Background: an optimization exercise with open tools, aiming at small area and a short achievable clock period. Do not read the settings as production practice. Where RTL was checked, it was by simulation tests only, not by an equivalence proof against the original. The series may have gaps, and a smaller design here may also do less where the tests do not look. Function not checked in runs 2, 5, 6, 9 to 11 and 20: the RTL went through the layout flow alone. Power figures rest on the tool's default switching activity, not on a simulated workload.

File: flow/design.v
module REGFILE #(parameter AW = 5, ENTRY = 32) (
    input    wire                CLK, 
    input    wire                RSTN,	  
    input    wire                WEN,     
    input    wire    [AW-1:0]    WA,      
    input    wire    [31:0]      DI,      
    input    wire    [AW-1:0]    RA0,     
    input    wire    [AW-1:0]    RA1,     
    output   wire    [31:0]      DOUT0,   
    output   wire    [31:0]      DOUT1,   
	output   wire    [31:0]      CONSIG   
);
    reg        [31:0]        ram[0:ENTRY-1];
    always @ (posedge CLK or negedge RSTN)
    begin
        if(~RSTN)
        begin
            ram[0] 	<= 32'b0;	ram[1] 	<= 32'b0;	ram[2] 	<= 32'b0;   ram[3] 	<= 32'b0;
            ram[4] 	<= 32'b0;	ram[5] 	<= 32'b0;   ram[6] 	<= 32'b0;   ram[7] 	<= 32'b0;
            ram[8] 	<= 32'b0;  	ram[9] 	<= 32'b0;   ram[10] <= 32'b0;  	ram[11] <= 32'b0;
            ram[12] <= 32'b0;  	ram[13] <= 32'b0;  	ram[14] <= 32'b0;  	ram[15] <= 32'b0;
            ram[16] <= 32'b0;  	ram[17] <= 32'b0;  	ram[18] <= 32'b0;  	ram[19] <= 32'b0;
            ram[20] <= 32'b0;  	ram[21] <= 32'b0;  	ram[22] <= 32'b0;  	ram[23] <= 32'b0;
            ram[24] <= 32'b0;  	ram[25] <= 32'b0;  	ram[26] <= 32'b0;  	ram[27] <= 32'b0;
            ram[28] <= 32'b0;  	ram[29] <= 32'b0;  	ram[30] <= 32'b0;  	ram[31] <= 32'b0;
        end
        else
        begin
            if (~WEN)    ram[WA] <= DI;		 
        end
    end
    assign  DOUT0   = ram[RA0];
    assign  DOUT1   = ram[RA1];
	assign				CONSIG	= ram[31];	
endmodule
module CONTROL (
    input  wire [4:0]  opcode,
    input  wire [4:0]  rb,
    input  wire [2:0]  br_cond_field,
    output reg         RegWrite_ID,
    output reg  [2:0]  MemRW_ID,
    output reg  [1:0]  ALUSrc_ID,
    output reg  [3:0]  ALUControl_ID,
    output reg         Branch_ID,
    output reg         Jump_ID,
    output reg  [1:0]  ResultSrc_ID,
    output reg         rb1111check_ID,
    output reg  [1:0]  LoadStoreSrc_ID,
    output reg  [2:0]  BR_cond_ID
);
    always @(*) begin
        RegWrite_ID     = 1'b0;
        MemRW_ID        = 3'b000;   
        ALUSrc_ID       = 2'b00; 
        ALUControl_ID   = 4'b0000;
        Branch_ID       = 1'b0;
        Jump_ID         = 1'b0;
        ResultSrc_ID    = 2'b00; 
        LoadStoreSrc_ID = 2'b00; 
        rb1111check_ID  = (rb == 5'b11111);
		  BR_cond_ID      = 3'b000;
        case (opcode)
            5'b00000: begin RegWrite_ID = 1; ALUControl_ID = 4'b0000; end  
            5'b00010: begin RegWrite_ID = 1; ALUControl_ID = 4'b0001; end  
            5'b00011: begin RegWrite_ID = 1; ALUControl_ID = 4'b0110; end  
            5'b00100: begin RegWrite_ID = 1; ALUControl_ID = 4'b0101; end  
            5'b00101: begin RegWrite_ID = 1; ALUControl_ID = 4'b0010; end  
            5'b00111: begin RegWrite_ID = 1; ALUControl_ID = 4'b0011; end  
            5'b01001: begin RegWrite_ID = 1; ALUControl_ID = 4'b0100; end  
            5'b01010: begin RegWrite_ID = 1; ALUControl_ID = 4'b1000; end  
            5'b01011: begin RegWrite_ID = 1; ALUControl_ID = 4'b1001; end  
            5'b01100: begin RegWrite_ID = 1; ALUControl_ID = 4'b0111; end  
            5'b01101: begin RegWrite_ID = 1; ALUControl_ID = 4'b1010; end  
            5'b00001: begin  
                RegWrite_ID = 1; ALUSrc_ID = 2'b01; ALUControl_ID = 4'b0000;
            end
            5'b00110: begin  
                RegWrite_ID = 1; ALUSrc_ID = 2'b01; ALUControl_ID = 4'b0010;
            end
            5'b01000: begin  
                RegWrite_ID = 1; ALUSrc_ID = 2'b01; ALUControl_ID = 4'b0011;
            end
            5'b01110: begin  
                RegWrite_ID = 1; ALUSrc_ID = 2'b01; ALUControl_ID = 4'b1011; 
            end
            5'b01111: begin  
                Jump_ID = 1; ALUSrc_ID = 2'b11; ALUControl_ID = 4'b1111;
            end
            5'b10000: begin  
                RegWrite_ID = 1; ResultSrc_ID = 2'b11; Jump_ID = 1; ALUControl_ID = 4'b1011; ALUSrc_ID = 2'b11;
                LoadStoreSrc_ID = 2'b01;
            end
            5'b10001: begin  
                Branch_ID = 1'b1; BR_cond_ID = br_cond_field; ALUControl_ID = 4'b1011; ALUSrc_ID = 2'b00;
            end
            5'b10010: begin  
                RegWrite_ID = 1; ResultSrc_ID = 2'b10; 
                Branch_ID = 1'b1; BR_cond_ID = br_cond_field;
                ALUControl_ID = 4'b1011; ALUSrc_ID = 2'b00;
                LoadStoreSrc_ID = 2'b00;  
            end
            5'b10011: begin  
                MemRW_ID = 3'b001; ALUSrc_ID = 2'b01; LoadStoreSrc_ID = 2'b00;
                ALUControl_ID = 4'b0000; 
                rb1111check_ID = (rb == 5'b11111);
            end
            5'b10100: begin  
                MemRW_ID = 3'b001; ALUSrc_ID = 2'b01; LoadStoreSrc_ID = 2'b01; 
                ALUControl_ID = 4'b0000; 
            end
            5'b10101: begin  
                RegWrite_ID = 1; MemRW_ID = 3'b101; ALUSrc_ID = 2'b01; LoadStoreSrc_ID = 2'b00;
                ResultSrc_ID = 2'b01; ALUControl_ID = 4'b0000;
                rb1111check_ID = (rb == 5'b11111);
            end
            5'b10110: begin  
                RegWrite_ID = 1; MemRW_ID = 3'b101; ALUSrc_ID = 2'b01; LoadStoreSrc_ID = 2'b01; 
                ResultSrc_ID = 2'b01; ALUControl_ID = 4'b0000;
            end
            5'b10111: begin  
                RegWrite_ID = 1'b0; MemRW_ID = 3'b111; ALUSrc_ID = 2'b01; 
                LoadStoreSrc_ID = 2'b10; 
                ResultSrc_ID = 2'b01; ALUControl_ID = 4'b1011; 
            end
            5'b11000: begin  
                MemRW_ID = 3'b011; ALUSrc_ID = 2'b01; 
                LoadStoreSrc_ID = 2'b10; 
                ALUControl_ID = 4'b1011; 
            end
            5'b11111: begin
                ALUControl_ID = 4'b1111;  
            end
        endcase
    end
endmodule
module HAZARD_UNIT (
    input  wire [4:0] ra_ID,
    input  wire [4:0] rb_ID,
    input  wire [4:0] rac_EX,
    input  wire [2:0] MemRW_EX,  
    output reg        stall_pipeline
);
    always @(*) begin
        stall_pipeline = 1'b0;  
        if (MemRW_EX[2] == 1'b1) begin
            if ( (rac_EX != 5'b0) && ((rac_EX == ra_ID) || (rac_EX == rb_ID)) ) begin
                stall_pipeline = 1'b1;
            end
        end
    end
endmodule
module FORWARDING (
    input  wire       RSTN,
    input  wire [4:0] ra_EX,  
    input  wire [4:0] rb_EX,  
    input  wire [4:0] ra_MEM,  
    input  wire       RegWrite_MEM,
    input  wire [4:0] ra_WB,   
    input  wire       RegWrite_WB,
    output reg [1:0]  ForwardA,  
    output reg [1:0]  ForwardB   
);
    always @(*) begin
        ForwardA = 2'b00;
        ForwardB = 2'b00;
        if (!RSTN) begin
            ForwardA = 2'b00;
            ForwardB = 2'b00;
        end else begin
            if (RegWrite_MEM && (ra_MEM != 5'b0) && (ra_MEM == ra_EX)) begin
                ForwardA = 2'b10;  
            end
            else if (RegWrite_WB && (ra_WB != 5'b0) && (ra_WB == ra_EX)) begin
                ForwardA = 2'b01;  
            end
            if (RegWrite_MEM && (ra_MEM != 5'b0) && (ra_MEM == rb_EX)) begin
                ForwardB = 2'b10;  
            end
            else if (RegWrite_WB && (ra_WB != 5'b0) && (ra_WB == rb_EX)) begin
                ForwardB = 2'b01;  
            end
        end
    end
endmodule
module stage_IF (
    input  wire        CLK,
    input  wire        RSTN,
    input  wire        branch_ID,  
	 input  wire        stall_PC, 
    input  wire [1:0]  PCSrc_ID,
    input  wire [31:0] PCTarget_ID,
    input  wire [1:0]  PCSrc_EX,     
    input  wire [31:0] PCTarget_EX,
    output wire [31:0] PC_IF,
    output wire [31:0] PCadd4_IF,
    output wire        IREQ,
    output wire [29:0] IADDR  
);
    reg [31:0] PC;
    reg [31:0] PC_next;
    reg        PCWrite_IF;
	 always @(*) begin
        if (stall_PC) begin
            PC_next = PC; 
        end
        else if (PCSrc_ID != 2'b00) begin
            PC_next = PCTarget_ID;
        end 
        else if (PCSrc_EX != 2'b00) begin
            PC_next = PCTarget_EX;
        end 
        else begin
            PC_next = PC + 32'd4;
        end
    end
    always @(*) begin
        if (!RSTN) begin
             PCWrite_IF = 1'b0;
		  end else if (stall_PC) begin   
             PCWrite_IF = 1'b0;
        end else begin
             PCWrite_IF = 1'b1;  
        end
    end
    always @(posedge CLK or negedge RSTN) begin
        if (!RSTN) begin
            PC <= 32'b0;
        end else if (PCWrite_IF) begin
            PC <= PC_next;
        end 
    end
    assign PC_IF = PC;
    assign PCadd4_IF = PC+32'd4; 
    assign IREQ = (RSTN) ? 1'b1 : 1'b0;     
    assign IADDR = PC[29:0]; 
endmodule
module stage_ID (
    input  wire [31:0] instruction_ID,
    input  wire [31:0] RD1,
    input  wire [31:0] RD2,
    input  wire [31:0] PC_ID,  
    output wire         RegWrite_ID,
    output wire  [2:0]  MemRW_ID,
    output wire  [1:0]  ALUSrc_ID,
    output wire  [3:0]  ALUControl_ID,
    output wire         Branch_ID,
    output wire         Jump_ID,
    output wire  [1:0]  ResultSrc_ID,
    output wire         rb1111check_ID,
    output wire  [1:0]  LoadStoreSrc_ID,
    output wire [5:0]   shift_amount_ID,
    output reg  [4:0]  ra,  
    output reg  [4:0]  rb,  
    output wire [4:0]  rac_ID,  
    output wire [2:0]  BR_cond_ID,  
    output wire [31:0] RD1_ID,
    output wire [31:0] RD2_ID,
    output reg  [31:0] immExtend_ID,
    output wire [31:0] PCTarget_ID,  
    output wire [1:0]  PCSrc_ID      
);
    wire [4:0] opcode_field = instruction_ID[31:27];
    wire [4:0] ra_field     = instruction_ID[26:22];
    wire [4:0] rb_field     = instruction_ID[21:17];
    wire [4:0] rc_field     = instruction_ID[16:12];
    wire [4:0] shamt_field  = instruction_ID[4:0];
    wire [2:0] br_cond_field = instruction_ID[2:0];
    wire [16:0] imm17       = instruction_ID[16:0];
    wire [21:0] imm22       = instruction_ID[21:0];
    wire [2:0]  cond_field  = instruction_ID[2:0];
    CONTROL control_unit (
        .opcode         (opcode_field),
        .rb             (rb_field),
        .RegWrite_ID    (RegWrite_ID),
        .MemRW_ID       (MemRW_ID),
        .ALUSrc_ID      (ALUSrc_ID),
        .ALUControl_ID  (ALUControl_ID),
        .Branch_ID      (Branch_ID),
        .Jump_ID        (Jump_ID),
        .ResultSrc_ID   (ResultSrc_ID),
        .rb1111check_ID (rb1111check_ID),
        .LoadStoreSrc_ID(LoadStoreSrc_ID)
    );
    assign shift_amount_ID = instruction_ID[5:0];
    assign RD1_ID = RD1;
    assign RD2_ID = RD2;
    assign BR_cond_ID = cond_field;
    assign rac_ID = ra_field;
    always @(*) begin
        ra = rb_field;
        rb = rc_field;
        case (opcode_field)
            5'b10011: begin 
                ra = rb_field; 
                rb = ra_field; 
            end
            5'b10100: begin 
                ra = 5'b00000; 
                rb = ra_field; 
            end
				5'b00011, 5'b00100: begin
                ra = rc_field;  
                rb = 5'b00000; 
            end
            default: begin
            end
        endcase
    end
    always @(*) begin
        immExtend_ID = 32'b0;
        case (opcode_field)
            5'b01111: begin  
                immExtend_ID = {{10{imm22[21]}}, imm22}; 
            end
            5'b10000: begin  
                immExtend_ID = {{10{imm22[21]}}, imm22}; 
            end
            5'b10011: begin  
                if (rb_field == 5'b11111) begin
                    immExtend_ID = {15'b0, imm17};  
                end else begin
                    immExtend_ID = {{15{imm17[16]}}, imm17};  
                end
            end
            5'b10100: begin  
                immExtend_ID = {{10{imm22[21]}}, imm22}; 
            end
            5'b10101: begin  
                if (rb_field == 5'b11111) begin
                    immExtend_ID = {15'b0, imm17};  
                end else begin
                    immExtend_ID = {{15{imm17[16]}}, imm17};  
                end
            end
            5'b10110: begin  
                immExtend_ID = {{10{imm22[21]}}, imm22}; 
            end
            5'b10111: begin  
                immExtend_ID = {10'b0, imm22}; 
            end
            5'b11000: begin  
                immExtend_ID = {10'b0, imm22}; 
            end
            default: begin
                immExtend_ID = {{15{imm17[16]}}, imm17};
            end
        endcase
    end
	assign PCTarget_ID = (Jump_ID) ? (PC_ID + 32'd4 + immExtend_ID) : 32'b0;
    assign PCSrc_ID    = (Jump_ID) ? 2'b01 : 2'b00;  
endmodule
module stage_EX (
    input  wire [31:0] RD1_EX,
    input  wire [31:0] RD2_EX,
    input  wire [31:0] Result_WB,
    input  wire [31:0] ALU_result_MEM,
    input  wire [1:0]  ForwardA,
    input  wire [1:0]  ForwardB,   
    input  wire [2:0]  BR_cond_ID,
    input  wire [1:0]  ALUSrc_EX,         
    input  wire [1:0]  LoadStoreSrc_EX,   
    input  wire [3:0]  ALUControl_EX,
    input  wire [31:0] immExtend_EX,
    input  wire [31:0] PC_EX,
    input  wire [5:0]  shift_amount_EX,
    input  wire        Branch_EX,         
    input  wire        Jump_EX,
    input  wire        rb1111check_EX,
    input  wire [2:0]  BR_cond_EX,  
    output wire [31:0] RD1_EX_a,          
    output wire [31:0] RD2_EX_a,          
    output wire [31:0] ALU_result_EX,
    output wire [31:0] PCTarget_EX,
    output wire [1:0]  PCSrc_EX           
);
    reg [31:0] RD1_fwd;
    reg [31:0] RD2_fwd;
    always @(*) begin
        case (ForwardA)
            2'b00: RD1_fwd = RD1_EX;
            2'b01: RD1_fwd = Result_WB;
            2'b10: RD1_fwd = ALU_result_MEM;
            2'b11: RD1_fwd = Result_WB;
            default: RD1_fwd = RD1_EX;
        endcase
    end
    always @(*) begin
        case (ForwardB)
            2'b00: RD2_fwd = RD2_EX;
            2'b01: RD2_fwd = Result_WB;
            2'b10: RD2_fwd = ALU_result_MEM;
            default: RD2_fwd = RD2_EX;
        endcase
    end
    assign RD1_EX_a = RD1_fwd;  
    assign RD2_EX_a = RD2_fwd;  
    reg [31:0] ALU_in_A;
    reg [31:0] ALU_in_B;
    always @(*) begin
        case (LoadStoreSrc_EX)
            2'b01: ALU_in_A = PC_EX;     
            2'b10: ALU_in_A = 32'b0;
            default: ALU_in_A = (rb1111check_EX) ? 32'b0 : RD1_fwd;  
        endcase
        case (ALUSrc_EX)
            2'b00: ALU_in_B = RD2_fwd;       
            2'b01: ALU_in_B = immExtend_EX;  
            2'b10: ALU_in_B = immExtend_EX + PC_EX;  
            2'b11: ALU_in_B = immExtend_EX + PC_EX + 32'd4;  
            default: ALU_in_B = RD2_fwd;
        endcase
    end
	 wire [4:0] final_shamt = (shift_amount_EX[5]) ? ALU_in_B[4:0] : shift_amount_EX[4:0];
    reg [31:0] alu_out;
    reg        zero_flag;  
    always @(*) begin
        case (ALUControl_EX)
            4'b0000: alu_out = ALU_in_A + ALU_in_B;                
            4'b0001: alu_out = ALU_in_A - ALU_in_B;                
            4'b0010: alu_out = ALU_in_A & ALU_in_B;                
            4'b0011: alu_out = ALU_in_A | ALU_in_B;                
            4'b0100: alu_out = ALU_in_A ^ ALU_in_B;                
            4'b0101: alu_out = ~ALU_in_A;                          
            4'b0110: alu_out = -ALU_in_A;                          
            4'b0111: alu_out = ALU_in_A <<  final_shamt;       
            4'b1000: alu_out = ALU_in_A >>  final_shamt;       
            4'b1001: alu_out = $signed(ALU_in_A) >>> final_shamt;  
            4'b1010: alu_out = (ALU_in_A >> final_shamt) | (ALU_in_A << (32 - final_shamt));    
            4'b1011: alu_out = ALU_in_B;                           
            4'b1111: alu_out = 32'b0;                         
            default: alu_out = 32'b0;
        endcase
        case (BR_cond_EX)
            3'b000: zero_flag = 1'b0;  
            3'b001: zero_flag = 1'b1;  
            3'b010: zero_flag = (alu_out == 32'b0);  
            3'b011: zero_flag = (alu_out != 32'b0);  
            3'b100: zero_flag = ($signed(alu_out) >= 0);  
            3'b101: zero_flag = ($signed(alu_out) < 0);   
            default: zero_flag = 1'b0;
        endcase
    end
    assign ALU_result_EX = alu_out;   
    assign PCTarget_EX = (Branch_EX & zero_flag) ? ALU_in_A : 32'b0;  
    wire branch_taken;
    assign branch_taken = (Branch_EX & zero_flag);  
    assign PCSrc_EX = (branch_taken) ? 2'b01 : 2'b00;
endmodule
module stage_MEM (
    input  wire [2:0]  MemRW_MEM,       
    input  wire [31:0] ALU_result_MEM,  
    input  wire [31:0] RD2_MEM,  
    input  wire [31:0] ALU_result_EX,
    output wire        DREQ,            
    output wire [1:0]  DRW,             
    output wire [31:0] DADDR,           
    output wire [31:0] DWDATA,          
    input  wire [31:0] DRDATA,          
    output wire [31:0] ReadData_Out     
);
    assign DREQ = MemRW_MEM[0];
    assign DRW[1:0] = MemRW_MEM[2:1]; 
    assign DADDR = ALU_result_MEM; 
    assign DWDATA = RD2_MEM;
    assign ReadData_Out = DRDATA;
endmodule
module stage_WB (
    input  wire [1:0]  ResultSrc_WB,
    input  wire [31:0] ALU_result_WB,
    input  wire [31:0] ReadData_MEM,
    input  wire [31:0] PCadd4_WB,
    input  wire [31:0] PC_WB,   
    output reg [31:0] Result_WB
);
    always @(*) begin
        case (ResultSrc_WB)
            2'b00: Result_WB = ALU_result_WB;
            2'b01: Result_WB = ReadData_MEM;
            2'b10: Result_WB = PC_WB;
            2'b11: Result_WB = PC_WB+32'd4;
            default: Result_WB = 32'b0;
        endcase
    end
endmodule
module reg_IFID (
    input  wire        CLK,
    input  wire        RSTN,
    input  wire        stall_IFID,
    input  wire        flush_IFID,
    input  wire [31:0] instruction_IF,
    input  wire [31:0] PC_IF,
    input  wire [31:0] PCadd4_IF,
    output wire  [31:0] instruction_ID,
    output reg  [31:0] PC_ID,
    output reg  [31:0] PCadd4_ID
);
	 assign instruction_ID = (!RSTN || flush_IFID) ? 32'hF8000000 : instruction_IF;    
    always @(posedge CLK or negedge RSTN) begin
        if (!RSTN) begin
            PC_ID          <= 32'b0;
            PCadd4_ID      <= 32'b0;
        end else if (flush_IFID) begin
            PC_ID          <= 32'b0;
            PCadd4_ID      <= 32'b0;
        end else if (!stall_IFID) begin
            PC_ID          <= PC_IF;
            PCadd4_ID      <= PCadd4_IF;
        end 
    end
endmodule
module reg_IDEX (
    input  wire        CLK,
    input  wire        RSTN,
    input  wire        stall_IDEX,
    input  wire        flush_IDEX,
    input  wire        RegWrite_ID,
    input  wire [2:0]  MemRW_ID,
    input  wire [1:0]  ALUSrc_ID,
    input  wire [3:0]  ALUControl_ID,
    input  wire        Branch_ID,
    input  wire        Jump_ID,
    input  wire [1:0]  ResultSrc_ID,
    input  wire        rb1111check_ID,
    input  wire [1:0]  LoadStoreSrc_ID,
    input  wire [5:0]  shift_amount_ID,
    input  wire [2:0]  BR_cond_ID,
    input  wire [31:0] PC_ID,
    input  wire [31:0] RD1_ID,
    input  wire [31:0] RD2_ID,
    input  wire [31:0] immExtend_ID,
    input  wire [4:0]  ra_ID,
    input  wire [4:0]  rb_ID,
    input  wire [4:0]  rac_ID,
    output reg         RegWrite_EX,
    output reg  [2:0]  MemRW_EX,
    output reg  [1:0]  ALUSrc_EX,
    output reg  [3:0]  ALUControl_EX,
    output reg         Branch_EX,
    output reg         Jump_EX,
    output reg  [1:0]  ResultSrc_EX,
    output reg         rb1111check_EX,
    output reg  [1:0]  LoadStoreSrc_EX,
    output reg  [5:0]  shift_amount_EX,
    output reg  [2:0]  BR_cond_EX,
    output reg  [31:0] PC_EX,
    output reg  [31:0] RD1_EX,
    output reg  [31:0] RD2_EX,
    output reg  [31:0] immExtend_EX,
    output reg  [4:0]  ra_EX,
    output reg  [4:0]  rb_EX,
    output reg  [4:0]  rac_EX
);
    always @(posedge CLK or negedge RSTN) begin
        if (!RSTN) begin
            RegWrite_EX      <= 1'b0;
            MemRW_EX         <= 3'b000;
            ALUSrc_EX        <= 2'b00;
            ALUControl_EX    <= 4'b0000;
            Branch_EX        <= 1'b0;
            Jump_EX          <= 1'b0;
            ResultSrc_EX     <= 2'b00;
            rb1111check_EX   <= 1'b0;
            LoadStoreSrc_EX  <= 2'b00;
            shift_amount_EX  <= 6'b0;
            BR_cond_EX       <= 3'b0;
            PC_EX            <= 32'b0;
            RD1_EX           <= 32'b0;
            RD2_EX           <= 32'b0;
            immExtend_EX     <= 32'b0;
            ra_EX            <= 5'b0;
            rb_EX            <= 5'b0;
            rac_EX           <= 5'b0;
        end else if (flush_IDEX) begin
            RegWrite_EX      <= 1'b0;
            MemRW_EX         <= 3'b000;
            ALUSrc_EX        <= 2'b00;
            ALUControl_EX    <= 4'b1111;  
            Branch_EX        <= 1'b0;
            Jump_EX          <= 1'b0;
            ResultSrc_EX     <= 2'b00;
            rb1111check_EX   <= 1'b0;
            LoadStoreSrc_EX  <= 2'b00;
            shift_amount_EX  <= 5'b0;
            BR_cond_EX       <= 3'b0;
            PC_EX            <= 32'b0;
            RD1_EX           <= 32'b0;
            RD2_EX           <= 32'b0;
            immExtend_EX     <= 32'b0;
            ra_EX            <= 5'b0;
            rb_EX            <= 5'b0;
            rac_EX           <= 5'b0;
        end else if (!stall_IDEX) begin
            RegWrite_EX      <= RegWrite_ID;
            MemRW_EX         <= MemRW_ID;
            ALUSrc_EX        <= ALUSrc_ID;
            ALUControl_EX    <= ALUControl_ID;
            Branch_EX        <= Branch_ID;
            Jump_EX          <= Jump_ID;
            ResultSrc_EX     <= ResultSrc_ID;
            rb1111check_EX   <= rb1111check_ID;
            LoadStoreSrc_EX  <= LoadStoreSrc_ID;
            shift_amount_EX  <= shift_amount_ID;
            BR_cond_EX       <= BR_cond_ID;
            PC_EX            <= PC_ID;
            RD1_EX           <= RD1_ID;
            RD2_EX           <= RD2_ID;
            immExtend_EX     <= immExtend_ID;
            ra_EX            <= ra_ID;
            rb_EX            <= rb_ID;
            rac_EX           <= rac_ID;
        end
    end
endmodule
module reg_EXMEM (
    input  wire        CLK,
    input  wire        RSTN,
    input  wire        stall_EXMEM,
    input  wire        flush_EXMEM,
    input  wire        RegWrite_EX,
    input  wire [2:0]  MemRW_EX,
    input  wire [1:0]  ResultSrc_EX,
    input  wire [31:0] PC_EX,
    input  wire [31:0] PCadd4_EX,
    input  wire [31:0] ALU_result_EX,
    input  wire [31:0] RD2_EX,
    input  wire [4:0]  rac_EX,
    output reg         RegWrite_MEM,
    output reg  [2:0]  MemRW_MEM,
    output reg  [1:0]  ResultSrc_MEM,
    output reg  [31:0] PC_MEM,
    output reg  [31:0] PCadd4_MEM,
    output reg  [31:0] ALU_result_MEM,
    output reg  [31:0] RD2_MEM,
    output reg  [4:0]  rac_MEM
);
    always @(posedge CLK or negedge RSTN) begin
        if (!RSTN) begin
            RegWrite_MEM     <= 1'b0;
            MemRW_MEM        <= 3'b000;
            ResultSrc_MEM    <= 2'b00;
            PC_MEM           <= 32'b0;
            PCadd4_MEM       <= 32'b0;
            ALU_result_MEM   <= 32'b0;
            RD2_MEM          <= 32'b0;
            rac_MEM          <= 5'b0;
        end else if (flush_EXMEM) begin
            RegWrite_MEM     <= 1'b0;
            MemRW_MEM        <= 3'b000;
            ResultSrc_MEM    <= 2'b00;
            PC_MEM           <= 32'b0;
            PCadd4_MEM       <= 32'b0;
            ALU_result_MEM   <= 32'b0;
            RD2_MEM          <= 32'b0;
            rac_MEM          <= 5'b0;
        end else if (!stall_EXMEM) begin
            RegWrite_MEM     <= RegWrite_EX;
            MemRW_MEM        <= MemRW_EX;
            ResultSrc_MEM    <= ResultSrc_EX;
            PC_MEM           <= PC_EX;
            PCadd4_MEM       <= PCadd4_EX;
            ALU_result_MEM   <= ALU_result_EX;
            RD2_MEM          <= RD2_EX;
            rac_MEM          <= rac_EX;
        end
    end
endmodule
module reg_MEMWB (
    input  wire        CLK,
    input  wire        RSTN,
    input  wire        flush_MEMWB,
    input  wire        RegWrite_MEM,
    input  wire [1:0]  ResultSrc_MEM,
    input  wire [31:0] ReadData_MEM, 
    input  wire [31:0] ALU_result_MEM,
    input  wire [31:0] PC_MEM,
    input  wire [31:0] PCadd4_MEM,
    input  wire [4:0]  rac_MEM,
    output reg         RegWrite_WB,
    output reg  [1:0]  ResultSrc_WB,
    output reg  [31:0] ReadData_WB, 
    output reg  [31:0] ALU_result_WB,
    output reg  [31:0] PCadd4_WB,
    output reg  [4:0]  rac_WB,
    output reg  [31:0] PC_WB
);
    always @(posedge CLK or negedge RSTN) begin
        if (!RSTN) begin
            RegWrite_WB    <= 1'b0;
            ResultSrc_WB   <= 2'b00;
            ReadData_WB    <= 32'b0;
            ALU_result_WB  <= 32'b0;
            PCadd4_WB      <= 32'b0;
            rac_WB         <= 5'b0;
        end else if (flush_MEMWB) begin
            RegWrite_WB    <= 1'b0;
            ResultSrc_WB   <= 2'b00;
            ReadData_WB    <= 32'b0;
            ALU_result_WB  <= 32'b0;
            PCadd4_WB      <= 32'b0;
            rac_WB         <= 5'b0;
        end else begin
            RegWrite_WB    <= RegWrite_MEM;
            ResultSrc_WB   <= ResultSrc_MEM;
            ReadData_WB    <= ReadData_MEM;
            ALU_result_WB  <= ALU_result_MEM;
            PC_WB          <= PC_MEM;
            PCadd4_WB      <= PCadd4_MEM;
            rac_WB         <= rac_MEM;
        end
    end
endmodule
module RISC_TOY (
    input      wire              CLK,
    input      wire              RSTN,
    output     wire              IREQ,
    output     wire    [29:0]    IADDR,
    input      wire    [31:0]    INSTR,
    output     wire              DREQ,
    output     wire    [1:0]     DRW,
    output     wire    [29:0]    DADDR,
    output     wire    [31:0]    DWDATA,
    output     wire    [31:0]    CONSIG,
    input      wire    [31:0]    DRDATA
);
    wire [31:0] PC_IF;
    wire [31:0] PCadd4_IF;
    wire [31:0] instruction_IF = INSTR;
    wire [31:0] PCTarget_ID;
    wire [1:0]  PCSrc_ID;
    wire [31:0] PCTarget_EX;
    wire [1:0]  PCSrc_EX;
    wire Branch_ID;
    wire Jump_ID;
    wire stall_branch_signal = (Branch_ID || Jump_ID);
    wire stall_pipeline;  
    stage_IF stage_if_inst (
        .CLK(CLK),
        .RSTN(RSTN),
        .branch_ID(stall_branch_signal),
        .stall_PC(stall_pipeline),         
        .PCSrc_ID(PCSrc_ID),               
        .PCTarget_ID(PCTarget_ID),         
        .PCTarget_EX(PCTarget_EX),         
        .PCSrc_EX(PCSrc_EX),               
        .IREQ(IREQ),
        .IADDR(IADDR),
        .PC_IF(PC_IF),
        .PCadd4_IF(PCadd4_IF)
    );
    wire stall_IFID  = stall_pipeline;
    wire stall_IDEX  = 1'b0;
    wire stall_EXMEM = 1'b0;
    reg PCSrc_ID_delayed;
    always @(posedge CLK or negedge RSTN) begin
        if (!RSTN) 
            PCSrc_ID_delayed <= 1'b0;
        else 
            PCSrc_ID_delayed <= (PCSrc_ID != 2'b00); 
    end
    assign flush_IFID  = (RSTN) ? ((PCSrc_EX != 2'b00) || PCSrc_ID_delayed) : 1'b0;    
    assign flush_IDEX  = stall_pipeline;
    wire flush_EXMEM = 1'b0;
    wire flush_MEMWB = 1'b0;
    wire [31:0] instruction_ID;
    wire [31:0] PC_ID;
    wire [31:0] PCadd4_ID;
    reg_IFID reg_ifid (
        .CLK(CLK),
        .RSTN(RSTN),
        .stall_IFID(stall_IFID),
        .flush_IFID(flush_IFID),
        .instruction_IF(instruction_IF),
        .PC_IF(PC_IF),
        .PCadd4_IF(PCadd4_IF),
        .instruction_ID(instruction_ID),
        .PC_ID(PC_ID),
        .PCadd4_ID(PCadd4_ID)
    );
    wire        RegWrite_WB;
    wire [4:0]  rac_WB;
    wire [31:0] Result_WB;
    wire [31:0] RD1_RF;
    wire [31:0] RD2_RF;
    wire [4:0]  ra_ID;
    wire [4:0]  rb_ID;
    REGFILE #(.AW(5), .ENTRY(32)) RegFile (
        .CLK   (CLK),
        .RSTN  (RSTN),
        .WEN   (~RegWrite_WB),
        .WA    (rac_WB),
        .DI    (Result_WB),
        .RA0   (ra_ID),
        .RA1   (rb_ID),
        .DOUT0 (RD1_RF),
        .DOUT1 (RD2_RF),
        .CONSIG(CONSIG)
    );
    wire        RegWrite_ID;
    wire [2:0]  MemRW_ID;
    wire [1:0]  ALUSrc_ID;
    wire [3:0]  ALUControl_ID;
    wire [1:0]  ResultSrc_ID;
    wire        rb1111check_ID;
    wire [1:0]  LoadStoreSrc_ID;
    wire [5:0]  shift_amount_ID;
    wire [4:0]  rac_ID;
    wire [2:0]  BR_cond_ID;  
    wire [31:0] RD1_ID;
    wire [31:0] RD2_ID;
    wire [31:0] immExtend_ID;
    wire [31:0] RD1_Final = (RegWrite_WB && (rac_WB != 5'b0) && (rac_WB == ra_ID)) ? Result_WB : RD1_RF;
    wire [31:0] RD2_Final = (RegWrite_WB && (rac_WB != 5'b0) && (rac_WB == rb_ID)) ? Result_WB : RD2_RF;
    stage_ID stage_id (
        .instruction_ID(instruction_ID),
        .RD1(RD1_Final),  
        .RD2(RD2_Final),  
        .PC_ID(PC_ID),    
        .RegWrite_ID(RegWrite_ID),
        .MemRW_ID(MemRW_ID),
        .ALUSrc_ID(ALUSrc_ID),
        .ALUControl_ID(ALUControl_ID),
        .Branch_ID(Branch_ID),
        .Jump_ID(Jump_ID),
        .ResultSrc_ID(ResultSrc_ID),
        .rb1111check_ID(rb1111check_ID),
        .LoadStoreSrc_ID(LoadStoreSrc_ID),
        .shift_amount_ID(shift_amount_ID),
        .BR_cond_ID(BR_cond_ID),  
        .ra(ra_ID),
        .rb(rb_ID),
        .rac_ID(rac_ID),
        .RD1_ID(RD1_ID),
        .RD2_ID(RD2_ID),
        .immExtend_ID(immExtend_ID),
        .PCTarget_ID(PCTarget_ID),  
        .PCSrc_ID(PCSrc_ID)         
    );
    wire        RegWrite_EX;
    wire [2:0]  MemRW_EX;       
    wire [1:0]  ALUSrc_EX;
    wire [3:0]  ALUControl_EX;
    wire        Branch_EX;
    wire        Jump_EX;
    wire [1:0]  ResultSrc_EX;
    wire        rb1111check_EX;
    wire [1:0]  LoadStoreSrc_EX;
    wire [5:0]  shift_amount_EX;
    wire [2:0]  BR_cond_EX; 
    wire [31:0] PC_EX;
    wire [31:0] RD1_EX;
    wire [31:0] RD2_EX;
    wire [31:0] immExtend_EX;
    wire [4:0]  ra_EX;
    wire [4:0]  rb_EX;
    wire [4:0]  rac_EX;         
    HAZARD_UNIT hazard_unit (
        .ra_ID(ra_ID),          
        .rb_ID(rb_ID),          
        .rac_EX(rac_EX),        
        .MemRW_EX(MemRW_EX),    
        .stall_pipeline(stall_pipeline) 
    );
    reg_IDEX reg_idex (
        .CLK(CLK),
        .RSTN(RSTN),
        .stall_IDEX(stall_IDEX),
        .flush_IDEX(flush_IDEX),
        .RegWrite_ID(RegWrite_ID),
        .MemRW_ID(MemRW_ID),
        .ALUSrc_ID(ALUSrc_ID),
        .ALUControl_ID(ALUControl_ID),
        .Branch_ID(Branch_ID),
        .Jump_ID(Jump_ID),
        .ResultSrc_ID(ResultSrc_ID),
        .rb1111check_ID(rb1111check_ID),
        .LoadStoreSrc_ID(LoadStoreSrc_ID),
        .shift_amount_ID(shift_amount_ID),
        .BR_cond_ID(BR_cond_ID), 
        .PC_ID(PC_ID),
        .RD1_ID(RD1_ID),
        .RD2_ID(RD2_ID),
        .immExtend_ID(immExtend_ID),
        .ra_ID(ra_ID),
        .rb_ID(rb_ID),
        .rac_ID(rac_ID),
        .RegWrite_EX(RegWrite_EX),
        .MemRW_EX(MemRW_EX),
        .ALUSrc_EX(ALUSrc_EX),
        .ALUControl_EX(ALUControl_EX),
        .Branch_EX(Branch_EX),
        .Jump_EX(Jump_EX),
        .ResultSrc_EX(ResultSrc_EX),
        .rb1111check_EX(rb1111check_EX),
        .LoadStoreSrc_EX(LoadStoreSrc_EX),
        .shift_amount_EX(shift_amount_EX),
        .BR_cond_EX(BR_cond_EX), 
        .PC_EX(PC_EX),
        .RD1_EX(RD1_EX),
        .RD2_EX(RD2_EX),
        .immExtend_EX(immExtend_EX),
        .ra_EX(ra_EX),
        .rb_EX(rb_EX),
        .rac_EX(rac_EX)
    );
    wire [1:0] ForwardA;
    wire [1:0] ForwardB;
    wire [4:0]  rac_MEM; 
    wire        RegWrite_MEM;
    FORWARDING forwarding_inst (
        .RSTN(RSTN),
        .ra_EX(ra_EX),
        .rb_EX(rb_EX),
        .ra_MEM(rac_MEM),
        .RegWrite_MEM(RegWrite_MEM),
        .ra_WB(rac_WB),
        .RegWrite_WB(RegWrite_WB),
        .ForwardA(ForwardA),
        .ForwardB(ForwardB)
    );
    wire [31:0] ALU_result_EX;
    wire [31:0] RD1_EX_a;  
    wire [31:0] RD2_EX_a;  
    wire [31:0] PCadd4_EX = PC_EX + 32'd4;
    wire [31:0] ALU_result_MEM;
    stage_EX stage_ex (
        .ALUSrc_EX(ALUSrc_EX),
        .ALUControl_EX(ALUControl_EX),
        .Branch_EX(Branch_EX),
        .Jump_EX(Jump_EX),
        .rb1111check_EX(rb1111check_EX),
        .LoadStoreSrc_EX(LoadStoreSrc_EX),
        .shift_amount_EX(shift_amount_EX),
        .BR_cond_EX(BR_cond_EX),  
        .RD1_EX(RD1_EX),
        .RD2_EX(RD2_EX),
        .immExtend_EX(immExtend_EX),
        .PC_EX(PC_EX),
        .ForwardA(ForwardA),
        .ForwardB(ForwardB),
        .Result_WB(Result_WB),
        .ALU_result_MEM(ALU_result_MEM), 
        .PCSrc_EX(PCSrc_EX),
        .PCTarget_EX(PCTarget_EX),
        .ALU_result_EX(ALU_result_EX),
        .RD1_EX_a(RD1_EX_a),
        .RD2_EX_a(RD2_EX_a)
    );
    wire [2:0]  MemRW_MEM;
    wire [1:0]  ResultSrc_MEM;
    wire [31:0] PC_MEM;
    wire [31:0] PCadd4_MEM;
    wire [31:0] RD2_MEM;
    reg_EXMEM reg_exmem (
        .CLK(CLK),
        .RSTN(RSTN),
        .stall_EXMEM(stall_EXMEM),
        .flush_EXMEM(flush_EXMEM),
        .RegWrite_EX(RegWrite_EX),
        .MemRW_EX(MemRW_EX),
        .ResultSrc_EX(ResultSrc_EX),
        .PC_EX(PC_EX),
        .PCadd4_EX(PCadd4_EX),
        .ALU_result_EX(ALU_result_EX),
        .RD2_EX(RD2_EX_a),  
        .rac_EX(rac_EX),
        .RegWrite_MEM(RegWrite_MEM),
        .MemRW_MEM(MemRW_MEM),
        .ResultSrc_MEM(ResultSrc_MEM),
        .PC_MEM(PC_MEM),
        .PCadd4_MEM(PCadd4_MEM),
        .ALU_result_MEM(ALU_result_MEM),
        .RD2_MEM(RD2_MEM),
        .rac_MEM(rac_MEM)
    );
    wire [31:0] ReadData_MEM;
    stage_MEM stage_mem (
        .MemRW_MEM(MemRW_MEM),
        .ALU_result_MEM(ALU_result_MEM),
        .RD2_MEM(RD2_MEM),
        .DREQ(DREQ),
        .DRW(DRW),
        .DADDR(DADDR),
        .DWDATA(DWDATA),
        .DRDATA(DRDATA),
        .ReadData_Out(ReadData_MEM)
    );
    wire [1:0]  ResultSrc_WB;
    wire [31:0] ReadData_WB;
    wire [31:0] ALU_result_WB;
    wire [31:0] PCadd4_WB;
    wire [31:0] PC_WB;   
    reg_MEMWB reg_memwb (
        .CLK(CLK),
        .RSTN(RSTN),
        .flush_MEMWB(flush_MEMWB),
        .RegWrite_MEM(RegWrite_MEM),
        .ResultSrc_MEM(ResultSrc_MEM),
        .ReadData_MEM(ReadData_MEM),
        .ALU_result_MEM(ALU_result_MEM),
        .PC_MEM(PC_MEM),
        .PCadd4_MEM(PCadd4_MEM),
        .rac_MEM(rac_MEM),
        .RegWrite_WB(RegWrite_WB),
        .ResultSrc_WB(ResultSrc_WB),
        .ReadData_WB(ReadData_WB),
        .ALU_result_WB(ALU_result_WB),
        .PCadd4_WB(PCadd4_WB),
        .PC_WB(PC_WB), 
        .rac_WB(rac_WB)
    );
    stage_WB stage_wb (
        .ResultSrc_WB(ResultSrc_WB),
        .ALU_result_WB(ALU_result_WB),
        .ReadData_MEM(ReadData_MEM),
        .PCadd4_WB(PCadd4_WB),
        .PC_WB(PC_WB), 
        .Result_WB(Result_WB)
    );
endmodule
module MAC (
    input  wire signed[3:0]  a_in,
    input  wire signed[3:0]  b_in,
    input  wire               CLK,
    input  wire               RSTN,
    input  wire               clr,  
    output reg  signed[3:0]  a_out,
    output reg  signed[3:0]  b_out,
    output reg  signed[19:0] result,
    output reg                done,
    input  wire               enable,
    input  wire               update_ready
);
    wire acc_en  = enable & update_ready;
    always @(posedge CLK or negedge RSTN) begin
        if (!RSTN) begin
            a_out <= 4'sd0;
            b_out <= 4'sd0;
            done  <= 1'b0;
        end else begin
            done <= acc_en;
            if (enable) begin
                a_out <= a_in;
                b_out <= b_in;
            end
        end
    end
    always @(posedge CLK or negedge RSTN) begin
        if (!RSTN) begin
            result <= 20'sd0;
        end else if (!acc_en) begin
            result <= result;
        end else if (clr) begin
            result <= 20'sd0;
        end else begin
            result <= result + ($signed(a_in) * $signed(b_in));
        end
    end
endmodule
module macarray_4x4 (
    input  wire               CLK,
    input  wire               RSTN,
    input  wire               clr,
    input  wire        [1:0]  enable,
    input  wire               update_ready,
    input  wire signed [3:0]  a_in_row0,
    input  wire signed [3:0]  a_in_row1,
    input  wire signed [3:0]  a_in_row2,
    input  wire signed [3:0]  a_in_row3,
    input  wire signed [3:0]  b_in_col0,
    input  wire signed [3:0]  b_in_col1,
    input  wire signed [3:0]  b_in_col2,
    input  wire signed [3:0]  b_in_col3,
    output wire signed [19:0] C00, C01, C02, C03,
    output wire signed [19:0] C10, C11, C12, C13,
    output wire signed [19:0] C20, C21, C22, C23,
    output wire signed [19:0] C30, C31, C32, C33,
    output wire signed [15:0] a_out
);
    wire signed [3:0] a_0_1, a_0_2, a_0_3;
    wire signed [3:0] a_1_1, a_1_2, a_1_3;
    wire signed [3:0] a_2_1, a_2_2, a_2_3;
    wire signed [3:0] a_3_1, a_3_2, a_3_3;
    wire signed [3:0] b_1_0, b_2_0, b_3_0;
    wire signed [3:0] b_1_1, b_2_1, b_3_1;
    wire signed [3:0] b_1_2, b_2_2, b_3_2;
    wire signed [3:0] b_1_3, b_2_3, b_3_3;
    wire d00, d01, d02, d03;
    wire d10, d11, d12, d13;
    wire d20, d21, d22, d23;
    wire d30, d31, d32, d33;
    assign a_out = {a_in_row3, a_in_row2, a_in_row1, a_in_row0};
    MAC pe00 (.a_in(a_in_row0), .b_in(b_in_col0), .CLK(CLK), .RSTN(RSTN), .clr(clr), .a_out(a_0_1), .b_out(b_1_0), .result(C00), .done(d00), .enable(enable[0]), .update_ready(update_ready));
    MAC pe01 (.a_in(a_0_1),     .b_in(b_in_col1), .CLK(CLK), .RSTN(RSTN), .clr(clr), .a_out(a_0_2), .b_out(b_1_1), .result(C01), .done(d01), .enable(enable[0]), .update_ready(update_ready));
    MAC pe02 (.a_in(a_0_2),     .b_in(b_in_col2), .CLK(CLK), .RSTN(RSTN), .clr(clr), .a_out(a_0_3), .b_out(b_1_2), .result(C02), .done(d02), .enable(enable[0]), .update_ready(update_ready));
    MAC pe03 (.a_in(a_0_3),     .b_in(b_in_col3), .CLK(CLK), .RSTN(RSTN), .clr(clr), .a_out( ), .b_out(b_1_3), .result(C03), .done(d03), .enable(enable[1]), .update_ready(update_ready));
    MAC pe10 (.a_in(a_in_row1), .b_in(b_1_0), .CLK(CLK), .RSTN(RSTN), .clr(clr), .a_out(a_1_1), .b_out(b_2_0), .result(C10), .done(d10), .enable(enable[0]), .update_ready(update_ready));
    MAC pe11 (.a_in(a_1_1),     .b_in(b_1_1), .CLK(CLK), .RSTN(RSTN), .clr(clr), .a_out(a_1_2), .b_out(b_2_1), .result(C11), .done(d11), .enable(enable[0]), .update_ready(update_ready));
    MAC pe12 (.a_in(a_1_2),     .b_in(b_1_2), .CLK(CLK), .RSTN(RSTN), .clr(clr), .a_out(a_1_3), .b_out(b_2_2), .result(C12), .done(d12), .enable(enable[0]), .update_ready(update_ready));
    MAC pe13 (.a_in(a_1_3),     .b_in(b_1_3), .CLK(CLK), .RSTN(RSTN), .clr(clr), .a_out( ), .b_out(b_2_3), .result(C13), .done(d13), .enable(enable[1]), .update_ready(update_ready));
    MAC pe20 (.a_in(a_in_row2), .b_in(b_2_0), .CLK(CLK), .RSTN(RSTN), .clr(clr), .a_out(a_2_1), .b_out(b_3_0), .result(C20), .done(d20), .enable(enable[0]), .update_ready(update_ready));
    MAC pe21 (.a_in(a_2_1),     .b_in(b_2_1), .CLK(CLK), .RSTN(RSTN), .clr(clr), .a_out(a_2_2), .b_out(b_3_1), .result(C21), .done(d21), .enable(enable[0]), .update_ready(update_ready));
    MAC pe22 (.a_in(a_2_2),     .b_in(b_2_2), .CLK(CLK), .RSTN(RSTN), .clr(clr), .a_out(a_2_3), .b_out(b_3_2), .result(C22), .done(d22), .enable(enable[0]), .update_ready(update_ready));
    MAC pe23 (.a_in(a_2_3),     .b_in(b_2_3), .CLK(CLK), .RSTN(RSTN), .clr(clr), .a_out( ), .b_out(b_3_3), .result(C23), .done(d23), .enable(enable[1]), .update_ready(update_ready));
    MAC pe30 (.a_in(a_in_row3), .b_in(b_3_0), .CLK(CLK), .RSTN(RSTN), .clr(clr), .a_out(a_3_1), .b_out( ), .result(C30), .done(d30), .enable(enable[1]), .update_ready(update_ready));
    MAC pe31 (.a_in(a_3_1),     .b_in(b_3_1), .CLK(CLK), .RSTN(RSTN), .clr(clr), .a_out(a_3_2), .b_out( ), .result(C31), .done(d31), .enable(enable[1]), .update_ready(update_ready));
    MAC pe32 (.a_in(a_3_2),     .b_in(b_3_2), .CLK(CLK), .RSTN(RSTN), .clr(clr), .a_out(a_3_3), .b_out( ), .result(C32), .done(d32), .enable(enable[1]), .update_ready(update_ready));
    MAC pe33 (.a_in(a_3_3),     .b_in(b_3_3), .CLK(CLK), .RSTN(RSTN), .clr(clr), .a_out( ), .b_out( ), .result(C33), .done(d33), .enable(enable[1]), .update_ready(update_ready));
endmodule
module CUSTOM_IP(
    input   wire            CLK,
    input   wire            RSTN,
    input   wire   [31:0]   IPIN,
    input   wire   [31:0]   CON,     
    output  wire    [31:0]   IPOUT
);
    reg [16:0] input_buffer [0:7];
    reg [31:0] IPOUT_reg;
    reg receiving_enable; 
    reg computing_enable;
    reg [3:0] cnt; 
    reg [4:0] exec_cnt;  
    wire start_bit = CON[2];
    wire is_3x3    = CON[0];
    wire init_bit   = CON[1];  
    integer i;
    reg clr_mac;
    reg update_ready;
    reg [1:0] mac_enable;
    reg signed [3:0] a_in_row [0:3];
    reg signed [3:0] b_in_col [0:3];
    wire signed [19:0] C[0:3][0:3];
    macarray_4x4 u_mac_array (
        .CLK(CLK),
        .RSTN(RSTN),
        .clr(clr_mac),
        .enable(mac_enable),
        .update_ready(update_ready),
        .a_in_row0(a_in_row[0]), .a_in_row1(a_in_row[1]), .a_in_row2(a_in_row[2]), .a_in_row3(a_in_row[3]),
        .b_in_col0(b_in_col[0]), .b_in_col1(b_in_col[1]), .b_in_col2(b_in_col[2]), .b_in_col3(b_in_col[3]),
        .C00(C[0][0]), .C01(C[0][1]), .C02(C[0][2]), .C03(C[0][3]),
        .C10(C[1][0]), .C11(C[1][1]), .C12(C[1][2]), .C13(C[1][3]),
        .C20(C[2][0]), .C21(C[2][1]), .C22(C[2][2]), .C23(C[2][3]),
        .C30(C[3][0]), .C31(C[3][1]), .C32(C[3][2]), .C33(C[3][3]),
        .a_out()
    );
    reg last_start_bit;
    reg last_init_bit;
    always @(posedge CLK or negedge RSTN) begin
        if (!RSTN) begin
            receiving_enable <= 1'b0;
            computing_enable <= 1'b0;
            cnt <= 0;
            exec_cnt <= 0;
            clr_mac <= 0;
            last_start_bit <= 0;
            last_init_bit <= 0;
            for(i=0; i<8; i=i+1) begin
                input_buffer[i] <= 17'd0;
            end
        end
        else begin
            last_start_bit <= start_bit;
            last_init_bit <= init_bit;
            if (init_bit) begin
                for(i=0; i<8; i=i+1) begin
                    input_buffer[i] <= 17'd0;
                end
                receiving_enable <= 1'b0;
                computing_enable <= 1'b0;
                cnt <= 0;
                exec_cnt <= 0;
                clr_mac <= 1'b1;
                update_ready <= 1'b1;
                mac_enable <= (is_3x3) ? 2'b01 : 2'b11;
            end
            if (start_bit && !last_start_bit && !receiving_enable && !computing_enable) begin
                receiving_enable <= 1'b1;
                cnt <= 1; 
                for(i=0; i<8; i=i+1) begin
                    input_buffer[i] <= 17'd0;
                end
                input_buffer[0] <= IPIN[16:0];  
            end
            else if (receiving_enable) begin
                if (is_3x3 && (cnt == 3 || cnt == 7)) begin
                    input_buffer[cnt] <= 17'd0;
                end
                else begin
                    input_buffer[cnt] <= IPIN[16:0];
                end
                if (cnt == 7) begin
                    receiving_enable <= 1'b0;
                    cnt <= 0;
                    computing_enable <= 1'b1;
                    exec_cnt <= 0;
                end
                else begin
                    cnt <= cnt + 1;
                end
            end
            if (computing_enable && !init_bit) begin
                exec_cnt <= exec_cnt + 1;
                if (exec_cnt == 0) begin
                    clr_mac <= 1'b1;
                    update_ready <= 1'b1; 
                    mac_enable <= (is_3x3) ? 2'b01 : 2'b11;
                end
                else if (exec_cnt == 1) begin
                    clr_mac <= 1'b0;  
                end
                else if (exec_cnt > 12) begin 
                    computing_enable <= 1'b0;
                    update_ready <= 1'b0;
                    mac_enable <= 2'b00;
                    exec_cnt <= 0;
                end
            end
            else begin
                if (init_bit) begin
                    clr_mac <= 1'b1;
                    update_ready <= 1'b1;
                    mac_enable <= (is_3x3) ? 2'b01 : 2'b11;
                end
                else begin
                    clr_mac <= 1'b0;
                    update_ready <= 1'b0;
                    mac_enable <= 2'b00;
                end
            end
        end
    end
    function signed [3:0] get_element;
        input [16:0] row_data;
        input integer idx;
        begin
            case (idx)
                0: get_element = row_data[3:0];
                1: get_element = row_data[7:4];
                2: get_element = row_data[11:8];
                3: begin
                    if (is_3x3) get_element = 4'sd0;
                    else        get_element = row_data[15:12];
                end
                default: get_element = 4'sd0;
            endcase
        end
    endfunction
    integer k, r, c;
    always @(*) begin
        for (r=0; r<4; r=r+1) a_in_row[r] = 4'sd0;
        for (c=0; c<4; c=c+1) b_in_col[c] = 4'sd0;
        if (computing_enable && exec_cnt >= 2) begin
            k = exec_cnt - 2;  
            for (r=0; r<4; r=r+1) begin
                if ((k >= r) && (k < r + 4)) begin
                   if (!is_3x3 || r < 3) begin
                        a_in_row[r] = get_element(input_buffer[r], k - r);
                   end
                end
            end
            for (c=0; c<4; c=c+1) begin
                if ((k >= c) && (k < c + 4)) begin
                    if (!is_3x3 || c < 3) begin
                         b_in_col[c] = get_element(input_buffer[4 + (k - c)], c);
                    end
                end
            end
        end
    end
    always @(*) begin
        if(CON[8]) begin
            IPOUT_reg = C[CON[7:6]][CON[5:4]];
        end else begin
            IPOUT_reg = 32'd0;
        end
    end 
assign IPOUT = IPOUT_reg;
endmodule
module RISC_TOY_SYS (
    input  wire          CLK,
    input  wire          RSTN,
    output wire          IREQ,
    output wire [29:0]   IADDR,
    input  wire [31:0]   INSTR,
    output wire          DREQ,
    output wire [1:0]    DRW,
    output wire [29:0]   DADDR,
    output wire [31:0]   DWDATA,
    input  wire [31:0]   DRDATA,
    output wire [31:0]   CONSIG,
    input  wire [31:0]   IPIN,
    output wire [31:0]   IPOUT
);
    RISC_TOY u_core (
        .CLK    (CLK),
        .RSTN   (RSTN),
        .IREQ   (IREQ),
        .IADDR  (IADDR),
        .INSTR  (INSTR),
        .DREQ   (DREQ),
        .DRW    (DRW),
        .DADDR  (DADDR),
        .DWDATA (DWDATA),
        .CONSIG (CONSIG),
        .DRDATA (DRDATA)
    );
    CUSTOM_IP u_ip (
        .CLK    (CLK),
        .RSTN   (RSTN),
        .IPIN   (IPIN),
        .CON    (CONSIG),
        .IPOUT  (IPOUT)
    );
endmodule
File: flow/run.sh
#!/bin/bash
# synth_recipe.tcl (not shown) runs the flow's synth.tcl, then flattens the netlist and writes it again
# the make line also repeats each setting of config.mk as NAME=value (left out here)
make -C /OpenROAD-flow-scripts/flow DESIGN_CONFIG=/design/flow/config.mk WORK_HOME=/design/flow/orfs CLKGATE_MAP_FILE= SYNTH_SCRIPT=/design/flow/synth_recipe.tcl finish
File: flow/config.mk
export PLATFORM = sky130hd
export DESIGN_NAME = RISC_TOY_SYS
export DESIGN_NICKNAME = RISC_TOY_SYS
export VERILOG_FILES = /design/flow/design.v
export SDC_FILE = /design/flow/constraint.sdc
export NUM_CORES = 8
export LEC_CHECK = 0
export CAP_MARGIN = 30
export CORE_MARGIN = 2
export CORE_UTILIZATION = 40
export SETUP_SLACK_MARGIN = 0.2
export SLEW_MARGIN = 30
File: flow/constraint.sdc
create_clock -name core_clock -period 14.0 [get_ports {CLK}]
set_input_delay 2.8000 -clock core_clock [delete_from_list [all_inputs] [get_ports {CLK}]]
set_output_delay 2.8000 -clock core_clock [all_outputs]
set_load 0.01 [all_outputs]
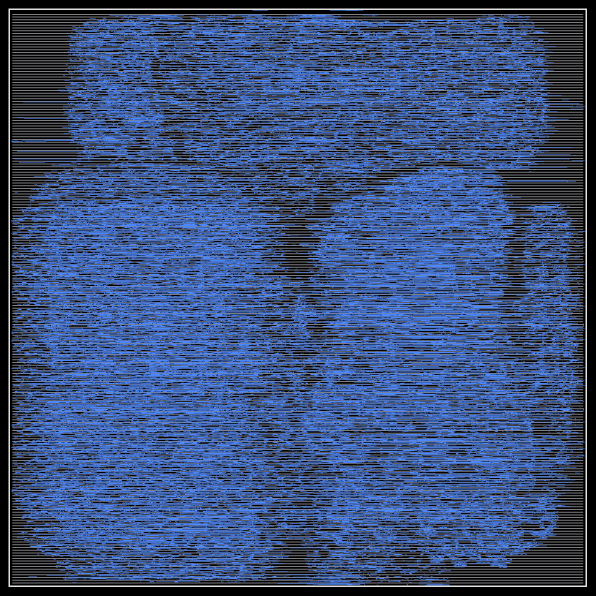
Fig. 1. Met1 routing (run 1).
Scale: 1 px per um. Supply wires on this layer in gray.
16016 nets have wire on it. The longest straight run is 164 um. The layer carries 284 mm of wire.
met1 Use GR: 55.1%
total wire length: 747000 um
via count: 136000

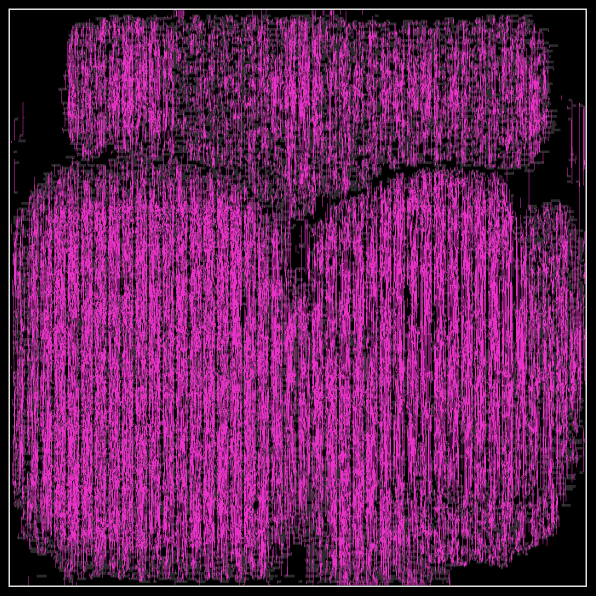
Fig. 2. Met2 routing (run 1).
Scale: 1 px per um. Cells faint in the background.
The wires run mostly vertical. 13600 nets have wire on it. The longest straight run is 209 um.
GRT met2 Usage: 61.2%

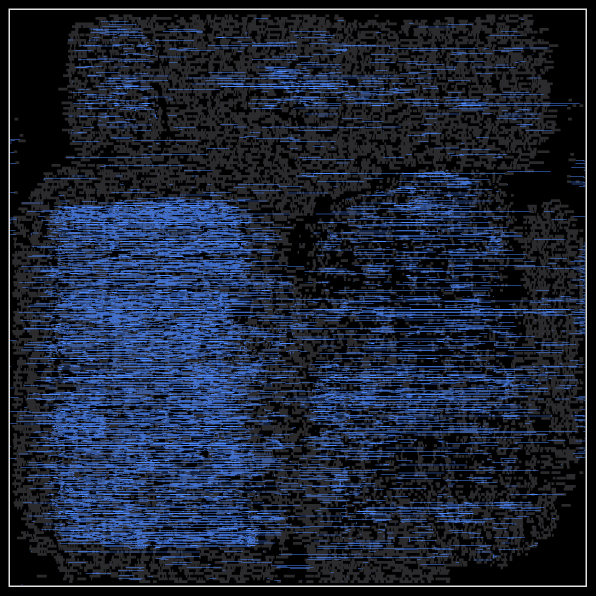
Fig. 3. The metal 3 layer (run 1).
Scale: 1 px per um. Cells faint in the background.
2438 nets have wire on it. The longest straight run is 257 um. The layer holds 13% of the routed length. The wires run mostly horizontal.
GR Util met3: 16.1%

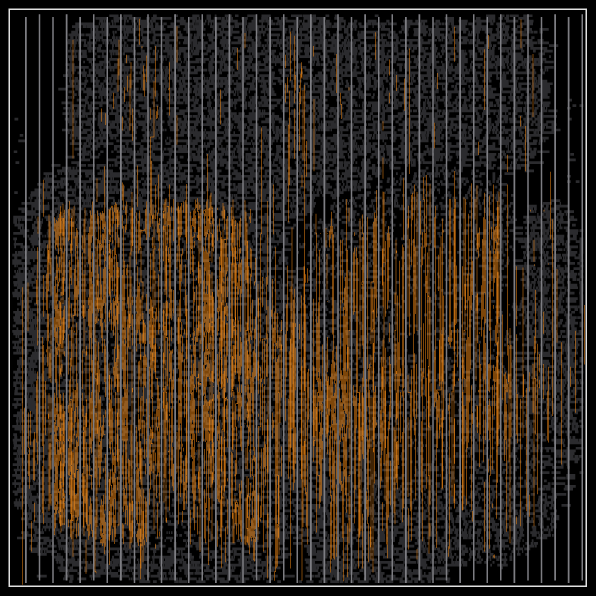
Fig. 4. Met4 routing (run 1).
Scale: 1 px per um. Supply wires on this layer in gray. Cells faint in the background.
The wires run mostly vertical. The layer carries 68.6 mm of wire. 800 nets have wire on it.

==> results_dict.tcl, run 1 <==
set metrics [dict create \
    p_clk_mw 6.78 \
    rsz0062_at_grt "false" \
    first_pass_iters 9 \
    ys.flop_type "dfrtp_1" \
    mostFrequentLayoutCells "2086 x nand2_1, 1936 x dfrtp_1, 1723 x buf_4" \
    sh_seq_area_pct 31.1 \
    critPathBufInv 8 \
    worst_slack_ns 0.544 \
    path_delay_family "compound AO/OA/AOI/OAI gates" \
    reg2reg_slack_ns 0.90 \
    power_per_cell_area_nw_per_um2 147 \
    status "no timing/DRC/antenna violations" \
    relSlewSlack_pct 15.7 \
    worst_pin_slew_ns 1.26 \
    synth_cell_type_count 123 \
    syn_nets 15700 \
    synthXorXnorAreaFrac_pct 3.89 \
    clockBufferDepth 4 \
    max_cap_viol_count 0 \
    cp_num_cells 61 \
    clkSlewWorstSetupHoldPaths_ns 0.06 \
    slowest_delay_ns 0.56 \
    yosys.area_share.adder_pct 9.35 \
    min_path_type "flip-flop to flip-flop" \
    reg2regPathDepth 61 \
    initialDrtViolationCount 21400 \
    multiInputGateArea_um2 75600 \
    highest_layer "met5" \
    p_seq_mw 7.89 \
    grt_pass1_vias 127000 \
    p_switching_mw 9.56 \
    crit_type "primary input to flip-flop" \
    largest_reg_flops 1024 \
    drc 0 \
    final_common_cell "nand2_1" \
    io_pins 258 \
    p_int_mw 13.9 \
    crit_path_start "RSTN" \
    post_cts_buffers 4 \
    utilization_pct 49.2 \
    root_buffer "clkbuf_16" \
    multi_input_cells 11000 \
    fmax_mhz 74.3 \
    dp_cells 20000 \
    antenna_found_initial 94 \
    clk_latency_ns 1.10 \
    diodes 65 \
    multi_input_area_share_pct 47.4 \
    worst_setup_path_start_kind "primary input" \
    arrival_ns 14.28 \
    initial_core_util_pct 40.3 \
    cts_tree "done" \
    tns_ns 0 \
    portBuffers 241 \
    crit_path_max_fanout 13 \
    cts_sinks 1977 \
    clkbuf_count 324 \
    pwr-share-clk_pct 28.9 \
    die_w_um 576 \
    top_register "u_core.RegFile.ram" \
    dieArea_um2 331000 \
    postCtsHoldBufs 0 \
    hold_viol 0 \
    synth_area_um2 131000 \
]
Fig. 5: run 1, finished layout with every layer on
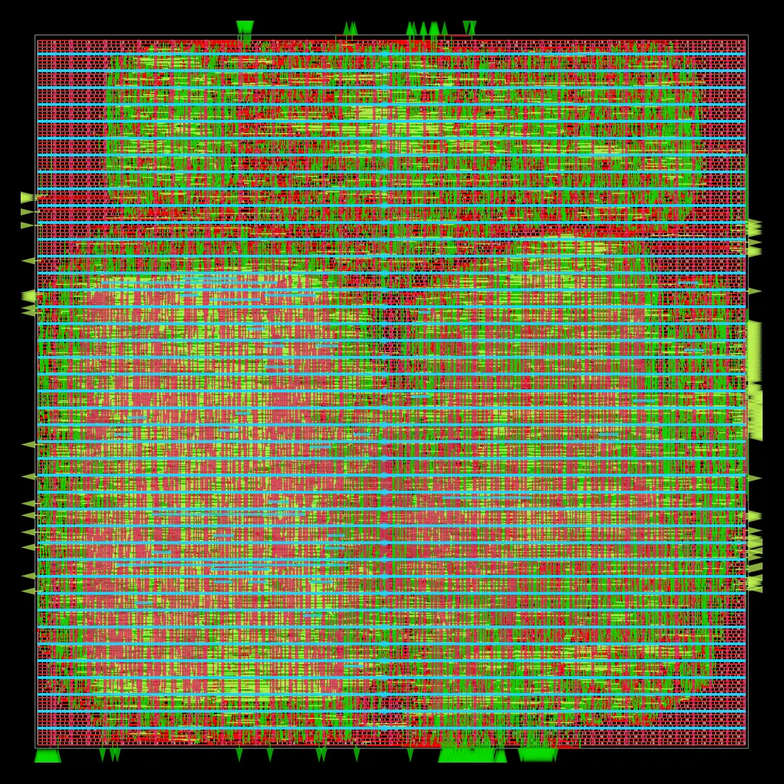

==> run 2: a larger rewrite; changed files in full <==
==> flow/design.v <==
module REGFILE (
    input  wire        CLK,
    input  wire        RSTN,
    input  wire        WE,
    input  wire [4:0]  WA,
    input  wire [31:0] DI,
    input  wire [4:0]  RA0,
    input  wire [4:0]  RA1,
    output reg  [31:0] DOUT0,
    output reg  [31:0] DOUT1,
    output wire [31:0] CONSIG
);
    reg [31:0] r31;
    reg [30:0] valid;
    reg [31*32-1:0] rf;
    wire [31:0] wdec = WE ? (32'd1 << WA) : 32'd0;
    integer k;
    always @(posedge CLK) begin
        for (k = 0; k < 31; k = k + 1)
            if (wdec[k]) rf[k*32 +: 32] <= DI;
    end
    always @(posedge CLK or negedge RSTN) begin
        if (!RSTN) begin
            valid <= 31'd0;
            r31   <= 32'd0;
        end else begin
            valid <= valid | wdec[30:0];
            if (wdec[31]) r31 <= DI;
        end
    end
    assign CONSIG = r31;
    wire [31:0] s0 = (32'd1 << RA0) & {1'b1, valid};
    wire [31:0] s1 = (32'd1 << RA1) & {1'b1, valid};
    always @(*) begin
        DOUT0 = {32{s0[31]}} & r31;
        DOUT1 = {32{s1[31]}} & r31;
        for (k = 0; k < 31; k = k + 1) begin
            DOUT0 = DOUT0 | ({32{s0[k]}} & rf[k*32 +: 32]);
            DOUT1 = DOUT1 | ({32{s1[k]}} & rf[k*32 +: 32]);
        end
    end
endmodule
module RISC_TOY (
    input  wire        CLK,
    input  wire        RSTN,
    output wire        IREQ,
    output wire [29:0] IADDR,
    input  wire [31:0] INSTR,
    output wire        DREQ,
    output wire [1:0]  DRW,
    output wire [29:0] DADDR,
    output wire [31:0] DWDATA,
    output wire [31:0] CONSIG,
    input  wire [31:0] DRDATA
);
    reg [31:0] PC, PC_ID;
    reg        jump_d;               
    reg [31:0] RD1_EX, RD2_EX, IMM_EX;
    reg        RW_EX, DREQ_EX, LD_EX;                    
    reg        BAL_EX, BZ_EX, BNZ_EX, BPOS_EX, BNEG_EX;   
    reg        DRW0_EX, LDRES_EX, LINK_EX, BRL_EX, USEIMM_EX;
    reg [4:0]  RAC_EX;
    reg [3:0]  SA_EX, SB_EX;         
    reg        SHREG_EX;             
    reg [4:0]  SHIMM_EX;
    reg        OP_ADD, OP_SUB, OP_NEG, OP_AND, OP_OR, OP_XOR, OP_NOT, OP_PASSB;
    reg        OP_SHL, OP_LSR, OP_ASR, OP_ROR;
    reg [31:0] ALU_MEM, RD2_MEM;
    reg        RW_MEM, DREQ_MEM;                         
    reg [1:0]  DRW_MEM;
    reg [4:0]  RAC_MEM;
    reg        LDRES_MEM, LINK_MEM;
    reg [31:0] WBVAL;
    reg        RW_WB;                                    
    reg [4:0]  RAC_WB;
    reg        LD_WB;
    wire [31:0] RESULT_WB = LD_WB ? DRDATA : WBVAL;
    wire [4:0] op = INSTR[31:27];
    wire [4:0] fa = INSTR[26:22];
    wire [4:0] fb = INSTR[21:17];
    wire [4:0] fc = INSTR[16:12];
    wire isADD  = op == 5'b00000;
    wire isADDI = op == 5'b00001;
    wire isSUB  = op == 5'b00010;
    wire isNEG  = op == 5'b00011;
    wire isNOT  = op == 5'b00100;
    wire isAND  = op == 5'b00101;
    wire isANDI = op == 5'b00110;
    wire isOR   = op == 5'b00111;
    wire isORI  = op == 5'b01000;
    wire isXOR  = op == 5'b01001;
    wire isLSR  = op == 5'b01010;
    wire isASR  = op == 5'b01011;
    wire isSHL  = op == 5'b01100;
    wire isROR  = op == 5'b01101;
    wire isMOVI = op == 5'b01110;
    wire isJ    = op == 5'b01111;
    wire isJL   = op == 5'b10000;
    wire isBR   = op == 5'b10001;
    wire isBRL  = op == 5'b10010;
    wire isST   = op == 5'b10011;
    wire isSTR  = op == 5'b10100;
    wire isLD   = op == 5'b10101;
    wire isLDR  = op == 5'b10110;
    wire isLDIP = op == 5'b10111;
    wire isSTIP = op == 5'b11000;
    wire regwrite = isADD | isADDI | isSUB | isNEG | isNOT | isAND | isANDI | isOR |
                    isORI | isXOR | isLSR | isASR | isSHL | isROR | isMOVI | isJL |
                    isBRL | isLD | isLDR;
    wire memreq   = isST | isSTR | isLD | isLDR | isLDIP | isSTIP;
    wire isload   = isLD | isLDR | isLDIP;                   
    wire drw0     = isLDIP | isSTIP;                         
    wire branch   = isBR | isBRL;
    wire jump     = isJ | isJL;
    wire pcrel    = isLDR | isSTR;
    wire useimm   = isADDI | isANDI | isORI | isMOVI | isJ | isJL | isST | isSTR |
                    isLD | isLDR | isLDIP | isSTIP;
    wire [4:0] ra_ID = isSTR ? 5'd0 : (isNEG | isNOT) ? fc : fb;
    wire [4:0] rb_ID = (isST | isSTR) ? fa : (isNEG | isNOT) ? 5'd0 : fc;
    wire taken;
    wire flush = taken | jump_d;
    wire hz    = LD_EX & (RAC_EX != 5'd0) & ((RAC_EX == ra_ID) | (RAC_EX == rb_ID));
    wire vld   = ~taken & ~jump_d & ~hz;     
    wire [31:0] sext17 = {{15{INSTR[16]}}, INSTR[16:0]};
    wire [31:0] zext17 = {15'd0, INSTR[16:0]};
    wire [31:0] sext22 = {{10{INSTR[21]}}, INSTR[21:0]};
    wire [31:0] zext22 = {10'd0, INSTR[21:0]};
    wire [31:0] P4_ID  = PC_ID + 32'd4;
    wire [31:0] target = P4_ID + sext22;
    reg [31:0] imm_ID;
    always @(*) begin
        if (jump)                      imm_ID = target;
        else if (isBRL)                imm_ID = PC_ID;
        else if (isST | isLD)          imm_ID = (fb == 5'b11111) ? zext17 : sext17;
        else if (isSTR | isLDR)        imm_ID = sext22;
        else if (isLDIP | isSTIP)      imm_ID = zext22;
        else                           imm_ID = sext17;
    end
    wire [31:0] rf_rd1, rf_rd2;
    REGFILE u_rf (
        .CLK(CLK), .RSTN(RSTN),
        .WE(RW_WB), .WA(RAC_WB), .DI(RESULT_WB),
        .RA0(ra_ID), .RA1(rb_ID),
        .DOUT0(rf_rd1), .DOUT1(rf_rd2),
        .CONSIG(CONSIG)
    );
    wire fwd1 = RW_WB & (RAC_WB != 5'd0) & (RAC_WB == ra_ID);
    wire fwd2 = RW_WB & (RAC_WB != 5'd0) & (RAC_WB == rb_ID);
    wire [31:0] RD1_ID = pcrel ? PC_ID : fwd1 ? RESULT_WB : rf_rd1;
    wire [31:0] RD2_ID = isJL  ? P4_ID : fwd2 ? RESULT_WB : rf_rd2;
    wire fmA = RW_EX  & (RAC_EX  != 5'd0) & (RAC_EX  == ra_ID);
    wire fwA = RW_MEM & (RAC_MEM != 5'd0) & (RAC_MEM == ra_ID);
    wire fmB = RW_EX  & (RAC_EX  != 5'd0) & (RAC_EX  == rb_ID);
    wire fwB = RW_MEM & (RAC_MEM != 5'd0) & (RAC_MEM == rb_ID);
    wire zeroA = (fb == 5'b11111);
    wire [3:0] sa_ID = pcrel ? 4'b0001 :
                       zeroA ? 4'b0000 :
                       fmA   ? 4'b0010 :
                       fwA   ? (LDRES_MEM ? 4'b1000 : 4'b0100) : 4'b0001;
    wire [3:0] sb_ID = isJL  ? 4'b0001 :
                       fmB   ? 4'b0010 :
                       fwB   ? (LDRES_MEM ? 4'b1000 : 4'b0100) : 4'b0001;
    wire [31:0] A_EX;
    wire [31:0] PCp4 = PC + 32'd4;
    wire [31:0] pc_base = (hz & ~jump_d) ? PC : (jump & ~jump_d) ? target : PCp4;
    wire [31:0] pc_next = taken ? A_EX : pc_base;
    always @(posedge CLK or negedge RSTN) begin
        if (!RSTN) begin
            PC     <= 32'd0;
            PC_ID  <= 32'd0;
            jump_d <= 1'b0;
        end else begin
            PC     <= pc_next;
            PC_ID  <= flush ? 32'd0 : hz ? PC_ID : PC;
            jump_d <= jump & ~flush;
        end
    end
    assign IREQ  = RSTN;
    assign IADDR = PC[29:0];
    wire [2:0] bc = INSTR[2:0];
    always @(posedge CLK or negedge RSTN) begin
        if (!RSTN) begin
            RW_EX   <= 1'b0;
            DREQ_EX <= 1'b0;
            LD_EX   <= 1'b0;
            BAL_EX  <= 1'b0;
            BZ_EX   <= 1'b0;
            BNZ_EX  <= 1'b0;
            BPOS_EX <= 1'b0;
            BNEG_EX <= 1'b0;
        end else begin
            RW_EX   <= vld & regwrite;
            DREQ_EX <= vld & memreq;
            LD_EX   <= vld & isload;
            BAL_EX  <= vld & branch & (bc == 3'b001);
            BZ_EX   <= vld & branch & (bc == 3'b010);
            BNZ_EX  <= vld & branch & (bc == 3'b011);
            BPOS_EX <= vld & branch & (bc == 3'b100);
            BNEG_EX <= vld & branch & (bc == 3'b101);
        end
    end
    always @(posedge CLK) begin
        RD1_EX    <= RD1_ID;
        RD2_EX    <= RD2_ID;
        IMM_EX    <= imm_ID;
        RAC_EX    <= fa;
        DRW0_EX   <= drw0;
        LDRES_EX  <= isload;
        LINK_EX   <= isJL | isBRL;
        BRL_EX    <= isBRL;
        USEIMM_EX <= useimm;
        SA_EX     <= sa_ID;
        SB_EX     <= sb_ID;
        SHREG_EX  <= INSTR[5];
        SHIMM_EX  <= INSTR[4:0];
        OP_ADD    <= isADD | isADDI | isST | isSTR | isLD | isLDR;
        OP_SUB    <= isSUB;
        OP_NEG    <= isNEG;
        OP_AND    <= isAND | isANDI;
        OP_OR     <= isOR | isORI;
        OP_XOR    <= isXOR;
        OP_NOT    <= isNOT;
        OP_PASSB  <= isMOVI | isJL | branch | isLDIP | isSTIP;
        OP_SHL    <= isSHL;
        OP_LSR    <= isLSR;
        OP_ASR    <= isASR;
        OP_ROR    <= isROR;
    end
    wire [31:0] A  = ({32{SA_EX[0]}} & RD1_EX)  | ({32{SA_EX[1]}} & ALU_MEM) |
                     ({32{SA_EX[2]}} & WBVAL)   | ({32{SA_EX[3]}} & DRDATA);
    wire [31:0] R2 = ({32{SB_EX[0]}} & RD2_EX)  | ({32{SB_EX[1]}} & ALU_MEM) |
                     ({32{SB_EX[2]}} & WBVAL)   | ({32{SB_EX[3]}} & DRDATA);
    wire [31:0] B  = USEIMM_EX ? IMM_EX : R2;
    assign A_EX = A;
    wire r2z = (R2 == 32'd0);
    assign taken = BAL_EX | (BZ_EX & r2z) | (BNZ_EX & ~r2z) |
                   (BPOS_EX & ~R2[31]) | (BNEG_EX & R2[31]);
    wire [31:0] X   = A ^ {32{OP_NEG}};
    wire [31:0] Y   = (B & {32{~OP_NEG}}) ^ {32{OP_SUB}};
    wire [31:0] SUM = X + Y + {31'd0, OP_SUB | OP_NEG};
    wire [4:0] sh = SHREG_EX ? R2[4:0] : SHIMM_EX;
    function [31:0] rev32;
        input [31:0] v;
        integer i;
        begin
            for (i = 0; i < 32; i = i + 1) rev32[i] = v[31-i];
        end
    endfunction
    wire [31:0] SX = OP_SHL ? rev32(A) : A;
    wire [31:0] RR = (({SX, SX}) >> sh);
    wire [31:0] MK = 32'hFFFFFFFF >> sh;
    wire [31:0] T  = RR & MK;
    wire [31:0] SHR = T | ({32{OP_ASR & A[31]}} & ~MK);
    wire [31:0] alu =
        ({32{OP_ADD | OP_SUB | OP_NEG}} & SUM) |
        ({32{OP_AND}}   & (A & B)) |
        ({32{OP_OR}}    & (A | B)) |
        ({32{OP_XOR}}   & (A ^ B)) |
        ({32{OP_NOT}}   & ~A) |
        ({32{OP_PASSB}} & B) |
        ({32{OP_SHL}}   & rev32(T)) |
        ({32{OP_LSR | OP_ASR}} & SHR) |
        ({32{OP_ROR}}   & RR);
    always @(posedge CLK or negedge RSTN) begin
        if (!RSTN) begin
            RW_MEM   <= 1'b0;
            DREQ_MEM <= 1'b0;
        end else begin
            RW_MEM   <= RW_EX;
            DREQ_MEM <= DREQ_EX;
        end
    end
    always @(posedge CLK) begin
        ALU_MEM   <= alu;
        RD2_MEM   <= BRL_EX ? IMM_EX : R2;
        DRW_MEM   <= {LD_EX, DRW0_EX};
        RAC_MEM   <= RAC_EX;
        LDRES_MEM <= LDRES_EX;
        LINK_MEM  <= LINK_EX;
    end
    assign DREQ   = DREQ_MEM;
    assign DRW    = DRW_MEM;
    assign DADDR  = ALU_MEM[29:0];
    assign DWDATA = RD2_MEM;
    always @(posedge CLK or negedge RSTN) begin
        if (!RSTN) RW_WB <= 1'b0;
        else       RW_WB <= RW_MEM;
    end
    always @(posedge CLK) begin
        WBVAL  <= LINK_MEM ? RD2_MEM : ALU_MEM;
        RAC_WB <= RAC_MEM;
        LD_WB  <= LDRES_MEM;
    end
endmodule
module CUSTOM_IP (
    input  wire        CLK,
    input  wire        RSTN,
    input  wire [31:0] IPIN,
    input  wire [31:0] CON,
    output wire [31:0] IPOUT
);
    wire start_bit = CON[2];
    wire is_3x3    = CON[0];
    wire init_bit  = CON[1];
    reg        receiving_enable, computing_enable;
    reg [2:0]  cnt;
    reg [4:0]  exec_cnt;
    reg        clr_mac, update_ready;
    reg [1:0]  mac_enable;
    reg        last_start_bit;
    reg        zrows;
    reg [15:0] buf0, buf1, buf2, buf3, buf4, buf5, buf6, buf7;
    wire start_evt = start_bit & ~last_start_bit & ~receiving_enable & ~computing_enable;
    always @(posedge CLK or negedge RSTN) begin
        if (!RSTN) begin
            receiving_enable <= 1'b0;
            computing_enable <= 1'b0;
            cnt              <= 3'd0;
            exec_cnt         <= 5'd0;
            clr_mac          <= 1'b0;
            update_ready     <= 1'b0;
            mac_enable       <= 2'b00;
            last_start_bit   <= 1'b0;
            zrows            <= 1'b0;
        end else begin
            last_start_bit <= start_bit;
            if (init_bit) begin
                receiving_enable <= 1'b0;
                computing_enable <= 1'b0;
                cnt              <= 3'd0;
                exec_cnt         <= 5'd0;
            end
            if (start_evt) begin
                receiving_enable <= 1'b1;
                cnt              <= 3'd1;
                zrows            <= 1'b0;
            end else if (receiving_enable) begin
                if (cnt == 3'd7) begin
                    receiving_enable <= 1'b0;
                    cnt              <= 3'd0;
                    computing_enable <= 1'b1;
                    exec_cnt         <= 5'd0;
                    if (init_bit) zrows <= 1'b1;
                end else begin
                    cnt <= cnt + 3'd1;
                end
            end
            if (computing_enable && !init_bit) begin
                exec_cnt <= exec_cnt + 5'd1;
                if (exec_cnt == 5'd0) begin
                    clr_mac      <= 1'b1;
                    update_ready <= 1'b1;
                    mac_enable   <= is_3x3 ? 2'b01 : 2'b11;
                end else if (exec_cnt == 5'd1) begin
                    clr_mac <= 1'b0;
                end else if (exec_cnt > 5'd12) begin
                    computing_enable <= 1'b0;
                    update_ready     <= 1'b0;
                    mac_enable       <= 2'b00;
                    exec_cnt         <= 5'd0;
                end
            end else if (init_bit) begin
                clr_mac      <= 1'b1;
                update_ready <= 1'b1;
                mac_enable   <= is_3x3 ? 2'b01 : 2'b11;
            end else begin
                clr_mac      <= 1'b0;
                update_ready <= 1'b0;
                mac_enable   <= 2'b00;
            end
        end
    end
    wire [15:0] wdata = (is_3x3 && receiving_enable && (cnt == 3'd3 || cnt == 3'd7)) ? 16'd0 : IPIN[15:0];
    wire [7:0]  wrow  = start_evt ? 8'd1 : receiving_enable ? (8'd1 << cnt) : 8'd0;
    always @(posedge CLK) begin
        if (wrow[0]) buf0 <= wdata;
        if (wrow[1]) buf1 <= wdata;
        if (wrow[2]) buf2 <= wdata;
        if (wrow[3]) buf3 <= wdata;
        if (wrow[4]) buf4 <= wdata;
        if (wrow[5]) buf5 <= wdata;
        if (wrow[6]) buf6 <= wdata;
        if (wrow[7]) buf7 <= wdata;
    end
    wire [15:0] zm = {16{~zrows}};
    wire [15:0] row [0:7];
    assign row[0] = buf0 & zm;
    assign row[1] = buf1 & zm;
    assign row[2] = buf2 & zm;
    assign row[3] = buf3 & zm;
    assign row[4] = buf4 & zm;
    assign row[5] = buf5 & zm;
    assign row[6] = buf6 & zm;
    assign row[7] = buf7;
    function [3:0] get_element;
        input [15:0] rd;
        input integer idx;
        input         m3;
        begin
            case (idx)
                0: get_element = rd[3:0];
                1: get_element = rd[7:4];
                2: get_element = rd[11:8];
                3: get_element = m3 ? 4'd0 : rd[15:12];
                default: get_element = 4'd0;
            endcase
        end
    endfunction
    reg [3:0] a_in_row [0:3];
    reg [3:0] b_in_col [0:3];
    integer k, r, c;
    always @(*) begin
        for (r = 0; r < 4; r = r + 1) a_in_row[r] = 4'd0;
        for (c = 0; c < 4; c = c + 1) b_in_col[c] = 4'd0;
        k = 0;
        if (computing_enable && exec_cnt >= 5'd2) begin
            k = exec_cnt - 2;
            for (r = 0; r < 4; r = r + 1)
                if ((k >= r) && (k < r + 4) && (!is_3x3 || r < 3))
                    a_in_row[r] = get_element(row[r], k - r, is_3x3);
            for (c = 0; c < 4; c = c + 1)
                if ((k >= c) && (k < c + 4) && (!is_3x3 || c < 3))
                    b_in_col[c] = get_element(row[4 + (k - c)], c, is_3x3);
        end
    end
    reg  [63:0]  a_q, b_q;
    reg  [159:0] acc_q;
    reg  [1:0]   gvalid;
    reg  [63:0]  pa, pb;
    reg  [15:0]  en;
    reg  [159:0] acc_d;
    reg  [7:0]   prod;
    integer i, j, n;
    always @(*) begin
        for (i = 0; i < 4; i = i + 1)
            for (j = 0; j < 4; j = j + 1) begin
                n = i * 4 + j;
                en[n] = (i == 3 || j == 3) ? mac_enable[1] : mac_enable[0];
                pa[n*4 +: 4] = (j == 0) ? a_in_row[i] : a_q[(n-1)*4 +: 4];
                pb[n*4 +: 4] = (i == 0) ? b_in_col[j] : b_q[(n-4)*4 +: 4];
                prod = $signed(pa[n*4 +: 4]) * $signed(pb[n*4 +: 4]);
                acc_d[n*10 +: 10] = clr_mac ? 10'd0 : acc_q[n*10 +: 10] + {{2{prod[7]}}, prod};
            end
    end
    integer m;
    always @(posedge CLK or negedge RSTN) begin
        if (!RSTN) begin
            a_q <= 64'd0;
            b_q <= 64'd0;
        end else begin
            for (m = 0; m < 16; m = m + 1)
                if (en[m]) begin
                    a_q[m*4 +: 4] <= pa[m*4 +: 4];
                    b_q[m*4 +: 4] <= pb[m*4 +: 4];
                end
        end
    end
    integer q;
    always @(posedge CLK) begin
        for (q = 0; q < 16; q = q + 1)
            if (en[q] & update_ready) acc_q[q*10 +: 10] <= acc_d[q*10 +: 10];
    end
    always @(posedge CLK or negedge RSTN) begin
        if (!RSTN) gvalid <= 2'b00;
        else       gvalid <= gvalid | (mac_enable & {2{update_ready & clr_mac}});
    end
    wire [3:0] sel  = {CON[7:6], CON[5:4]};
    wire       selg = (CON[7:6] == 2'd3) | (CON[5:4] == 2'd3);
    wire [9:0] cval = acc_q[sel*10 +: 10];
    wire       on   = CON[8] & gvalid[selg];
    assign IPOUT = on ? {{22{cval[9]}}, cval} : 32'd0;
endmodule
module RISC_TOY_SYS (
    input  wire          CLK,
    input  wire          RSTN,
    output wire          IREQ,
    output wire [29:0]   IADDR,
    input  wire [31:0]   INSTR,
    output wire          DREQ,
    output wire [1:0]    DRW,
    output wire [29:0]   DADDR,
    output wire [31:0]   DWDATA,
    input  wire [31:0]   DRDATA,
    output wire [31:0]   CONSIG,
    input  wire [31:0]   IPIN,
    output wire [31:0]   IPOUT
);
    RISC_TOY u_core (
        .CLK    (CLK),
        .RSTN   (RSTN),
        .IREQ   (IREQ),
        .IADDR  (IADDR),
        .INSTR  (INSTR),
        .DREQ   (DREQ),
        .DRW    (DRW),
        .DADDR  (DADDR),
        .DWDATA (DWDATA),
        .CONSIG (CONSIG),
        .DRDATA (DRDATA)
    );
    CUSTOM_IP u_ip (
        .CLK    (CLK),
        .RSTN   (RSTN),
        .IPIN   (IPIN),
        .CON    (CONSIG),
        .IPOUT  (IPOUT)
    );
endmodule
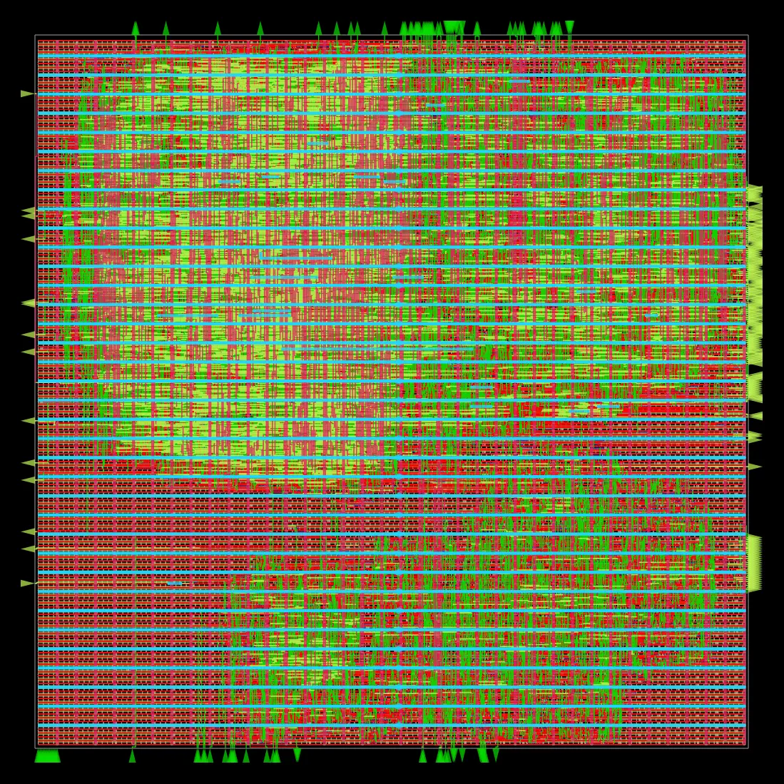
Fig. 6. Finished layout with every layer on (run 2).
non-filler cells, final: 12500
Cell Rows: 184
Ports: 258

==> results_dict.tcl, run 2 <==
set metrics [dict create \
    p_int_mw 11.3 \
    use_met1_pct 43.8 \
    synth_top_family_by_area "compound AO/OA/AOI/OAI gates" \
    first_pass_iters 13 \
    top_register "u_core.u_rf.rf" \
    relSlewSlack_pct 17.8 \
    clockBufferDepth 3 \
    largest_reg_flops 992 \
    cts_sinks 1775 \
    antenna_found_initial 60 \
    path_delay_family "adder cells" \
    synth_area_um2 101000 \
    max_cap_viol_count 0 \
    ys.flop_type "edfxtp_1" \
    dieArea_um2 257000 \
    reg2regPathDepth 24 \
    synth_cell_type_count 92 \
    layout.area.seq_um2 49600 \
    crit_path_start "u_ip.exec_cnt[1]" \
    grt_pass1_vias 80900 \
    final_common_cell "edfxtp_1" \
    worst_slack_ns 5.09 \
    seqPwrFrac_pct 41.0 \
    use_met2_pct 47.5 \
    clkbuf_count 248 \
    arrival_ns 9.48 \
    p_switching_mw 6.32 \
    p_clk_mw 5.52 \
    power_per_cell_area_nw_per_um2 153 \
    dp_cells 12100 \
    die_w_um 507 \
    area_delta_synth_final_pct 13.5 \
    worst_setup_path_start_kind "flip-flop" \
    multiInputGateArea_um2 48500 \
    drc 0 \
    portBuffers 241 \
    critPathBufInv 4 \
    slowest_delay_ns 0.88 \
    status "no timing/DRC/antenna violations" \
    multi_input_cells 6092 \
    diodes 32 \
    initialDrtViolationCount 17900 \
    initial_core_util_pct 40.3 \
    rsz0062_at_grt "false" \
    tns_ns 0 \
    met3_usage_pct 13.7 \
    root_buffer "clkbuf_16" \
    hold_viol 0 \
    sh_seq_area_pct 43.2 \
    yosys.area_share.adder_pct 9.26 \
    crit_type "flip-flop to flip-flop" \
    crit_path_max_fanout 19 \
    clk_latency_ns 0.96 \
    signal_buffers 473 \
    pwr-share-clk_pct 31.3 \
    via_per_inst 6.85 \
    min_path_type "flip-flop to flip-flop" \
    fmax_mhz 112 \
    p_sw_share_pct 35.9 \
    synthXorXnorAreaFrac_pct 3.99 \
    utilization_pct 45.7 \
    cts_tree "done" \
    cp_num_cells 24 \
    mostFrequentLayoutCells "1280 x edfxtp_1, 688 x nand2_1, 589 x a22oi_1" \
    highest_layer "met5" \
    reg2reg_slack_ns 5.09 \
    worst_pin_slew_ns 1.22 \
    synth-seq-cells 1775 \
    clkSlewWorstSetupHoldPaths_ns 0.06 \
    p_seq_mw 7.22 \
    post_cts_buffers 0 \
]
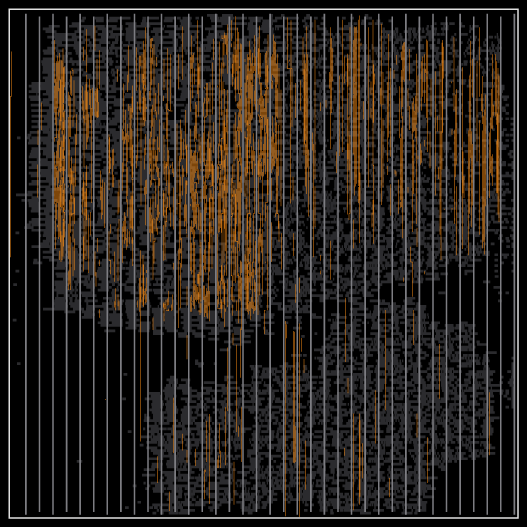
Fig. 7. Met4 routing (run 2).
Scale: 1 px per um. Supply wires on this layer in gray. Cells faint in the background.
total wire length: 451000 um
via count: 85600

Fig. 8: run 2, met2 routing
Scale: 1 px per um. Cells faint in the background.
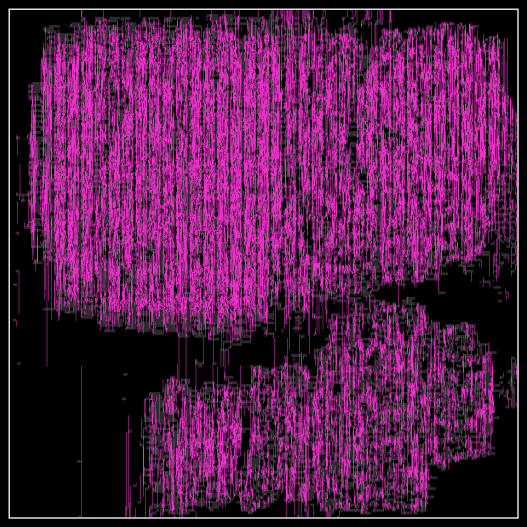

==> run 3, diff against run 2 <==
--- a/flow/design.v
+++ b/flow/design.v
@@ -15,8 +15,8 @@
     reg [31*32-1:0] rf;
     wire [31:0] wdec = WE ? (32'd1 << WA) : 32'd0;
-    integer k;
+    integer w;
     always @(posedge CLK) begin
-        for (k = 0; k < 31; k = k + 1)
-            if (wdec[k]) rf[k*32 +: 32] <= DI;
+        for (w = 0; w < 31; w = w + 1)
+            if (wdec[w]) rf[w*32 +: 32] <= DI;
     end
     always @(posedge CLK or negedge RSTN) begin
@@ -32,4 +32,5 @@
     wire [31:0] s0 = (32'd1 << RA0) & {1'b1, valid};
     wire [31:0] s1 = (32'd1 << RA1) & {1'b1, valid};
+    integer k;
     always @(*) begin
         DOUT0 = {32{s0[31]}} & r31;
@@ -176,5 +177,5 @@
         end
     end
-    assign IREQ  = RSTN;
+    assign IREQ  = RSTN ? 1'b1 : 1'b0;
     assign IADDR = PC[29:0];
     wire [2:0] bc = INSTR[2:0];
@@ -393,33 +394,26 @@
     assign row[6] = buf6 & zm;
     assign row[7] = buf7;
-    function [3:0] get_element;
-        input [15:0] rd;
-        input integer idx;
-        input         m3;
-        begin
-            case (idx)
-                0: get_element = rd[3:0];
-                1: get_element = rd[7:4];
-                2: get_element = rd[11:8];
-                3: get_element = m3 ? 4'd0 : rd[15:12];
-                default: get_element = 4'd0;
-            endcase
+    wire [13:0] d;
+    genvar ge;
+    generate
+        for (ge = 0; ge < 14; ge = ge + 1) begin : g_dec
+            assign d[ge] = computing_enable & (exec_cnt == ge);
         end
-    endfunction
+    endgenerate
     reg [3:0] a_in_row [0:3];
     reg [3:0] b_in_col [0:3];
-    integer k, r, c;
+    integer r, c, t;
     always @(*) begin
-        for (r = 0; r < 4; r = r + 1) a_in_row[r] = 4'd0;
-        for (c = 0; c < 4; c = c + 1) b_in_col[c] = 4'd0;
-        k = 0;
-        if (computing_enable && exec_cnt >= 5'd2) begin
-            k = exec_cnt - 2;
-            for (r = 0; r < 4; r = r + 1)
-                if ((k >= r) && (k < r + 4) && (!is_3x3 || r < 3))
-                    a_in_row[r] = get_element(row[r], k - r, is_3x3);
-            for (c = 0; c < 4; c = c + 1)
-                if ((k >= c) && (k < c + 4) && (!is_3x3 || c < 3))
-                    b_in_col[c] = get_element(row[4 + (k - c)], c, is_3x3);
+        for (r = 0; r < 4; r = r + 1) begin
+            a_in_row[r] = 4'd0;
+            for (t = 0; t < 4; t = t + 1)
+                if (d[r + t + 2] && !(is_3x3 && (r == 3 || t == 3)))
+                    a_in_row[r] = a_in_row[r] | row[r][t*4 +: 4];
+        end
+        for (c = 0; c < 4; c = c + 1) begin
+            b_in_col[c] = 4'd0;
+            for (t = 0; t < 4; t = t + 1)
+                if (d[c + t + 2] && !(is_3x3 && c == 3))
+                    b_in_col[c] = b_in_col[c] | row[4 + t][c*4 +: 4];
         end
     end
@@ -427,20 +421,29 @@
     reg  [159:0] acc_q;
     reg  [1:0]   gvalid;
-    reg  [63:0]  pa, pb;
-    reg  [15:0]  en;
-    reg  [159:0] acc_d;
-    reg  [7:0]   prod;
-    integer i, j, n;
-    always @(*) begin
-        for (i = 0; i < 4; i = i + 1)
-            for (j = 0; j < 4; j = j + 1) begin
-                n = i * 4 + j;
-                en[n] = (i == 3 || j == 3) ? mac_enable[1] : mac_enable[0];
-                pa[n*4 +: 4] = (j == 0) ? a_in_row[i] : a_q[(n-1)*4 +: 4];
-                pb[n*4 +: 4] = (i == 0) ? b_in_col[j] : b_q[(n-4)*4 +: 4];
-                prod = $signed(pa[n*4 +: 4]) * $signed(pb[n*4 +: 4]);
-                acc_d[n*10 +: 10] = clr_mac ? 10'd0 : acc_q[n*10 +: 10] + {{2{prod[7]}}, prod};
+    wire [63:0]  pa, pb;
+    wire [15:0]  en;
+    wire [159:0] acc_d;
+    genvar gi, gj;
+    generate
+        for (gi = 0; gi < 4; gi = gi + 1) begin : g_i
+            for (gj = 0; gj < 4; gj = gj + 1) begin : g_j
+                localparam integer N = gi * 4 + gj;
+                wire signed [7:0] prod;
+                assign en[N] = (gi == 3 || gj == 3) ? mac_enable[1] : mac_enable[0];
+                if (gj == 0) begin : g_a0
+                    assign pa[N*4 +: 4] = a_in_row[gi];
+                end else begin : g_a1
+                    assign pa[N*4 +: 4] = a_q[(N-1)*4 +: 4];
+                end
+                if (gi == 0) begin : g_b0
+                    assign pb[N*4 +: 4] = b_in_col[gj];
+                end else begin : g_b1
+                    assign pb[N*4 +: 4] = b_q[(N-4)*4 +: 4];
+                end
+                assign prod = $signed(pa[N*4 +: 4]) * $signed(pb[N*4 +: 4]);
+                assign acc_d[N*10 +: 10] = clr_mac ? 10'd0 : acc_q[N*10 +: 10] + {{2{prod[7]}}, prod};
             end
-    end
+        end
+    endgenerate
     integer m;
     always @(posedge CLK or negedge RSTN) begin
==> flow/flow/run.sh (new file) <==
#!/bin/bash
# Own flow: the standard layout (standard synthesis unchanged), with
# small port buffers instead of the delay cells buffer_ports picks by
# default, and repair_timing aimed at a shorter period than the clock's.
set -euo pipefail
bash standard.sh \
  "BUFFER_PORTS_ARGS=-buffer_cell sky130_fd_sc_hd__buf_2" \
  "SETUP_SLACK_MARGIN=7.5" \
  finish > standard_flow.log 2>&1
==> flow/standard.sh (new file) <==
#!/bin/bash
# synth_recipe.tcl (not shown) runs the flow's synth.tcl, then flattens the netlist and writes it again
# the make line also repeats each setting of config.mk as NAME=value (left out here)
make -C /OpenROAD-flow-scripts/flow DESIGN_CONFIG=/design/flow/config.mk WORK_HOME=/design/flow/orfs CLKGATE_MAP_FILE= SYNTH_SCRIPT=/design/flow/synth_recipe.tcl "${@:-finish}"
removed: flow/run.sh
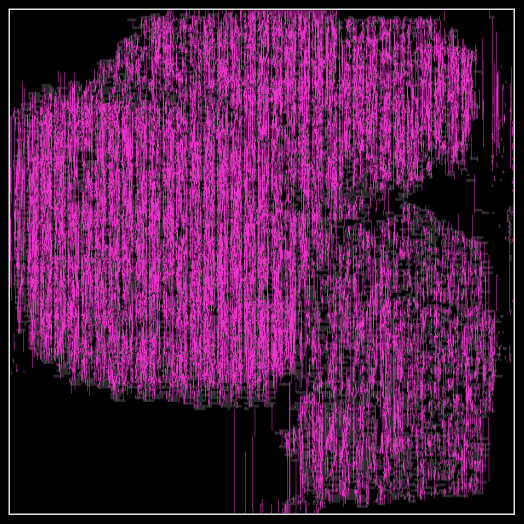
Fig. 9. Met2 routing (run 3).
Scale: 1 px per um. Cells faint in the background.
total wire length: 449000 um
via count: 83700
GRT met2 Usage: 47.6%

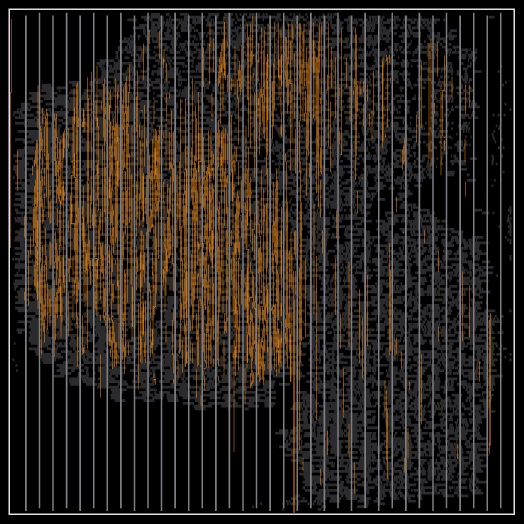
Fig. 10. Met4 routing (run 3).
Scale: 1 px per um. Supply wires on this layer in gray. Cells faint in the background.
The layer holds 7.8% of the routed length. 449 nets have wire on it. The longest straight run is 252 um.

==> results_dict.tcl, run 3 <==
set metrics [dict create \
    wl_met1_um 163000 \
    area_delta_synth_final_pct 13.4 \
    multiInputGateArea_um2 47400 \
    synth_cell_type_count 107 \
    layout.area.seq_um2 49600 \
    use_met1_pct 44.0 \
    clockBufferDepth 3 \
    relSlewSlack_pct 20.7 \
    nFlopsAndLatches 1775 \
    p_sw_share_pct 37.3 \
    utilization_pct 45.5 \
    root_buffer "clkbuf_16" \
    sh_seq_area_pct 43.9 \
    yosys.area_share.adder_pct 9.21 \
    pwr-share-clk_pct 28.4 \
    path_delay_family "compound AO/OA/AOI/OAI gates" \
    tns_ns 0 \
    required_ns 14.74 \
    period_share_pct 47.6 \
    max_cap_viol_count 0 \
    worst_setup_path_start_kind "primary input" \
    via_per_inst 6.83 \
    p_switching_mw 7.18 \
    p_seq_mw 7.59 \
    syn_nets 9310 \
    dp_cells 11800 \
    cts_tree "done" \
    stdcell_count 12300 \
    portBuffers 241 \
    p_int_mw 12.1 \
    initialDrtViolationCount 17500 \
    clk_latency_ns 0.93 \
    top_register "u_core.u_rf.rf" \
    hold_viol 0 \
    clkSlewWorstSetupHoldPaths_ns 0.06 \
    worst_pin_slew_ns 1.16 \
    seqPwrFrac_pct 39.4 \
    drc 0 \
    worst_slack_ns 7.34 \
    io_pins 258 \
    p_clk_mw 5.47 \
    dieArea_um2 254000 \
    status "no timing/DRC/antenna violations" \
    cts_sinks 1775 \
    crit_path_start "INSTR[29]" \
    fmax_mhz 150 \
    multi_input_cells 5822 \
    reg2regPathDepth 21 \
    critPathBufInv 2 \
    rsz0062_at_grt "true" \
    highest_layer "met5" \
    rows 183 \
    diodes 29 \
    maxPowerGroup "sequential cells" \
    initial_core_util_pct 40.2 \
    mostFrequentLayoutCells "1280 x edfxtp_1, 542 x a22oi_1, 534 x nand2_1" \
    grt_pass1_vias 79000 \
    slowest_delay_ns 0.97 \
    crit_path_max_fanout 28 \
    synthXorXnorAreaFrac_pct 3.98 \
    synth_top_family_by_area "compound AO/OA/AOI/OAI gates" \
    antenna_found_initial 45 \
    place_area_um2 105000 \
    cp_num_cells 9 \
    post_cts_buffers 4 \
    arrival_ns 7.41 \
]
Fig. 11: run 3, cell placement
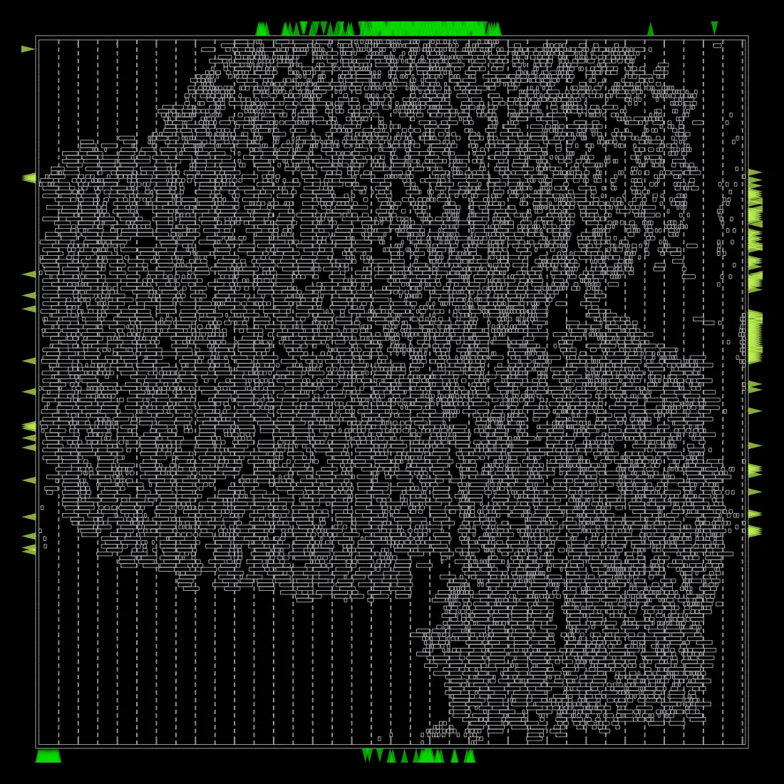

==> run 4, diff against run 3 <==
==> flow/run.sh (new file) <==
#!/bin/bash
# synth_recipe.tcl (not shown) runs the flow's synth.tcl, then flattens the netlist and writes it again
# the make line also repeats each setting of config.mk as NAME=value (left out here)
make -C /OpenROAD-flow-scripts/flow DESIGN_CONFIG=/design/flow/config.mk WORK_HOME=/design/flow/orfs CLKGATE_MAP_FILE= SYNTH_SCRIPT=/design/flow/synth_recipe.tcl finish
--- a/flow/config.mk
+++ b/flow/config.mk
@@ -9,4 +9,4 @@
 export CORE_MARGIN = 2
 export CORE_UTILIZATION = 40
-export SETUP_SLACK_MARGIN = 0.2
+export SETUP_SLACK_MARGIN = 5
 export SLEW_MARGIN = 30
removed: flow/flow/run.sh
removed: flow/standard.sh
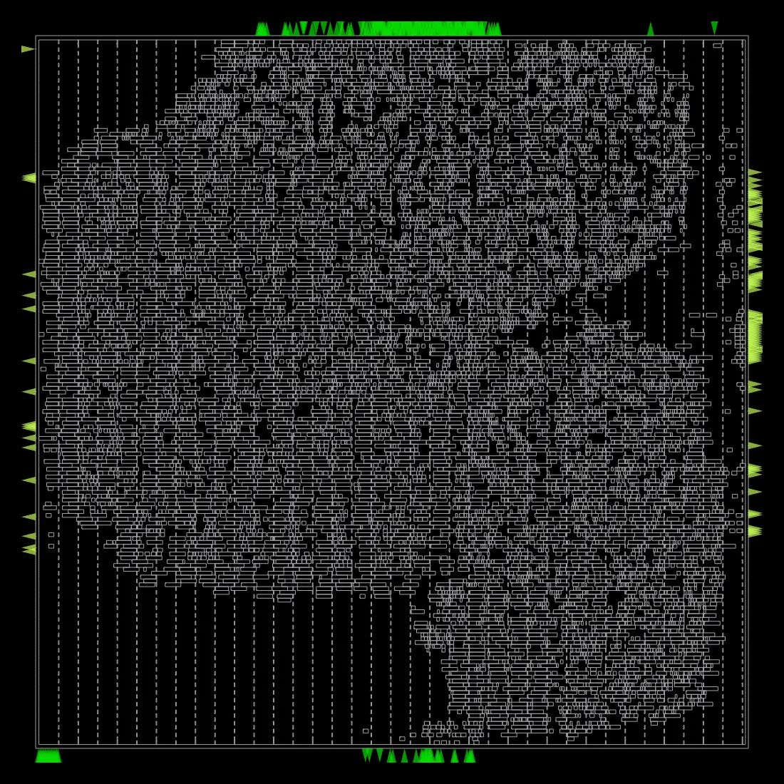
Fig. 12. Cell placement (run 4).
Seq area share: 43.6%
non-filler cells, final: 12200

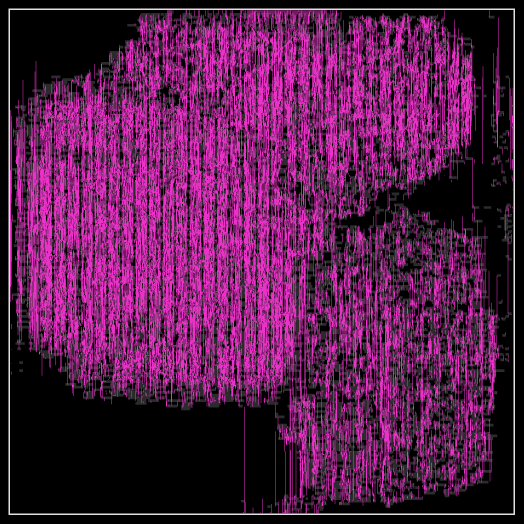
Fig. 13. Met2 routing (run 4).
Scale: 1 px per um. Cells faint in the background.
total wire length: 447000 um
via count: 83900
GRT met2 Usage: 47.0%

==> results_dict.tcl, run 4 <==
set metrics [dict create \
    crit_type "primary input to flip-flop" \
    coreArea_um2 248000 \
    dieArea_um2 254000 \
    muxShareOfSynthArea_pct 5.78 \
    post_cts_buffers 0 \
    final_common_cell "edfxtp_1" \
    via_per_inst 6.86 \
    worst_slack_ns 5.85 \
    p_clk_mw 5.45 \
    ys_warn_count 5 \
    multiInputGateArea_um2 47000 \
    total_power_mw 19.4 \
    pwr-share-clk_pct 28.1 \
    antenna_found_initial 35 \
    avgSynthCellArea_um2 11.6 \
    ys_seq_area_share_pct 49.7 \
    multi_input_cells 5821 \
    place_area_um2 107000 \
    top_register "u_core.u_rf.rf" \
    tns_ns 0 \
    die_w_um 504 \
    timing.critical_path.mode_cell "buf_4" \
    synth_cell_type_count 107 \
    postRouteAntennaNets 0 \
    hold_depth 0 \
    critPathBufInv 4 \
    hold_viol 0 \
    initial_core_util_pct 40.2 \
    portBuffers 241 \
    max_cap_viol_count 0 \
    dp_cells 11800 \
    grt_max_degree 84 \
    signal_buffers 541 \
    utilization_pct 45.8 \
    synth_top_family_by_area "compound AO/OA/AOI/OAI gates" \
    drc 0 \
    root_buffer "clkbuf_16" \
    mostFrequentLayoutCells "1280 x edfxtp_1, 544 x a22oi_1, 533 x nand2_1" \
    clk_latency_ns 0.91 \
    post_cts_resized 0 \
    synth_compound_area_share_pct 17.5 \
    gp_congestion 1.03 \
    clockBufferDepth 3 \
    cp_num_cells 12 \
    largest_reg_flops 992 \
    seqPwrFrac_pct 39.1 \
    path_delay_family "buffers and inverters" \
    netlist.area_leader.share_pct 38.5 \
    p_seq_mw 7.59 \
    clkSlewWorstSetupHoldPaths_ns 0.06 \
    inverters 377 \
    worst_pin_slew_ns 1.19 \
    end_kind "flip-flop" \
    worst_setup_path_start_kind "primary input" \
    p_sw_share_pct 37.0 \
    maxPowerGroup "sequential cells" \
    required_ns 14.71 \
    initialDrtViolationCount 18000 \
    cts_tree "done" \
    syn_nets 9310 \
    highest_layer "met5" \
    crit_end "u_core.RD1_EX[16]" \
    wl_met3_um 72900 \
    rsz0062_at_grt "false" \
    synthXorXnorAreaFrac_pct 3.98 \
    min_path_type "flip-flop to flip-flop" \
    use_met1_pct 43.9 \
    fmax_mhz 123 \
    yosys.area_share.adder_pct 9.21 \
    layout.area.seq_um2 49600 \
    area_delta_synth_final_pct 14.0 \
    first_pass_iters 14 \
    grt_pass1_wl_um 613000 \
    diodes 23 \
    grt_usage_pct 34.3 \
    status "no timing/DRC/antenna violations" \
    leakage_nw 43.8 \
    cts_sinks 1775 \
    io_pins 258 \
    rows 183 \
    grt-busiest-layer "met2" \
    htree_levels 4 \
    pre_cts_ws_ns 5.45 \
    slowest_delay_ns 1.02 \
    crit_path_max_fanout 46 \
    finClkSkew_ns 0.0925 \
    p_switching_mw 7.18 \
    p_int_mw 12.2 \
    crit_path_start "INSTR[30]" \
    synthArstFlopShare_pct 14.2 \
    relSlewSlack_pct 20.7 \
    grt_pass1_vias 78700 \
    arrival_ns 8.86 \
    wl_met1_um 161000 \
    period_share_pct 58.2 \
    nFlopsAndLatches 1775 \
    reg2regPathDepth 22 \
]
Fig. 14: run 4, met4 routing
Scale: 1 px per um. Supply wires on this layer in gray. Cells faint in the background.
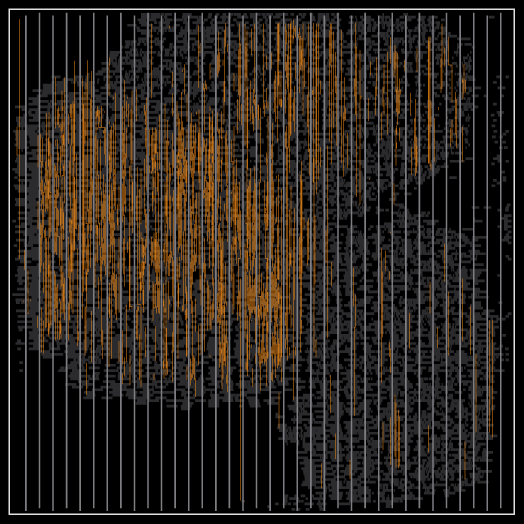

==> run 5, diff against run 4 <==
--- a/flow/design.v
+++ b/flow/design.v
@@ -1,13 +1,12 @@
 module REGFILE (
-    input  wire        CLK,
-    input  wire        RSTN,
-    input  wire        WE,
-    input  wire [4:0]  WA,
-    input  wire [31:0] DI,
-    input  wire [4:0]  RA0,
-    input  wire [4:0]  RA1,
-    output reg  [31:0] DOUT0,
-    output reg  [31:0] DOUT1,
-    output wire [31:0] CONSIG
+    input  wire          CLK,
+    input  wire          RSTN,
+    input  wire          WE,
+    input  wire [4:0]    WA,
+    input  wire [31:0]   DI,
+    output wire [1023:0] Q,         
+    output wire [31:0]   VALID,     
+    output wire [31:0]   CONSIG,
+    output wire [31:0]   CONSIG_D    
 );
     reg [31:0] r31;
@@ -29,15 +28,19 @@
         end
     end
+    assign Q      = {r31, rf};
+    assign VALID  = {1'b1, valid};
     assign CONSIG = r31;
-    wire [31:0] s0 = (32'd1 << RA0) & {1'b1, valid};
-    wire [31:0] s1 = (32'd1 << RA1) & {1'b1, valid};
+    assign CONSIG_D = wdec[31] ? DI : r31;
+endmodule
+module RFREAD (
+    input  wire [33:0]      S,
+    input  wire [34*32-1:0] D,
+    output reg  [31:0]      Y
+);
     integer k;
     always @(*) begin
-        DOUT0 = {32{s0[31]}} & r31;
-        DOUT1 = {32{s1[31]}} & r31;
-        for (k = 0; k < 31; k = k + 1) begin
-            DOUT0 = DOUT0 | ({32{s0[k]}} & rf[k*32 +: 32]);
-            DOUT1 = DOUT1 | ({32{s1[k]}} & rf[k*32 +: 32]);
-        end
+        Y = 32'd0;
+        for (k = 0; k < 34; k = k + 1)
+            Y = Y | ({32{S[k]}} & D[k*32 +: 32]);
     end
 endmodule
@@ -53,4 +56,5 @@
     output wire [31:0] DWDATA,
     output wire [31:0] CONSIG,
+    output wire [31:0] CONSIG_D,
     input  wire [31:0] DRDATA
 );
@@ -138,16 +142,21 @@
         else                           imm_ID = sext17;
     end
-    wire [31:0] rf_rd1, rf_rd2;
+    wire [1023:0] rf_q;
+    wire [31:0]   rf_valid;
     REGFILE u_rf (
         .CLK(CLK), .RSTN(RSTN),
         .WE(RW_WB), .WA(RAC_WB), .DI(RESULT_WB),
-        .RA0(ra_ID), .RA1(rb_ID),
-        .DOUT0(rf_rd1), .DOUT1(rf_rd2),
-        .CONSIG(CONSIG)
+        .Q(rf_q), .VALID(rf_valid),
+        .CONSIG(CONSIG), .CONSIG_D(CONSIG_D)
     );
     wire fwd1 = RW_WB & (RAC_WB != 5'd0) & (RAC_WB == ra_ID);
     wire fwd2 = RW_WB & (RAC_WB != 5'd0) & (RAC_WB == rb_ID);
-    wire [31:0] RD1_ID = pcrel ? PC_ID : fwd1 ? RESULT_WB : rf_rd1;
-    wire [31:0] RD2_ID = isJL  ? P4_ID : fwd2 ? RESULT_WB : rf_rd2;
+    wire [31:0] dec1 = (32'd1 << ra_ID) & rf_valid;
+    wire [31:0] dec2 = (32'd1 << rb_ID) & rf_valid;
+    wire [33:0] sel1 = pcrel ? 34'h200000000 : fwd1 ? 34'h100000000 : {2'b00, dec1};
+    wire [33:0] sel2 = isJL  ? 34'h200000000 : fwd2 ? 34'h100000000 : {2'b00, dec2};
+    wire [31:0] RD1_ID, RD2_ID;
+    RFREAD u_rd1 (.S(sel1), .D({PC_ID, RESULT_WB, rf_q}), .Y(RD1_ID));
+    RFREAD u_rd2 (.S(sel2), .D({P4_ID, RESULT_WB, rf_q}), .Y(RD2_ID));
     wire fmA = RW_EX  & (RAC_EX  != 5'd0) & (RAC_EX  == ra_ID);
     wire fwA = RW_MEM & (RAC_MEM != 5'd0) & (RAC_MEM == ra_ID);
@@ -294,4 +303,50 @@
     end
 endmodule
+module MAC10 (
+    input  wire [9:0] acc,
+    input  wire [3:0] a,
+    input  wire [3:0] b,
+    output wire [9:0] s
+);
+    wire t1 = acc[1] ^ (a[0] & b[1]) ^ (a[1] & b[0]);
+    wire t2 = (acc[1] & (a[0] & b[1])) | (acc[1] & (a[1] & b[0])) | ((a[0] & b[1]) & (a[1] & b[0]));
+    wire t3 = acc[2] ^ (a[0] & b[2]) ^ (a[1] & b[1]);
+    wire t4 = (acc[2] & (a[0] & b[2])) | (acc[2] & (a[1] & b[1])) | ((a[0] & b[2]) & (a[1] & b[1]));
+    wire t5 = acc[3] ^ (a[1] & b[2]) ^ (a[2] & b[1]);
+    wire t6 = (acc[3] & (a[1] & b[2])) | (acc[3] & (a[2] & b[1])) | ((a[1] & b[2]) & (a[2] & b[1]));
+    wire t7 = ~(a[3] & b[0]) ^ ~(a[0] & b[3]);
+    wire t8 = ~(a[3] & b[0]) & ~(a[0] & b[3]);
+    wire t9 = acc[4] ^ (a[2] & b[2]) ^ ~(a[3] & b[1]);
+    wire t10 = (acc[4] & (a[2] & b[2])) | (acc[4] & ~(a[3] & b[1])) | ((a[2] & b[2]) & ~(a[3] & b[1]));
+    wire t11 = ~(a[1] & b[3]) ^ 1'b1;
+    wire t12 = ~(a[1] & b[3]) & 1'b1;
+    wire t13 = acc[5] ^ ~(a[3] & b[2]) ^ ~(a[2] & b[3]);
+    wire t14 = (acc[5] & ~(a[3] & b[2])) | (acc[5] & ~(a[2] & b[3])) | (~(a[3] & b[2]) & ~(a[2] & b[3]));
+    wire t15 = t2 ^ t3 ^ (a[2] & b[0]);
+    wire t16 = (t2 & t3) | (t2 & (a[2] & b[0])) | (t3 & (a[2] & b[0]));
+    wire t17 = t4 ^ t5 ^ t7;
+    wire t18 = (t4 & t5) | (t4 & t7) | (t5 & t7);
+    wire t19 = t6 ^ t8 ^ t9;
+    wire t20 = (t6 & t8) | (t6 & t9) | (t8 & t9);
+    wire t21 = t10 ^ t12 ^ t13;
+    wire t22 = (t10 & t12) | (t10 & t13) | (t12 & t13);
+    wire t23 = t14 ^ acc[6] ^ (a[3] & b[3]);
+    wire t24 = (t14 & acc[6]) | (t14 & (a[3] & b[3])) | (acc[6] & (a[3] & b[3]));
+    wire t25 = t18 ^ t19 ^ t11;
+    wire t26 = (t18 & t19) | (t18 & t11) | (t19 & t11);
+    wire t27 = t24 ^ acc[7] ^ 1'b1;
+    wire t28 = (t24 & acc[7]) | (t24 & 1'b1) | (acc[7] & 1'b1);
+    wire t29 = t26 ^ t20 ^ t21;
+    wire t30 = (t26 & t20) | (t26 & t21) | (t20 & t21);
+    wire t31 = t28 ^ acc[8] ^ 1'b1;
+    wire t32 = (t28 & acc[8]) | (t28 & 1'b1) | (acc[8] & 1'b1);
+    wire t33 = t30 ^ t22 ^ t23;
+    wire t34 = (t30 & t22) | (t30 & t23) | (t22 & t23);
+    wire t35 = t32 ^ acc[9] ^ 1'b1;
+    wire t36 = (t32 & acc[9]) | (t32 & 1'b1) | (acc[9] & 1'b1);
+    wire [9:0] x = {t35, t31, t34, t33, t29, t25, t16, t15, t1, acc[0]};
+    wire [9:0] y = {1'b0, 1'b0, t27, 1'b0, 1'b0, 1'b0, t17, 1'b0, 1'b0, (a[0] & b[0])};
+    assign s = x + y;
+endmodule
 module CUSTOM_IP (
     input  wire        CLK,
@@ -299,4 +354,5 @@
     input  wire [31:0] IPIN,
     input  wire [31:0] CON,
+    input  wire [31:0] CON_D,    
     output wire [31:0] IPOUT
 );
@@ -429,5 +485,5 @@
             for (gj = 0; gj < 4; gj = gj + 1) begin : g_j
                 localparam integer N = gi * 4 + gj;
-                wire signed [7:0] prod;
+                wire [9:0] macs;
                 assign en[N] = (gi == 3 || gj == 3) ? mac_enable[1] : mac_enable[0];
                 if (gj == 0) begin : g_a0
@@ -441,6 +497,6 @@
                     assign pb[N*4 +: 4] = b_q[(N-4)*4 +: 4];
                 end
-                assign prod = $signed(pa[N*4 +: 4]) * $signed(pb[N*4 +: 4]);
-                assign acc_d[N*10 +: 10] = clr_mac ? 10'd0 : acc_q[N*10 +: 10] + {{2{prod[7]}}, prod};
+                MAC10 u_mac (.acc(acc_q[N*10 +: 10]), .a(pa[N*4 +: 4]), .b(pb[N*4 +: 4]), .s(macs));
+                assign acc_d[N*10 +: 10] = clr_mac ? 10'd0 : macs;
             end
         end
@@ -468,9 +524,21 @@
         else       gvalid <= gvalid | (mac_enable & {2{update_ready & clr_mac}});
     end
-    wire [3:0] sel  = {CON[7:6], CON[5:4]};
-    wire       selg = (CON[7:6] == 2'd3) | (CON[5:4] == 2'd3);
-    wire [9:0] cval = acc_q[sel*10 +: 10];
-    wire       on   = CON[8] & gvalid[selg];
-    assign IPOUT = on ? {{22{cval[9]}}, cval} : 32'd0;
+    wire [1:0]  gvalid_d = gvalid | (mac_enable & {2{update_ready & clr_mac}});
+    wire [3:0]  sel_d    = {CON_D[7:6], CON_D[5:4]};
+    wire        selg_d   = (CON_D[7:6] == 2'd3) | (CON_D[5:4] == 2'd3);
+    wire        on_d     = CON_D[8] & gvalid_d[selg_d];
+    reg  [15:0] rsel;
+    always @(posedge CLK or negedge RSTN) begin
+        if (!RSTN) rsel <= 16'd0;
+        else       rsel <= on_d ? (16'd1 << sel_d) : 16'd0;
+    end
+    reg [9:0] cval;
+    integer s;
+    always @(*) begin
+        cval = 10'd0;
+        for (s = 0; s < 16; s = s + 1)
+            cval = cval | ({10{rsel[s]}} & acc_q[s*10 +: 10]);
+    end
+    assign IPOUT = {{22{cval[9]}}, cval};
 endmodule
 module RISC_TOY_SYS (
@@ -489,4 +557,5 @@
     output wire [31:0]   IPOUT
 );
+    wire [31:0] consig_d;    
     RISC_TOY u_core (
         .CLK    (CLK),
@@ -500,4 +569,5 @@
         .DWDATA (DWDATA),
         .CONSIG (CONSIG),
+        .CONSIG_D (consig_d),
         .DRDATA (DRDATA)
     );
@@ -507,4 +577,5 @@
         .IPIN   (IPIN),
         .CON    (CONSIG),
+        .CON_D  (consig_d),
         .IPOUT  (IPOUT)
     );
==> flow/flow/run.sh (new file) <==
#!/bin/bash
# Own flow for RISC_TOY_SYS. Runs in the standard flow's work folder (design.v,
# config.mk, standard.sh, synth_recipe.tcl, flow/, out/).
#  1. design_gl.v: design.v with the register file's read selector (RFREAD)
#     replaced by a gate-level one (a222oi AND-OR tree, flow/gen_rfread.py);
#     it has no registers, so the registers are the standard synthesis's.
#  2. Synthesis is synth_recipe.tcl with the ABC pass called through a Tcl
#     proc (same script and arguments).
#  3. the standard layout (standard.sh) with small port buffers
#     (buf_2) instead of buffer_ports' default delay cells, and repair_timing
#     aimed below the clock period (the SDC is unchanged).
# Each tool's output goes to a log file of its own here.
set -euo pipefail
W=$(pwd)
python3 flow/gen_rfread.py "$W/rfread_gl.v" > gen_rfread.log 2>&1
python3 - "$W/design.v" "$W/rfread_gl.v" "$W/design_gl.v" > design_gl.log 2>&1 <<'PY'
import re, sys
src = open(sys.argv[1]).read()
gl = open(sys.argv[2]).read()
pat = re.compile(r"\bmodule\s+RFREAD\b.*?\bendmodule\b", re.S)
assert len(pat.findall(src)) == 1, "RFREAD not found exactly once"
open(sys.argv[3], "w").write(pat.sub("", src) + "\n" + gl)
print("design_gl.v written")
PY
{
  echo 'proc synth {args} { yosys synth -nofsm -noshare {*}$args }'
  echo 'proc abc {args} { yosys abc {*}$args }'
  tail -n +2 synth_recipe.tcl
} > my_synth.tcl
bash standard.sh \
  "VERILOG_FILES=$W/design_gl.v" \
  "SYNTH_SCRIPT=$W/my_synth.tcl" \
  "BUFFER_PORTS_ARGS=-buffer_cell sky130_fd_sc_hd__buf_2" \
  "SETUP_SLACK_MARGIN=8.2" \
  finish > standard_flow.log 2>&1
==> flow/flow/gen_rfread.py (new file) <==
#!/usr/bin/env python3
"""Writes flow/rfread_gl.v: a gate-level RFREAD (34-way one-hot AND-OR,
32 bits) from sky130hd cells, used by flow/run.sh in place of the RTL one."""
import sys
NT, W = 34, 32
P = "sky130_fd_sc_hd__"
o = []
o.append("// Generated by gen/gen_rfread.py: gate-level RFREAD for the own flow.")
o.append("module RFREAD (S, D, Y);")
o.append(f"  input [{NT-1}:0] S;")
o.append(f"  input [{NT*W-1}:0] D;")
o.append(f"  output [{W-1}:0] Y;")
for b in range(W):
    o.append(f"  wire [11:0] n{b};")
    o.append(f"  wire [2:0] p{b};")
    for g in range(11):
        t = [3*g, 3*g+1, 3*g+2]
        o.append(f"  {P}a222oi_1 a{b}_{g} (.A1(S[{t[0]}]), .A2(D[{t[0]*W+b}]), .B1(S[{t[1]}]), .B2(D[{t[1]*W+b}]), .C1(S[{t[2]}]), .C2(D[{t[2]*W+b}]), .Y(n{b}[{g}]));")
    o.append(f"  {P}nand2_1 x{b} (.A(S[33]), .B(D[{33*W+b}]), .Y(n{b}[11]));")
    for g in range(3):
        o.append(f"  {P}nand4_1 q{b}_{g} (.A(n{b}[{4*g}]), .B(n{b}[{4*g+1}]), .C(n{b}[{4*g+2}]), .D(n{b}[{4*g+3}]), .Y(p{b}[{g}]));")
    o.append(f"  {P}or3_1 r{b} (.A(p{b}[0]), .B(p{b}[1]), .C(p{b}[2]), .X(Y[{b}]));")
o.append("endmodule")
open(sys.argv[1] if len(sys.argv) > 1 else "rfread_gl.v", "w").write("\n".join(o) + "\n")
==> flow/standard.sh (new file) <==
#!/bin/bash
# synth_recipe.tcl (not shown) runs the flow's synth.tcl, then flattens the netlist and writes it again
# the make line also repeats each setting of config.mk as NAME=value (left out here)
make -C /OpenROAD-flow-scripts/flow DESIGN_CONFIG=/design/flow/config.mk WORK_HOME=/design/flow/orfs CLKGATE_MAP_FILE= SYNTH_SCRIPT=/design/flow/synth_recipe.tcl "${@:-finish}"
--- a/flow/config.mk
+++ b/flow/config.mk
@@ -9,4 +9,4 @@
 export CORE_MARGIN = 2
 export CORE_UTILIZATION = 40
-export SETUP_SLACK_MARGIN = 5
+export SETUP_SLACK_MARGIN = 0.2
 export SLEW_MARGIN = 30
removed: flow/run.sh
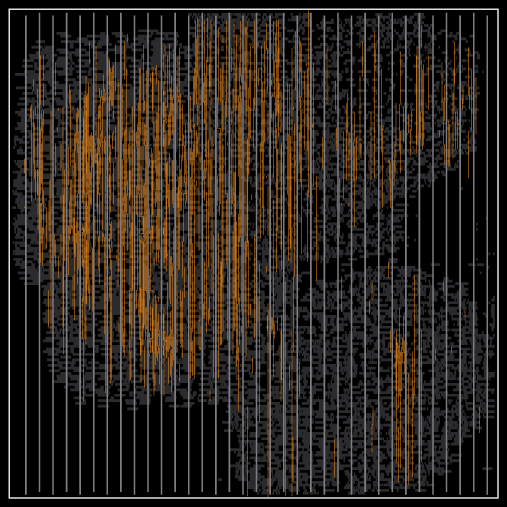
Fig. 15. Met4 routing (run 5).
Scale: 1 px per um. Supply wires on this layer in gray. Cells faint in the background.
total wire length: 424000 um
via count: 78700

==> results_dict.tcl, run 5 <==
set metrics [dict create \
    grt-busiest-layer "met2" \
    portBuffers 241 \
    pwr-share-clk_pct 29.6 \
    initialDrtViolationCount 16000 \
    mostFrequentLayoutCells "1280 x edfxtp_1, 721 x a222oi_1, 616 x nand2_1" \
    synth_top_family_by_area "compound AO/OA/AOI/OAI gates" \
    die_w_um 487 \
    min_path_type "flip-flop to flip-flop" \
    ys_seq_area_share_pct 53.5 \
    post_cts_resized 157 \
    stdcell_count 11300 \
    worst_pin_slew_ns 1.36 \
    status "no timing/DRC/antenna violations" \
    signal_buffers 547 \
    yosys.area_share.adder_pct 7.87 \
    multiInputGateArea_um2 42200 \
    worst_slack_ns 7.67 \
    io_pins 258 \
    slowest_delay_ns 0.70 \
    crit_type "primary input to flip-flop" \
    sh_seq_area_pct 46.1 \
    synth_cell_type_count 96 \
    grt_usage_pct 33.3 \
    post_cts_buffers 57 \
    leakage_nw 40.3 \
    synthArstFlopShare_pct 15.0 \
    reg2regPathDepth 19 \
    layout.area.seq_um2 50000 \
    p_seq_mw 7.49 \
    coreArea_um2 232000 \
    max_cap_viol_count 0 \
    use_met1_pct 44.3 \
    gp_congestion 1.00 \
    p_int_mw 11.4 \
    top_register "u_core.u_rf.rf" \
    finClkSkew_ns 0.138 \
    synthXorXnorAreaFrac_pct 2.99 \
    synth_compound_area_share_pct 16.5 \
    ys_warn_count 5 \
    netlist.area_leader.share_pct 41.2 \
    place_area_um2 98300 \
    crit_end "u_core.RD1_EX[29]" \
    maxPowerGroup "sequential cells" \
    p_sw_share_pct 37.0 \
    timing.critical_path.mode_cell "buf_12" \
    dp_cells 10800 \
    crit_path_start "INSTR[29]" \
    diodes 33 \
    via_per_inst 6.94 \
    arrival_ns 7.11 \
    grt_max_degree 145 \
    cts_tree "done" \
    nFlopsAndLatches 1791 \
    use_met2_pct 47.4 \
    root_buffer "clkbuf_16" \
    cp_num_cells 16 \
    rsz0062_at_grt "true" \
    cts_sinks 1791 \
    antenna_found_initial 67 \
    path_delay_family "simple AND/OR/NAND/NOR gates" \
    wl_met1_um 157000 \
    postRouteAntennaNets 0 \
    initial_core_util_pct 40.2 \
    seqPwrFrac_pct 41.5 \
    area_delta_synth_final_pct 16.1 \
    tns_ns 0 \
    p_clk_mw 5.33 \
    htree_levels 4 \
    period_share_pct 45.2 \
    dieArea_um2 237000 \
    fmax_mhz 158 \
]
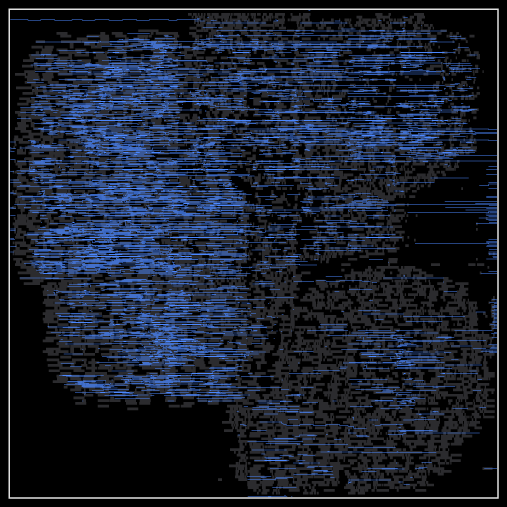
Fig. 16. The metal 3 layer (run 5).
Scale: 1 px per um. Cells faint in the background.
The longest straight run is 190 um. The layer holds 14% of the routed length. The wires run mostly horizontal.
GR Util met3: 10.1%

Fig. 17: run 5, met2 routing
Scale: 1 px per um. Cells faint in the background.
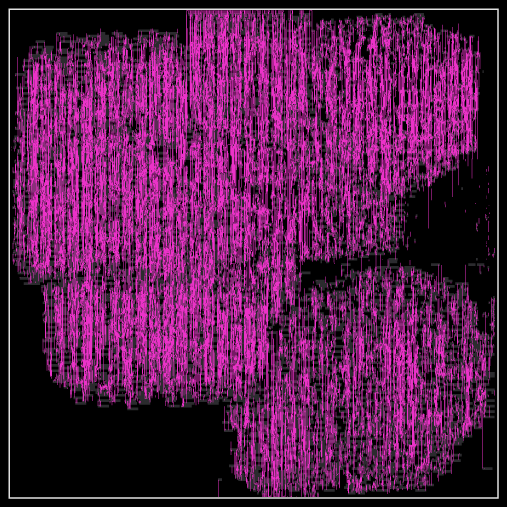

==> run 6, diff against run 5 <==
--- a/flow/config.mk
+++ b/flow/config.mk
@@ -8,5 +8,6 @@
 export CAP_MARGIN = 30
 export CORE_MARGIN = 2
-export CORE_UTILIZATION = 40
+export CORE_UTILIZATION = 55
+export CTS_BUF_LIST = sky130_fd_sc_hd__clkbuf_4 sky130_fd_sc_hd__clkbuf_8
 export SETUP_SLACK_MARGIN = 0.2
 export SLEW_MARGIN = 30
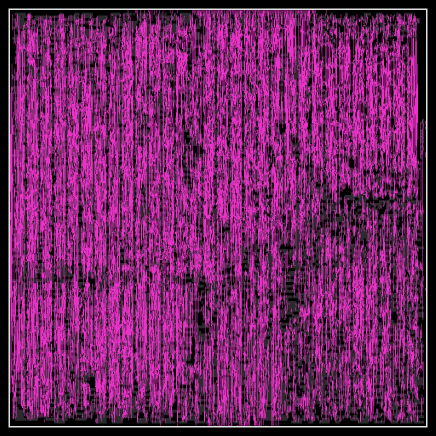
Fig. 18. Met2 routing (run 6).
Scale: 1 px per um. Cells faint in the background.
The longest straight run is 257 um. The layer carries 169 mm of wire. 7629 nets have wire on it. The wires run mostly vertical. The layer holds 43% of the routed length.
via count: 77200
GRT met2 Usage: 64.7%

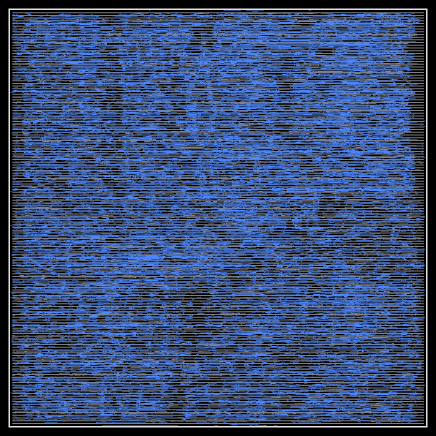
Fig. 19. Met1 routing (run 6).
Scale: 1 px per um. Supply wires on this layer in gray.
total wire length: 392000 um
met1 Use GR: 54.2%

==> results_dict.tcl, run 6 <==
set metrics [dict create \
    layout.area.seq_um2 50000 \
    crit_end "u_core.RD1_EX[30]" \
    crit_path_start "INSTR[28]" \
    ys_warn_count 5 \
    grt_usage_pct 43.5 \
    die_w_um 416 \
    root_buffer "clkbuf_8" \
    via_per_inst 7.23 \
    min_path_type "flip-flop to flip-flop" \
    gp_congestion 1.03 \
    timing.critical_path.mode_cell "buf_6" \
    top_register "u_core.u_rf.rf" \
    nFlopsAndLatches 1791 \
    p_seq_mw 7.52 \
    postRouteAntennaNets 0 \
    fmax_mhz 162 \
    maxPowerGroup "sequential cells" \
    synthArstFlopShare_pct 15.0 \
    cts_tree "done" \
    dieArea_um2 173000 \
    post_cts_resized 79 \
    signal_buffers 475 \
    worst_pin_slew_ns 1.31 \
    p_clk_mw 4.95 \
    period_share_pct 44.0 \
    synth_compound_area_share_pct 16.5 \
    sh_seq_area_pct 47.3 \
    mostFrequentLayoutCells "1280 x edfxtp_1, 721 x a222oi_1, 631 x nand2_1" \
    netlist.area_leader.share_pct 41.2 \
    place_area_um2 97100 \
    finClkSkew_ns 0.0761 \
    tns_ns 0 \
    cp_num_cells 17 \
    stdcell_count 10700 \
    portBuffers 241 \
    p_sw_share_pct 36.8 \
    antenna_found_initial 65 \
    pwr-share-clk_pct 28.6 \
    status "no timing/DRC/antenna violations" \
    leakage_nw 39.9 \
    p_int_mw 10.9 \
    path_delay_family "simple AND/OR/NAND/NOR gates" \
    reg2regPathDepth 19 \
    wl_met1_um 135000 \
    post_cts_buffers 35 \
]
Fig. 20: run 6, cell placement
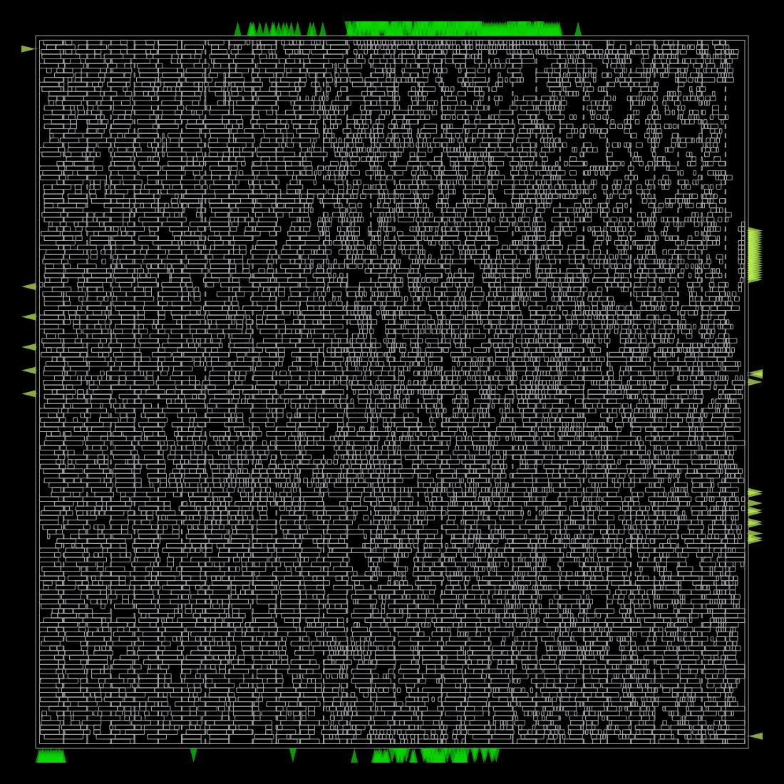

==> run 7, diff against run 6 <==
--- a/flow/design.v
+++ b/flow/design.v
@@ -64,7 +64,8 @@
     reg        RW_EX, DREQ_EX, LD_EX;                    
     reg        BAL_EX, BZ_EX, BNZ_EX, BPOS_EX, BNEG_EX;   
-    reg        DRW0_EX, LDRES_EX, LINK_EX, BRL_EX, USEIMM_EX;
+    reg        DRW0_EX, LDRES_EX, LINK_EX, BRL_EX;
     reg [4:0]  RAC_EX;
     reg [3:0]  SA_EX, SB_EX;         
+    reg [4:0]  SBB_EX;               
     reg        SHREG_EX;             
     reg [4:0]  SHIMM_EX;
@@ -121,9 +122,22 @@
     wire useimm   = isADDI | isANDI | isORI | isMOVI | isJ | isJL | isST | isSTR |
                     isLD | isLDR | isLDIP | isSTIP;
-    wire [4:0] ra_ID = isSTR ? 5'd0 : (isNEG | isNOT) ? fc : fb;
-    wire [4:0] rb_ID = (isST | isSTR) ? fa : (isNEG | isNOT) ? 5'd0 : fc;
+    wire nn  = isNEG | isNOT;
+    wire stx = isST | isSTR;
+    function mA;    
+        input [4:0] R;
+        input nn_, str_;
+        input [4:0] fb_, fc_;
+        mA = ~str_ & (nn_ ? (fc_ == R) : (fb_ == R));
+    endfunction
+    function mB;    
+        input [4:0] R;
+        input nn_, stx_;
+        input [4:0] fa_, fc_;
+        mB = stx_ ? (fa_ == R) : (~nn_ & (fc_ == R));
+    endfunction
     wire taken;
     wire flush = taken | jump_d;
-    wire hz    = LD_EX & (RAC_EX != 5'd0) & ((RAC_EX == ra_ID) | (RAC_EX == rb_ID));
+    wire hz    = LD_EX & (RAC_EX != 5'd0) &
+                 (mA(RAC_EX, nn, isSTR, fb, fc) | mB(RAC_EX, nn, stx, fa, fc));
     wire vld   = ~taken & ~jump_d & ~hz;     
     wire [31:0] sext17 = {{15{INSTR[16]}}, INSTR[16:0]};
@@ -150,17 +164,22 @@
         .CONSIG(CONSIG), .CONSIG_D(CONSIG_D)
     );
-    wire fwd1 = RW_WB & (RAC_WB != 5'd0) & (RAC_WB == ra_ID);
-    wire fwd2 = RW_WB & (RAC_WB != 5'd0) & (RAC_WB == rb_ID);
-    wire [31:0] dec1 = (32'd1 << ra_ID) & rf_valid;
-    wire [31:0] dec2 = (32'd1 << rb_ID) & rf_valid;
-    wire [33:0] sel1 = pcrel ? 34'h200000000 : fwd1 ? 34'h100000000 : {2'b00, dec1};
-    wire [33:0] sel2 = isJL  ? 34'h200000000 : fwd2 ? 34'h100000000 : {2'b00, dec2};
+    wire fwd1 = RW_WB & (RAC_WB != 5'd0) & mA(RAC_WB, nn, isSTR, fb, fc);
+    wire fwd2 = RW_WB & (RAC_WB != 5'd0) & mB(RAC_WB, nn, stx, fa, fc);
+    wire [31:0] decfa = 32'd1 << fa;
+    wire [31:0] decfb = 32'd1 << fb;
+    wire [31:0] decfc = 32'd1 << fc;
+    wire [31:0] wbm   = RW_WB ? ((32'd1 << RAC_WB) & 32'hFFFFFFFE) : 32'd0;
+    wire [31:0] rmask = rf_valid & ~wbm;
+    wire [31:0] dec1  = (nn ? decfc : decfb) & rmask;
+    wire [31:0] dec2  = (stx ? decfa : nn ? 32'd0 : decfc) & rmask;
+    wire [33:0] sel1 = {pcrel, ~pcrel & fwd1, {32{~pcrel}} & dec1};
+    wire [33:0] sel2 = {isJL,  ~isJL & fwd2,  {32{~isJL}} & dec2};
     wire [31:0] RD1_ID, RD2_ID;
     RFREAD u_rd1 (.S(sel1), .D({PC_ID, RESULT_WB, rf_q}), .Y(RD1_ID));
     RFREAD u_rd2 (.S(sel2), .D({P4_ID, RESULT_WB, rf_q}), .Y(RD2_ID));
-    wire fmA = RW_EX  & (RAC_EX  != 5'd0) & (RAC_EX  == ra_ID);
-    wire fwA = RW_MEM & (RAC_MEM != 5'd0) & (RAC_MEM == ra_ID);
-    wire fmB = RW_EX  & (RAC_EX  != 5'd0) & (RAC_EX  == rb_ID);
-    wire fwB = RW_MEM & (RAC_MEM != 5'd0) & (RAC_MEM == rb_ID);
+    wire fmA = RW_EX  & (RAC_EX  != 5'd0) & mA(RAC_EX,  nn, isSTR, fb, fc);
+    wire fwA = RW_MEM & (RAC_MEM != 5'd0) & mA(RAC_MEM, nn, isSTR, fb, fc);
+    wire fmB = RW_EX  & (RAC_EX  != 5'd0) & mB(RAC_EX,  nn, stx, fa, fc);
+    wire fwB = RW_MEM & (RAC_MEM != 5'd0) & mB(RAC_MEM, nn, stx, fa, fc);
     wire zeroA = (fb == 5'b11111);
     wire [3:0] sa_ID = pcrel ? 4'b0001 :
@@ -219,7 +238,7 @@
         LINK_EX   <= isJL | isBRL;
         BRL_EX    <= isBRL;
-        USEIMM_EX <= useimm;
         SA_EX     <= sa_ID;
         SB_EX     <= sb_ID;
+        SBB_EX    <= isNEG ? 5'd0 : useimm ? 5'b10000 : {1'b0, sb_ID};
         SHREG_EX  <= INSTR[5];
         SHIMM_EX  <= INSTR[4:0];
@@ -241,5 +260,7 @@
     wire [31:0] R2 = ({32{SB_EX[0]}} & RD2_EX)  | ({32{SB_EX[1]}} & ALU_MEM) |
                      ({32{SB_EX[2]}} & WBVAL)   | ({32{SB_EX[3]}} & DRDATA);
-    wire [31:0] B  = USEIMM_EX ? IMM_EX : R2;
+    wire [31:0] B  = ({32{SBB_EX[0]}} & RD2_EX)  | ({32{SBB_EX[1]}} & ALU_MEM) |
+                     ({32{SBB_EX[2]}} & WBVAL)   | ({32{SBB_EX[3]}} & DRDATA) |
+                     ({32{SBB_EX[4]}} & IMM_EX);
     assign A_EX = A;
     wire r2z = (R2 == 32'd0);
@@ -247,5 +268,5 @@
                    (BPOS_EX & ~R2[31]) | (BNEG_EX & R2[31]);
     wire [31:0] X   = A ^ {32{OP_NEG}};
-    wire [31:0] Y   = (B & {32{~OP_NEG}}) ^ {32{OP_SUB}};
+    wire [31:0] Y   = B ^ {32{OP_SUB}};    
     wire [31:0] SUM = X + Y + {31'd0, OP_SUB | OP_NEG};
     wire [4:0] sh = SHREG_EX ? R2[4:0] : SHIMM_EX;
--- a/flow/flow/run.sh
+++ b/flow/flow/run.sh
@@ -32,4 +32,4 @@
   "SYNTH_SCRIPT=$W/my_synth.tcl" \
   "BUFFER_PORTS_ARGS=-buffer_cell sky130_fd_sc_hd__buf_2" \
-  "SETUP_SLACK_MARGIN=8.2" \
+  "SETUP_SLACK_MARGIN=8.5" \
   finish > standard_flow.log 2>&1
--- a/flow/config.mk
+++ b/flow/config.mk
@@ -9,5 +9,6 @@
 export CORE_MARGIN = 2
 export CORE_UTILIZATION = 55
-export CTS_BUF_LIST = sky130_fd_sc_hd__clkbuf_4 sky130_fd_sc_hd__clkbuf_8
+export CTS_CLUSTER_DIAMETER = 150
+export CTS_CLUSTER_SIZE = 20
 export SETUP_SLACK_MARGIN = 0.2
 export SLEW_MARGIN = 30
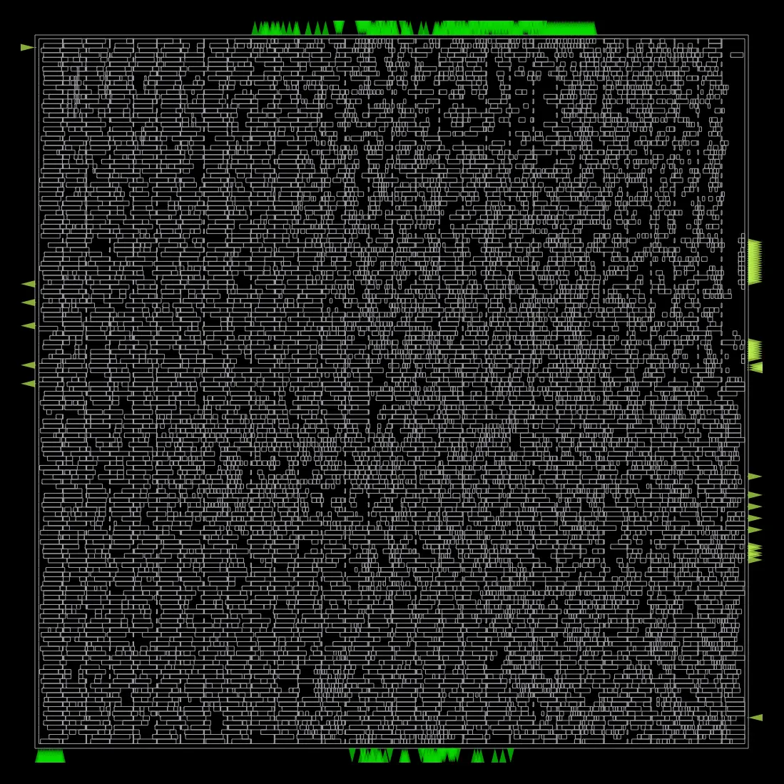
Fig. 21. Cell placement (run 7).
Cell Rows: 152
placeable core region: 171000 um2
seq_cells: 1795

==> results_dict.tcl, run 7 <==
set metrics [dict create \
    finClkSkew_ns 0.0517 \
    cts_buffers 101 \
    crit_path_start "RSTN" \
    path_delay_family "buffers and inverters" \
    root_buffer "clkbuf_16" \
    yosys.area_share.adder_pct 7.78 \
    p_int_mw 9.46 \
    setup_viol_count_final 0 \
    cts_tree "done" \
    end_kind "output port" \
    reg2regPathDepth 22 \
    power_per_cell_area_nw_per_um2 145 \
    critPathBufInv 2 \
    top_regs "u_core.u_rf.rf (992), u_ip.acc_q (160)" \
    status "no timing/DRC/antenna violations" \
    required_ns 11.20 \
    use_met2_pct 63.2 \
    worst_pin_slew_ns 1.04 \
    p_switching_mw 5.69 \
    slew_viol_final 0 \
    die_w_um 418 \
    highest_layer "met5" \
    maxPowerGroup "sequential cells" \
    min_path_type "flip-flop to flip-flop" \
    synth-seq-cells 1795 \
    final_area_um2 104000 \
    stdcell_count 10500 \
    top_register "u_core.u_rf.rf" \
    fmax_mhz 171 \
    wl_met3_um 49800 \
    synthSimpleGateAreaFrac_pct 10.9 \
    whs_endpoint "u_core.LINK_MEM" \
    hold_viol 0 \
    layout.area.seq_um2 50100 \
    grt_max_degree 152 \
    fillers 13800 \
    place_area_um2 98800 \
    p_seq_mw 7.37 \
    antenna_found_initial 65 \
    rsz0062_at_grt "true" \
    p_clk_mw 3.24 \
    postRouteAntennaNets 0 \
    leakage_nw 38.1 \
    sh_seq_area_pct 48.0 \
    post_cts_resized 160 \
    synthArstFlopShare_pct 14.9 \
    signal_buffers 531 \
    period_share_pct 41.8 \
    hold_depth 0 \
    crit_end "IREQ" \
    via_per_inst 7.37 \
    grt_usage_pct 42.6 \
    dieArea_um2 175000 \
    p_sw_share_pct 37.5 \
    tns_ns 0 \
    ys_warn_count 5 \
    post_cts_buffers 31 \
    reg2reg_slack_ns 8.68 \
    cp_num_cells 2 \
    ir_drop_uv 127 \
    pwr-share-clk_pct 21.4 \
    cts_sinks 1795 \
    netlist.area_leader.share_pct 40.7 \
    portBuffers 241 \
    synth_compound_area_share_pct 17.0 \
    gp_congestion 1.00 \
    mostFrequentLayoutCells "1280 x edfxtp_1, 754 x a222oi_1, 623 x nand2_1" \
    overflow 0 \
    relSlewSlack_pct 30.5 \
    hold_ws_ns 0.332 \
    dpl.hpwl_um 258000 \
    wire_per_inst_um 36.6 \
    initial_core_util_pct 55.2 \
    wl_met1_um 137000 \
]
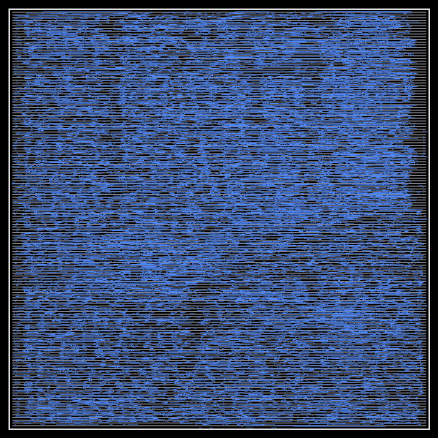
Fig. 22. Met1 routing (run 7).
Scale: 1 px per um. Supply wires on this layer in gray.
The layer holds 36% of the routed length. The wires run mostly horizontal. The layer carries 137 mm of wire.
total wire length: 384000 um
via count: 77400
met1 Use GR: 56.1%

Fig. 23: run 7, met2 routing
Scale: 1 px per um. Cells faint in the background.
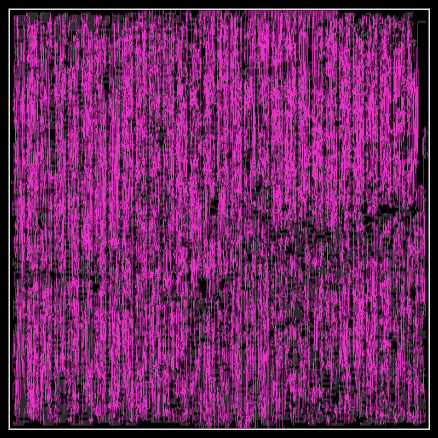

==> run 8, diff against run 7 <==
--- a/flow/config.mk
+++ b/flow/config.mk
@@ -6,9 +6,9 @@
 export NUM_CORES = 8
 export LEC_CHECK = 0
-export CAP_MARGIN = 30
+export CAP_MARGIN = 20
 export CORE_MARGIN = 2
 export CORE_UTILIZATION = 55
-export CTS_CLUSTER_DIAMETER = 150
-export CTS_CLUSTER_SIZE = 20
+export CTS_CLUSTER_DIAMETER = 100
+export CTS_CLUSTER_SIZE = 24
 export SETUP_SLACK_MARGIN = 0.2
-export SLEW_MARGIN = 30
+export SLEW_MARGIN = 20
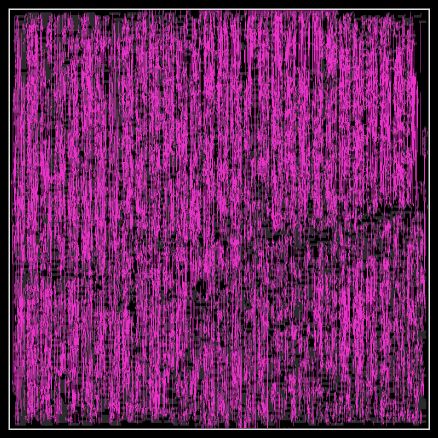
Fig. 24. Met2 routing (run 8).
Scale: 1 px per um. Cells faint in the background.
The longest straight run is 175 um. 7566 nets have wire on it.
via count: 76800
GRT met2 Usage: 62.9%
total wire length: 384000 um

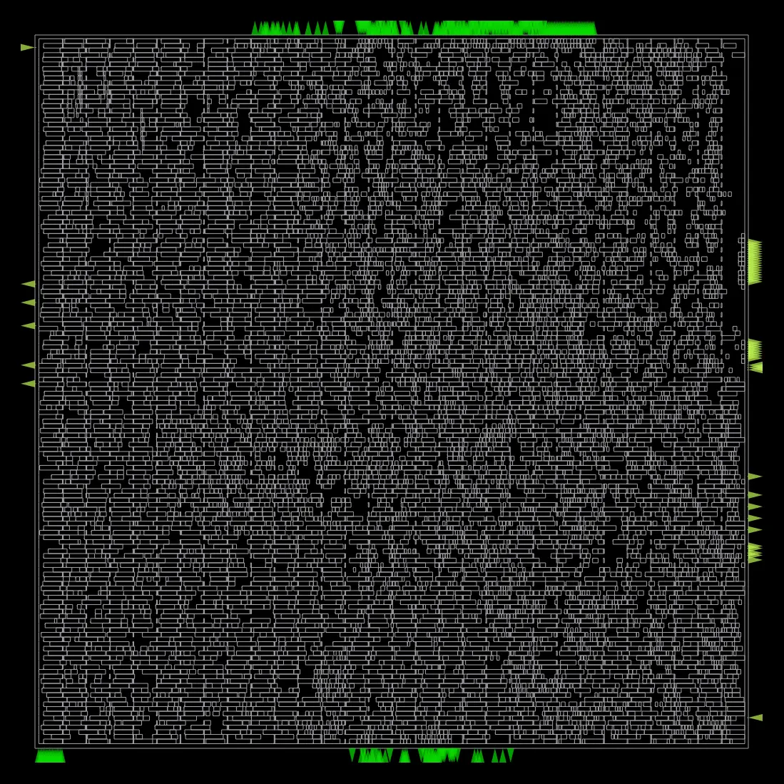
Fig. 25. Cell placement (run 8).
# Taps: 2233
Seq area share: 48.2%
fillers: 13800
final core utilization: 60.8%
non-filler cells, final: 10500

==> results_dict.tcl, run 8 <==
set metrics [dict create \
    power_per_cell_area_nw_per_um2 144 \
    wire_per_inst_um 36.6 \
    setup_viol_count_final 0 \
    min_path_type "flip-flop to flip-flop" \
    top_register "u_core.u_rf.rf" \
    postRouteAntennaNets 0 \
    root_buffer "clkbuf_16" \
    ys_warn_count 5 \
    rsz0062_at_grt "true" \
    hold_depth 0 \
    crit_end "IREQ" \
    p_int_mw 9.34 \
    die_w_um 418 \
    fmax_mhz 171 \
    highest_layer "met5" \
    finClkSkew_ns 0.0524 \
    post_cts_buffers 38 \
    wl_met3_um 50200 \
    place_area_um2 98700 \
    via_per_inst 7.32 \
    initial_core_util_pct 55.2 \
    signal_buffers 525 \
    p_clk_mw 3.14 \
    end_kind "output port" \
    overflow 0 \
    critPathBufInv 2 \
    cts_sinks 1795 \
    cts_buffers 90 \
    reg2regPathDepth 22 \
    reg2reg_slack_ns 8.68 \
    p_seq_mw 7.37 \
    rows 152 \
    relSlewSlack_pct 19.5 \
    whs_endpoint "u_core.DRW_MEM[0]" \
    status "no timing/DRC/antenna violations" \
    top_regs "u_core.u_rf.rf (992), u_ip.acc_q (160)" \
    path_delay_family "buffers and inverters" \
    period_share_pct 41.8 \
    final_area_um2 104000 \
    maxPowerGroup "sequential cells" \
    dieArea_um2 175000 \
    slew_viol_final 0 \
    leakage_nw 38.0 \
    cts_tree "done" \
    coreArea_um2 171000 \
    antenna_found_initial 60 \
]
Fig. 26: run 8, the metal 3 layer
Scale: 1 px per um. Cells faint in the background.
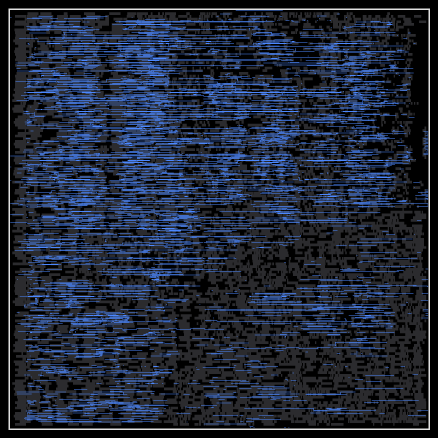

==> run 9, diff against run 8 <==
--- a/flow/design.v
+++ b/flow/design.v
@@ -34,6 +34,6 @@
 endmodule
 module RFREAD (
-    input  wire [33:0]      S,
-    input  wire [34*32-1:0] D,
+    input  wire [32:0]      S,
+    input  wire [33*32-1:0] D,
     output reg  [31:0]      Y
 );
@@ -41,8 +41,16 @@
     always @(*) begin
         Y = 32'd0;
-        for (k = 0; k < 34; k = k + 1)
+        for (k = 0; k < 33; k = k + 1)
             Y = Y | ({32{S[k]}} & D[k*32 +: 32]);
     end
 endmodule
+module OPMUX (
+    input  wire [31:0] E,
+    input  wire        S,
+    input  wire [31:0] L,
+    output wire [31:0] Y
+);
+    assign Y = E | ({32{S}} & L);
+endmodule
 module RISC_TOY (
     input  wire        CLK,
@@ -64,5 +72,5 @@
     reg        RW_EX, DREQ_EX, LD_EX;                    
     reg        BAL_EX, BZ_EX, BNZ_EX, BPOS_EX, BNEG_EX;   
-    reg        DRW0_EX, LDRES_EX, LINK_EX, BRL_EX;
+    reg        DRW0_EX, LDRES_EX, LINK_EX;
     reg [4:0]  RAC_EX;
     reg [3:0]  SA_EX, SB_EX;         
@@ -71,5 +79,5 @@
     reg [4:0]  SHIMM_EX;
     reg        OP_ADD, OP_SUB, OP_NEG, OP_AND, OP_OR, OP_XOR, OP_NOT, OP_PASSB;
-    reg        OP_SHL, OP_LSR, OP_ASR, OP_ROR;
+    reg        OP_SHL, OP_LSR, OP_ASR, OP_ROR, OP_PC;
     reg [31:0] ALU_MEM, RD2_MEM;
     reg        RW_MEM, DREQ_MEM;                         
@@ -146,11 +154,11 @@
     wire [31:0] zext22 = {10'd0, INSTR[21:0]};
     wire [31:0] P4_ID  = PC_ID + 32'd4;
-    wire [31:0] target = P4_ID + sext22;
+    wire [31:0] target = (jump ? P4_ID : PC_ID) + sext22;
     reg [31:0] imm_ID;
     always @(*) begin
-        if (jump)                      imm_ID = target;
-        else if (isBRL)                imm_ID = PC_ID;
+        if (jump)                      imm_ID = P4_ID;       
+        else if (isBRL)                imm_ID = PC_ID;       
         else if (isST | isLD)          imm_ID = (fb == 5'b11111) ? zext17 : sext17;
-        else if (isSTR | isLDR)        imm_ID = sext22;
+        else if (isSTR | isLDR)        imm_ID = target;      
         else if (isLDIP | isSTIP)      imm_ID = zext22;
         else                           imm_ID = sext17;
@@ -173,9 +181,9 @@
     wire [31:0] dec1  = (nn ? decfc : decfb) & rmask;
     wire [31:0] dec2  = (stx ? decfa : nn ? 32'd0 : decfc) & rmask;
-    wire [33:0] sel1 = {pcrel, ~pcrel & fwd1, {32{~pcrel}} & dec1};
-    wire [33:0] sel2 = {isJL,  ~isJL & fwd2,  {32{~isJL}} & dec2};
+    wire [32:0] sel1 = {fwd1, dec1};
+    wire [32:0] sel2 = {fwd2, dec2};
     wire [31:0] RD1_ID, RD2_ID;
-    RFREAD u_rd1 (.S(sel1), .D({PC_ID, RESULT_WB, rf_q}), .Y(RD1_ID));
-    RFREAD u_rd2 (.S(sel2), .D({P4_ID, RESULT_WB, rf_q}), .Y(RD2_ID));
+    RFREAD u_rd1 (.S(sel1), .D({RESULT_WB, rf_q}), .Y(RD1_ID));
+    RFREAD u_rd2 (.S(sel2), .D({RESULT_WB, rf_q}), .Y(RD2_ID));
     wire fmA = RW_EX  & (RAC_EX  != 5'd0) & mA(RAC_EX,  nn, isSTR, fb, fc);
     wire fwA = RW_MEM & (RAC_MEM != 5'd0) & mA(RAC_MEM, nn, isSTR, fb, fc);
@@ -183,10 +191,9 @@
     wire fwB = RW_MEM & (RAC_MEM != 5'd0) & mB(RAC_MEM, nn, stx, fa, fc);
     wire zeroA = (fb == 5'b11111);
-    wire [3:0] sa_ID = pcrel ? 4'b0001 :
+    wire [3:0] sa_ID = pcrel ? 4'b0000 :      
                        zeroA ? 4'b0000 :
                        fmA   ? 4'b0010 :
                        fwA   ? (LDRES_MEM ? 4'b1000 : 4'b0100) : 4'b0001;
-    wire [3:0] sb_ID = isJL  ? 4'b0001 :
-                       fmB   ? 4'b0010 :
+    wire [3:0] sb_ID = fmB   ? 4'b0010 :
                        fwB   ? (LDRES_MEM ? 4'b1000 : 4'b0100) : 4'b0001;
     wire [31:0] A_EX;
@@ -237,5 +244,4 @@
         LDRES_EX  <= isload;
         LINK_EX   <= isJL | isBRL;
-        BRL_EX    <= isBRL;
         SA_EX     <= sa_ID;
         SB_EX     <= sb_ID;
@@ -250,5 +256,6 @@
         OP_XOR    <= isXOR;
         OP_NOT    <= isNOT;
-        OP_PASSB  <= isMOVI | isJL | branch | isLDIP | isSTIP;
+        OP_PASSB  <= isMOVI | branch | isLDIP | isSTIP;
+        OP_PC     <= isJL;      
         OP_SHL    <= isSHL;
         OP_LSR    <= isLSR;
@@ -256,11 +263,14 @@
         OP_ROR    <= isROR;
     end
-    wire [31:0] A  = ({32{SA_EX[0]}} & RD1_EX)  | ({32{SA_EX[1]}} & ALU_MEM) |
-                     ({32{SA_EX[2]}} & WBVAL)   | ({32{SA_EX[3]}} & DRDATA);
-    wire [31:0] R2 = ({32{SB_EX[0]}} & RD2_EX)  | ({32{SB_EX[1]}} & ALU_MEM) |
-                     ({32{SB_EX[2]}} & WBVAL)   | ({32{SB_EX[3]}} & DRDATA);
-    wire [31:0] B  = ({32{SBB_EX[0]}} & RD2_EX)  | ({32{SBB_EX[1]}} & ALU_MEM) |
-                     ({32{SBB_EX[2]}} & WBVAL)   | ({32{SBB_EX[3]}} & DRDATA) |
-                     ({32{SBB_EX[4]}} & IMM_EX);
+    wire [31:0] A_e  = ({32{SA_EX[0]}} & RD1_EX)  | ({32{SA_EX[1]}} & ALU_MEM) |
+                       ({32{SA_EX[2]}} & WBVAL);
+    wire [31:0] R2_e = ({32{SB_EX[0]}} & RD2_EX)  | ({32{SB_EX[1]}} & ALU_MEM) |
+                       ({32{SB_EX[2]}} & WBVAL);
+    wire [31:0] B_e  = ({32{SBB_EX[0]}} & RD2_EX)  | ({32{SBB_EX[1]}} & ALU_MEM) |
+                       ({32{SBB_EX[2]}} & WBVAL)   | ({32{SBB_EX[4]}} & IMM_EX);
+    wire [31:0] A, R2, B;
+    OPMUX u_opa (.E(A_e),  .S(SA_EX[3]),  .L(DRDATA), .Y(A));
+    OPMUX u_opr (.E(R2_e), .S(SB_EX[3]),  .L(DRDATA), .Y(R2));
+    OPMUX u_opb (.E(B_e),  .S(SBB_EX[3]), .L(DRDATA), .Y(B));
     assign A_EX = A;
     wire r2z = (R2 == 32'd0);
@@ -290,4 +300,5 @@
         ({32{OP_NOT}}   & ~A) |
         ({32{OP_PASSB}} & B) |
+        ({32{OP_PC}}    & PC) |
         ({32{OP_SHL}}   & rev32(T)) |
         ({32{OP_LSR | OP_ASR}} & SHR) |
@@ -304,5 +315,5 @@
     always @(posedge CLK) begin
         ALU_MEM   <= alu;
-        RD2_MEM   <= BRL_EX ? IMM_EX : R2;
+        RD2_MEM   <= LINK_EX ? IMM_EX : R2;    
         DRW_MEM   <= {LD_EX, DRW0_EX};
         RAC_MEM   <= RAC_EX;
--- a/flow/flow/run.sh
+++ b/flow/flow/run.sh
@@ -2,7 +2,9 @@
 # Own flow for RISC_TOY_SYS. Runs in the standard flow's work folder (design.v,
 # config.mk, standard.sh, synth_recipe.tcl, flow/, out/).
-#  1. design_gl.v: design.v with the register file's read selector (RFREAD)
-#     replaced by a gate-level one (a222oi AND-OR tree, flow/gen_rfread.py);
-#     it has no registers, so the registers are the standard synthesis's.
+#  1. design_gl.v: design.v with two combinational modules replaced by
+#     gate-level ones (flow/gen_gl.py): the register file's read selector
+#     (RFREAD, an a222oi AND-OR tree) and the EX operand selector's last
+#     gate (OPMUX, a21o). They have no registers, so the registers are the
+#     standard synthesis's.
 #  2. Synthesis is synth_recipe.tcl with the ABC pass called through a Tcl
 #     proc (same script and arguments).
@@ -13,12 +15,14 @@
 set -euo pipefail
 W=$(pwd)
-python3 flow/gen_rfread.py "$W/rfread_gl.v" > gen_rfread.log 2>&1
+python3 flow/gen_gl.py "$W/rfread_gl.v" > gen_gl.log 2>&1
 python3 - "$W/design.v" "$W/rfread_gl.v" "$W/design_gl.v" > design_gl.log 2>&1 <<'PY'
 import re, sys
 src = open(sys.argv[1]).read()
 gl = open(sys.argv[2]).read()
-pat = re.compile(r"\bmodule\s+RFREAD\b.*?\bendmodule\b", re.S)
-assert len(pat.findall(src)) == 1, "RFREAD not found exactly once"
-open(sys.argv[3], "w").write(pat.sub("", src) + "\n" + gl)
+for m in ("RFREAD", "OPMUX"):
+    pat = re.compile(r"\bmodule\s+" + m + r"\b.*?\bendmodule\b", re.S)
+    assert len(pat.findall(src)) == 1, m + " not found exactly once"
+    src = pat.sub("", src)
+open(sys.argv[3], "w").write(src + "\n" + gl)
 print("design_gl.v written")
 PY
==> flow/flow/gen_gl.py (new file) <==
#!/usr/bin/env python3
"""Writes gate-level (sky130hd cells) versions of two RTL modules, used by
flow/run.sh in place of the RTL ones:
  RFREAD (rtl/model.v): 33-way one-hot AND-OR, 32 bits (a222oi tree);
  OPMUX (rtl/stage_EX.v): Y = E | (S & L), 32 bits (one a21o per bit)."""
import sys
P = "sky130_fd_sc_hd__"
NT, W = 33, 32
o = ["// Generated by flow/gen_gl.py for the own flow.",
     "module RFREAD (S, D, Y);",
     f"  input [{NT-1}:0] S;",
     f"  input [{NT*W-1}:0] D;",
     f"  output [{W-1}:0] Y;"]
for b in range(W):
    o.append(f"  wire [10:0] n{b};")
    o.append(f"  wire [2:0] p{b};")
    for g in range(11):
        t = [3*g, 3*g+1, 3*g+2]
        o.append(f"  {P}a222oi_1 a{b}_{g} (.A1(S[{t[0]}]), .A2(D[{t[0]*W+b}]), .B1(S[{t[1]}]), .B2(D[{t[1]*W+b}]), .C1(S[{t[2]}]), .C2(D[{t[2]*W+b}]), .Y(n{b}[{g}]));")
    o.append(f"  {P}nand4_1 q{b}_0 (.A(n{b}[0]), .B(n{b}[1]), .C(n{b}[2]), .D(n{b}[3]), .Y(p{b}[0]));")
    o.append(f"  {P}nand4_1 q{b}_1 (.A(n{b}[4]), .B(n{b}[5]), .C(n{b}[6]), .D(n{b}[7]), .Y(p{b}[1]));")
    o.append(f"  {P}nand3_1 q{b}_2 (.A(n{b}[8]), .B(n{b}[9]), .C(n{b}[10]), .Y(p{b}[2]));")
    o.append(f"  {P}or3_1 r{b} (.A(p{b}[0]), .B(p{b}[1]), .C(p{b}[2]), .X(Y[{b}]));")
o.append("endmodule")
o += ["module OPMUX (E, S, L, Y);",
      "  input [31:0] E;", "  input S;", "  input [31:0] L;", "  output [31:0] Y;"]
for b in range(32):
    o.append(f"  {P}a21o_1 m{b} (.A1(S), .A2(L[{b}]), .B1(E[{b}]), .X(Y[{b}]));")
o.append("endmodule")
open(sys.argv[1], "w").write("\n".join(o) + "\n")
removed: flow/flow/gen_rfread.py
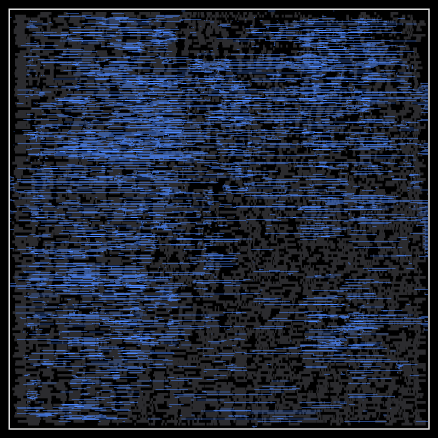
Fig. 27. The metal 3 layer (run 9).
Scale: 1 px per um. Cells faint in the background.
The layer carries 48.5 mm of wire. The longest straight run is 197 um. The wires run mostly horizontal. The layer holds 13% of the routed length. 1454 nets have wire on it.
total wire length: 377000 um
via count: 76300

==> results_dict.tcl, run 9 <==
set metrics [dict create \
    status "no timing/DRC/antenna violations" \
    use_met1_pct 55.9 \
    min_path_type "flip-flop to flip-flop" \
    clk_share_pct 2.71 \
    hold_viol 0 \
    crit_end "u_core.IMM_EX[25]" \
    use_met2_pct 60.6 \
    leakage_nw 39.4 \
    p_comb_share_pct 30.2 \
    synth_edf_count 1280 \
    rows 152 \
    layout.area.seq_um2 50100 \
    place_area_um2 98300 \
    cp_num_cells 19 \
    root_buffer "clkbuf_16" \
    p_switching_mw 5.64 \
    overflow 0 \
    fillers 13800 \
    rsz0062_at_grt "true" \
    min-delay-start "u_core.DRW0_EX" \
    power_per_cell_area_nw_per_um2 145 \
    period_needed_ns 5.96 \
    drive_gt1_share_pct 15.9 \
    post_cts_buffers 47 \
    muxShareOfSynthArea_pct 4.60 \
    die_w_um 418 \
    largest_class "sequential cells" \
    grt-busiest-layer "met2" \
    hold_depth 0 \
    via_per_inst 7.35 \
    stdcell_count 10400 \
    clk_latency_ns 0.82 \
    period_share_pct 42.6 \
    initial_core_util_pct 55.2 \
    p_sw_share_pct 37.3 \
    synthCells 7808 \
    grt_pass1_wl_um 523000 \
    nFlopsAndLatches 1795 \
    p_int_mw 9.48 \
    dieArea_um2 175000 \
    reg2regPathDepth 22 \
    whs_endpoint "u_core.DRW_MEM[0]" \
    taps 2233 \
    synth_commonest_cells "1280 x edfxtp_1, 785 x a222oi_1, 542 x nand2_1" \
    met3_usage_pct 10.3 \
    setup_viol_count_final 0 \
    inverters 484 \
    area_delta_synth_final_pct 10.4 \
    nets 8563 \
    cts_sinks 1795 \
    final_area_um2 104000 \
    synthArstFlopShare_pct 14.9 \
    dp_cells 10000 \
    yosys.area_share.adder_pct 7.79 \
    wl_met3_um 48500 \
    end_kind "flip-flop" \
    ys_seq_area_share_pct 53.1 \
    crit_path_max_fanout 5 \
    crit_chain "buf_12 > or4b_4 > buf_6 > o21ai_4 > buf_12 > buf_8 > nand2_2 > xnor2_2 > ha_1 > o211ai_1 > o211a_4 > o21a_4 > nor3_4 > nor2_4 > buf_6 > o21ai_4 > a21oi_2 > xor2_1 > o211ai_1" \
    grt_max_degree 71 \
    io_pins 258 \
    ys_warn_count 5 \
    drc 0 \
    highest_layer "met5" \
    largest_reg_flops 992 \
    multi_input_area_share_pct 40.8 \
    cts_tree "done" \
    worst_setup_path_start_kind "primary input" \
    path_delay_family "compound AO/OA/AOI/OAI gates" \
    slew_viol_final 0 \
    wire_per_inst_um 36.3 \
    fmax_mhz 168 \
    antenna_found_initial 56 \
    relSlewSlack_pct 14.2 \
    dpl.hpwl_um 246000 \
    finClkSkew_ns 0.0659 \
    top_register "u_core.u_rf.rf" \
    signal_buffers 522 \
    crit_path_top_delay_cell "or4b_4" \
    portBuffers 241 \
    reg2reg_slack_ns 8.72 \
    synth_cell_type_count 100 \
    p_seq_mw 7.44 \
    mostFrequentLayoutCells "1280 x edfxtp_1, 785 x a222oi_1, 532 x nand2_1" \
    synthXorXnorAreaFrac_pct 3.02 \
    postRouteAntennaNets 0 \
    synth-seq-cells 1795 \
    p_clk_mw 3.11 \
    critPathBufInv 5 \
    cts_buffers 89 \
    maxPowerGroup "sequential cells" \
    grt_usage_pct 41.8 \
    top_regs "u_core.u_rf.rf (992), u_ip.acc_q (160)" \
    r2r-start "u_ip.exec_cnt[0]" \
]
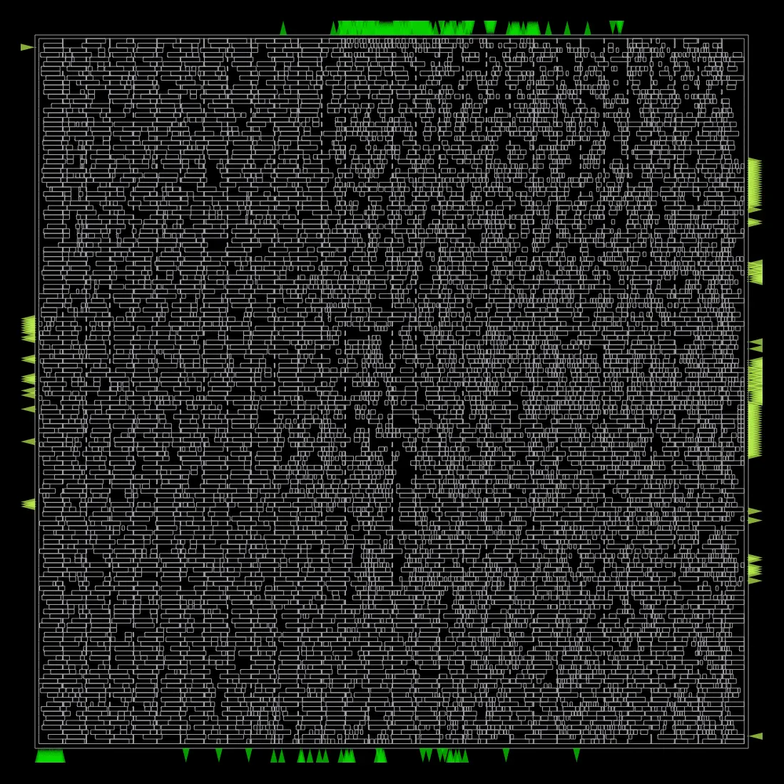
Fig. 28. Cell placement (run 9).
Seq area share: 48.1%
placeable core region: 171000 um2
final core utilization: 60.9%

Fig. 29: run 9, met4 routing
Scale: 1 px per um. Supply wires on this layer in gray. Cells faint in the background.
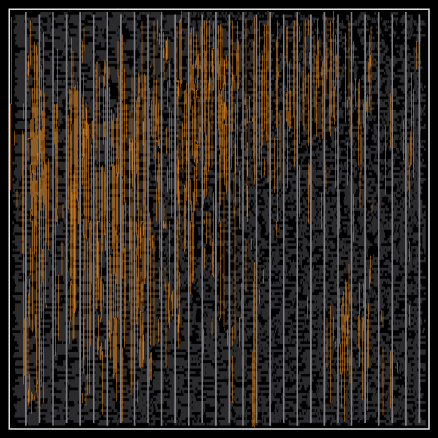

==> run 10, diff against run 9 <==
--- a/flow/design.v
+++ b/flow/design.v
@@ -75,8 +75,9 @@
     reg [4:0]  RAC_EX;
     reg [3:0]  SA_EX, SB_EX;         
-    reg [4:0]  SBB_EX;               
+    reg [5:0]  SBB_EX;               
     reg        SHREG_EX;             
     reg [4:0]  SHIMM_EX;
-    reg        OP_ADD, OP_SUB, OP_NEG, OP_AND, OP_OR, OP_XOR, OP_NOT, OP_PASSB;
+    reg        OP_ADD, OP_SUB;
+    reg [3:0]  LUT_EX;      
     reg        OP_SHL, OP_LSR, OP_ASR, OP_ROR, OP_PC;
     reg [31:0] ALU_MEM, RD2_MEM;
@@ -244,17 +245,16 @@
         LDRES_EX  <= isload;
         LINK_EX   <= isJL | isBRL;
-        SA_EX     <= sa_ID;
+        SA_EX     <= isNEG ? 4'b0000 : sa_ID;
         SB_EX     <= sb_ID;
-        SBB_EX    <= isNEG ? 5'd0 : useimm ? 5'b10000 : {1'b0, sb_ID};
+        SBB_EX    <= isNEG ? {sa_ID[0], 1'b0, sa_ID[3:1], 1'b0} : useimm ? 6'b010000 : {2'b00, sb_ID};
         SHREG_EX  <= INSTR[5];
         SHIMM_EX  <= INSTR[4:0];
         OP_ADD    <= isADD | isADDI | isST | isSTR | isLD | isLDR;
-        OP_SUB    <= isSUB;
-        OP_NEG    <= isNEG;
-        OP_AND    <= isAND | isANDI;
-        OP_OR     <= isOR | isORI;
-        OP_XOR    <= isXOR;
-        OP_NOT    <= isNOT;
-        OP_PASSB  <= isMOVI | branch | isLDIP | isSTIP;
+        OP_SUB    <= isSUB | isNEG;
+        LUT_EX    <= (isAND | isANDI)                     ? 4'b1000 :
+                     (isOR | isORI)                       ? 4'b1110 :
+                     isXOR                                ? 4'b0110 :
+                     isNOT                                ? 4'b0011 :
+                     (isMOVI | branch | isLDIP | isSTIP)  ? 4'b1010 : 4'b0000;
         OP_PC     <= isJL;      
         OP_SHL    <= isSHL;
@@ -268,5 +268,6 @@
                        ({32{SB_EX[2]}} & WBVAL);
     wire [31:0] B_e  = ({32{SBB_EX[0]}} & RD2_EX)  | ({32{SBB_EX[1]}} & ALU_MEM) |
-                       ({32{SBB_EX[2]}} & WBVAL)   | ({32{SBB_EX[4]}} & IMM_EX);
+                       ({32{SBB_EX[2]}} & WBVAL)   | ({32{SBB_EX[4]}} & IMM_EX) |
+                       ({32{SBB_EX[5]}} & RD1_EX);
     wire [31:0] A, R2, B;
     OPMUX u_opa (.E(A_e),  .S(SA_EX[3]),  .L(DRDATA), .Y(A));
@@ -277,7 +278,6 @@
     assign taken = BAL_EX | (BZ_EX & r2z) | (BNZ_EX & ~r2z) |
                    (BPOS_EX & ~R2[31]) | (BNEG_EX & R2[31]);
-    wire [31:0] X   = A ^ {32{OP_NEG}};
-    wire [31:0] Y   = B ^ {32{OP_SUB}};    
-    wire [31:0] SUM = X + Y + {31'd0, OP_SUB | OP_NEG};
+    wire [31:0] Y   = B ^ {32{OP_SUB}};
+    wire [31:0] SUM = A + Y + {31'd0, OP_SUB};
     wire [4:0] sh = SHREG_EX ? R2[4:0] : SHIMM_EX;
     function [31:0] rev32;
@@ -294,10 +294,9 @@
     wire [31:0] SHR = T | ({32{OP_ASR & A[31]}} & ~MK);
     wire [31:0] alu =
-        ({32{OP_ADD | OP_SUB | OP_NEG}} & SUM) |
-        ({32{OP_AND}}   & (A & B)) |
-        ({32{OP_OR}}    & (A | B)) |
-        ({32{OP_XOR}}   & (A ^ B)) |
-        ({32{OP_NOT}}   & ~A) |
-        ({32{OP_PASSB}} & B) |
+        ({32{OP_ADD | OP_SUB}} & SUM) |
+        ({32{LUT_EX[0]}} & ~A & ~B) |
+        ({32{LUT_EX[1]}} & ~A &  B) |
+        ({32{LUT_EX[2]}} &  A & ~B) |
+        ({32{LUT_EX[3]}} &  A &  B) |
         ({32{OP_PC}}    & PC) |
         ({32{OP_SHL}}   & rev32(T)) |
@@ -472,13 +471,12 @@
         if (wrow[7]) buf7 <= wdata;
     end
-    wire [15:0] zm = {16{~zrows}};
     wire [15:0] row [0:7];
-    assign row[0] = buf0 & zm;
-    assign row[1] = buf1 & zm;
-    assign row[2] = buf2 & zm;
-    assign row[3] = buf3 & zm;
-    assign row[4] = buf4 & zm;
-    assign row[5] = buf5 & zm;
-    assign row[6] = buf6 & zm;
+    assign row[0] = buf0;
+    assign row[1] = buf1;
+    assign row[2] = buf2;
+    assign row[3] = buf3;
+    assign row[4] = buf4;
+    assign row[5] = buf5;
+    assign row[6] = buf6;
     assign row[7] = buf7;
     wire [13:0] d;
@@ -496,5 +494,5 @@
             a_in_row[r] = 4'd0;
             for (t = 0; t < 4; t = t + 1)
-                if (d[r + t + 2] && !(is_3x3 && (r == 3 || t == 3)))
+                if (d[r + t + 2] && !zrows && !(is_3x3 && (r == 3 || t == 3)))
                     a_in_row[r] = a_in_row[r] | row[r][t*4 +: 4];
         end
@@ -502,5 +500,5 @@
             b_in_col[c] = 4'd0;
             for (t = 0; t < 4; t = t + 1)
-                if (d[c + t + 2] && !(is_3x3 && c == 3))
+                if (d[c + t + 2] && !(zrows && t != 3) && !(is_3x3 && c == 3))
                     b_in_col[c] = b_in_col[c] | row[4 + t][c*4 +: 4];
         end
--- a/flow/flow/run.sh
+++ b/flow/flow/run.sh
@@ -8,5 +8,5 @@
 #     standard synthesis's.
 #  2. Synthesis is synth_recipe.tcl with the ABC pass called through a Tcl
-#     proc (same script and arguments).
+#     proc (same arguments; the script is flow/abc.script if present).
 #  3. the standard layout (standard.sh) with small port buffers
 #     (buf_2) instead of buffer_ports' default delay cells, and repair_timing
@@ -27,7 +27,13 @@
 print("design_gl.v written")
 PY
+# ABC: ORFS's script, or flow/abc.script when there is one
+if [[ -f flow/abc.script ]]; then
+  ABCP="set i [lsearch \$args -script]; if {\$i >= 0} { lset args [expr {\$i+1}] $W/flow/abc.script }; "
+else
+  ABCP=""
+fi
 {
   echo 'proc synth {args} { yosys synth -nofsm -noshare {*}$args }'
-  echo 'proc abc {args} { yosys abc {*}$args }'
+  echo "proc abc {args} { ${ABCP}yosys abc {*}\$args }"
   tail -n +2 synth_recipe.tcl
 } > my_synth.tcl
@@ -36,4 +42,4 @@
   "SYNTH_SCRIPT=$W/my_synth.tcl" \
   "BUFFER_PORTS_ARGS=-buffer_cell sky130_fd_sc_hd__buf_2" \
-  "SETUP_SLACK_MARGIN=8.5" \
+  "SETUP_SLACK_MARGIN=8.4" \
   finish > standard_flow.log 2>&1
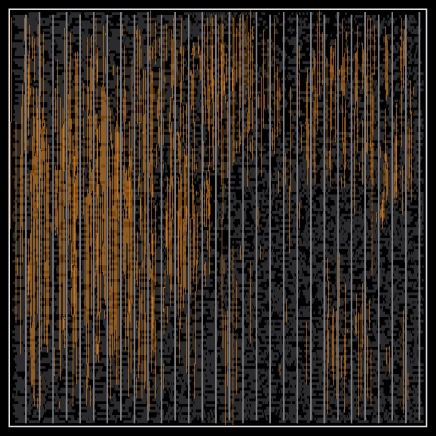
Fig. 30. Met4 routing (run 10).
Scale: 1 px per um. Supply wires on this layer in gray. Cells faint in the background.
via count: 75400
total wire length: 382000 um

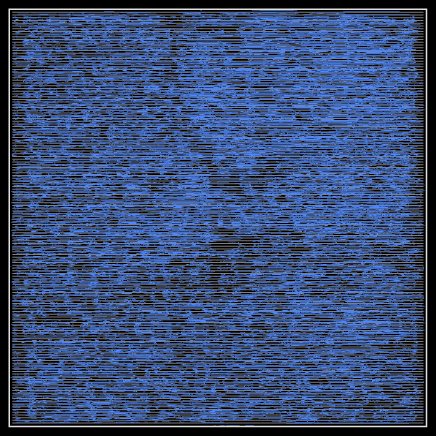
Fig. 31. Met1 routing (run 10).
Scale: 1 px per um. Supply wires on this layer in gray.
The layer holds 36% of the routed length. The longest straight run is 95.2 um. The wires run mostly horizontal. The layer carries 137 mm of wire.
met1 Use GR: 55.7%

==> results_dict.tcl, run 10 <==
set metrics [dict create \
    post_cts_buffers 60 \
    use_met2_pct 63.2 \
    synth_commonest_cells "1280 x edfxtp_1, 825 x a222oi_1, 555 x nand2_1" \
    crit_end "IREQ" \
    r2r-start "u_ip.exec_cnt[0]" \
    via_per_inst 7.39 \
    pwr-share-clk_pct 16.2 \
    p_seq_mw 8.12 \
    ys_seq_area_share_pct 53.7 \
    hold_viol 0 \
    period_share_pct 41.6 \
    reg2regPathDepth 20 \
    period_needed_ns 5.83 \
    synthXorXnorAreaFrac_pct 2.70 \
    hold_depth 0 \
    antenna_found_initial 42 \
    overflow 0 \
    largest_class "sequential cells" \
    dieArea_um2 173000 \
    clk_share_pct 2.73 \
    largest_reg_flops 992 \
    synth-seq-cells 1794 \
    mostFrequentLayoutCells "1280 x edfxtp_1, 825 x a222oi_1, 543 x nand2_1" \
    min_path_type "flip-flop to flip-flop" \
    die_y_um 416 \
    whs_endpoint "u_core.DRW_MEM[0]" \
    initial_core_util_pct 55.2 \
    p_clk_mw 3.09 \
    top_register "u_core.u_rf.rf" \
    bufAreaShareNonClock_pct 3.77 \
    p_int_mw 11.4 \
    cts_sinks 1794 \
    slew_viol_final 0 \
    grt-busiest-layer "met2" \
    place_area_um2 97200 \
    highest_layer "met5" \
    yosys.area_share.adder_pct 7.00 \
    worst_setup_path_start_kind "primary input" \
    drc 0 \
    muxShareOfSynthArea_pct 4.96 \
    clk_latency_ns 0.82 \
    rows 151 \
    area_delta_synth_final_pct 10.0 \
    fmax_mhz 172 \
    inverters 416 \
    stdcell_count 10200 \
    status "no timing/DRC/antenna violations" \
    rsz0062_at_grt "true" \
    cts_tree "done" \
    io_pins 258 \
    p_comb_share_pct 41.2 \
    slowest_delay_ns 0.11 \
    maxPowerGroup "sequential cells" \
    top_regs "u_core.u_rf.rf (992), u_ip.acc_q (160)" \
    leakage_nw 38.8 \
    crit_path_top_delay_cell "buf_16" \
    finClkSkew_ns 0.0657 \
    synthArstFlopShare_pct 14.9 \
    cp_num_cells 2 \
    crit_chain "buf_16 > buf_6" \
    min-delay-start "u_core.DRW0_EX" \
    final_area_um2 103000 \
    synth_edf_count 1280 \
    drive_gt1_share_pct 15.5 \
    die_w_um 416 \
    wl_met3_um 48500 \
    signal_buffers 520 \
    synthCells 7684 \
    multi_input_area_share_pct 40.4 \
    grt_pass1_wl_um 527000 \
    critPathBufInv 2 \
    reg2reg_slack_ns 8.60 \
    synth_cell_type_count 90 \
    p_switching_mw 7.70 \
    root_buffer "clkbuf_16" \
    wire_per_inst_um 37.4 \
    p_sw_share_pct 40.4 \
    utilization_pct 60.8 \
    taps 2218 \
    crit_path_max_fanout 3 \
    nets 8364 \
    power_per_cell_area_nw_per_um2 186 \
    initialDrtViolationCount 15900 \
    ys_warn_count 5 \
    postRouteAntennaNets 0 \
    end_kind "output port" \
    nFlopsAndLatches 1794 \
    grt_max_degree 129 \
    grt_usage_pct 42.7 \
    layout.area.seq_um2 50100 \
    setup_viol_count_final 0 \
]
Fig. 32: run 10, cell placement
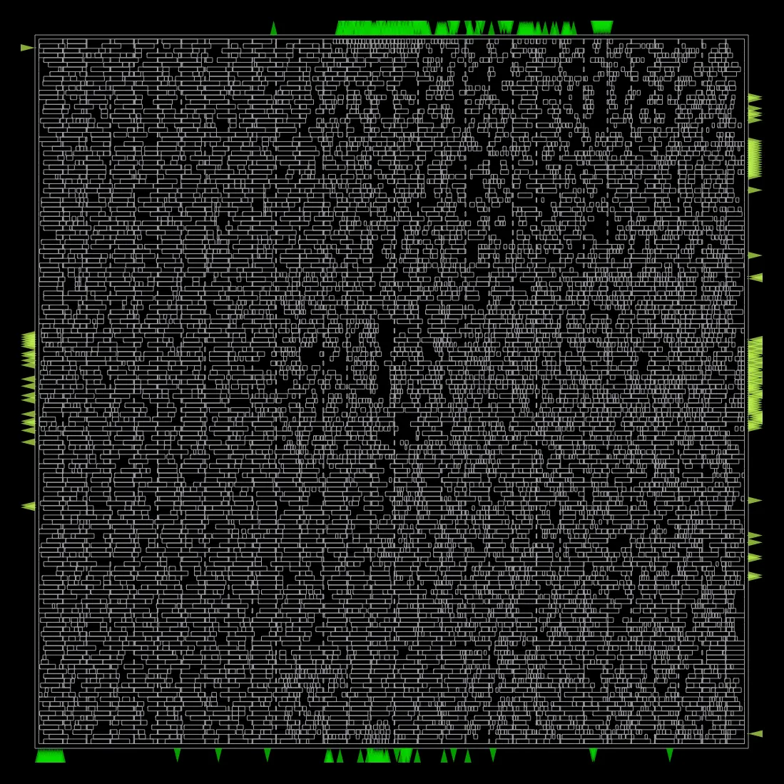

==> run 11, diff against run 10 <==
--- a/flow/design.v
+++ b/flow/design.v
@@ -155,5 +155,6 @@
     wire [31:0] zext22 = {10'd0, INSTR[21:0]};
     wire [31:0] P4_ID  = PC_ID + 32'd4;
-    wire [31:0] target = (jump ? P4_ID : PC_ID) + sext22;
+    wire        tbase  = ~(INSTR[31] & INSTR[29]);
+    wire [31:0] target = (tbase ? P4_ID : PC_ID) + sext22;
     reg [31:0] imm_ID;
     always @(*) begin
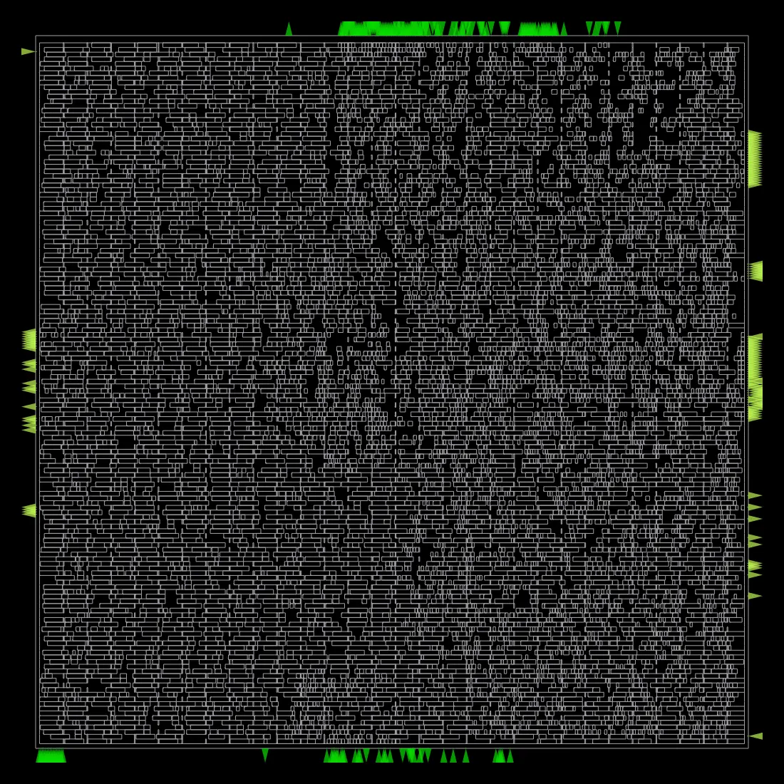
Fig. 33. Cell placement (run 11).
fillers: 13600
Cell Rows: 150

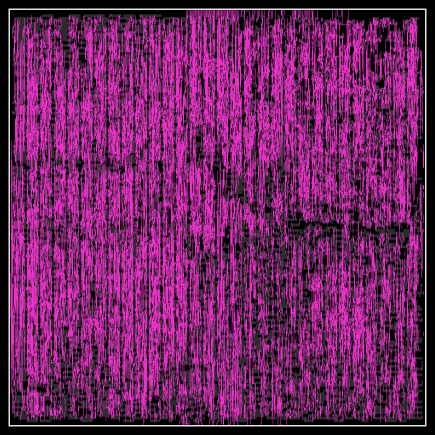
Fig. 34. Met2 routing (run 11).
Scale: 1 px per um. Cells faint in the background.
The longest straight run is 209 um. The layer holds 43% of the routed length.
GRT met2 Usage: 61.8%
total wire length: 376000 um
via count: 74500

==> results_dict.tcl, run 11 <==
set metrics [dict create \
    status "no timing/DRC/antenna violations" \
    top_regs "u_core.u_rf.rf (992), u_ip.acc_q (160)" \
    taps 2204 \
    pwr-share-clk_pct 16.4 \
    drive_gt1_share_pct 14.7 \
    antenna_found_initial 42 \
    p_seq_mw 8.06 \
    mostFrequentLayoutCells "1280 x edfxtp_1, 824 x a222oi_1, 523 x nand2_1" \
    muxShareOfSynthArea_pct 5.32 \
    synth_cell_type_count 88 \
    crit_path_max_fanout 3 \
    end_kind "output port" \
    crit_chain "buf_16 > buf_6" \
    cp_num_cells 2 \
    postRouteAntennaNets 0 \
    bufAreaShareNonClock_pct 3.32 \
    grt_pass1_wl_um 521000 \
    initial_core_util_pct 55.5 \
    leakage_nw 37.9 \
    die_w_um 415 \
    multi_input_area_share_pct 40.2 \
    post_cts_buffers 12 \
    ys_warn_count 5 \
    drc 0 \
    cts_tree "done" \
    clk_latency_ns 0.83 \
    min_path_type "flip-flop to flip-flop" \
    stdcell_count 10000 \
    die_y_um 415 \
    overflow 0 \
    worst_setup_path_start_kind "primary input" \
    clk_share_pct 2.72 \
    largest_reg_flops 992 \
    p_comb_share_pct 40.4 \
    synth_commonest_cells "1280 x edfxtp_1, 824 x a222oi_1, 527 x nand2_1" \
    place_area_um2 97000 \
    dieArea_um2 172000 \
    slew_viol_final 0 \
    root_buffer "clkbuf_16" \
    period_share_pct 41.7 \
    rsz0062_at_grt "true" \
    nets 8214 \
    inverters 396 \
    synthCells 7571 \
    p_int_mw 11.2 \
    synthArstFlopShare_pct 14.9 \
    synthXorXnorAreaFrac_pct 2.80 \
    slowest_delay_ns 0.12 \
    maxPowerGroup "sequential cells" \
    p_switching_mw 7.52 \
    wl_met3_um 49100 \
    fmax_mhz 171 \
    reg2reg_slack_ns 8.57 \
    area_delta_synth_final_pct 8.99 \
    reg2regPathDepth 19 \
    p_clk_mw 3.07 \
    via_per_inst 7.42 \
    largest_class "sequential cells" \
    min-delay-start "u_core.LDRES_EX" \
    yosys.area_share.adder_pct 7.03 \
    top_register "u_core.u_rf.rf" \
    setup_viol_count_final 0 \
    io_pins 258 \
    p_sw_share_pct 40.2 \
    synth-seq-cells 1794 \
    hold_viol 0 \
    grt_max_degree 78 \
]
Fig. 35: run 11, finished layout with every layer on
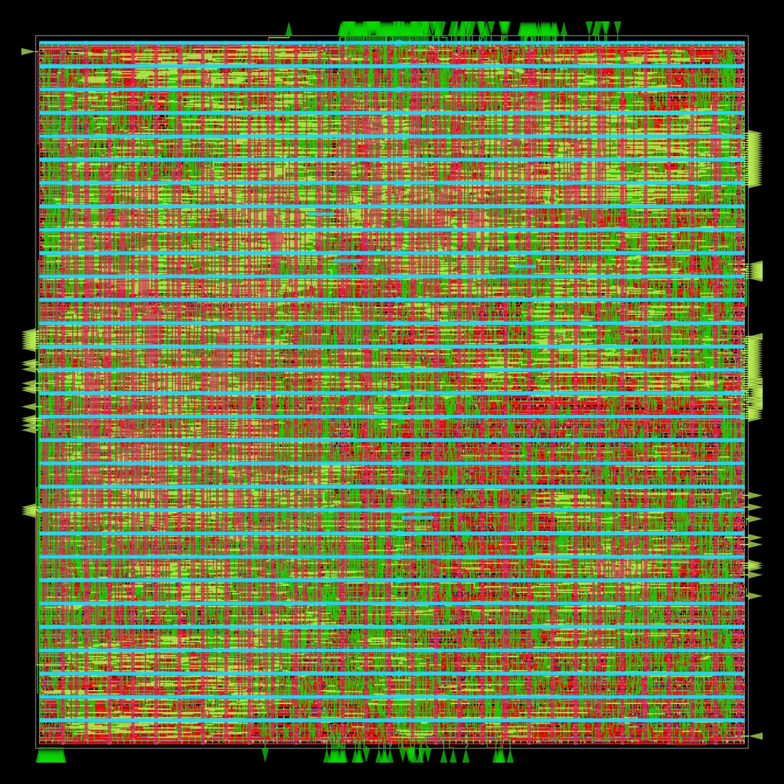

==> run 12, diff against run 11 <==
--- a/flow/design.v
+++ b/flow/design.v
@@ -341,43 +341,41 @@
     output wire [9:0] s
 );
-    wire t1 = acc[1] ^ (a[0] & b[1]) ^ (a[1] & b[0]);
-    wire t2 = (acc[1] & (a[0] & b[1])) | (acc[1] & (a[1] & b[0])) | ((a[0] & b[1]) & (a[1] & b[0]));
-    wire t3 = acc[2] ^ (a[0] & b[2]) ^ (a[1] & b[1]);
-    wire t4 = (acc[2] & (a[0] & b[2])) | (acc[2] & (a[1] & b[1])) | ((a[0] & b[2]) & (a[1] & b[1]));
-    wire t5 = acc[3] ^ (a[1] & b[2]) ^ (a[2] & b[1]);
-    wire t6 = (acc[3] & (a[1] & b[2])) | (acc[3] & (a[2] & b[1])) | ((a[1] & b[2]) & (a[2] & b[1]));
-    wire t7 = ~(a[3] & b[0]) ^ ~(a[0] & b[3]);
-    wire t8 = ~(a[3] & b[0]) & ~(a[0] & b[3]);
-    wire t9 = acc[4] ^ (a[2] & b[2]) ^ ~(a[3] & b[1]);
-    wire t10 = (acc[4] & (a[2] & b[2])) | (acc[4] & ~(a[3] & b[1])) | ((a[2] & b[2]) & ~(a[3] & b[1]));
-    wire t11 = ~(a[1] & b[3]) ^ 1'b1;
-    wire t12 = ~(a[1] & b[3]) & 1'b1;
-    wire t13 = acc[5] ^ ~(a[3] & b[2]) ^ ~(a[2] & b[3]);
-    wire t14 = (acc[5] & ~(a[3] & b[2])) | (acc[5] & ~(a[2] & b[3])) | (~(a[3] & b[2]) & ~(a[2] & b[3]));
-    wire t15 = t2 ^ t3 ^ (a[2] & b[0]);
-    wire t16 = (t2 & t3) | (t2 & (a[2] & b[0])) | (t3 & (a[2] & b[0]));
-    wire t17 = t4 ^ t5 ^ t7;
-    wire t18 = (t4 & t5) | (t4 & t7) | (t5 & t7);
-    wire t19 = t6 ^ t8 ^ t9;
-    wire t20 = (t6 & t8) | (t6 & t9) | (t8 & t9);
-    wire t21 = t10 ^ t12 ^ t13;
-    wire t22 = (t10 & t12) | (t10 & t13) | (t12 & t13);
-    wire t23 = t14 ^ acc[6] ^ (a[3] & b[3]);
-    wire t24 = (t14 & acc[6]) | (t14 & (a[3] & b[3])) | (acc[6] & (a[3] & b[3]));
-    wire t25 = t18 ^ t19 ^ t11;
-    wire t26 = (t18 & t19) | (t18 & t11) | (t19 & t11);
-    wire t27 = t24 ^ acc[7] ^ 1'b1;
-    wire t28 = (t24 & acc[7]) | (t24 & 1'b1) | (acc[7] & 1'b1);
-    wire t29 = t26 ^ t20 ^ t21;
-    wire t30 = (t26 & t20) | (t26 & t21) | (t20 & t21);
-    wire t31 = t28 ^ acc[8] ^ 1'b1;
-    wire t32 = (t28 & acc[8]) | (t28 & 1'b1) | (acc[8] & 1'b1);
-    wire t33 = t30 ^ t22 ^ t23;
-    wire t34 = (t30 & t22) | (t30 & t23) | (t22 & t23);
-    wire t35 = t32 ^ acc[9] ^ 1'b1;
-    wire t36 = (t32 & acc[9]) | (t32 & 1'b1) | (acc[9] & 1'b1);
-    wire [9:0] x = {t35, t31, t34, t33, t29, t25, t16, t15, t1, acc[0]};
-    wire [9:0] y = {1'b0, 1'b0, t27, 1'b0, 1'b0, 1'b0, t17, 1'b0, 1'b0, (a[0] & b[0])};
-    assign s = x + y;
+    wire t1 = acc[3] ^ (a[1] & b[2]);
+    wire t2 = acc[3] & (a[1] & b[2]);
+    wire t3 = acc[4] ^ (a[2] & b[2]) ^ ~(a[3] & b[1]);
+    wire t4 = (acc[4] & (a[2] & b[2])) | (acc[4] & ~(a[3] & b[1])) | ((a[2] & b[2]) & ~(a[3] & b[1]));
+    wire t5 = acc[2] ^ (a[0] & b[2]);
+    wire t6 = acc[2] & (a[0] & b[2]);
+    wire t7 = (a[2] & b[1]) ^ ~(a[3] & b[0]) ^ ~(a[0] & b[3]);
+    wire t8 = ((a[2] & b[1]) & ~(a[3] & b[0])) | ((a[2] & b[1]) & ~(a[0] & b[3])) | (~(a[3] & b[0]) & ~(a[0] & b[3]));
+    wire t9 = ~(a[1] & b[3]) ^ 1'b1 ^ t3;
+    wire t10 = (~(a[1] & b[3]) & 1'b1) | (~(a[1] & b[3]) & t3) | (1'b1 & t3);
+    wire t11 = acc[5] ^ ~(a[3] & b[2]) ^ ~(a[2] & b[3]);
+    wire t12 = (acc[5] & ~(a[3] & b[2])) | (acc[5] & ~(a[2] & b[3])) | (~(a[3] & b[2]) & ~(a[2] & b[3]));
+    wire t13 = acc[1] ^ (a[0] & b[1]);
+    wire t14 = acc[1] & (a[0] & b[1]);
+    wire t15 = (a[1] & b[1]) ^ (a[2] & b[0]) ^ t5;
+    wire t16 = ((a[1] & b[1]) & (a[2] & b[0])) | ((a[1] & b[1]) & t5) | ((a[2] & b[0]) & t5);
+    wire t17 = t1 ^ t7 ^ t6;
+    wire t18 = (t1 & t7) | (t1 & t6) | (t7 & t6);
+    wire t19 = t2 ^ t9 ^ t8;
+    wire t20 = (t2 & t9) | (t2 & t8) | (t9 & t8);
+    wire t21 = t4 ^ t11 ^ t10;
+    wire t22 = (t4 & t11) | (t4 & t10) | (t11 & t10);
+    wire t23 = acc[6] ^ (a[3] & b[3]) ^ t12;
+    wire t24 = (acc[6] & (a[3] & b[3])) | (acc[6] & t12) | ((a[3] & b[3]) & t12);
+    wire t25 = acc[7] ^ 1'b1;
+    wire t26 = acc[7] & 1'b1;
+    wire t27 = acc[8] ^ 1'b1;
+    wire t28 = acc[8] & 1'b1;
+    wire t29 = acc[9] ^ 1'b1;
+    wire t30 = acc[9] & 1'b1;
+    wire [9:0] x = {t29, t27, t25, t23, t21, t19, t17, t15, (a[1] & b[0]), acc[0]};
+    wire [9:0] y = {t28, t26, t24, t22, t20, t18, t16, t14, t13, (a[0] & b[0])};
+    wire [10:0] c; assign c[0] = 1'b0;
+    genvar i; generate for (i = 0; i < 10; i = i + 1) begin : g
+        assign s[i] = x[i] ^ y[i] ^ c[i];
+        assign c[i+1] = (x[i] & y[i]) | (x[i] & c[i]) | (y[i] & c[i]);
+    end endgenerate
 endmodule
 module CUSTOM_IP (
--- a/flow/flow/run.sh
+++ b/flow/flow/run.sh
@@ -11,5 +11,6 @@
 #  3. the standard layout (standard.sh) with small port buffers
 #     (buf_2) instead of buffer_ports' default delay cells, and repair_timing
-#     aimed below the clock period (the SDC is unchanged).
+#     aimed below the clock period (the SDC is unchanged); RSTN and IREQ
+#     pins placed side by side (flow/io.tcl).
 # Each tool's output goes to a log file of its own here.
 set -euo pipefail
@@ -43,3 +44,4 @@
   "BUFFER_PORTS_ARGS=-buffer_cell sky130_fd_sc_hd__buf_2" \
   "SETUP_SLACK_MARGIN=8.4" \
+  "IO_CONSTRAINTS=$W/flow/io.tcl" \
   finish > standard_flow.log 2>&1
==> flow/flow/io.tcl (new file) <==
# Keep RSTN and IREQ (IREQ = RSTN through the two port buffers) side by side.
set_io_pin_constraint -pin_names {RSTN IREQ} -group -order
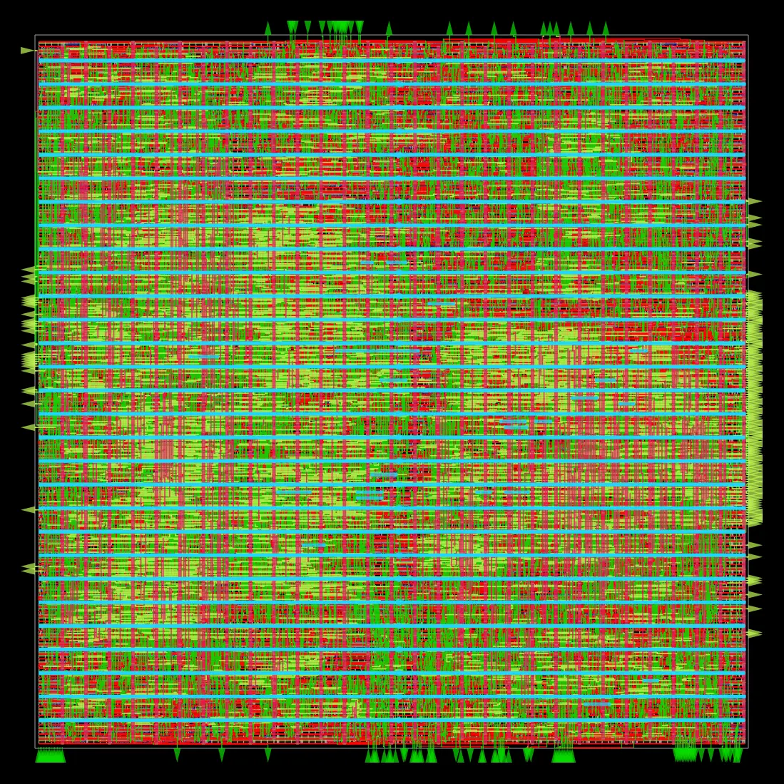
Fig. 36. Finished layout with every layer on (run 12).
Die ar.: 170000 um2
non-filler cells, final: 9746
Cell Rows: 149

==> results_dict.tcl, run 12 <==
set metrics [dict create \
    status "no timing/DRC/antenna violations" \
    wl_um 363000 \
    seqPwrFrac_pct 46.2 \
    synth_compound_area_share_pct 16.8 \
    p_comb_share_pct 36.4 \
    leakage_nw 37.6 \
    antenna_found_initial 51 \
    p_int_mw 10.7 \
    min-delay-start "u_core.LDRES_EX" \
    end_kind "output port" \
    top_regs "u_core.u_rf.rf (992), u_ip.acc_q (160)" \
    nets 7971 \
    clk_share_pct 2.73 \
    synthCells 7253 \
    sh_seq_area_pct 50.0 \
    slowest_delay_ns 0.11 \
    postRouteAntennaNets 0 \
    cts_tree "done" \
    io_pins 258 \
    synth_cell_type_count 94 \
    crit_path_start "RSTN" \
    r2r-start "u_ip.computing_enable" \
    wl_met3_um 55600 \
    cp_num_cells 2 \
    reg2regPathDepth 24 \
    crit_path_top_delay_cell "buf_6" \
    tns_ns 0 \
    top_register "u_core.u_rf.rf" \
    finClkSkew_ns 0.0553 \
    dp_cells 9460 \
    yosys.area_share.adder_pct 7.74 \
    fmax_mhz 172 \
    drc 0 \
    largest_class "sequential cells" \
    rsz0062_at_grt "true" \
    period_share_pct 41.5 \
    root_buffer "clkbuf_16" \
    maxPowerGroup "sequential cells" \
    synthXorXnorAreaFrac_pct 2.11 \
    reg2reg_to "u_ip.acc_q[8]" \
    slew_viol_final 0 \
    pg_comb_mw 6.37 \
    wire_per_inst_um 37.2 \
    area_delta_synth_final_pct 9.49 \
    first_pass_iters 15 \
    post_cts_buffers 52 \
    synthArstFlopShare_pct 14.9 \
    nFlopsAndLatches 1794 \
    via_per_inst 7.50 \
    ys_warn_count 5 \
    grt_pass1_wl_um 501000 \
    clk_latency_ns 0.80 \
    mostFrequentLayoutCells "1280 x edfxtp_1, 822 x a222oi_1, 471 x nand2_1" \
    p_seq_mw 8.09 \
    path_delay_family "buffers and inverters" \
    synth-seq-cells 1794 \
    hold_viol 0 \
    die_w_um 412 \
    muxShareOfSynthArea_pct 4.91 \
    netlist.area_leader.share_pct 42.0 \
    crit_path_max_fanout 3 \
    largest_reg_flops 992 \
    p_clk_mw 3.05 \
    overflow 0 \
    taps 2189 \
    reg2reg_slack_ns 8.22 \
    synth_commonest_cells "1280 x edfxtp_1, 822 x a222oi_1, 498 x nand2_1" \
    crit_chain "buf_16 > buf_6" \
    inverters 375 \
    grt_max_degree 172 \
    setup_viol_count_final 0 \
    pwr-share-clk_pct 17.4 \
    fillers 13200 \
    bufAreaShareNonClock_pct 3.54 \
    initial_core_util_pct 55.4 \
    place_area_um2 95600 \
    p_switching_mw 6.76 \
    pre_cts_ws_ns 6.99 \
    p_sw_share_pct 38.6 \
    multi_input_area_share_pct 39.6 \
    drive_gt1_share_pct 16.5 \
    wl_met2_um 152000 \
    die_y_um 412 \
    relSlewSlack_pct 16.0 \
    worst_setup_path_start_kind "primary input" \
    postCtsHoldBufs 0 \
    min_path_type "flip-flop to flip-flop" \
    synth_area_um2 91500 \
]
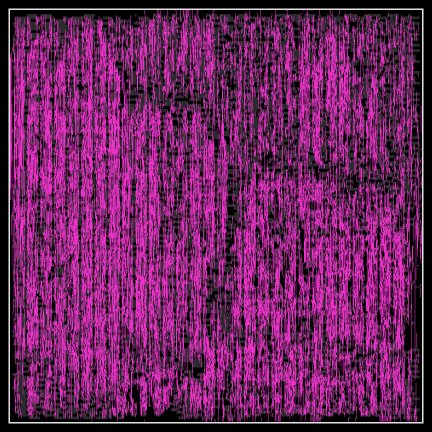
Fig. 37. Met2 routing (run 12).
Scale: 1 px per um. Cells faint in the background.
The longest straight run is 151 um. The layer carries 152 mm of wire.
GRT met2 Usage: 59.1%
via count: 73100

Fig. 38: run 12, the metal 3 layer
Scale: 1 px per um. Cells faint in the background.
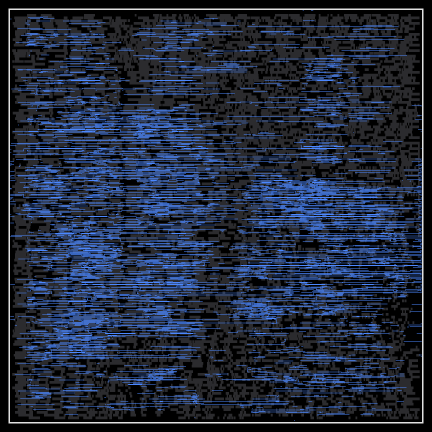

==> run 13, diff against run 12 <==
--- a/flow/flow/run.sh
+++ b/flow/flow/run.sh
@@ -11,6 +11,5 @@
 #  3. the standard layout (standard.sh) with small port buffers
 #     (buf_2) instead of buffer_ports' default delay cells, and repair_timing
-#     aimed below the clock period (the SDC is unchanged); RSTN and IREQ
-#     pins placed side by side (flow/io.tcl).
+#     aimed below the clock period (the SDC is unchanged).
 # Each tool's output goes to a log file of its own here.
 set -euo pipefail
@@ -44,4 +43,3 @@
   "BUFFER_PORTS_ARGS=-buffer_cell sky130_fd_sc_hd__buf_2" \
   "SETUP_SLACK_MARGIN=8.4" \
-  "IO_CONSTRAINTS=$W/flow/io.tcl" \
   finish > standard_flow.log 2>&1
==> flow/flow/abc.script (new file) <==
strash
dch
amap
topo
stime -c
buffer -c
upsize -c
dnsize -c
removed: flow/flow/io.tcl
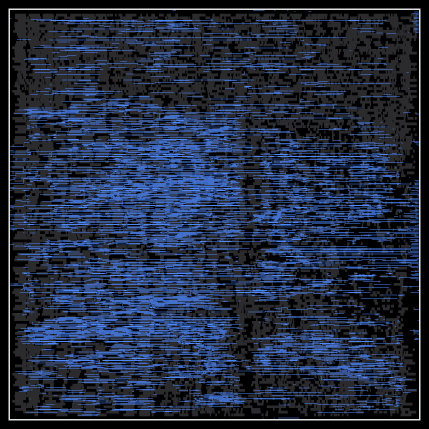
Fig. 39. The metal 3 layer (run 13).
Scale: 1 px per um. Cells faint in the background.
The longest straight run is 255 um. The layer carries 61.6 mm of wire. The wires run mostly horizontal. 1555 nets have wire on it. The layer holds 16% of the routed length.
via count: 77900
total wire length: 384000 um

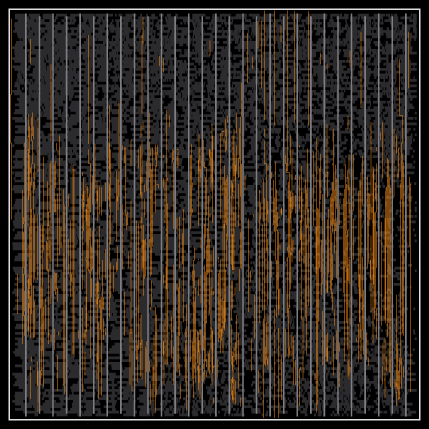
Fig. 40. Met4 routing (run 13).
Scale: 1 px per um. Supply wires on this layer in gray. Cells faint in the background.

==> results_dict.tcl, run 13 <==
set metrics [dict create \
    slowest_delay_ns 0.58 \
    clk_latency_ns 0.79 \
    yosys.area_share.adder_pct 7.85 \
    crit_path_max_fanout 5 \
    synth_commonest_cells "1280 x edfxtp_1, 839 x a222oi_1, 719 x inv_1" \
    postCtsHoldBufs 0 \
    mostFrequentLayoutCells "1280 x edfxtp_1, 839 x a222oi_1, 667 x inv_1" \
    finClkSkew_ns 0.0676 \
    synthXorXnorAreaFrac_pct 0.00971 \
    antenna_found_initial 48 \
    dp_cells 9827 \
    min_path_type "flip-flop to flip-flop" \
    setup_viol_count_final 0 \
    path_delay_family "compound AO/OA/AOI/OAI gates" \
    end_kind "output port" \
    relSlewSlack_pct 14.7 \
    crit_chain "a222oi_1 > o21ai_1 > a21oi_1 > o21ai_1 > a221oi_2 > o21ai_1 > a221oi_2 > o21ai_2 > a221oi_2 > o21ai_1 > o21bai_1 > buf_2" \
    place_area_um2 94800 \
    p_switching_mw 6.48 \
    post_cts_buffers 207 \
    crit_path_top_delay_cell "a222oi_1" \
    grt_max_degree 112 \
    sh_seq_area_pct 48.4 \
    initial_core_util_pct 55.4 \
    max_cap_viol_count 0 \
    nets 8555 \
    rsz0062_at_grt "true" \
    hold_viol 0 \
    reg2reg_to "u_ip.acc_q[49]" \
    crit_path_start "u_ip.rsel[1]" \
    muxShareOfSynthArea_pct 0 \
    seqPwrFrac_pct 45.7 \
    pwr-share-clk_pct 19.1 \
    wl_met3_um 61600 \
    pg_comb_mw 5.80 \
    dieArea_um2 167000 \
    clk_share_pct 2.79 \
    grt_pass1_wl_um 529000 \
    slew_viol_final 0 \
    synth_cell_type_count 80 \
    netlist.area_leader.share_pct 42.6 \
    wl_met2_um 159000 \
    drive_gt1_share_pct 19.5 \
    p_comb_share_pct 35.3 \
    postRouteAntennaNets 0 \
    r2r-start "u_ip.exec_cnt[0]" \
    cp_num_cells 12 \
    status "no timing/DRC/antenna violations" \
    p_seq_mw 7.51 \
    synthArstFlopShare_pct 14.9 \
    p_int_mw 9.97 \
    reg2regPathDepth 27 \
    period_share_pct 47.3 \
    wire_per_inst_um 37.2 \
    fmax_mhz 151 \
    ys_warn_count 5 \
    tns_ns 0 \
    largest_reg_flops 992 \
    first_pass_iters 15 \
    top_regs "u_core.u_rf.rf (992), u_ip.acc_q (160)" \
    leakage_nw 37.8 \
    io_pins 258 \
    drc 0 \
    root_buffer "clkbuf_16" \
    inverters 757 \
    min-delay-start "u_core.LDRES_EX" \
    die_y_um 409 \
    use_met2_pct 62.1 \
    synth_compound_area_share_pct 21.3 \
    maxPowerGroup "sequential cells" \
    reg2reg_slack_ns 8.08 \
    rows 148 \
    overflow 0 \
    stdcell_count 10300 \
    synth_area_um2 90200 \
    pre_cts_ws_ns 5.94 \
    cts_tree "done" \
    area_delta_synth_final_pct 14.6 \
    synthCells 7657 \
    multi_input_area_share_pct 37.5 \
]
Fig. 41: run 13, met2 routing
Scale: 1 px per um. Cells faint in the background.
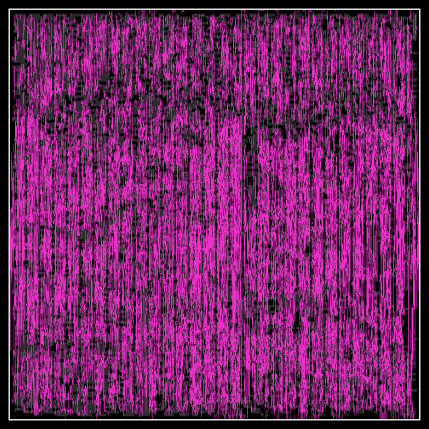

==> run 14, diff against run 13 <==
removed: flow/flow/abc.script
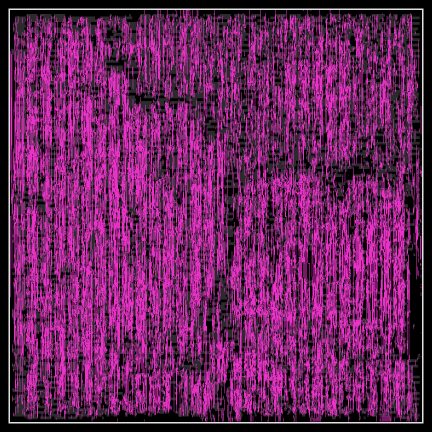
Fig. 42. Met2 routing (run 14).
Scale: 1 px per um. Cells faint in the background.
via count: 73000
total wire length: 363000 um
GRT met2 Usage: 58.9%

==> results_dict.tcl, run 14 <==
set metrics [dict create \
    status "no timing/DRC/antenna violations" \
    fmax_mhz 172 \
    end_kind "output port" \
    nets 7973 \
    taps 2189 \
    cp_num_cells 2 \
    antenna_found_initial 43 \
    wl_met3_um 54400 \
    multi_input_area_share_pct 39.5 \
    initial_core_util_pct 55.4 \
    synthArstFlopShare_pct 14.9 \
    clk_share_pct 2.82 \
    reg2reg_to "u_ip.acc_q[8]" \
    muxShareOfSynthArea_pct 4.91 \
    crit_path_top_delay_cell "buf_6" \
    top_regs "u_core.u_rf.rf (992), u_ip.acc_q (160)" \
    dieArea_um2 170000 \
    area_delta_synth_final_pct 9.78 \
    ys_warn_count 5 \
    hold_viol 0 \
    drive_gt1_share_pct 16.8 \
    post_cts_buffers 49 \
    synth_cell_type_count 94 \
    p_comb_share_pct 36.3 \
    setup_viol_count_final 0 \
    slowest_delay_ns 0.11 \
    pg_comb_mw 6.40 \
    io_pins 258 \
    clkSlewWorstSetupHoldPaths_ns 0.09 \
    place_area_um2 95600 \
    wl_met2_um 153000 \
    first_pass_iters 17 \
    sh_seq_area_pct 49.9 \
    netlist.area_leader.share_pct 42.0 \
    dp_cells 9466 \
    crit_path_max_fanout 3 \
    coreArea_um2 165000 \
    min-delay-start "u_core.DRW0_EX" \
    yosys.area_share.adder_pct 7.74 \
    synthCells 7253 \
    inverters 375 \
    grt_pass1_wl_um 500000 \
    pre_cts_ws_ns 6.85 \
    p_int_mw 10.8 \
    p_seq_mw 8.09 \
    seqPwrFrac_pct 45.9 \
    synth_area_um2 91500 \
    overflow 0 \
    postCtsHoldBufs 0 \
    rows 149 \
    rsz0062_at_grt "true" \
    grt_max_degree 90 \
    reg2regPathDepth 18 \
    die_y_um 412 \
    slew_viol_final 0 \
    reg2reg_slack_ns 8.42 \
    min_path_type "flip-flop to flip-flop" \
    hold_ws_ns 0.349 \
    pwr-share-clk_pct 17.7 \
    leakage_nw 37.6 \
    crit_chain "buf_16 > buf_6" \
    p_switching_mw 6.81 \
    tns_ns 0 \
    maxPowerGroup "sequential cells" \
    path_delay_family "buffers and inverters" \
    period_share_pct 41.5 \
    relSlewSlack_pct 11.4 \
    crit_path_start "RSTN" \
    wire_per_inst_um 37.3 \
    root_buffer "clkbuf_16" \
    synth_commonest_cells "1280 x edfxtp_1, 822 x a222oi_1, 498 x nand2_1" \
    synth_compound_area_share_pct 16.8 \
    r2r-start "u_ip.computing_enable" \
]
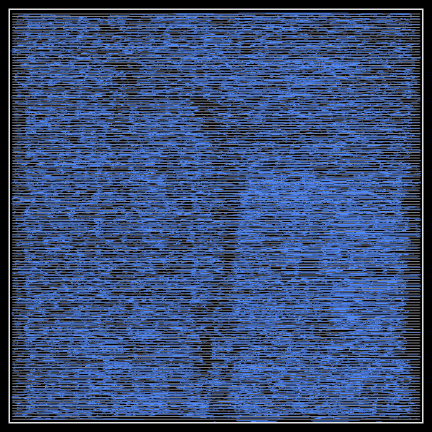
Fig. 43. Met1 routing (run 14).
Scale: 1 px per um. Supply wires on this layer in gray.
The longest straight run is 134 um. The layer carries 137 mm of wire. 7481 nets have wire on it. The layer holds 38% of the routed length.
met1 Use GR: 58.6%

Fig. 44: run 14, finished layout with every layer on
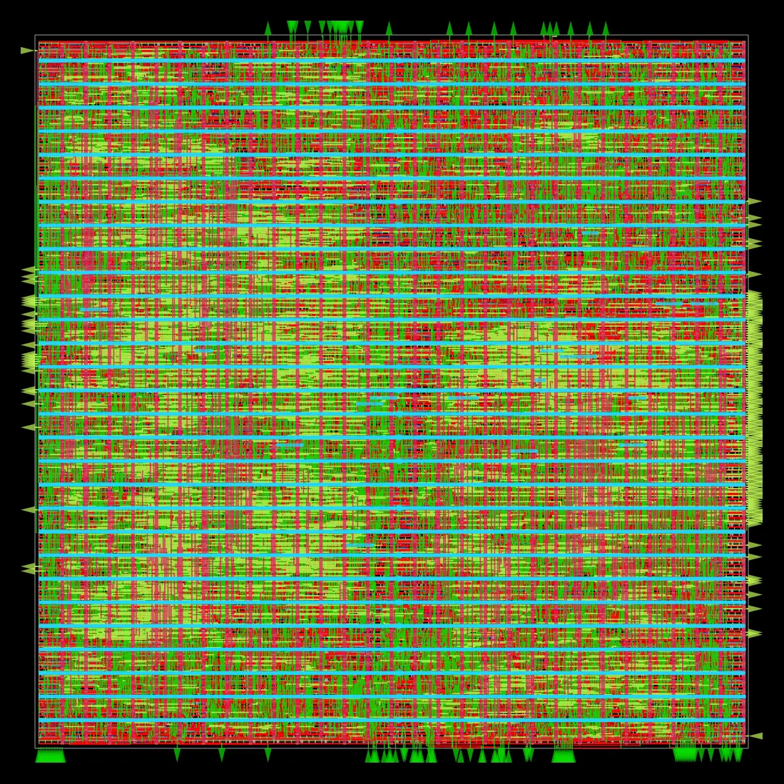

==> run 15, diff against run 14 <==
--- a/flow/config.mk
+++ b/flow/config.mk
@@ -8,7 +8,8 @@
 export CAP_MARGIN = 20
 export CORE_MARGIN = 2
-export CORE_UTILIZATION = 55
+export CORE_UTILIZATION = 65
 export CTS_CLUSTER_DIAMETER = 100
 export CTS_CLUSTER_SIZE = 24
+export PLACE_DENSITY = 0.72
 export SETUP_SLACK_MARGIN = 0.2
 export SLEW_MARGIN = 20
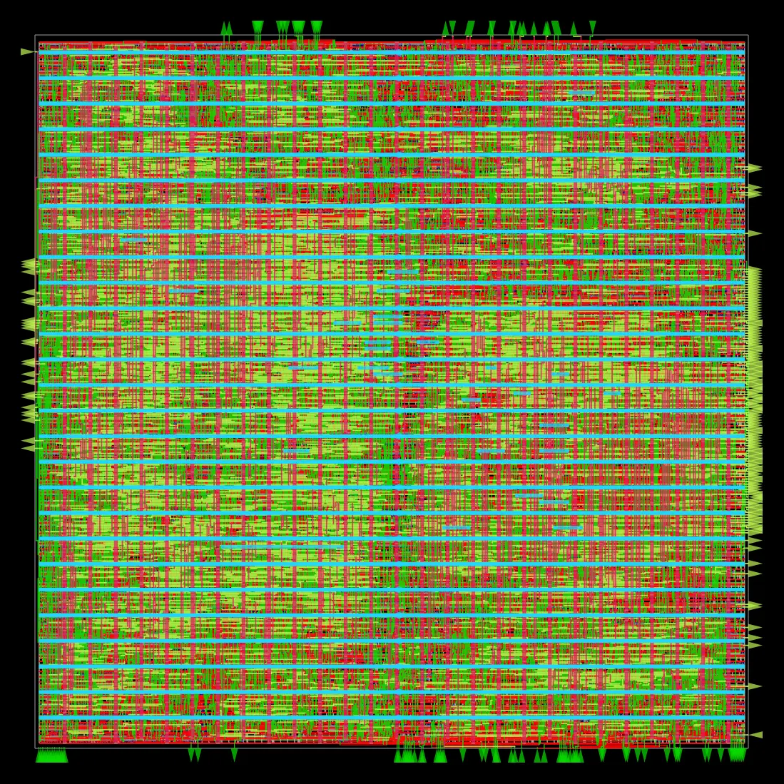
Fig. 45. Finished layout with every layer on (run 15).
chip height: 379 um
final core utilization: 71.1%
Die Span X: 379 um

==> results_dict.tcl, run 15 <==
set metrics [dict create \
    path_delay_family "buffers and inverters" \
    initial_core_util_pct 65.5 \
    hold_ws_ns 0.340 \
    dieArea_um2 144000 \
    p_seq_mw 8.13 \
    crit_path_start "RSTN" \
    dp_cells 9134 \
    sh_seq_area_pct 50.4 \
    place_area_um2 94900 \
    min-delay-start "u_core.DRW0_EX" \
    synth_area_um2 91500 \
    pre_cts_ws_ns 6.86 \
    relSlewSlack_pct 28.0 \
    wire_per_inst_um 36.9 \
    fmax_mhz 172 \
    pg_comb_mw 6.31 \
    vias 74300 \
    min_path_type "flip-flop to flip-flop" \
    period_share_pct 41.5 \
    wl_um 347000 \
    p_comb_share_pct 36.2 \
    status "finished with violations" \
    p_int_mw 10.7 \
    antenna_found_initial 56 \
    rsz0062_at_grt "true" \
    crit_chain "buf_16 > buf_6" \
    synthCells 7253 \
    p_switching_mw 6.73 \
    reg2reg_slack_ns 8.36 \
    violatedChecks "antenna violations" \
    tns_ns 0 \
    reg2reg_to "u_ip.acc_q[8]" \
    use_met1_pct 65.1 \
    synthArstFlopShare_pct 14.9 \
    postRouteAntennaNets 1 \
    clkSlewWorstSetupHoldPaths_ns 0.10 \
    synth_commonest_cells "1280 x edfxtp_1, 822 x a222oi_1, 498 x nand2_1" \
    ys_warn_count 5 \
    end_kind "output port" \
    multi_input_area_share_pct 39.5 \
    inverters 375 \
    synth_cell_type_count 94 \
    setup_viol_count_final 0 \
    clk_share_pct 2.70 \
]
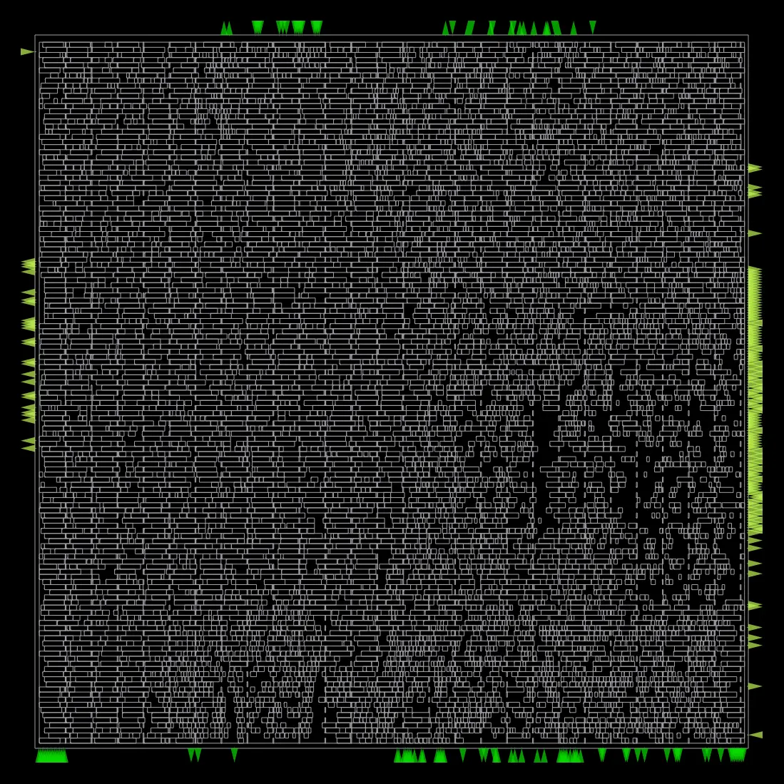
Fig. 46. Cell placement (run 15).
Cell Rows: 137
# Taps: 1876
non-filler cells, final: 9412

Fig. 47: run 15, met2 routing
Scale: 1 px per um. Cells faint in the background.
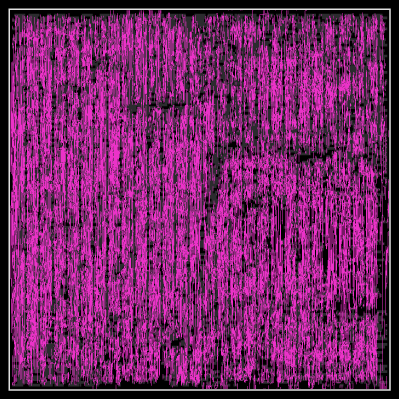

==> run 16, diff against run 15 <==
--- a/flow/config.mk
+++ b/flow/config.mk
@@ -8,8 +8,8 @@
 export CAP_MARGIN = 20
 export CORE_MARGIN = 2
-export CORE_UTILIZATION = 65
-export CTS_CLUSTER_DIAMETER = 100
-export CTS_CLUSTER_SIZE = 24
-export PLACE_DENSITY = 0.72
+export CORE_UTILIZATION = 55
+export CTS_BUF_LIST = sky130_fd_sc_hd__clkbuf_8
+export CTS_CLUSTER_DIAMETER = 80
+export CTS_CLUSTER_SIZE = 14
 export SETUP_SLACK_MARGIN = 0.2
 export SLEW_MARGIN = 20
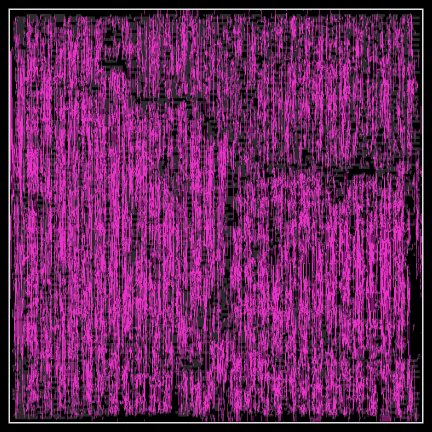
Fig. 48. Met2 routing (run 16).
Scale: 1 px per um. Cells faint in the background.
total wire length: 364000 um
via count: 73100
GRT met2 Usage: 59.0%

==> results_dict.tcl, run 16 <==
set metrics [dict create \
    synthCells 7253 \
    initial_core_util_pct 55.4 \
    multi_input_area_share_pct 39.4 \
    die_y_um 412 \
    post_cts_resized 157 \
    relSlewSlack_pct 9.22 \
    synth_cell_type_count 94 \
    path_delay_family "buffers and inverters" \
    synthArstFlopShare_pct 14.9 \
    dp_cells 9466 \
    synth_commonest_cells "1280 x edfxtp_1, 822 x a222oi_1, 498 x nand2_1" \
    rows 149 \
    antenna_found_initial 54 \
    finClkSkew_ns 0.0674 \
    ir_drop_uv 124 \
    diodes 18 \
    synth_area_um2 91500 \
    final_common_cell "edfxtp_1" \
    stdcell_count 9843 \
    min_path_type "flip-flop to flip-flop" \
    p_comb_share_pct 36.4 \
    p_int_mw 10.6 \
    status "no timing/DRC/antenna violations" \
    reg2reg_to "u_ip.acc_q[129]" \
    utilization_pct 60.6 \
    clk_share_pct 2.87 \
    min-delay-start "u_core.DREQ_EX" \
    ys_warn_count 5 \
    setup_viol_count_final 0 \
    wl_met1_um 136000 \
    p_seq_mw 8.10 \
    dieArea_um2 170000 \
    maxPowerGroup "sequential cells" \
    period_share_pct 41.5 \
    pg_comb_mw 6.38 \
    pre_cts_ws_ns 6.85 \
    ys.flop_type "edfxtp_1" \
    inverters 375 \
    fmax_mhz 172 \
    end_kind "output port" \
    cts_buffers 153 \
    tns_ns 0 \
    rsz0062_at_grt "true" \
    worst_slack_ns 8.19 \
    die_w_um 412 \
    synth_top_area_cell "edfxtp_1" \
    seqPwrFrac_pct 46.3 \
    fillers 13300 \
    postRouteAntennaNets 0 \
    whs_endpoint "u_core.DREQ_MEM" \
    sh_seq_area_pct 50.0 \
    place_area_um2 95600 \
    p_switching_mw 6.87 \
    wire_per_inst_um 37.0 \
    period_needed_ns 5.81 \
    reg2reg_slack_ns 8.42 \
    area_delta_synth_final_pct 9.43 \
    taps 2189 \
    use_met1_pct 58.2 \
    overflow 0 \
    crit_path_start "RSTN" \
    crit_path_max_fanout 3 \
    crit_chain "buf_16 > buf_6" \
    clkSlewWorstSetupHoldPaths_ns 0.09 \
    hold_ws_ns 0.339 \
]
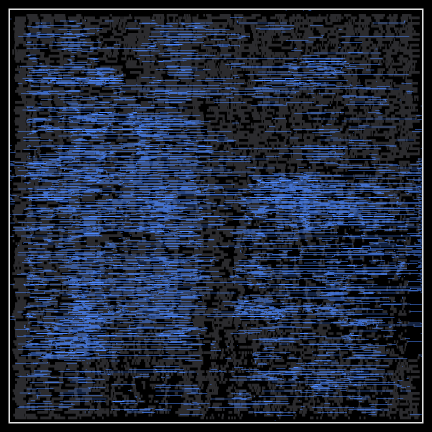
Fig. 49. The metal 3 layer (run 16).
Scale: 1 px per um. Cells faint in the background.
The wires run mostly horizontal. The layer holds 15% of the routed length. 1506 nets have wire on it.
GR Util met3: 14.1%

Fig. 50: run 16, finished layout with every layer on
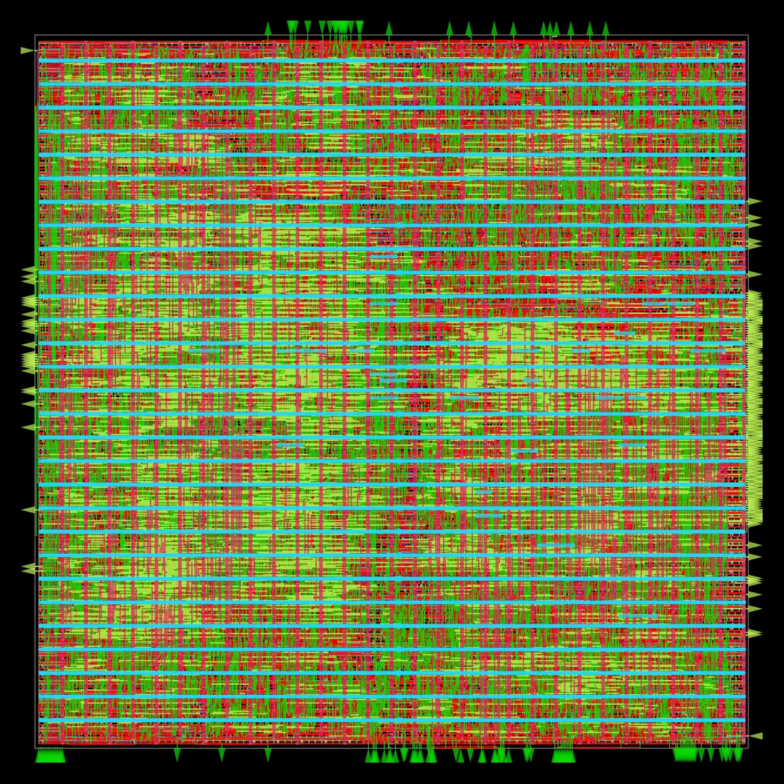

==> run 17, diff against run 16 <==
--- a/flow/flow/run.sh
+++ b/flow/flow/run.sh
@@ -11,5 +11,6 @@
 #  3. the standard layout (standard.sh) with small port buffers
 #     (buf_2) instead of buffer_ports' default delay cells, and repair_timing
-#     aimed below the clock period (the SDC is unchanged).
+#     aimed below the clock period (the SDC is unchanged); clock tree
+#     synthesis without dummy loads.
 # Each tool's output goes to a log file of its own here.
 set -euo pipefail
@@ -43,3 +44,4 @@
   "BUFFER_PORTS_ARGS=-buffer_cell sky130_fd_sc_hd__buf_2" \
   "SETUP_SLACK_MARGIN=8.4" \
+  "CTS_ARGS=-sink_clustering_enable -repair_clock_nets -sink_clustering_size 14 -sink_clustering_max_diameter 80 -buf_list sky130_fd_sc_hd__clkbuf_8 -dont_use_dummy_load" \
   finish > standard_flow.log 2>&1
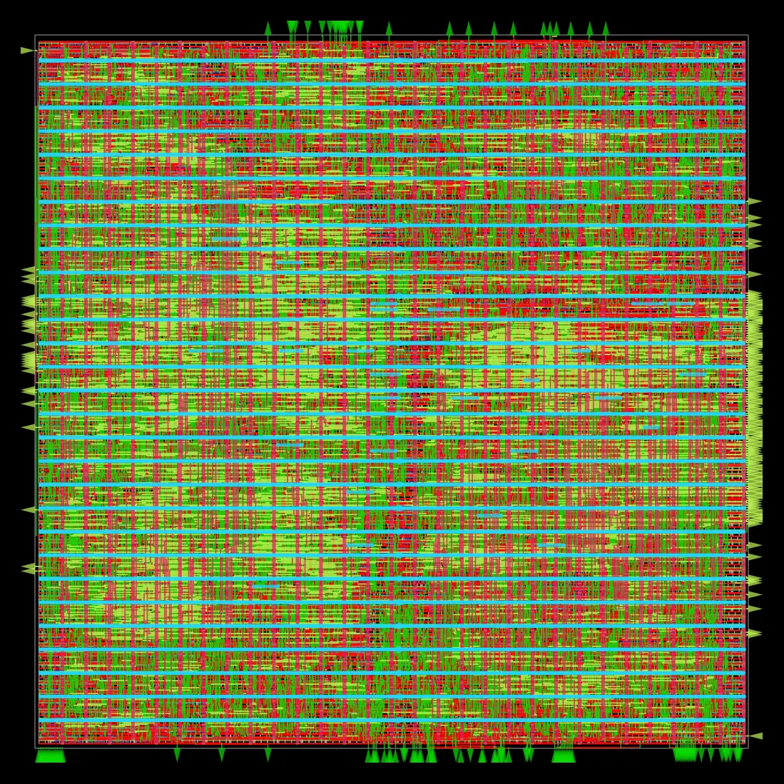
Fig. 51. Finished layout with every layer on (run 17).
total wire length: 364000 um
chip height: 412 um
Die Span X: 412 um
Final Cell Area: 99500 um2
final core utilization: 60.3%

==> results_dict.tcl, run 17 <==
set metrics [dict create \
    rows 149 \
    crit_path_top_delay_cell "buf_6" \
    p_comb_share_pct 37.2 \
    clk_share_pct 2.12 \
    p_sw_share_pct 39.1 \
    clkbuf_count 153 \
    ir_drop_uv 117 \
    dieArea_um2 170000 \
    synthXorXnorAreaFrac_pct 2.11 \
    cts_buffers 153 \
    min-delay-start "u_core.DREQ_EX" \
    met3_usage_pct 14.0 \
    period_share_pct 41.5 \
    cts_sinks 1794 \
    ys_warn_count 5 \
    clkSlewWorstSetupHoldPaths_ns 0.09 \
    synthSimpleGateAreaFrac_pct 9.95 \
    path_delay_family "buffers and inverters" \
    p_clk_mw 2.70 \
    synth_top_family_by_area "compound AO/OA/AOI/OAI gates" \
    relSlewSlack_pct 15.0 \
    post_cts_buffers 52 \
    diodes 17 \
    crit_end "IREQ" \
    first_pass_iters 14 \
    initial_core_util_pct 55.4 \
    overflow 0 \
    pg_comb_mw 6.39 \
    reg2reg_to "u_ip.acc_q[38]" \
    end_kind "output port" \
    hold_viol 0 \
    whs_endpoint "u_core.DREQ_MEM" \
    largest_reg_flops 992 \
    p_seq_mw 8.09 \
    pre_cts_ws_ns 6.85 \
    top_register "u_core.u_rf.rf" \
    bufAreaShareNonClock_pct 3.61 \
    reg2reg_slack_ns 8.37 \
    total_power_mw 17.2 \
    fmax_mhz 172 \
    status "no timing/DRC/antenna violations" \
    synthCells 7253 \
    area_delta_synth_final_pct 8.78 \
    synth_area_um2 91500 \
    synth_commonest_cells "1280 x edfxtp_1, 822 x a222oi_1, 498 x nand2_1" \
    p_int_mw 10.5 \
    hold_ws_ns 0.293 \
    period_needed_ns 5.81 \
    mostFrequentLayoutCells "1280 x edfxtp_1, 822 x a222oi_1, 472 x nand2_1" \
    taps 2189 \
    tns_ns 0 \
    setup_viol_count_final 0 \
    synth_edf_count 1280 \
    seqPwrFrac_pct 47.1 \
    use_met1_pct 58.3 \
    finClkSkew_ns 0.111 \
    crit_path_start "RSTN" \
    inverters 375 \
    synth_cell_type_count 94 \
    final_common_cell "edfxtp_1" \
    stdcell_count 9724 \
    wire_per_inst_um 37.4 \
    max_cap_viol_count 0 \
    postRouteAntennaNets 0 \
    synth_top_area_cell "edfxtp_1" \
    reg2regPathDepth 23 \
    drc 0 \
    ys_seq_area_share_pct 54.7 \
    grt-busiest-layer "met2" \
    gp_congestion 1.03 \
    rsz0062_at_grt "true" \
    post_cts_resized 162 \
    multi_input_area_share_pct 39.7 \
    wl_met1_um 138000 \
    root_buffer "clkbuf_8" \
    antenna_found_initial 56 \
    ys.flop_type "edfxtp_1" \
    fillers 13300 \
    synthArstFlopShare_pct 14.9 \
    dp_cells 9466 \
    io_pins 258 \
    initialDrtViolationCount 16000 \
    crit_path_max_fanout 3 \
    muxShareOfSynthArea_pct 4.91 \
    maxPowerGroup "sequential cells" \
    crit_chain "buf_16 > buf_6" \
    p_switching_mw 6.72 \
    crit_type "primary input to output port" \
    largest_class "sequential cells" \
    sh_seq_area_pct 50.3 \
    min_path_type "flip-flop to flip-flop" \
    place_area_um2 95600 \
    worst_slack_ns 8.19 \
]
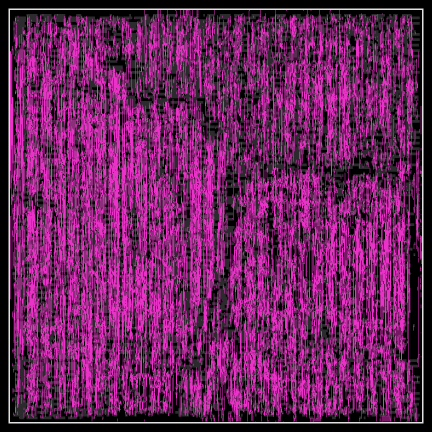
Fig. 52. Met2 routing (run 17).
Scale: 1 px per um. Cells faint in the background.
The wires run mostly vertical. 7073 nets have wire on it. The layer carries 152 mm of wire.
via count: 72800
GRT met2 Usage: 58.8%

Fig. 53: run 17, met1 routing
Scale: 1 px per um. Supply wires on this layer in gray.
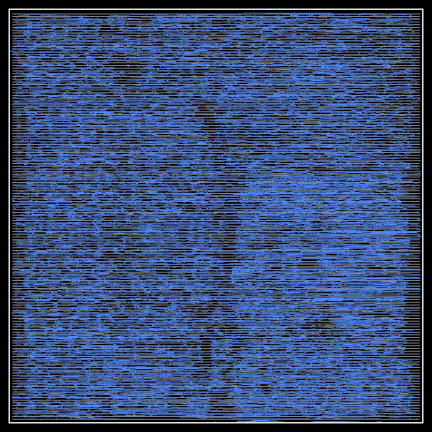

==> run 18, diff against run 17 <==
--- a/flow/flow/run.sh
+++ b/flow/flow/run.sh
@@ -44,4 +44,4 @@
   "BUFFER_PORTS_ARGS=-buffer_cell sky130_fd_sc_hd__buf_2" \
   "SETUP_SLACK_MARGIN=8.4" \
-  "CTS_ARGS=-sink_clustering_enable -repair_clock_nets -sink_clustering_size 14 -sink_clustering_max_diameter 80 -buf_list sky130_fd_sc_hd__clkbuf_8 -dont_use_dummy_load" \
+  "CTS_ARGS=-sink_clustering_enable -repair_clock_nets -sink_clustering_size 24 -sink_clustering_max_diameter 100 -dont_use_dummy_load" \
   finish > standard_flow.log 2>&1
--- a/flow/config.mk
+++ b/flow/config.mk
@@ -9,7 +9,6 @@
 export CORE_MARGIN = 2
 export CORE_UTILIZATION = 55
-export CTS_BUF_LIST = sky130_fd_sc_hd__clkbuf_8
-export CTS_CLUSTER_DIAMETER = 80
-export CTS_CLUSTER_SIZE = 14
+export CTS_CLUSTER_DIAMETER = 100
+export CTS_CLUSTER_SIZE = 24
 export SETUP_SLACK_MARGIN = 0.2
 export SLEW_MARGIN = 20
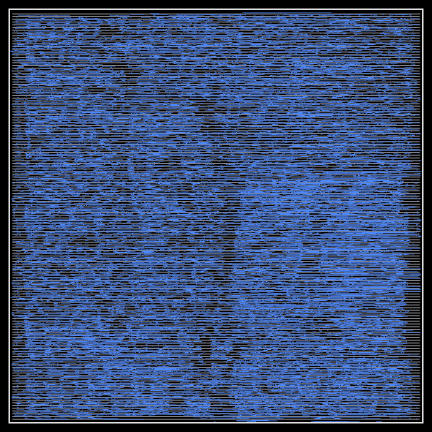
Fig. 54. Met1 routing (run 18).
Scale: 1 px per um. Supply wires on this layer in gray.
The wires run mostly horizontal. The longest straight run is 184 um. The layer holds 38% of the routed length. The layer carries 137 mm of wire. 7485 nets have wire on it.
via count: 72900
met1 Use GR: 58.2%
total wire length: 363000 um

==> results_dict.tcl, run 18 <==
set metrics [dict create \
    status "no timing/DRC/antenna violations" \
    finClkSkew_ns 0.132 \
    p_seq_mw 8.09 \
    synth_edf_count 1280 \
    clk_share_pct 2.26 \
    period_share_pct 41.5 \
    postRouteAntennaNets 0 \
    tns_ns 0 \
    synth_area_um2 91500 \
    wire_per_inst_um 37.5 \
    use_met2_pct 59.0 \
    reg2reg_to "u_ip.acc_q[48]" \
    hold_viol 0 \
    reg2regPathDepth 20 \
    crit_path_start "RSTN" \
    io_pins 258 \
    max_cap_viol_count 0 \
    clkbuf_count 90 \
    multi_input_area_share_pct 39.8 \
    p_int_mw 10.7 \
    whs_endpoint "u_core.DREQ_MEM" \
    initialDrtViolationCount 15900 \
    largest_class "sequential cells" \
    min_path_type "flip-flop to flip-flop" \
    initial_core_util_pct 55.4 \
    synthArstFlopShare_pct 14.9 \
    hold_ws_ns 0.344 \
    synth_top_family_by_area "compound AO/OA/AOI/OAI gates" \
    crit_path_max_fanout 3 \
    post_cts_resized 168 \
    end_kind "output port" \
    crit_type "primary input to output port" \
    worst_slack_ns 8.19 \
    inverters 375 \
    wl_met1_um 137000 \
    crit_path_top_delay_cell "buf_6" \
    fmax_mhz 172 \
    bufAreaShareNonClock_pct 3.56 \
    p_sw_share_pct 38.6 \
    taps 2189 \
    root_buffer "clkbuf_16" \
    crit_end "IREQ" \
    drc 0 \
    maxPowerGroup "sequential cells" \
    clkSlewWorstSetupHoldPaths_ns 0.09 \
    antenna_found_initial 49 \
    final_area_um2 99800 \
    reg2reg_slack_ns 8.37 \
    pre_cts_ws_ns 6.85 \
    area_delta_synth_final_pct 9.06 \
    pg_comb_mw 6.43 \
    ir_drop_uv 114 \
    top_register "u_core.u_rf.rf" \
    fillers 13300 \
]
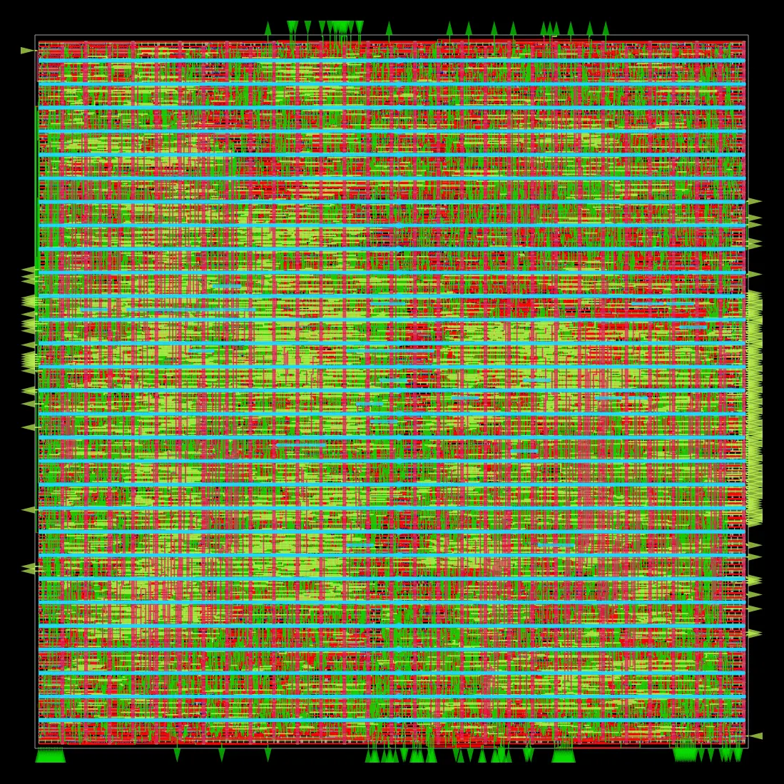
Fig. 55. Finished layout with every layer on (run 18).
final core utilization: 60.4%
non-filler cells, final: 9666
Cell Rows: 149

Fig. 56: run 18, cell placement
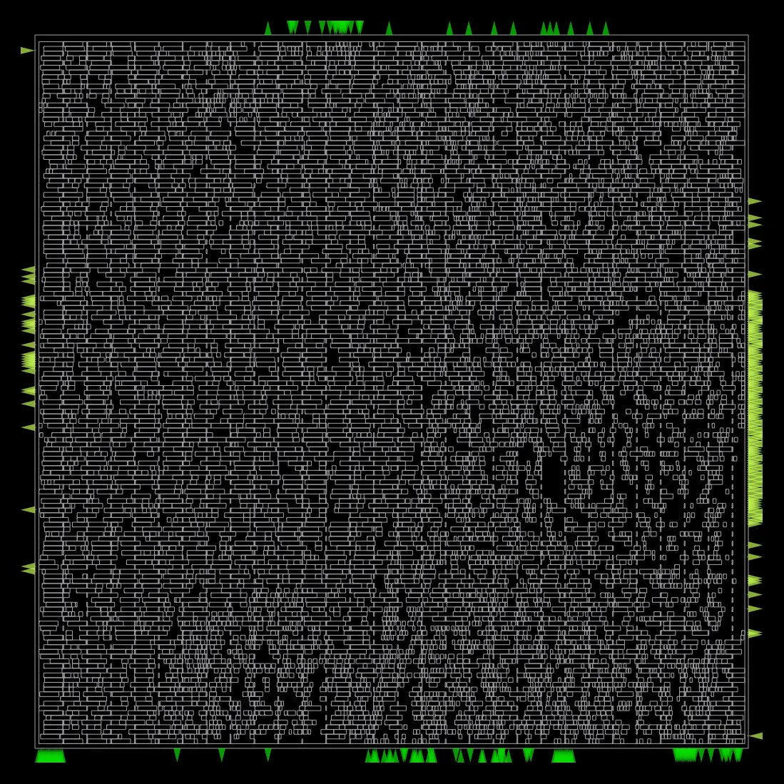

==> run 19, diff against run 18 <==
--- a/flow/flow/run.sh
+++ b/flow/flow/run.sh
@@ -10,5 +10,5 @@
 #     proc (same arguments; the script is flow/abc.script if present).
 #  3. the standard layout (standard.sh) with small port buffers
-#     (buf_2) instead of buffer_ports' default delay cells, and repair_timing
+#     (buf_1) instead of buffer_ports' default delay cells, and repair_timing
 #     aimed below the clock period (the SDC is unchanged); clock tree
 #     synthesis without dummy loads.
@@ -42,6 +42,7 @@
   "VERILOG_FILES=$W/design_gl.v" \
   "SYNTH_SCRIPT=$W/my_synth.tcl" \
-  "BUFFER_PORTS_ARGS=-buffer_cell sky130_fd_sc_hd__buf_2" \
+  "BUFFER_PORTS_ARGS=-buffer_cell sky130_fd_sc_hd__buf_1" \
   "SETUP_SLACK_MARGIN=8.4" \
-  "CTS_ARGS=-sink_clustering_enable -repair_clock_nets -sink_clustering_size 24 -sink_clustering_max_diameter 100 -dont_use_dummy_load" \
+  "MAX_REPAIR_ANTENNAS_ITER_DRT=10" \
+  "CTS_ARGS=-sink_clustering_enable -repair_clock_nets -sink_clustering_size 14 -sink_clustering_max_diameter 80 -buf_list sky130_fd_sc_hd__clkbuf_8 -dont_use_dummy_load" \
   finish > standard_flow.log 2>&1
--- a/flow/config.mk
+++ b/flow/config.mk
@@ -8,7 +8,9 @@
 export CAP_MARGIN = 20
 export CORE_MARGIN = 2
-export CORE_UTILIZATION = 55
-export CTS_CLUSTER_DIAMETER = 100
-export CTS_CLUSTER_SIZE = 24
+export CORE_UTILIZATION = 62
+export CTS_BUF_LIST = sky130_fd_sc_hd__clkbuf_8
+export CTS_CLUSTER_DIAMETER = 80
+export CTS_CLUSTER_SIZE = 14
+export PLACE_DENSITY = 0.68
 export SETUP_SLACK_MARGIN = 0.2
 export SLEW_MARGIN = 20
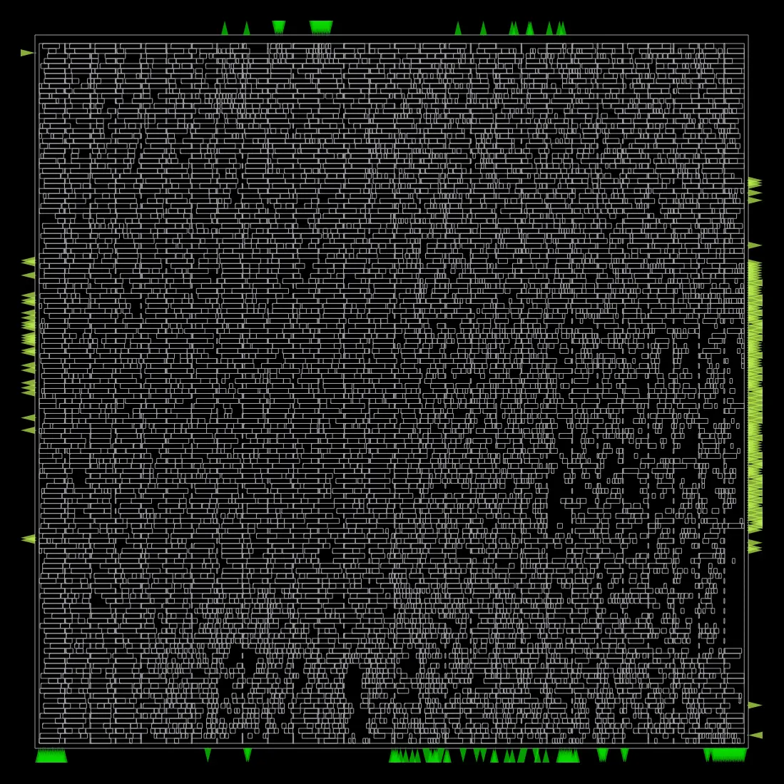
Fig. 57. Cell placement (run 19).
non-filler cells, final: 9457
Seq area share: 50.6%
seq_cells: 1794
# Taps: 1917
Cell Rows: 140

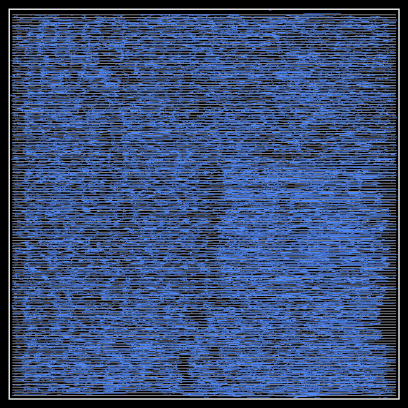
Fig. 58. Met1 routing (run 19).
Scale: 1 px per um. Supply wires on this layer in gray.
total wire length: 355000 um
met1 Use GR: 62.2%
via count: 74200

==> results_dict.tcl, run 19 <==
set metrics [dict create \
    hold_viol 0 \
    synth_top_family_by_area "compound AO/OA/AOI/OAI gates" \
    p_sw_share_pct 39.2 \
    initialDrtViolationCount 17500 \
    path_delay_family "buffers and inverters" \
    avgSynthCellArea_um2 12.6 \
    wire_per_inst_um 37.6 \
    clk_share_pct 2.12 \
    ys_warn_count 5 \
    worst_slack_ns 8.17 \
    area_delta_synth_final_pct 8.08 \
    inverters 375 \
    period_share_pct 41.6 \
    top_register "u_core.u_rf.rf" \
    ys.flop_type "edfxtp_1" \
    max_cap_viol_count 0 \
    bufAreaShareNonClock_pct 3.26 \
    gp_congestion 1.09 \
    post_cts_buffers 59 \
    wl_met2_um 147000 \
    crit_path_start "RSTN" \
    yosys.area_share.adder_pct 7.74 \
    fmax_mhz 172 \
    relSlewSlack_pct 28.1 \
    dp_cells 9178 \
    synth_edf_count 1280 \
    p_seq_mw 8.13 \
    slowest_delay_ns 0.12 \
    utilization_pct 67.7 \
    post_cts_resized 152 \
    initial_core_util_pct 62.6 \
    highest_layer "met5" \
    crit_end "IREQ" \
    crit_path_top_delay_cell "clkbuf_16" \
    synth_area_um2 91500 \
    seqPwrFrac_pct 47.4 \
    crit_path_max_fanout 2 \
    min_path_type "flip-flop to flip-flop" \
    postRouteAntennaNets 0 \
    cp_num_cells 2 \
    whs_endpoint "u_core.DRW_MEM[0]" \
    reg2reg_to "u_ip.acc_q[18]" \
    multiInputGateArea_um2 39600 \
    setup_viol_count_final 0 \
    overflow 0 \
    clkbuf_count 152 \
    reg2reg_slack_ns 8.28 \
    crit_type "primary input to output port" \
    grt_pass1_vias 69000 \
    clk_latency_ns 0.97 \
    reg2regPathDepth 20 \
    worst_pin_slew_ns 1.08 \
    p_int_mw 10.4 \
    drc 0 \
    final_area_um2 98900 \
    total_power_mw 17.2 \
    end_kind "output port" \
    htree_levels 4 \
    io_pins 258 \
    hold_depth 0 \
    synth_top_area_cell "edfxtp_1" \
    pg_comb_mw 6.36 \
    portBuffers 241 \
    synth_area_leaders "edfxtp_1 42%, a222oi_1 9.0%, dfrtp_1 7.3%, fa_1 5.6%, dfxtp_1 5.4%" \
    antenna_found_initial 59 \
    use_met2_pct 64.7 \
    ir_drop_uv 137 \
    synth_compound_area_share_pct 16.8 \
    tns_ns 0 \
    clkSlewWorstSetupHoldPaths_ns 0.05 \
    p_clk_mw 2.67 \
    fillers 10600 \
    root_buffer "clkbuf_8" \
    layout.area.seq_um2 50100 \
    multi_input_area_share_pct 40.1 \
    via_per_inst 7.85 \
    wl_met1_um 124000 \
    synthSimpleGateAreaFrac_pct 9.95 \
    maxPowerGroup "sequential cells" \
    finClkSkew_ns 0.120 \
    place_area_um2 94800 \
    largest_class "sequential cells" \
    pre_cts_ws_ns 6.32 \
    status "no timing/DRC/antenna violations" \
    synthArstFlopShare_pct 14.9 \
    hold_ws_ns 0.340 \
]
Fig. 59: run 19, met4 routing
Scale: 1 px per um. Supply wires on this layer in gray. Cells faint in the background.
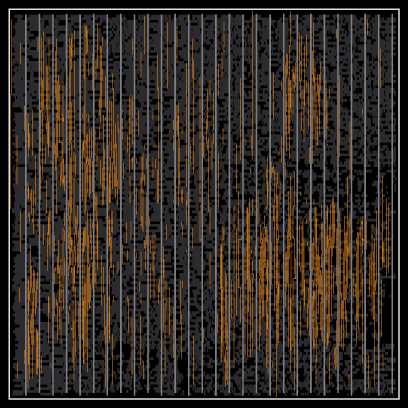

==> run 20, diff against run 19 <==
--- a/flow/design.v
+++ b/flow/design.v
@@ -531,16 +531,17 @@
         end
     endgenerate
-    integer m;
+    reg  [1:0] flush;
     always @(posedge CLK or negedge RSTN) begin
-        if (!RSTN) begin
-            a_q <= 64'd0;
-            b_q <= 64'd0;
-        end else begin
-            for (m = 0; m < 16; m = m + 1)
-                if (en[m]) begin
-                    a_q[m*4 +: 4] <= pa[m*4 +: 4];
-                    b_q[m*4 +: 4] <= pb[m*4 +: 4];
-                end
-        end
+        if (!RSTN)               flush <= 2'd3;
+        else if (flush != 2'd0)  flush <= flush - 2'd1;
+    end
+    wire fl = (flush != 2'd0);
+    integer m;
+    always @(posedge CLK) begin
+        for (m = 0; m < 16; m = m + 1)
+            if (en[m] | fl) begin
+                a_q[m*4 +: 4] <= pa[m*4 +: 4];
+                b_q[m*4 +: 4] <= pb[m*4 +: 4];
+            end
     end
     integer q;
--- a/flow/flow/run.sh
+++ b/flow/flow/run.sh
@@ -10,5 +10,5 @@
 #     proc (same arguments; the script is flow/abc.script if present).
 #  3. the standard layout (standard.sh) with small port buffers
-#     (buf_1) instead of buffer_ports' default delay cells, and repair_timing
+#     (buf_2) instead of buffer_ports' default delay cells, and repair_timing
 #     aimed below the clock period (the SDC is unchanged); clock tree
 #     synthesis without dummy loads.
@@ -42,7 +42,6 @@
   "VERILOG_FILES=$W/design_gl.v" \
   "SYNTH_SCRIPT=$W/my_synth.tcl" \
-  "BUFFER_PORTS_ARGS=-buffer_cell sky130_fd_sc_hd__buf_1" \
+  "BUFFER_PORTS_ARGS=-buffer_cell sky130_fd_sc_hd__buf_2" \
   "SETUP_SLACK_MARGIN=8.4" \
-  "MAX_REPAIR_ANTENNAS_ITER_DRT=10" \
   "CTS_ARGS=-sink_clustering_enable -repair_clock_nets -sink_clustering_size 14 -sink_clustering_max_diameter 80 -buf_list sky130_fd_sc_hd__clkbuf_8 -dont_use_dummy_load" \
   finish > standard_flow.log 2>&1
--- a/flow/config.mk
+++ b/flow/config.mk
@@ -8,9 +8,8 @@
 export CAP_MARGIN = 20
 export CORE_MARGIN = 2
-export CORE_UTILIZATION = 62
+export CORE_UTILIZATION = 55
 export CTS_BUF_LIST = sky130_fd_sc_hd__clkbuf_8
 export CTS_CLUSTER_DIAMETER = 80
 export CTS_CLUSTER_SIZE = 14
-export PLACE_DENSITY = 0.68
 export SETUP_SLACK_MARGIN = 0.2
 export SLEW_MARGIN = 20
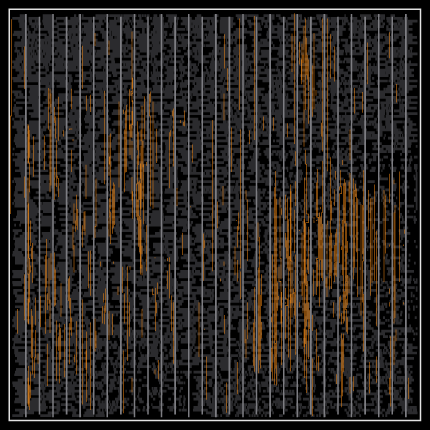
Fig. 60. Met4 routing (run 20).
Scale: 1 px per um. Supply wires on this layer in gray. Cells faint in the background.
The wires run mostly vertical. The longest straight run is 200 um. The layer carries 16000 um of wire. The layer holds 4.5% of the routed length. 248 nets have wire on it.
total wire length: 354000 um
via count: 71200

==> results_dict.tcl, run 20 <==
set metrics [dict create \
    ys_warn_count 5 \
    max_cap_viol_count 0 \
    postRouteAntennaNets 0 \
    yosys.area_share.adder_pct 7.85 \
    relSlewSlack_pct 18.0 \
    grt_usage_pct 41.0 \
    finClkSkew_ns 0.123 \
    area_delta_synth_final_pct 8.77 \
    hold_ws_ns 0.348 \
    end_kind "flip-flop" \
    wire_per_inst_um 37.1 \
    synth_area_um2 90500 \
    dp_cells 9250 \
    initialDrtViolationCount 15600 \
    wl_met2_um 149000 \
    clk_latency_ns 0.97 \
    multi_input_cells 4504 \
    crit_end "u_ip.acc_q[19]" \
    place_area_um2 94400 \
    largest_class "sequential cells" \
    status "no timing/DRC/antenna violations" \
    setup_viol_count_final 0 \
    clockBufferDepth 3 \
    pwr-share-clk_pct 17.4 \
    synth_edf_count 1376 \
    path_delay_family "adder cells" \
    layout.area.seq_um2 50600 \
    io_pins 258 \
    utilization_pct 60.3 \
    min_path_type "flip-flop to flip-flop" \
    reg2reg_slack_ns 8.09 \
    ys.flop_type "edfxtp_1" \
    post_cts_buffers 80 \
    drc 0 \
    hold_viol 0 \
    grt_pass1_vias 66500 \
    crit_type "flip-flop to flip-flop" \
    total_power_mw 15.3 \
    reg2reg_to "u_ip.acc_q[19]" \
    fillers 13000 \
    initial_core_util_pct 55.5 \
    p_comb_share_pct 31.8 \
    multiInputGateArea_um2 38000 \
    p_int_mw 9.59 \
    use_met2_pct 58.7 \
    fmax_mhz 169 \
    worst_pin_slew_ns 1.23 \
    clkSlewWorstSetupHoldPaths_ns 0.10 \
    worst_slack_ns 8.09 \
    overflow 0 \
    synth_compound_area_share_pct 16.4 \
    p_sw_share_pct 37.4 \
    crit_path_max_fanout 6 \
    nFlopsAndLatches 1796 \
    use_met1_pct 58.6 \
    highest_layer "met5" \
    post_cts_resized 196 \
    synth_area_leaders "edfxtp_1 46%, a222oi_1 9.2%, fa_1 5.7%, dfxtp_1 5.4%, dfrtp_1 4.8%" \
    antenna_found_initial 58 \
    wl_met1_um 133000 \
    final_area_um2 98400 \
    clk_share_pct 2.10 \
    root_buffer "clkbuf_8" \
    crit_path_start "u_ip.exec_cnt[2]" \
    pre_cts_ws_ns 6.54 \
    cp_num_cells 25 \
    clkbuf_count 150 \
    top_register "u_core.u_rf.rf" \
    synthArstFlopShare_pct 9.69 \
    synth_top_family_by_area "compound AO/OA/AOI/OAI gates" \
    whs_endpoint "u_core.DRW_MEM[0]" \
    htree_levels 4 \
    p_seq_mw 7.78 \
    multi_input_area_share_pct 38.6 \
    inverters 373 \
    tns_ns 0 \
    period_share_pct 42.2 \
    taps 2175 \
    hold_depth 0 \
    maxPowerGroup "sequential cells" \
    top_regs "u_core.u_rf.rf (992), u_ip.acc_q (160)" \
    p_clk_mw 2.67 \
    cts_tree "done" \
    ir_drop_uv 120 \
    slowest_delay_ns 0.54 \
    synthSimpleGateAreaFrac_pct 9.83 \
    avgSynthCellArea_um2 12.8 \
    stdcell_count 9525 \
    crit_path_top_delay_cell "fa_1" \
    portBuffers 241 \
    dieArea_um2 168000 \
    die_y_um 410 \
    bufAreaShareNonClock_pct 3.61 \
    reg2regPathDepth 25 \
]
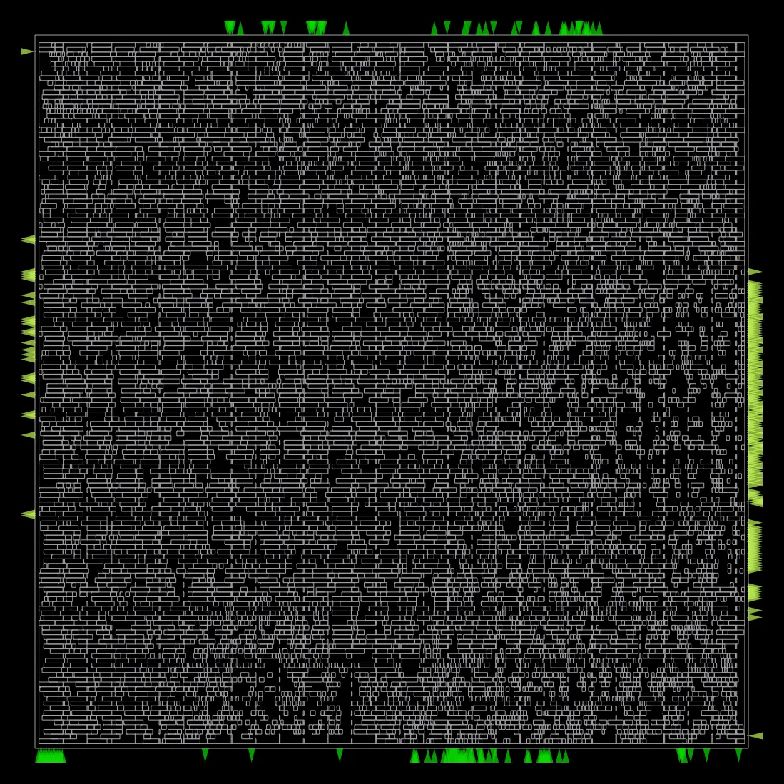
Fig. 61. Cell placement (run 20).
Seq area share: 51.4%
Cell Rows: 148

Fig. 62: run 20, finished layout with every layer on
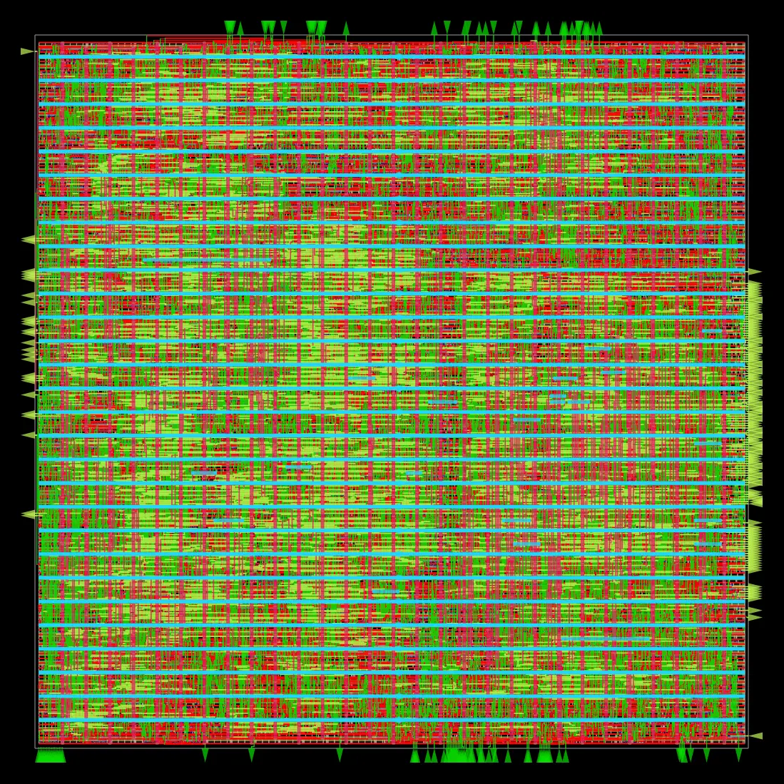

==> run 21, diff against run 20 <==
--- a/flow/design.v
+++ b/flow/design.v
@@ -373,10 +373,58 @@
     wire [9:0] x = {t29, t27, t25, t23, t21, t19, t17, t15, (a[1] & b[0]), acc[0]};
     wire [9:0] y = {t28, t26, t24, t22, t20, t18, t16, t14, t13, (a[0] & b[0])};
-    wire [10:0] c; assign c[0] = 1'b0;
-    genvar i; generate for (i = 0; i < 10; i = i + 1) begin : g
+    wire [10:0] c;
+    assign c[0] = 1'b0;
+    genvar i;
+    generate for (i = 0; i < 10; i = i + 1) begin : g_rc
         assign s[i] = x[i] ^ y[i] ^ c[i];
         assign c[i+1] = (x[i] & y[i]) | (x[i] & c[i]) | (y[i] & c[i]);
     end endgenerate
 endmodule
+module MAC10F (
+    input  wire [9:0] acc,
+    input  wire [3:0] a,
+    input  wire [3:0] b,
+    output wire [9:0] s
+);
+    wire t1 = acc[1] ^ (a[0] & b[1]) ^ (a[1] & b[0]);
+    wire t2 = (acc[1] & (a[0] & b[1])) | (acc[1] & (a[1] & b[0])) | ((a[0] & b[1]) & (a[1] & b[0]));
+    wire t3 = acc[2] ^ (a[0] & b[2]) ^ (a[1] & b[1]);
+    wire t4 = (acc[2] & (a[0] & b[2])) | (acc[2] & (a[1] & b[1])) | ((a[0] & b[2]) & (a[1] & b[1]));
+    wire t5 = acc[3] ^ (a[1] & b[2]) ^ (a[2] & b[1]);
+    wire t6 = (acc[3] & (a[1] & b[2])) | (acc[3] & (a[2] & b[1])) | ((a[1] & b[2]) & (a[2] & b[1]));
+    wire t7 = ~(a[3] & b[0]) ^ ~(a[0] & b[3]);
+    wire t8 = ~(a[3] & b[0]) & ~(a[0] & b[3]);
+    wire t9 = acc[4] ^ (a[2] & b[2]) ^ ~(a[3] & b[1]);
+    wire t10 = (acc[4] & (a[2] & b[2])) | (acc[4] & ~(a[3] & b[1])) | ((a[2] & b[2]) & ~(a[3] & b[1]));
+    wire t11 = ~(a[1] & b[3]) ^ 1'b1;
+    wire t12 = ~(a[1] & b[3]) & 1'b1;
+    wire t13 = acc[5] ^ ~(a[3] & b[2]) ^ ~(a[2] & b[3]);
+    wire t14 = (acc[5] & ~(a[3] & b[2])) | (acc[5] & ~(a[2] & b[3])) | (~(a[3] & b[2]) & ~(a[2] & b[3]));
+    wire t15 = t2 ^ t3 ^ (a[2] & b[0]);
+    wire t16 = (t2 & t3) | (t2 & (a[2] & b[0])) | (t3 & (a[2] & b[0]));
+    wire t17 = t4 ^ t5 ^ t7;
+    wire t18 = (t4 & t5) | (t4 & t7) | (t5 & t7);
+    wire t19 = t6 ^ t8 ^ t9;
+    wire t20 = (t6 & t8) | (t6 & t9) | (t8 & t9);
+    wire t21 = t10 ^ t12 ^ t13;
+    wire t22 = (t10 & t12) | (t10 & t13) | (t12 & t13);
+    wire t23 = t14 ^ acc[6] ^ (a[3] & b[3]);
+    wire t24 = (t14 & acc[6]) | (t14 & (a[3] & b[3])) | (acc[6] & (a[3] & b[3]));
+    wire t25 = t18 ^ t19 ^ t11;
+    wire t26 = (t18 & t19) | (t18 & t11) | (t19 & t11);
+    wire t27 = t24 ^ acc[7] ^ 1'b1;
+    wire t28 = (t24 & acc[7]) | (t24 & 1'b1) | (acc[7] & 1'b1);
+    wire t29 = t26 ^ t20 ^ t21;
+    wire t30 = (t26 & t20) | (t26 & t21) | (t20 & t21);
+    wire t31 = t28 ^ acc[8] ^ 1'b1;
+    wire t32 = (t28 & acc[8]) | (t28 & 1'b1) | (acc[8] & 1'b1);
+    wire t33 = t30 ^ t22 ^ t23;
+    wire t34 = (t30 & t22) | (t30 & t23) | (t22 & t23);
+    wire t35 = t32 ^ acc[9] ^ 1'b1;
+    wire t36 = (t32 & acc[9]) | (t32 & 1'b1) | (acc[9] & 1'b1);
+    wire [9:0] x = {t35, t31, t34, t33, t29, t25, t16, t15, t1, acc[0]};
+    wire [9:0] y = {1'b0, 1'b0, t27, 1'b0, 1'b0, 1'b0, t17, 1'b0, 1'b0, (a[0] & b[0])};
+    assign s = x + y;
+endmodule
 module CUSTOM_IP (
     input  wire        CLK,
@@ -526,5 +574,9 @@
                     assign pb[N*4 +: 4] = b_q[(N-4)*4 +: 4];
                 end
-                MAC10 u_mac (.acc(acc_q[N*10 +: 10]), .a(pa[N*4 +: 4]), .b(pb[N*4 +: 4]), .s(macs));
+                if (gi == 0 || gj == 0) begin : g_fast    
+                    MAC10F u_mac (.acc(acc_q[N*10 +: 10]), .a(pa[N*4 +: 4]), .b(pb[N*4 +: 4]), .s(macs));
+                end else begin : g_small
+                    MAC10  u_mac (.acc(acc_q[N*10 +: 10]), .a(pa[N*4 +: 4]), .b(pb[N*4 +: 4]), .s(macs));
+                end
                 assign acc_d[N*10 +: 10] = clr_mac ? 10'd0 : macs;
             end
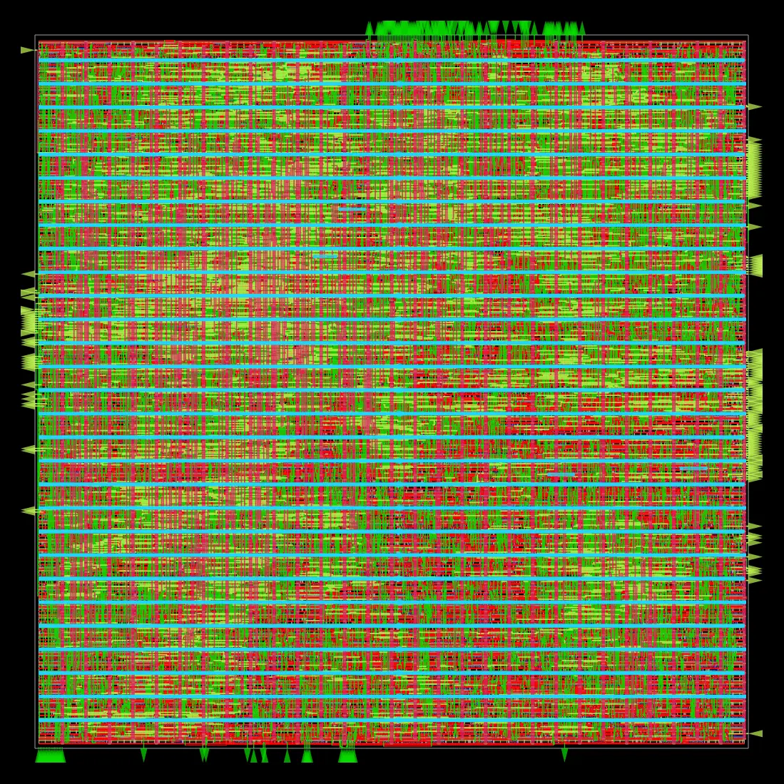
Fig. 63. Finished layout with every layer on (run 21).
Cell Rows: 149
total wire length: 358000 um
Die ar.: 169000 um2
non-filler cells, final: 9644

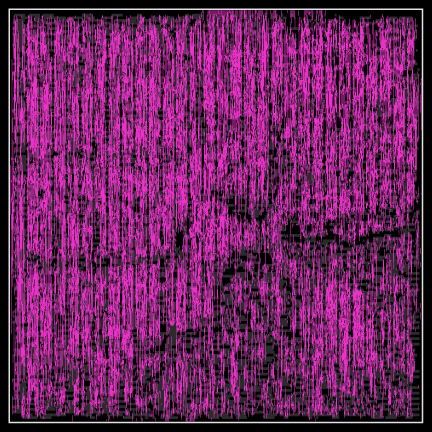
Fig. 64. Met2 routing (run 21).
Scale: 1 px per um. Cells faint in the background.
The longest straight run is 170 um. 6937 nets have wire on it. The layer holds 43% of the routed length. The wires run mostly vertical.
via count: 71900
GRT met2 Usage: 60.2%

==> results_dict.tcl, run 21 <==
set metrics [dict create \
    synth-seq-cells 1796 \
    slowest_delay_ns 0.13 \
    inverters 384 \
    wl_met1_um 132000 \
    initial_core_util_pct 55.4 \
    top_regs "u_core.u_rf.rf (992), u_ip.acc_q (160)" \
    nets 7910 \
    root_buffer "clkbuf_8" \
    utilization_pct 59.8 \
    fillers 13300 \
    period_share_pct 42.0 \
    bufAreaShareNonClock_pct 2.95 \
    pre_cts_ws_ns 6.65 \
    grt_pass1_wl_um 499000 \
    p_seq_mw 7.71 \
    taps 2189 \
    maxPowerGroup "sequential cells" \
    wire_per_inst_um 37.1 \
    dp_cells 9410 \
    worst_pin_slew_ns 1.26 \
    multi_input_cells 4640 \
    highest_layer "met5" \
    synth_area_leaders "edfxtp_1 45%, a222oi_1 9.1%, dfxtp_1 5.4%, fa_1 5.2%, dfrtp_1 4.7%" \
    sh_seq_area_pct 51.3 \
    whs_endpoint "u_core.LDRES_MEM" \
    multiInputGateArea_um2 38700 \
    post_cts_buffers 10 \
    pwr-share-clk_pct 17.4 \
    synth_top_family_by_area "compound AO/OA/AOI/OAI gates" \
    min_path_type "flip-flop to flip-flop" \
    fmax_mhz 170 \
    hold_viol 0 \
    p_sw_share_pct 37.6 \
    multi_input_area_share_pct 39.3 \
    p_switching_mw 5.78 \
    wl_met2_um 152000 \
    area_delta_synth_final_pct 7.90 \
    layout.area.seq_um2 50600 \
    total_power_mw 15.4 \
    status "no timing/DRC/antenna violations" \
    hold_depth 0 \
    ys.flop_type "edfxtp_1" \
    crit_path_top_delay_cell "buf_16" \
    final_area_um2 98600 \
    path_delay_family "buffers and inverters" \
    p_comb_share_pct 32.4 \
    largest_class "sequential cells" \
    hold_ws_ns 0.336 \
    p_int_mw 9.58 \
    clkSlewWorstSetupHoldPaths_ns 0.09 \
    htree_levels 4 \
    crit_end "IREQ" \
    synth_top_area_cell "edfxtp_1" \
    grt_pass1_vias 67500 \
    synthSimpleGateAreaFrac_pct 9.91 \
    io_pins 258 \
    dpl.hpwl_um 234000 \
    postRouteAntennaNets 0 \
    crit_type "primary input to output port" \
    reg2regPathDepth 19 \
    place_area_um2 95500 \
    top_register "u_core.u_rf.rf" \
    die_y_um 412 \
    ys_warn_count 5 \
    yosys.area_share.adder_pct 7.50 \
    reg2reg_slack_ns 8.59 \
    crit_path_start "RSTN" \
    clk_latency_ns 0.99 \
    nFlopsAndLatches 1796 \
    clkbuf_count 150 \
    synth_commonest_cells "1376 x edfxtp_1, 829 x a222oi_1, 502 x nand2_1" \
    synth_area_um2 91400 \
    clk_share_pct 2.09 \
    relSlewSlack_pct 16.1 \
    first_pass_iters 14 \
    antenna_found_initial 43 \
    reg2reg_to "u_ip.acc_q[88]" \
]

[static timing again, ports no longer ideal]
Ports are ideal in the flow. The routed layouts listed here were re-timed in OpenROAD.
Step 1 (the two cells are an assumption about what drives the block):
set clk [get_ports {CLK}]
set_driving_cell -lib_cell sky130_fd_sc_hd__clkbuf_16 $clk
set_driving_cell -lib_cell sky130_fd_sc_hd__buf_2 [delete_from_list [all_inputs] $clk]
Step 2 times the ports against the registers' clock, not the clock port: input delays grow and output delays shrink by t, the midpoint of the rising clock arrivals with the driver on.
a / b / c = no drivers / after step 1 / after step 2; a / b = the first two.
run	t, ns	setup slack, ns	worst hold slack (ns)	worst setup path after step 2	worst slew at a driven data input, ns
run 1	1.145	0.544 / 0.584 / -0.561	0.304 / 0.304 / 0.304	input to register	0.30
run 2	0.979	5.090 / 5.090 / 4.860	0.325 / 0.325 / 0.325	input to register	0.22
run 3	0.983	7.335 / 7.248 / 6.265	0.323 / 0.323 / 0.323	input to register	0.23
run 4	0.975	5.853 / 5.881 / 4.906	0.333 / 0.333 / 0.333	input to register	0.18
run 5	0.954	7.670 / 7.685 / 6.731	0.253 / 0.253 / 0.253	input to register	0.34
run 6	1.164	7.841 / 7.749 / 6.584	0.326 / 0.326 / 0.326	input to register	0.24
run 7	0.881	8.150 / 7.911 / 7.419	0.332 / 0.332 / 0.332	input to register	0.29
run 8	0.888	8.153 / 7.918 / 7.306	0.335 / 0.335 / 0.335	input to register	0.29
run 9	0.876	8.039 / 7.953 / 7.103	0.340 / 0.340 / 0.340	input to register	0.27
run 10	0.882	8.170 / 7.997 / 7.259	0.338 / 0.338 / 0.338	input to register	0.28
run 11	0.872	8.161 / 7.924 / 7.304	0.353 / 0.353 / 0.353	input to register	0.30
run 12	0.866	8.189 / 7.943 / 7.448	0.336 / 0.336 / 0.336	input to register	0.32
run 13	0.859	7.375 / 7.289 / 6.465	0.349 / 0.349 / 0.349	input to register	0.39
run 14	0.857	8.191 / 8.039 / 7.463	0.349 / 0.349 / 0.349	input to register	0.20
run 15	0.836	8.189 / 8.020 / 7.455	0.340 / 0.340 / 0.340	input to register	0.23
run 16	1.031	8.191 / 8.014 / 7.188	0.339 / 0.339 / 0.339	input to register	0.23
run 17	0.996	8.191 / 8.053 / 7.380	0.292 / 0.292 / 0.292	input to register	0.20
run 18	0.826	8.191 / 8.000 / 7.510	0.344 / 0.344 / 0.344	input to register	0.25
run 19	0.998	8.170 / 8.102 / 7.297	0.340 / 0.340 / 0.340	input to register	0.22
run 20	0.989	8.090 / 8.063 / 7.246	0.348 / 0.348 / 0.348	input to register	0.18
run 21	1.019	8.125 / 7.849 / 7.252	0.336 / 0.336 / 0.336	input to register	0.33
Met with ideal ports but missed after step 2: setup timing in run 1. For run 6, which loses most, drivers alone change the setup slack by -0.092 ns; drivers and shift together by -1.257 ns.
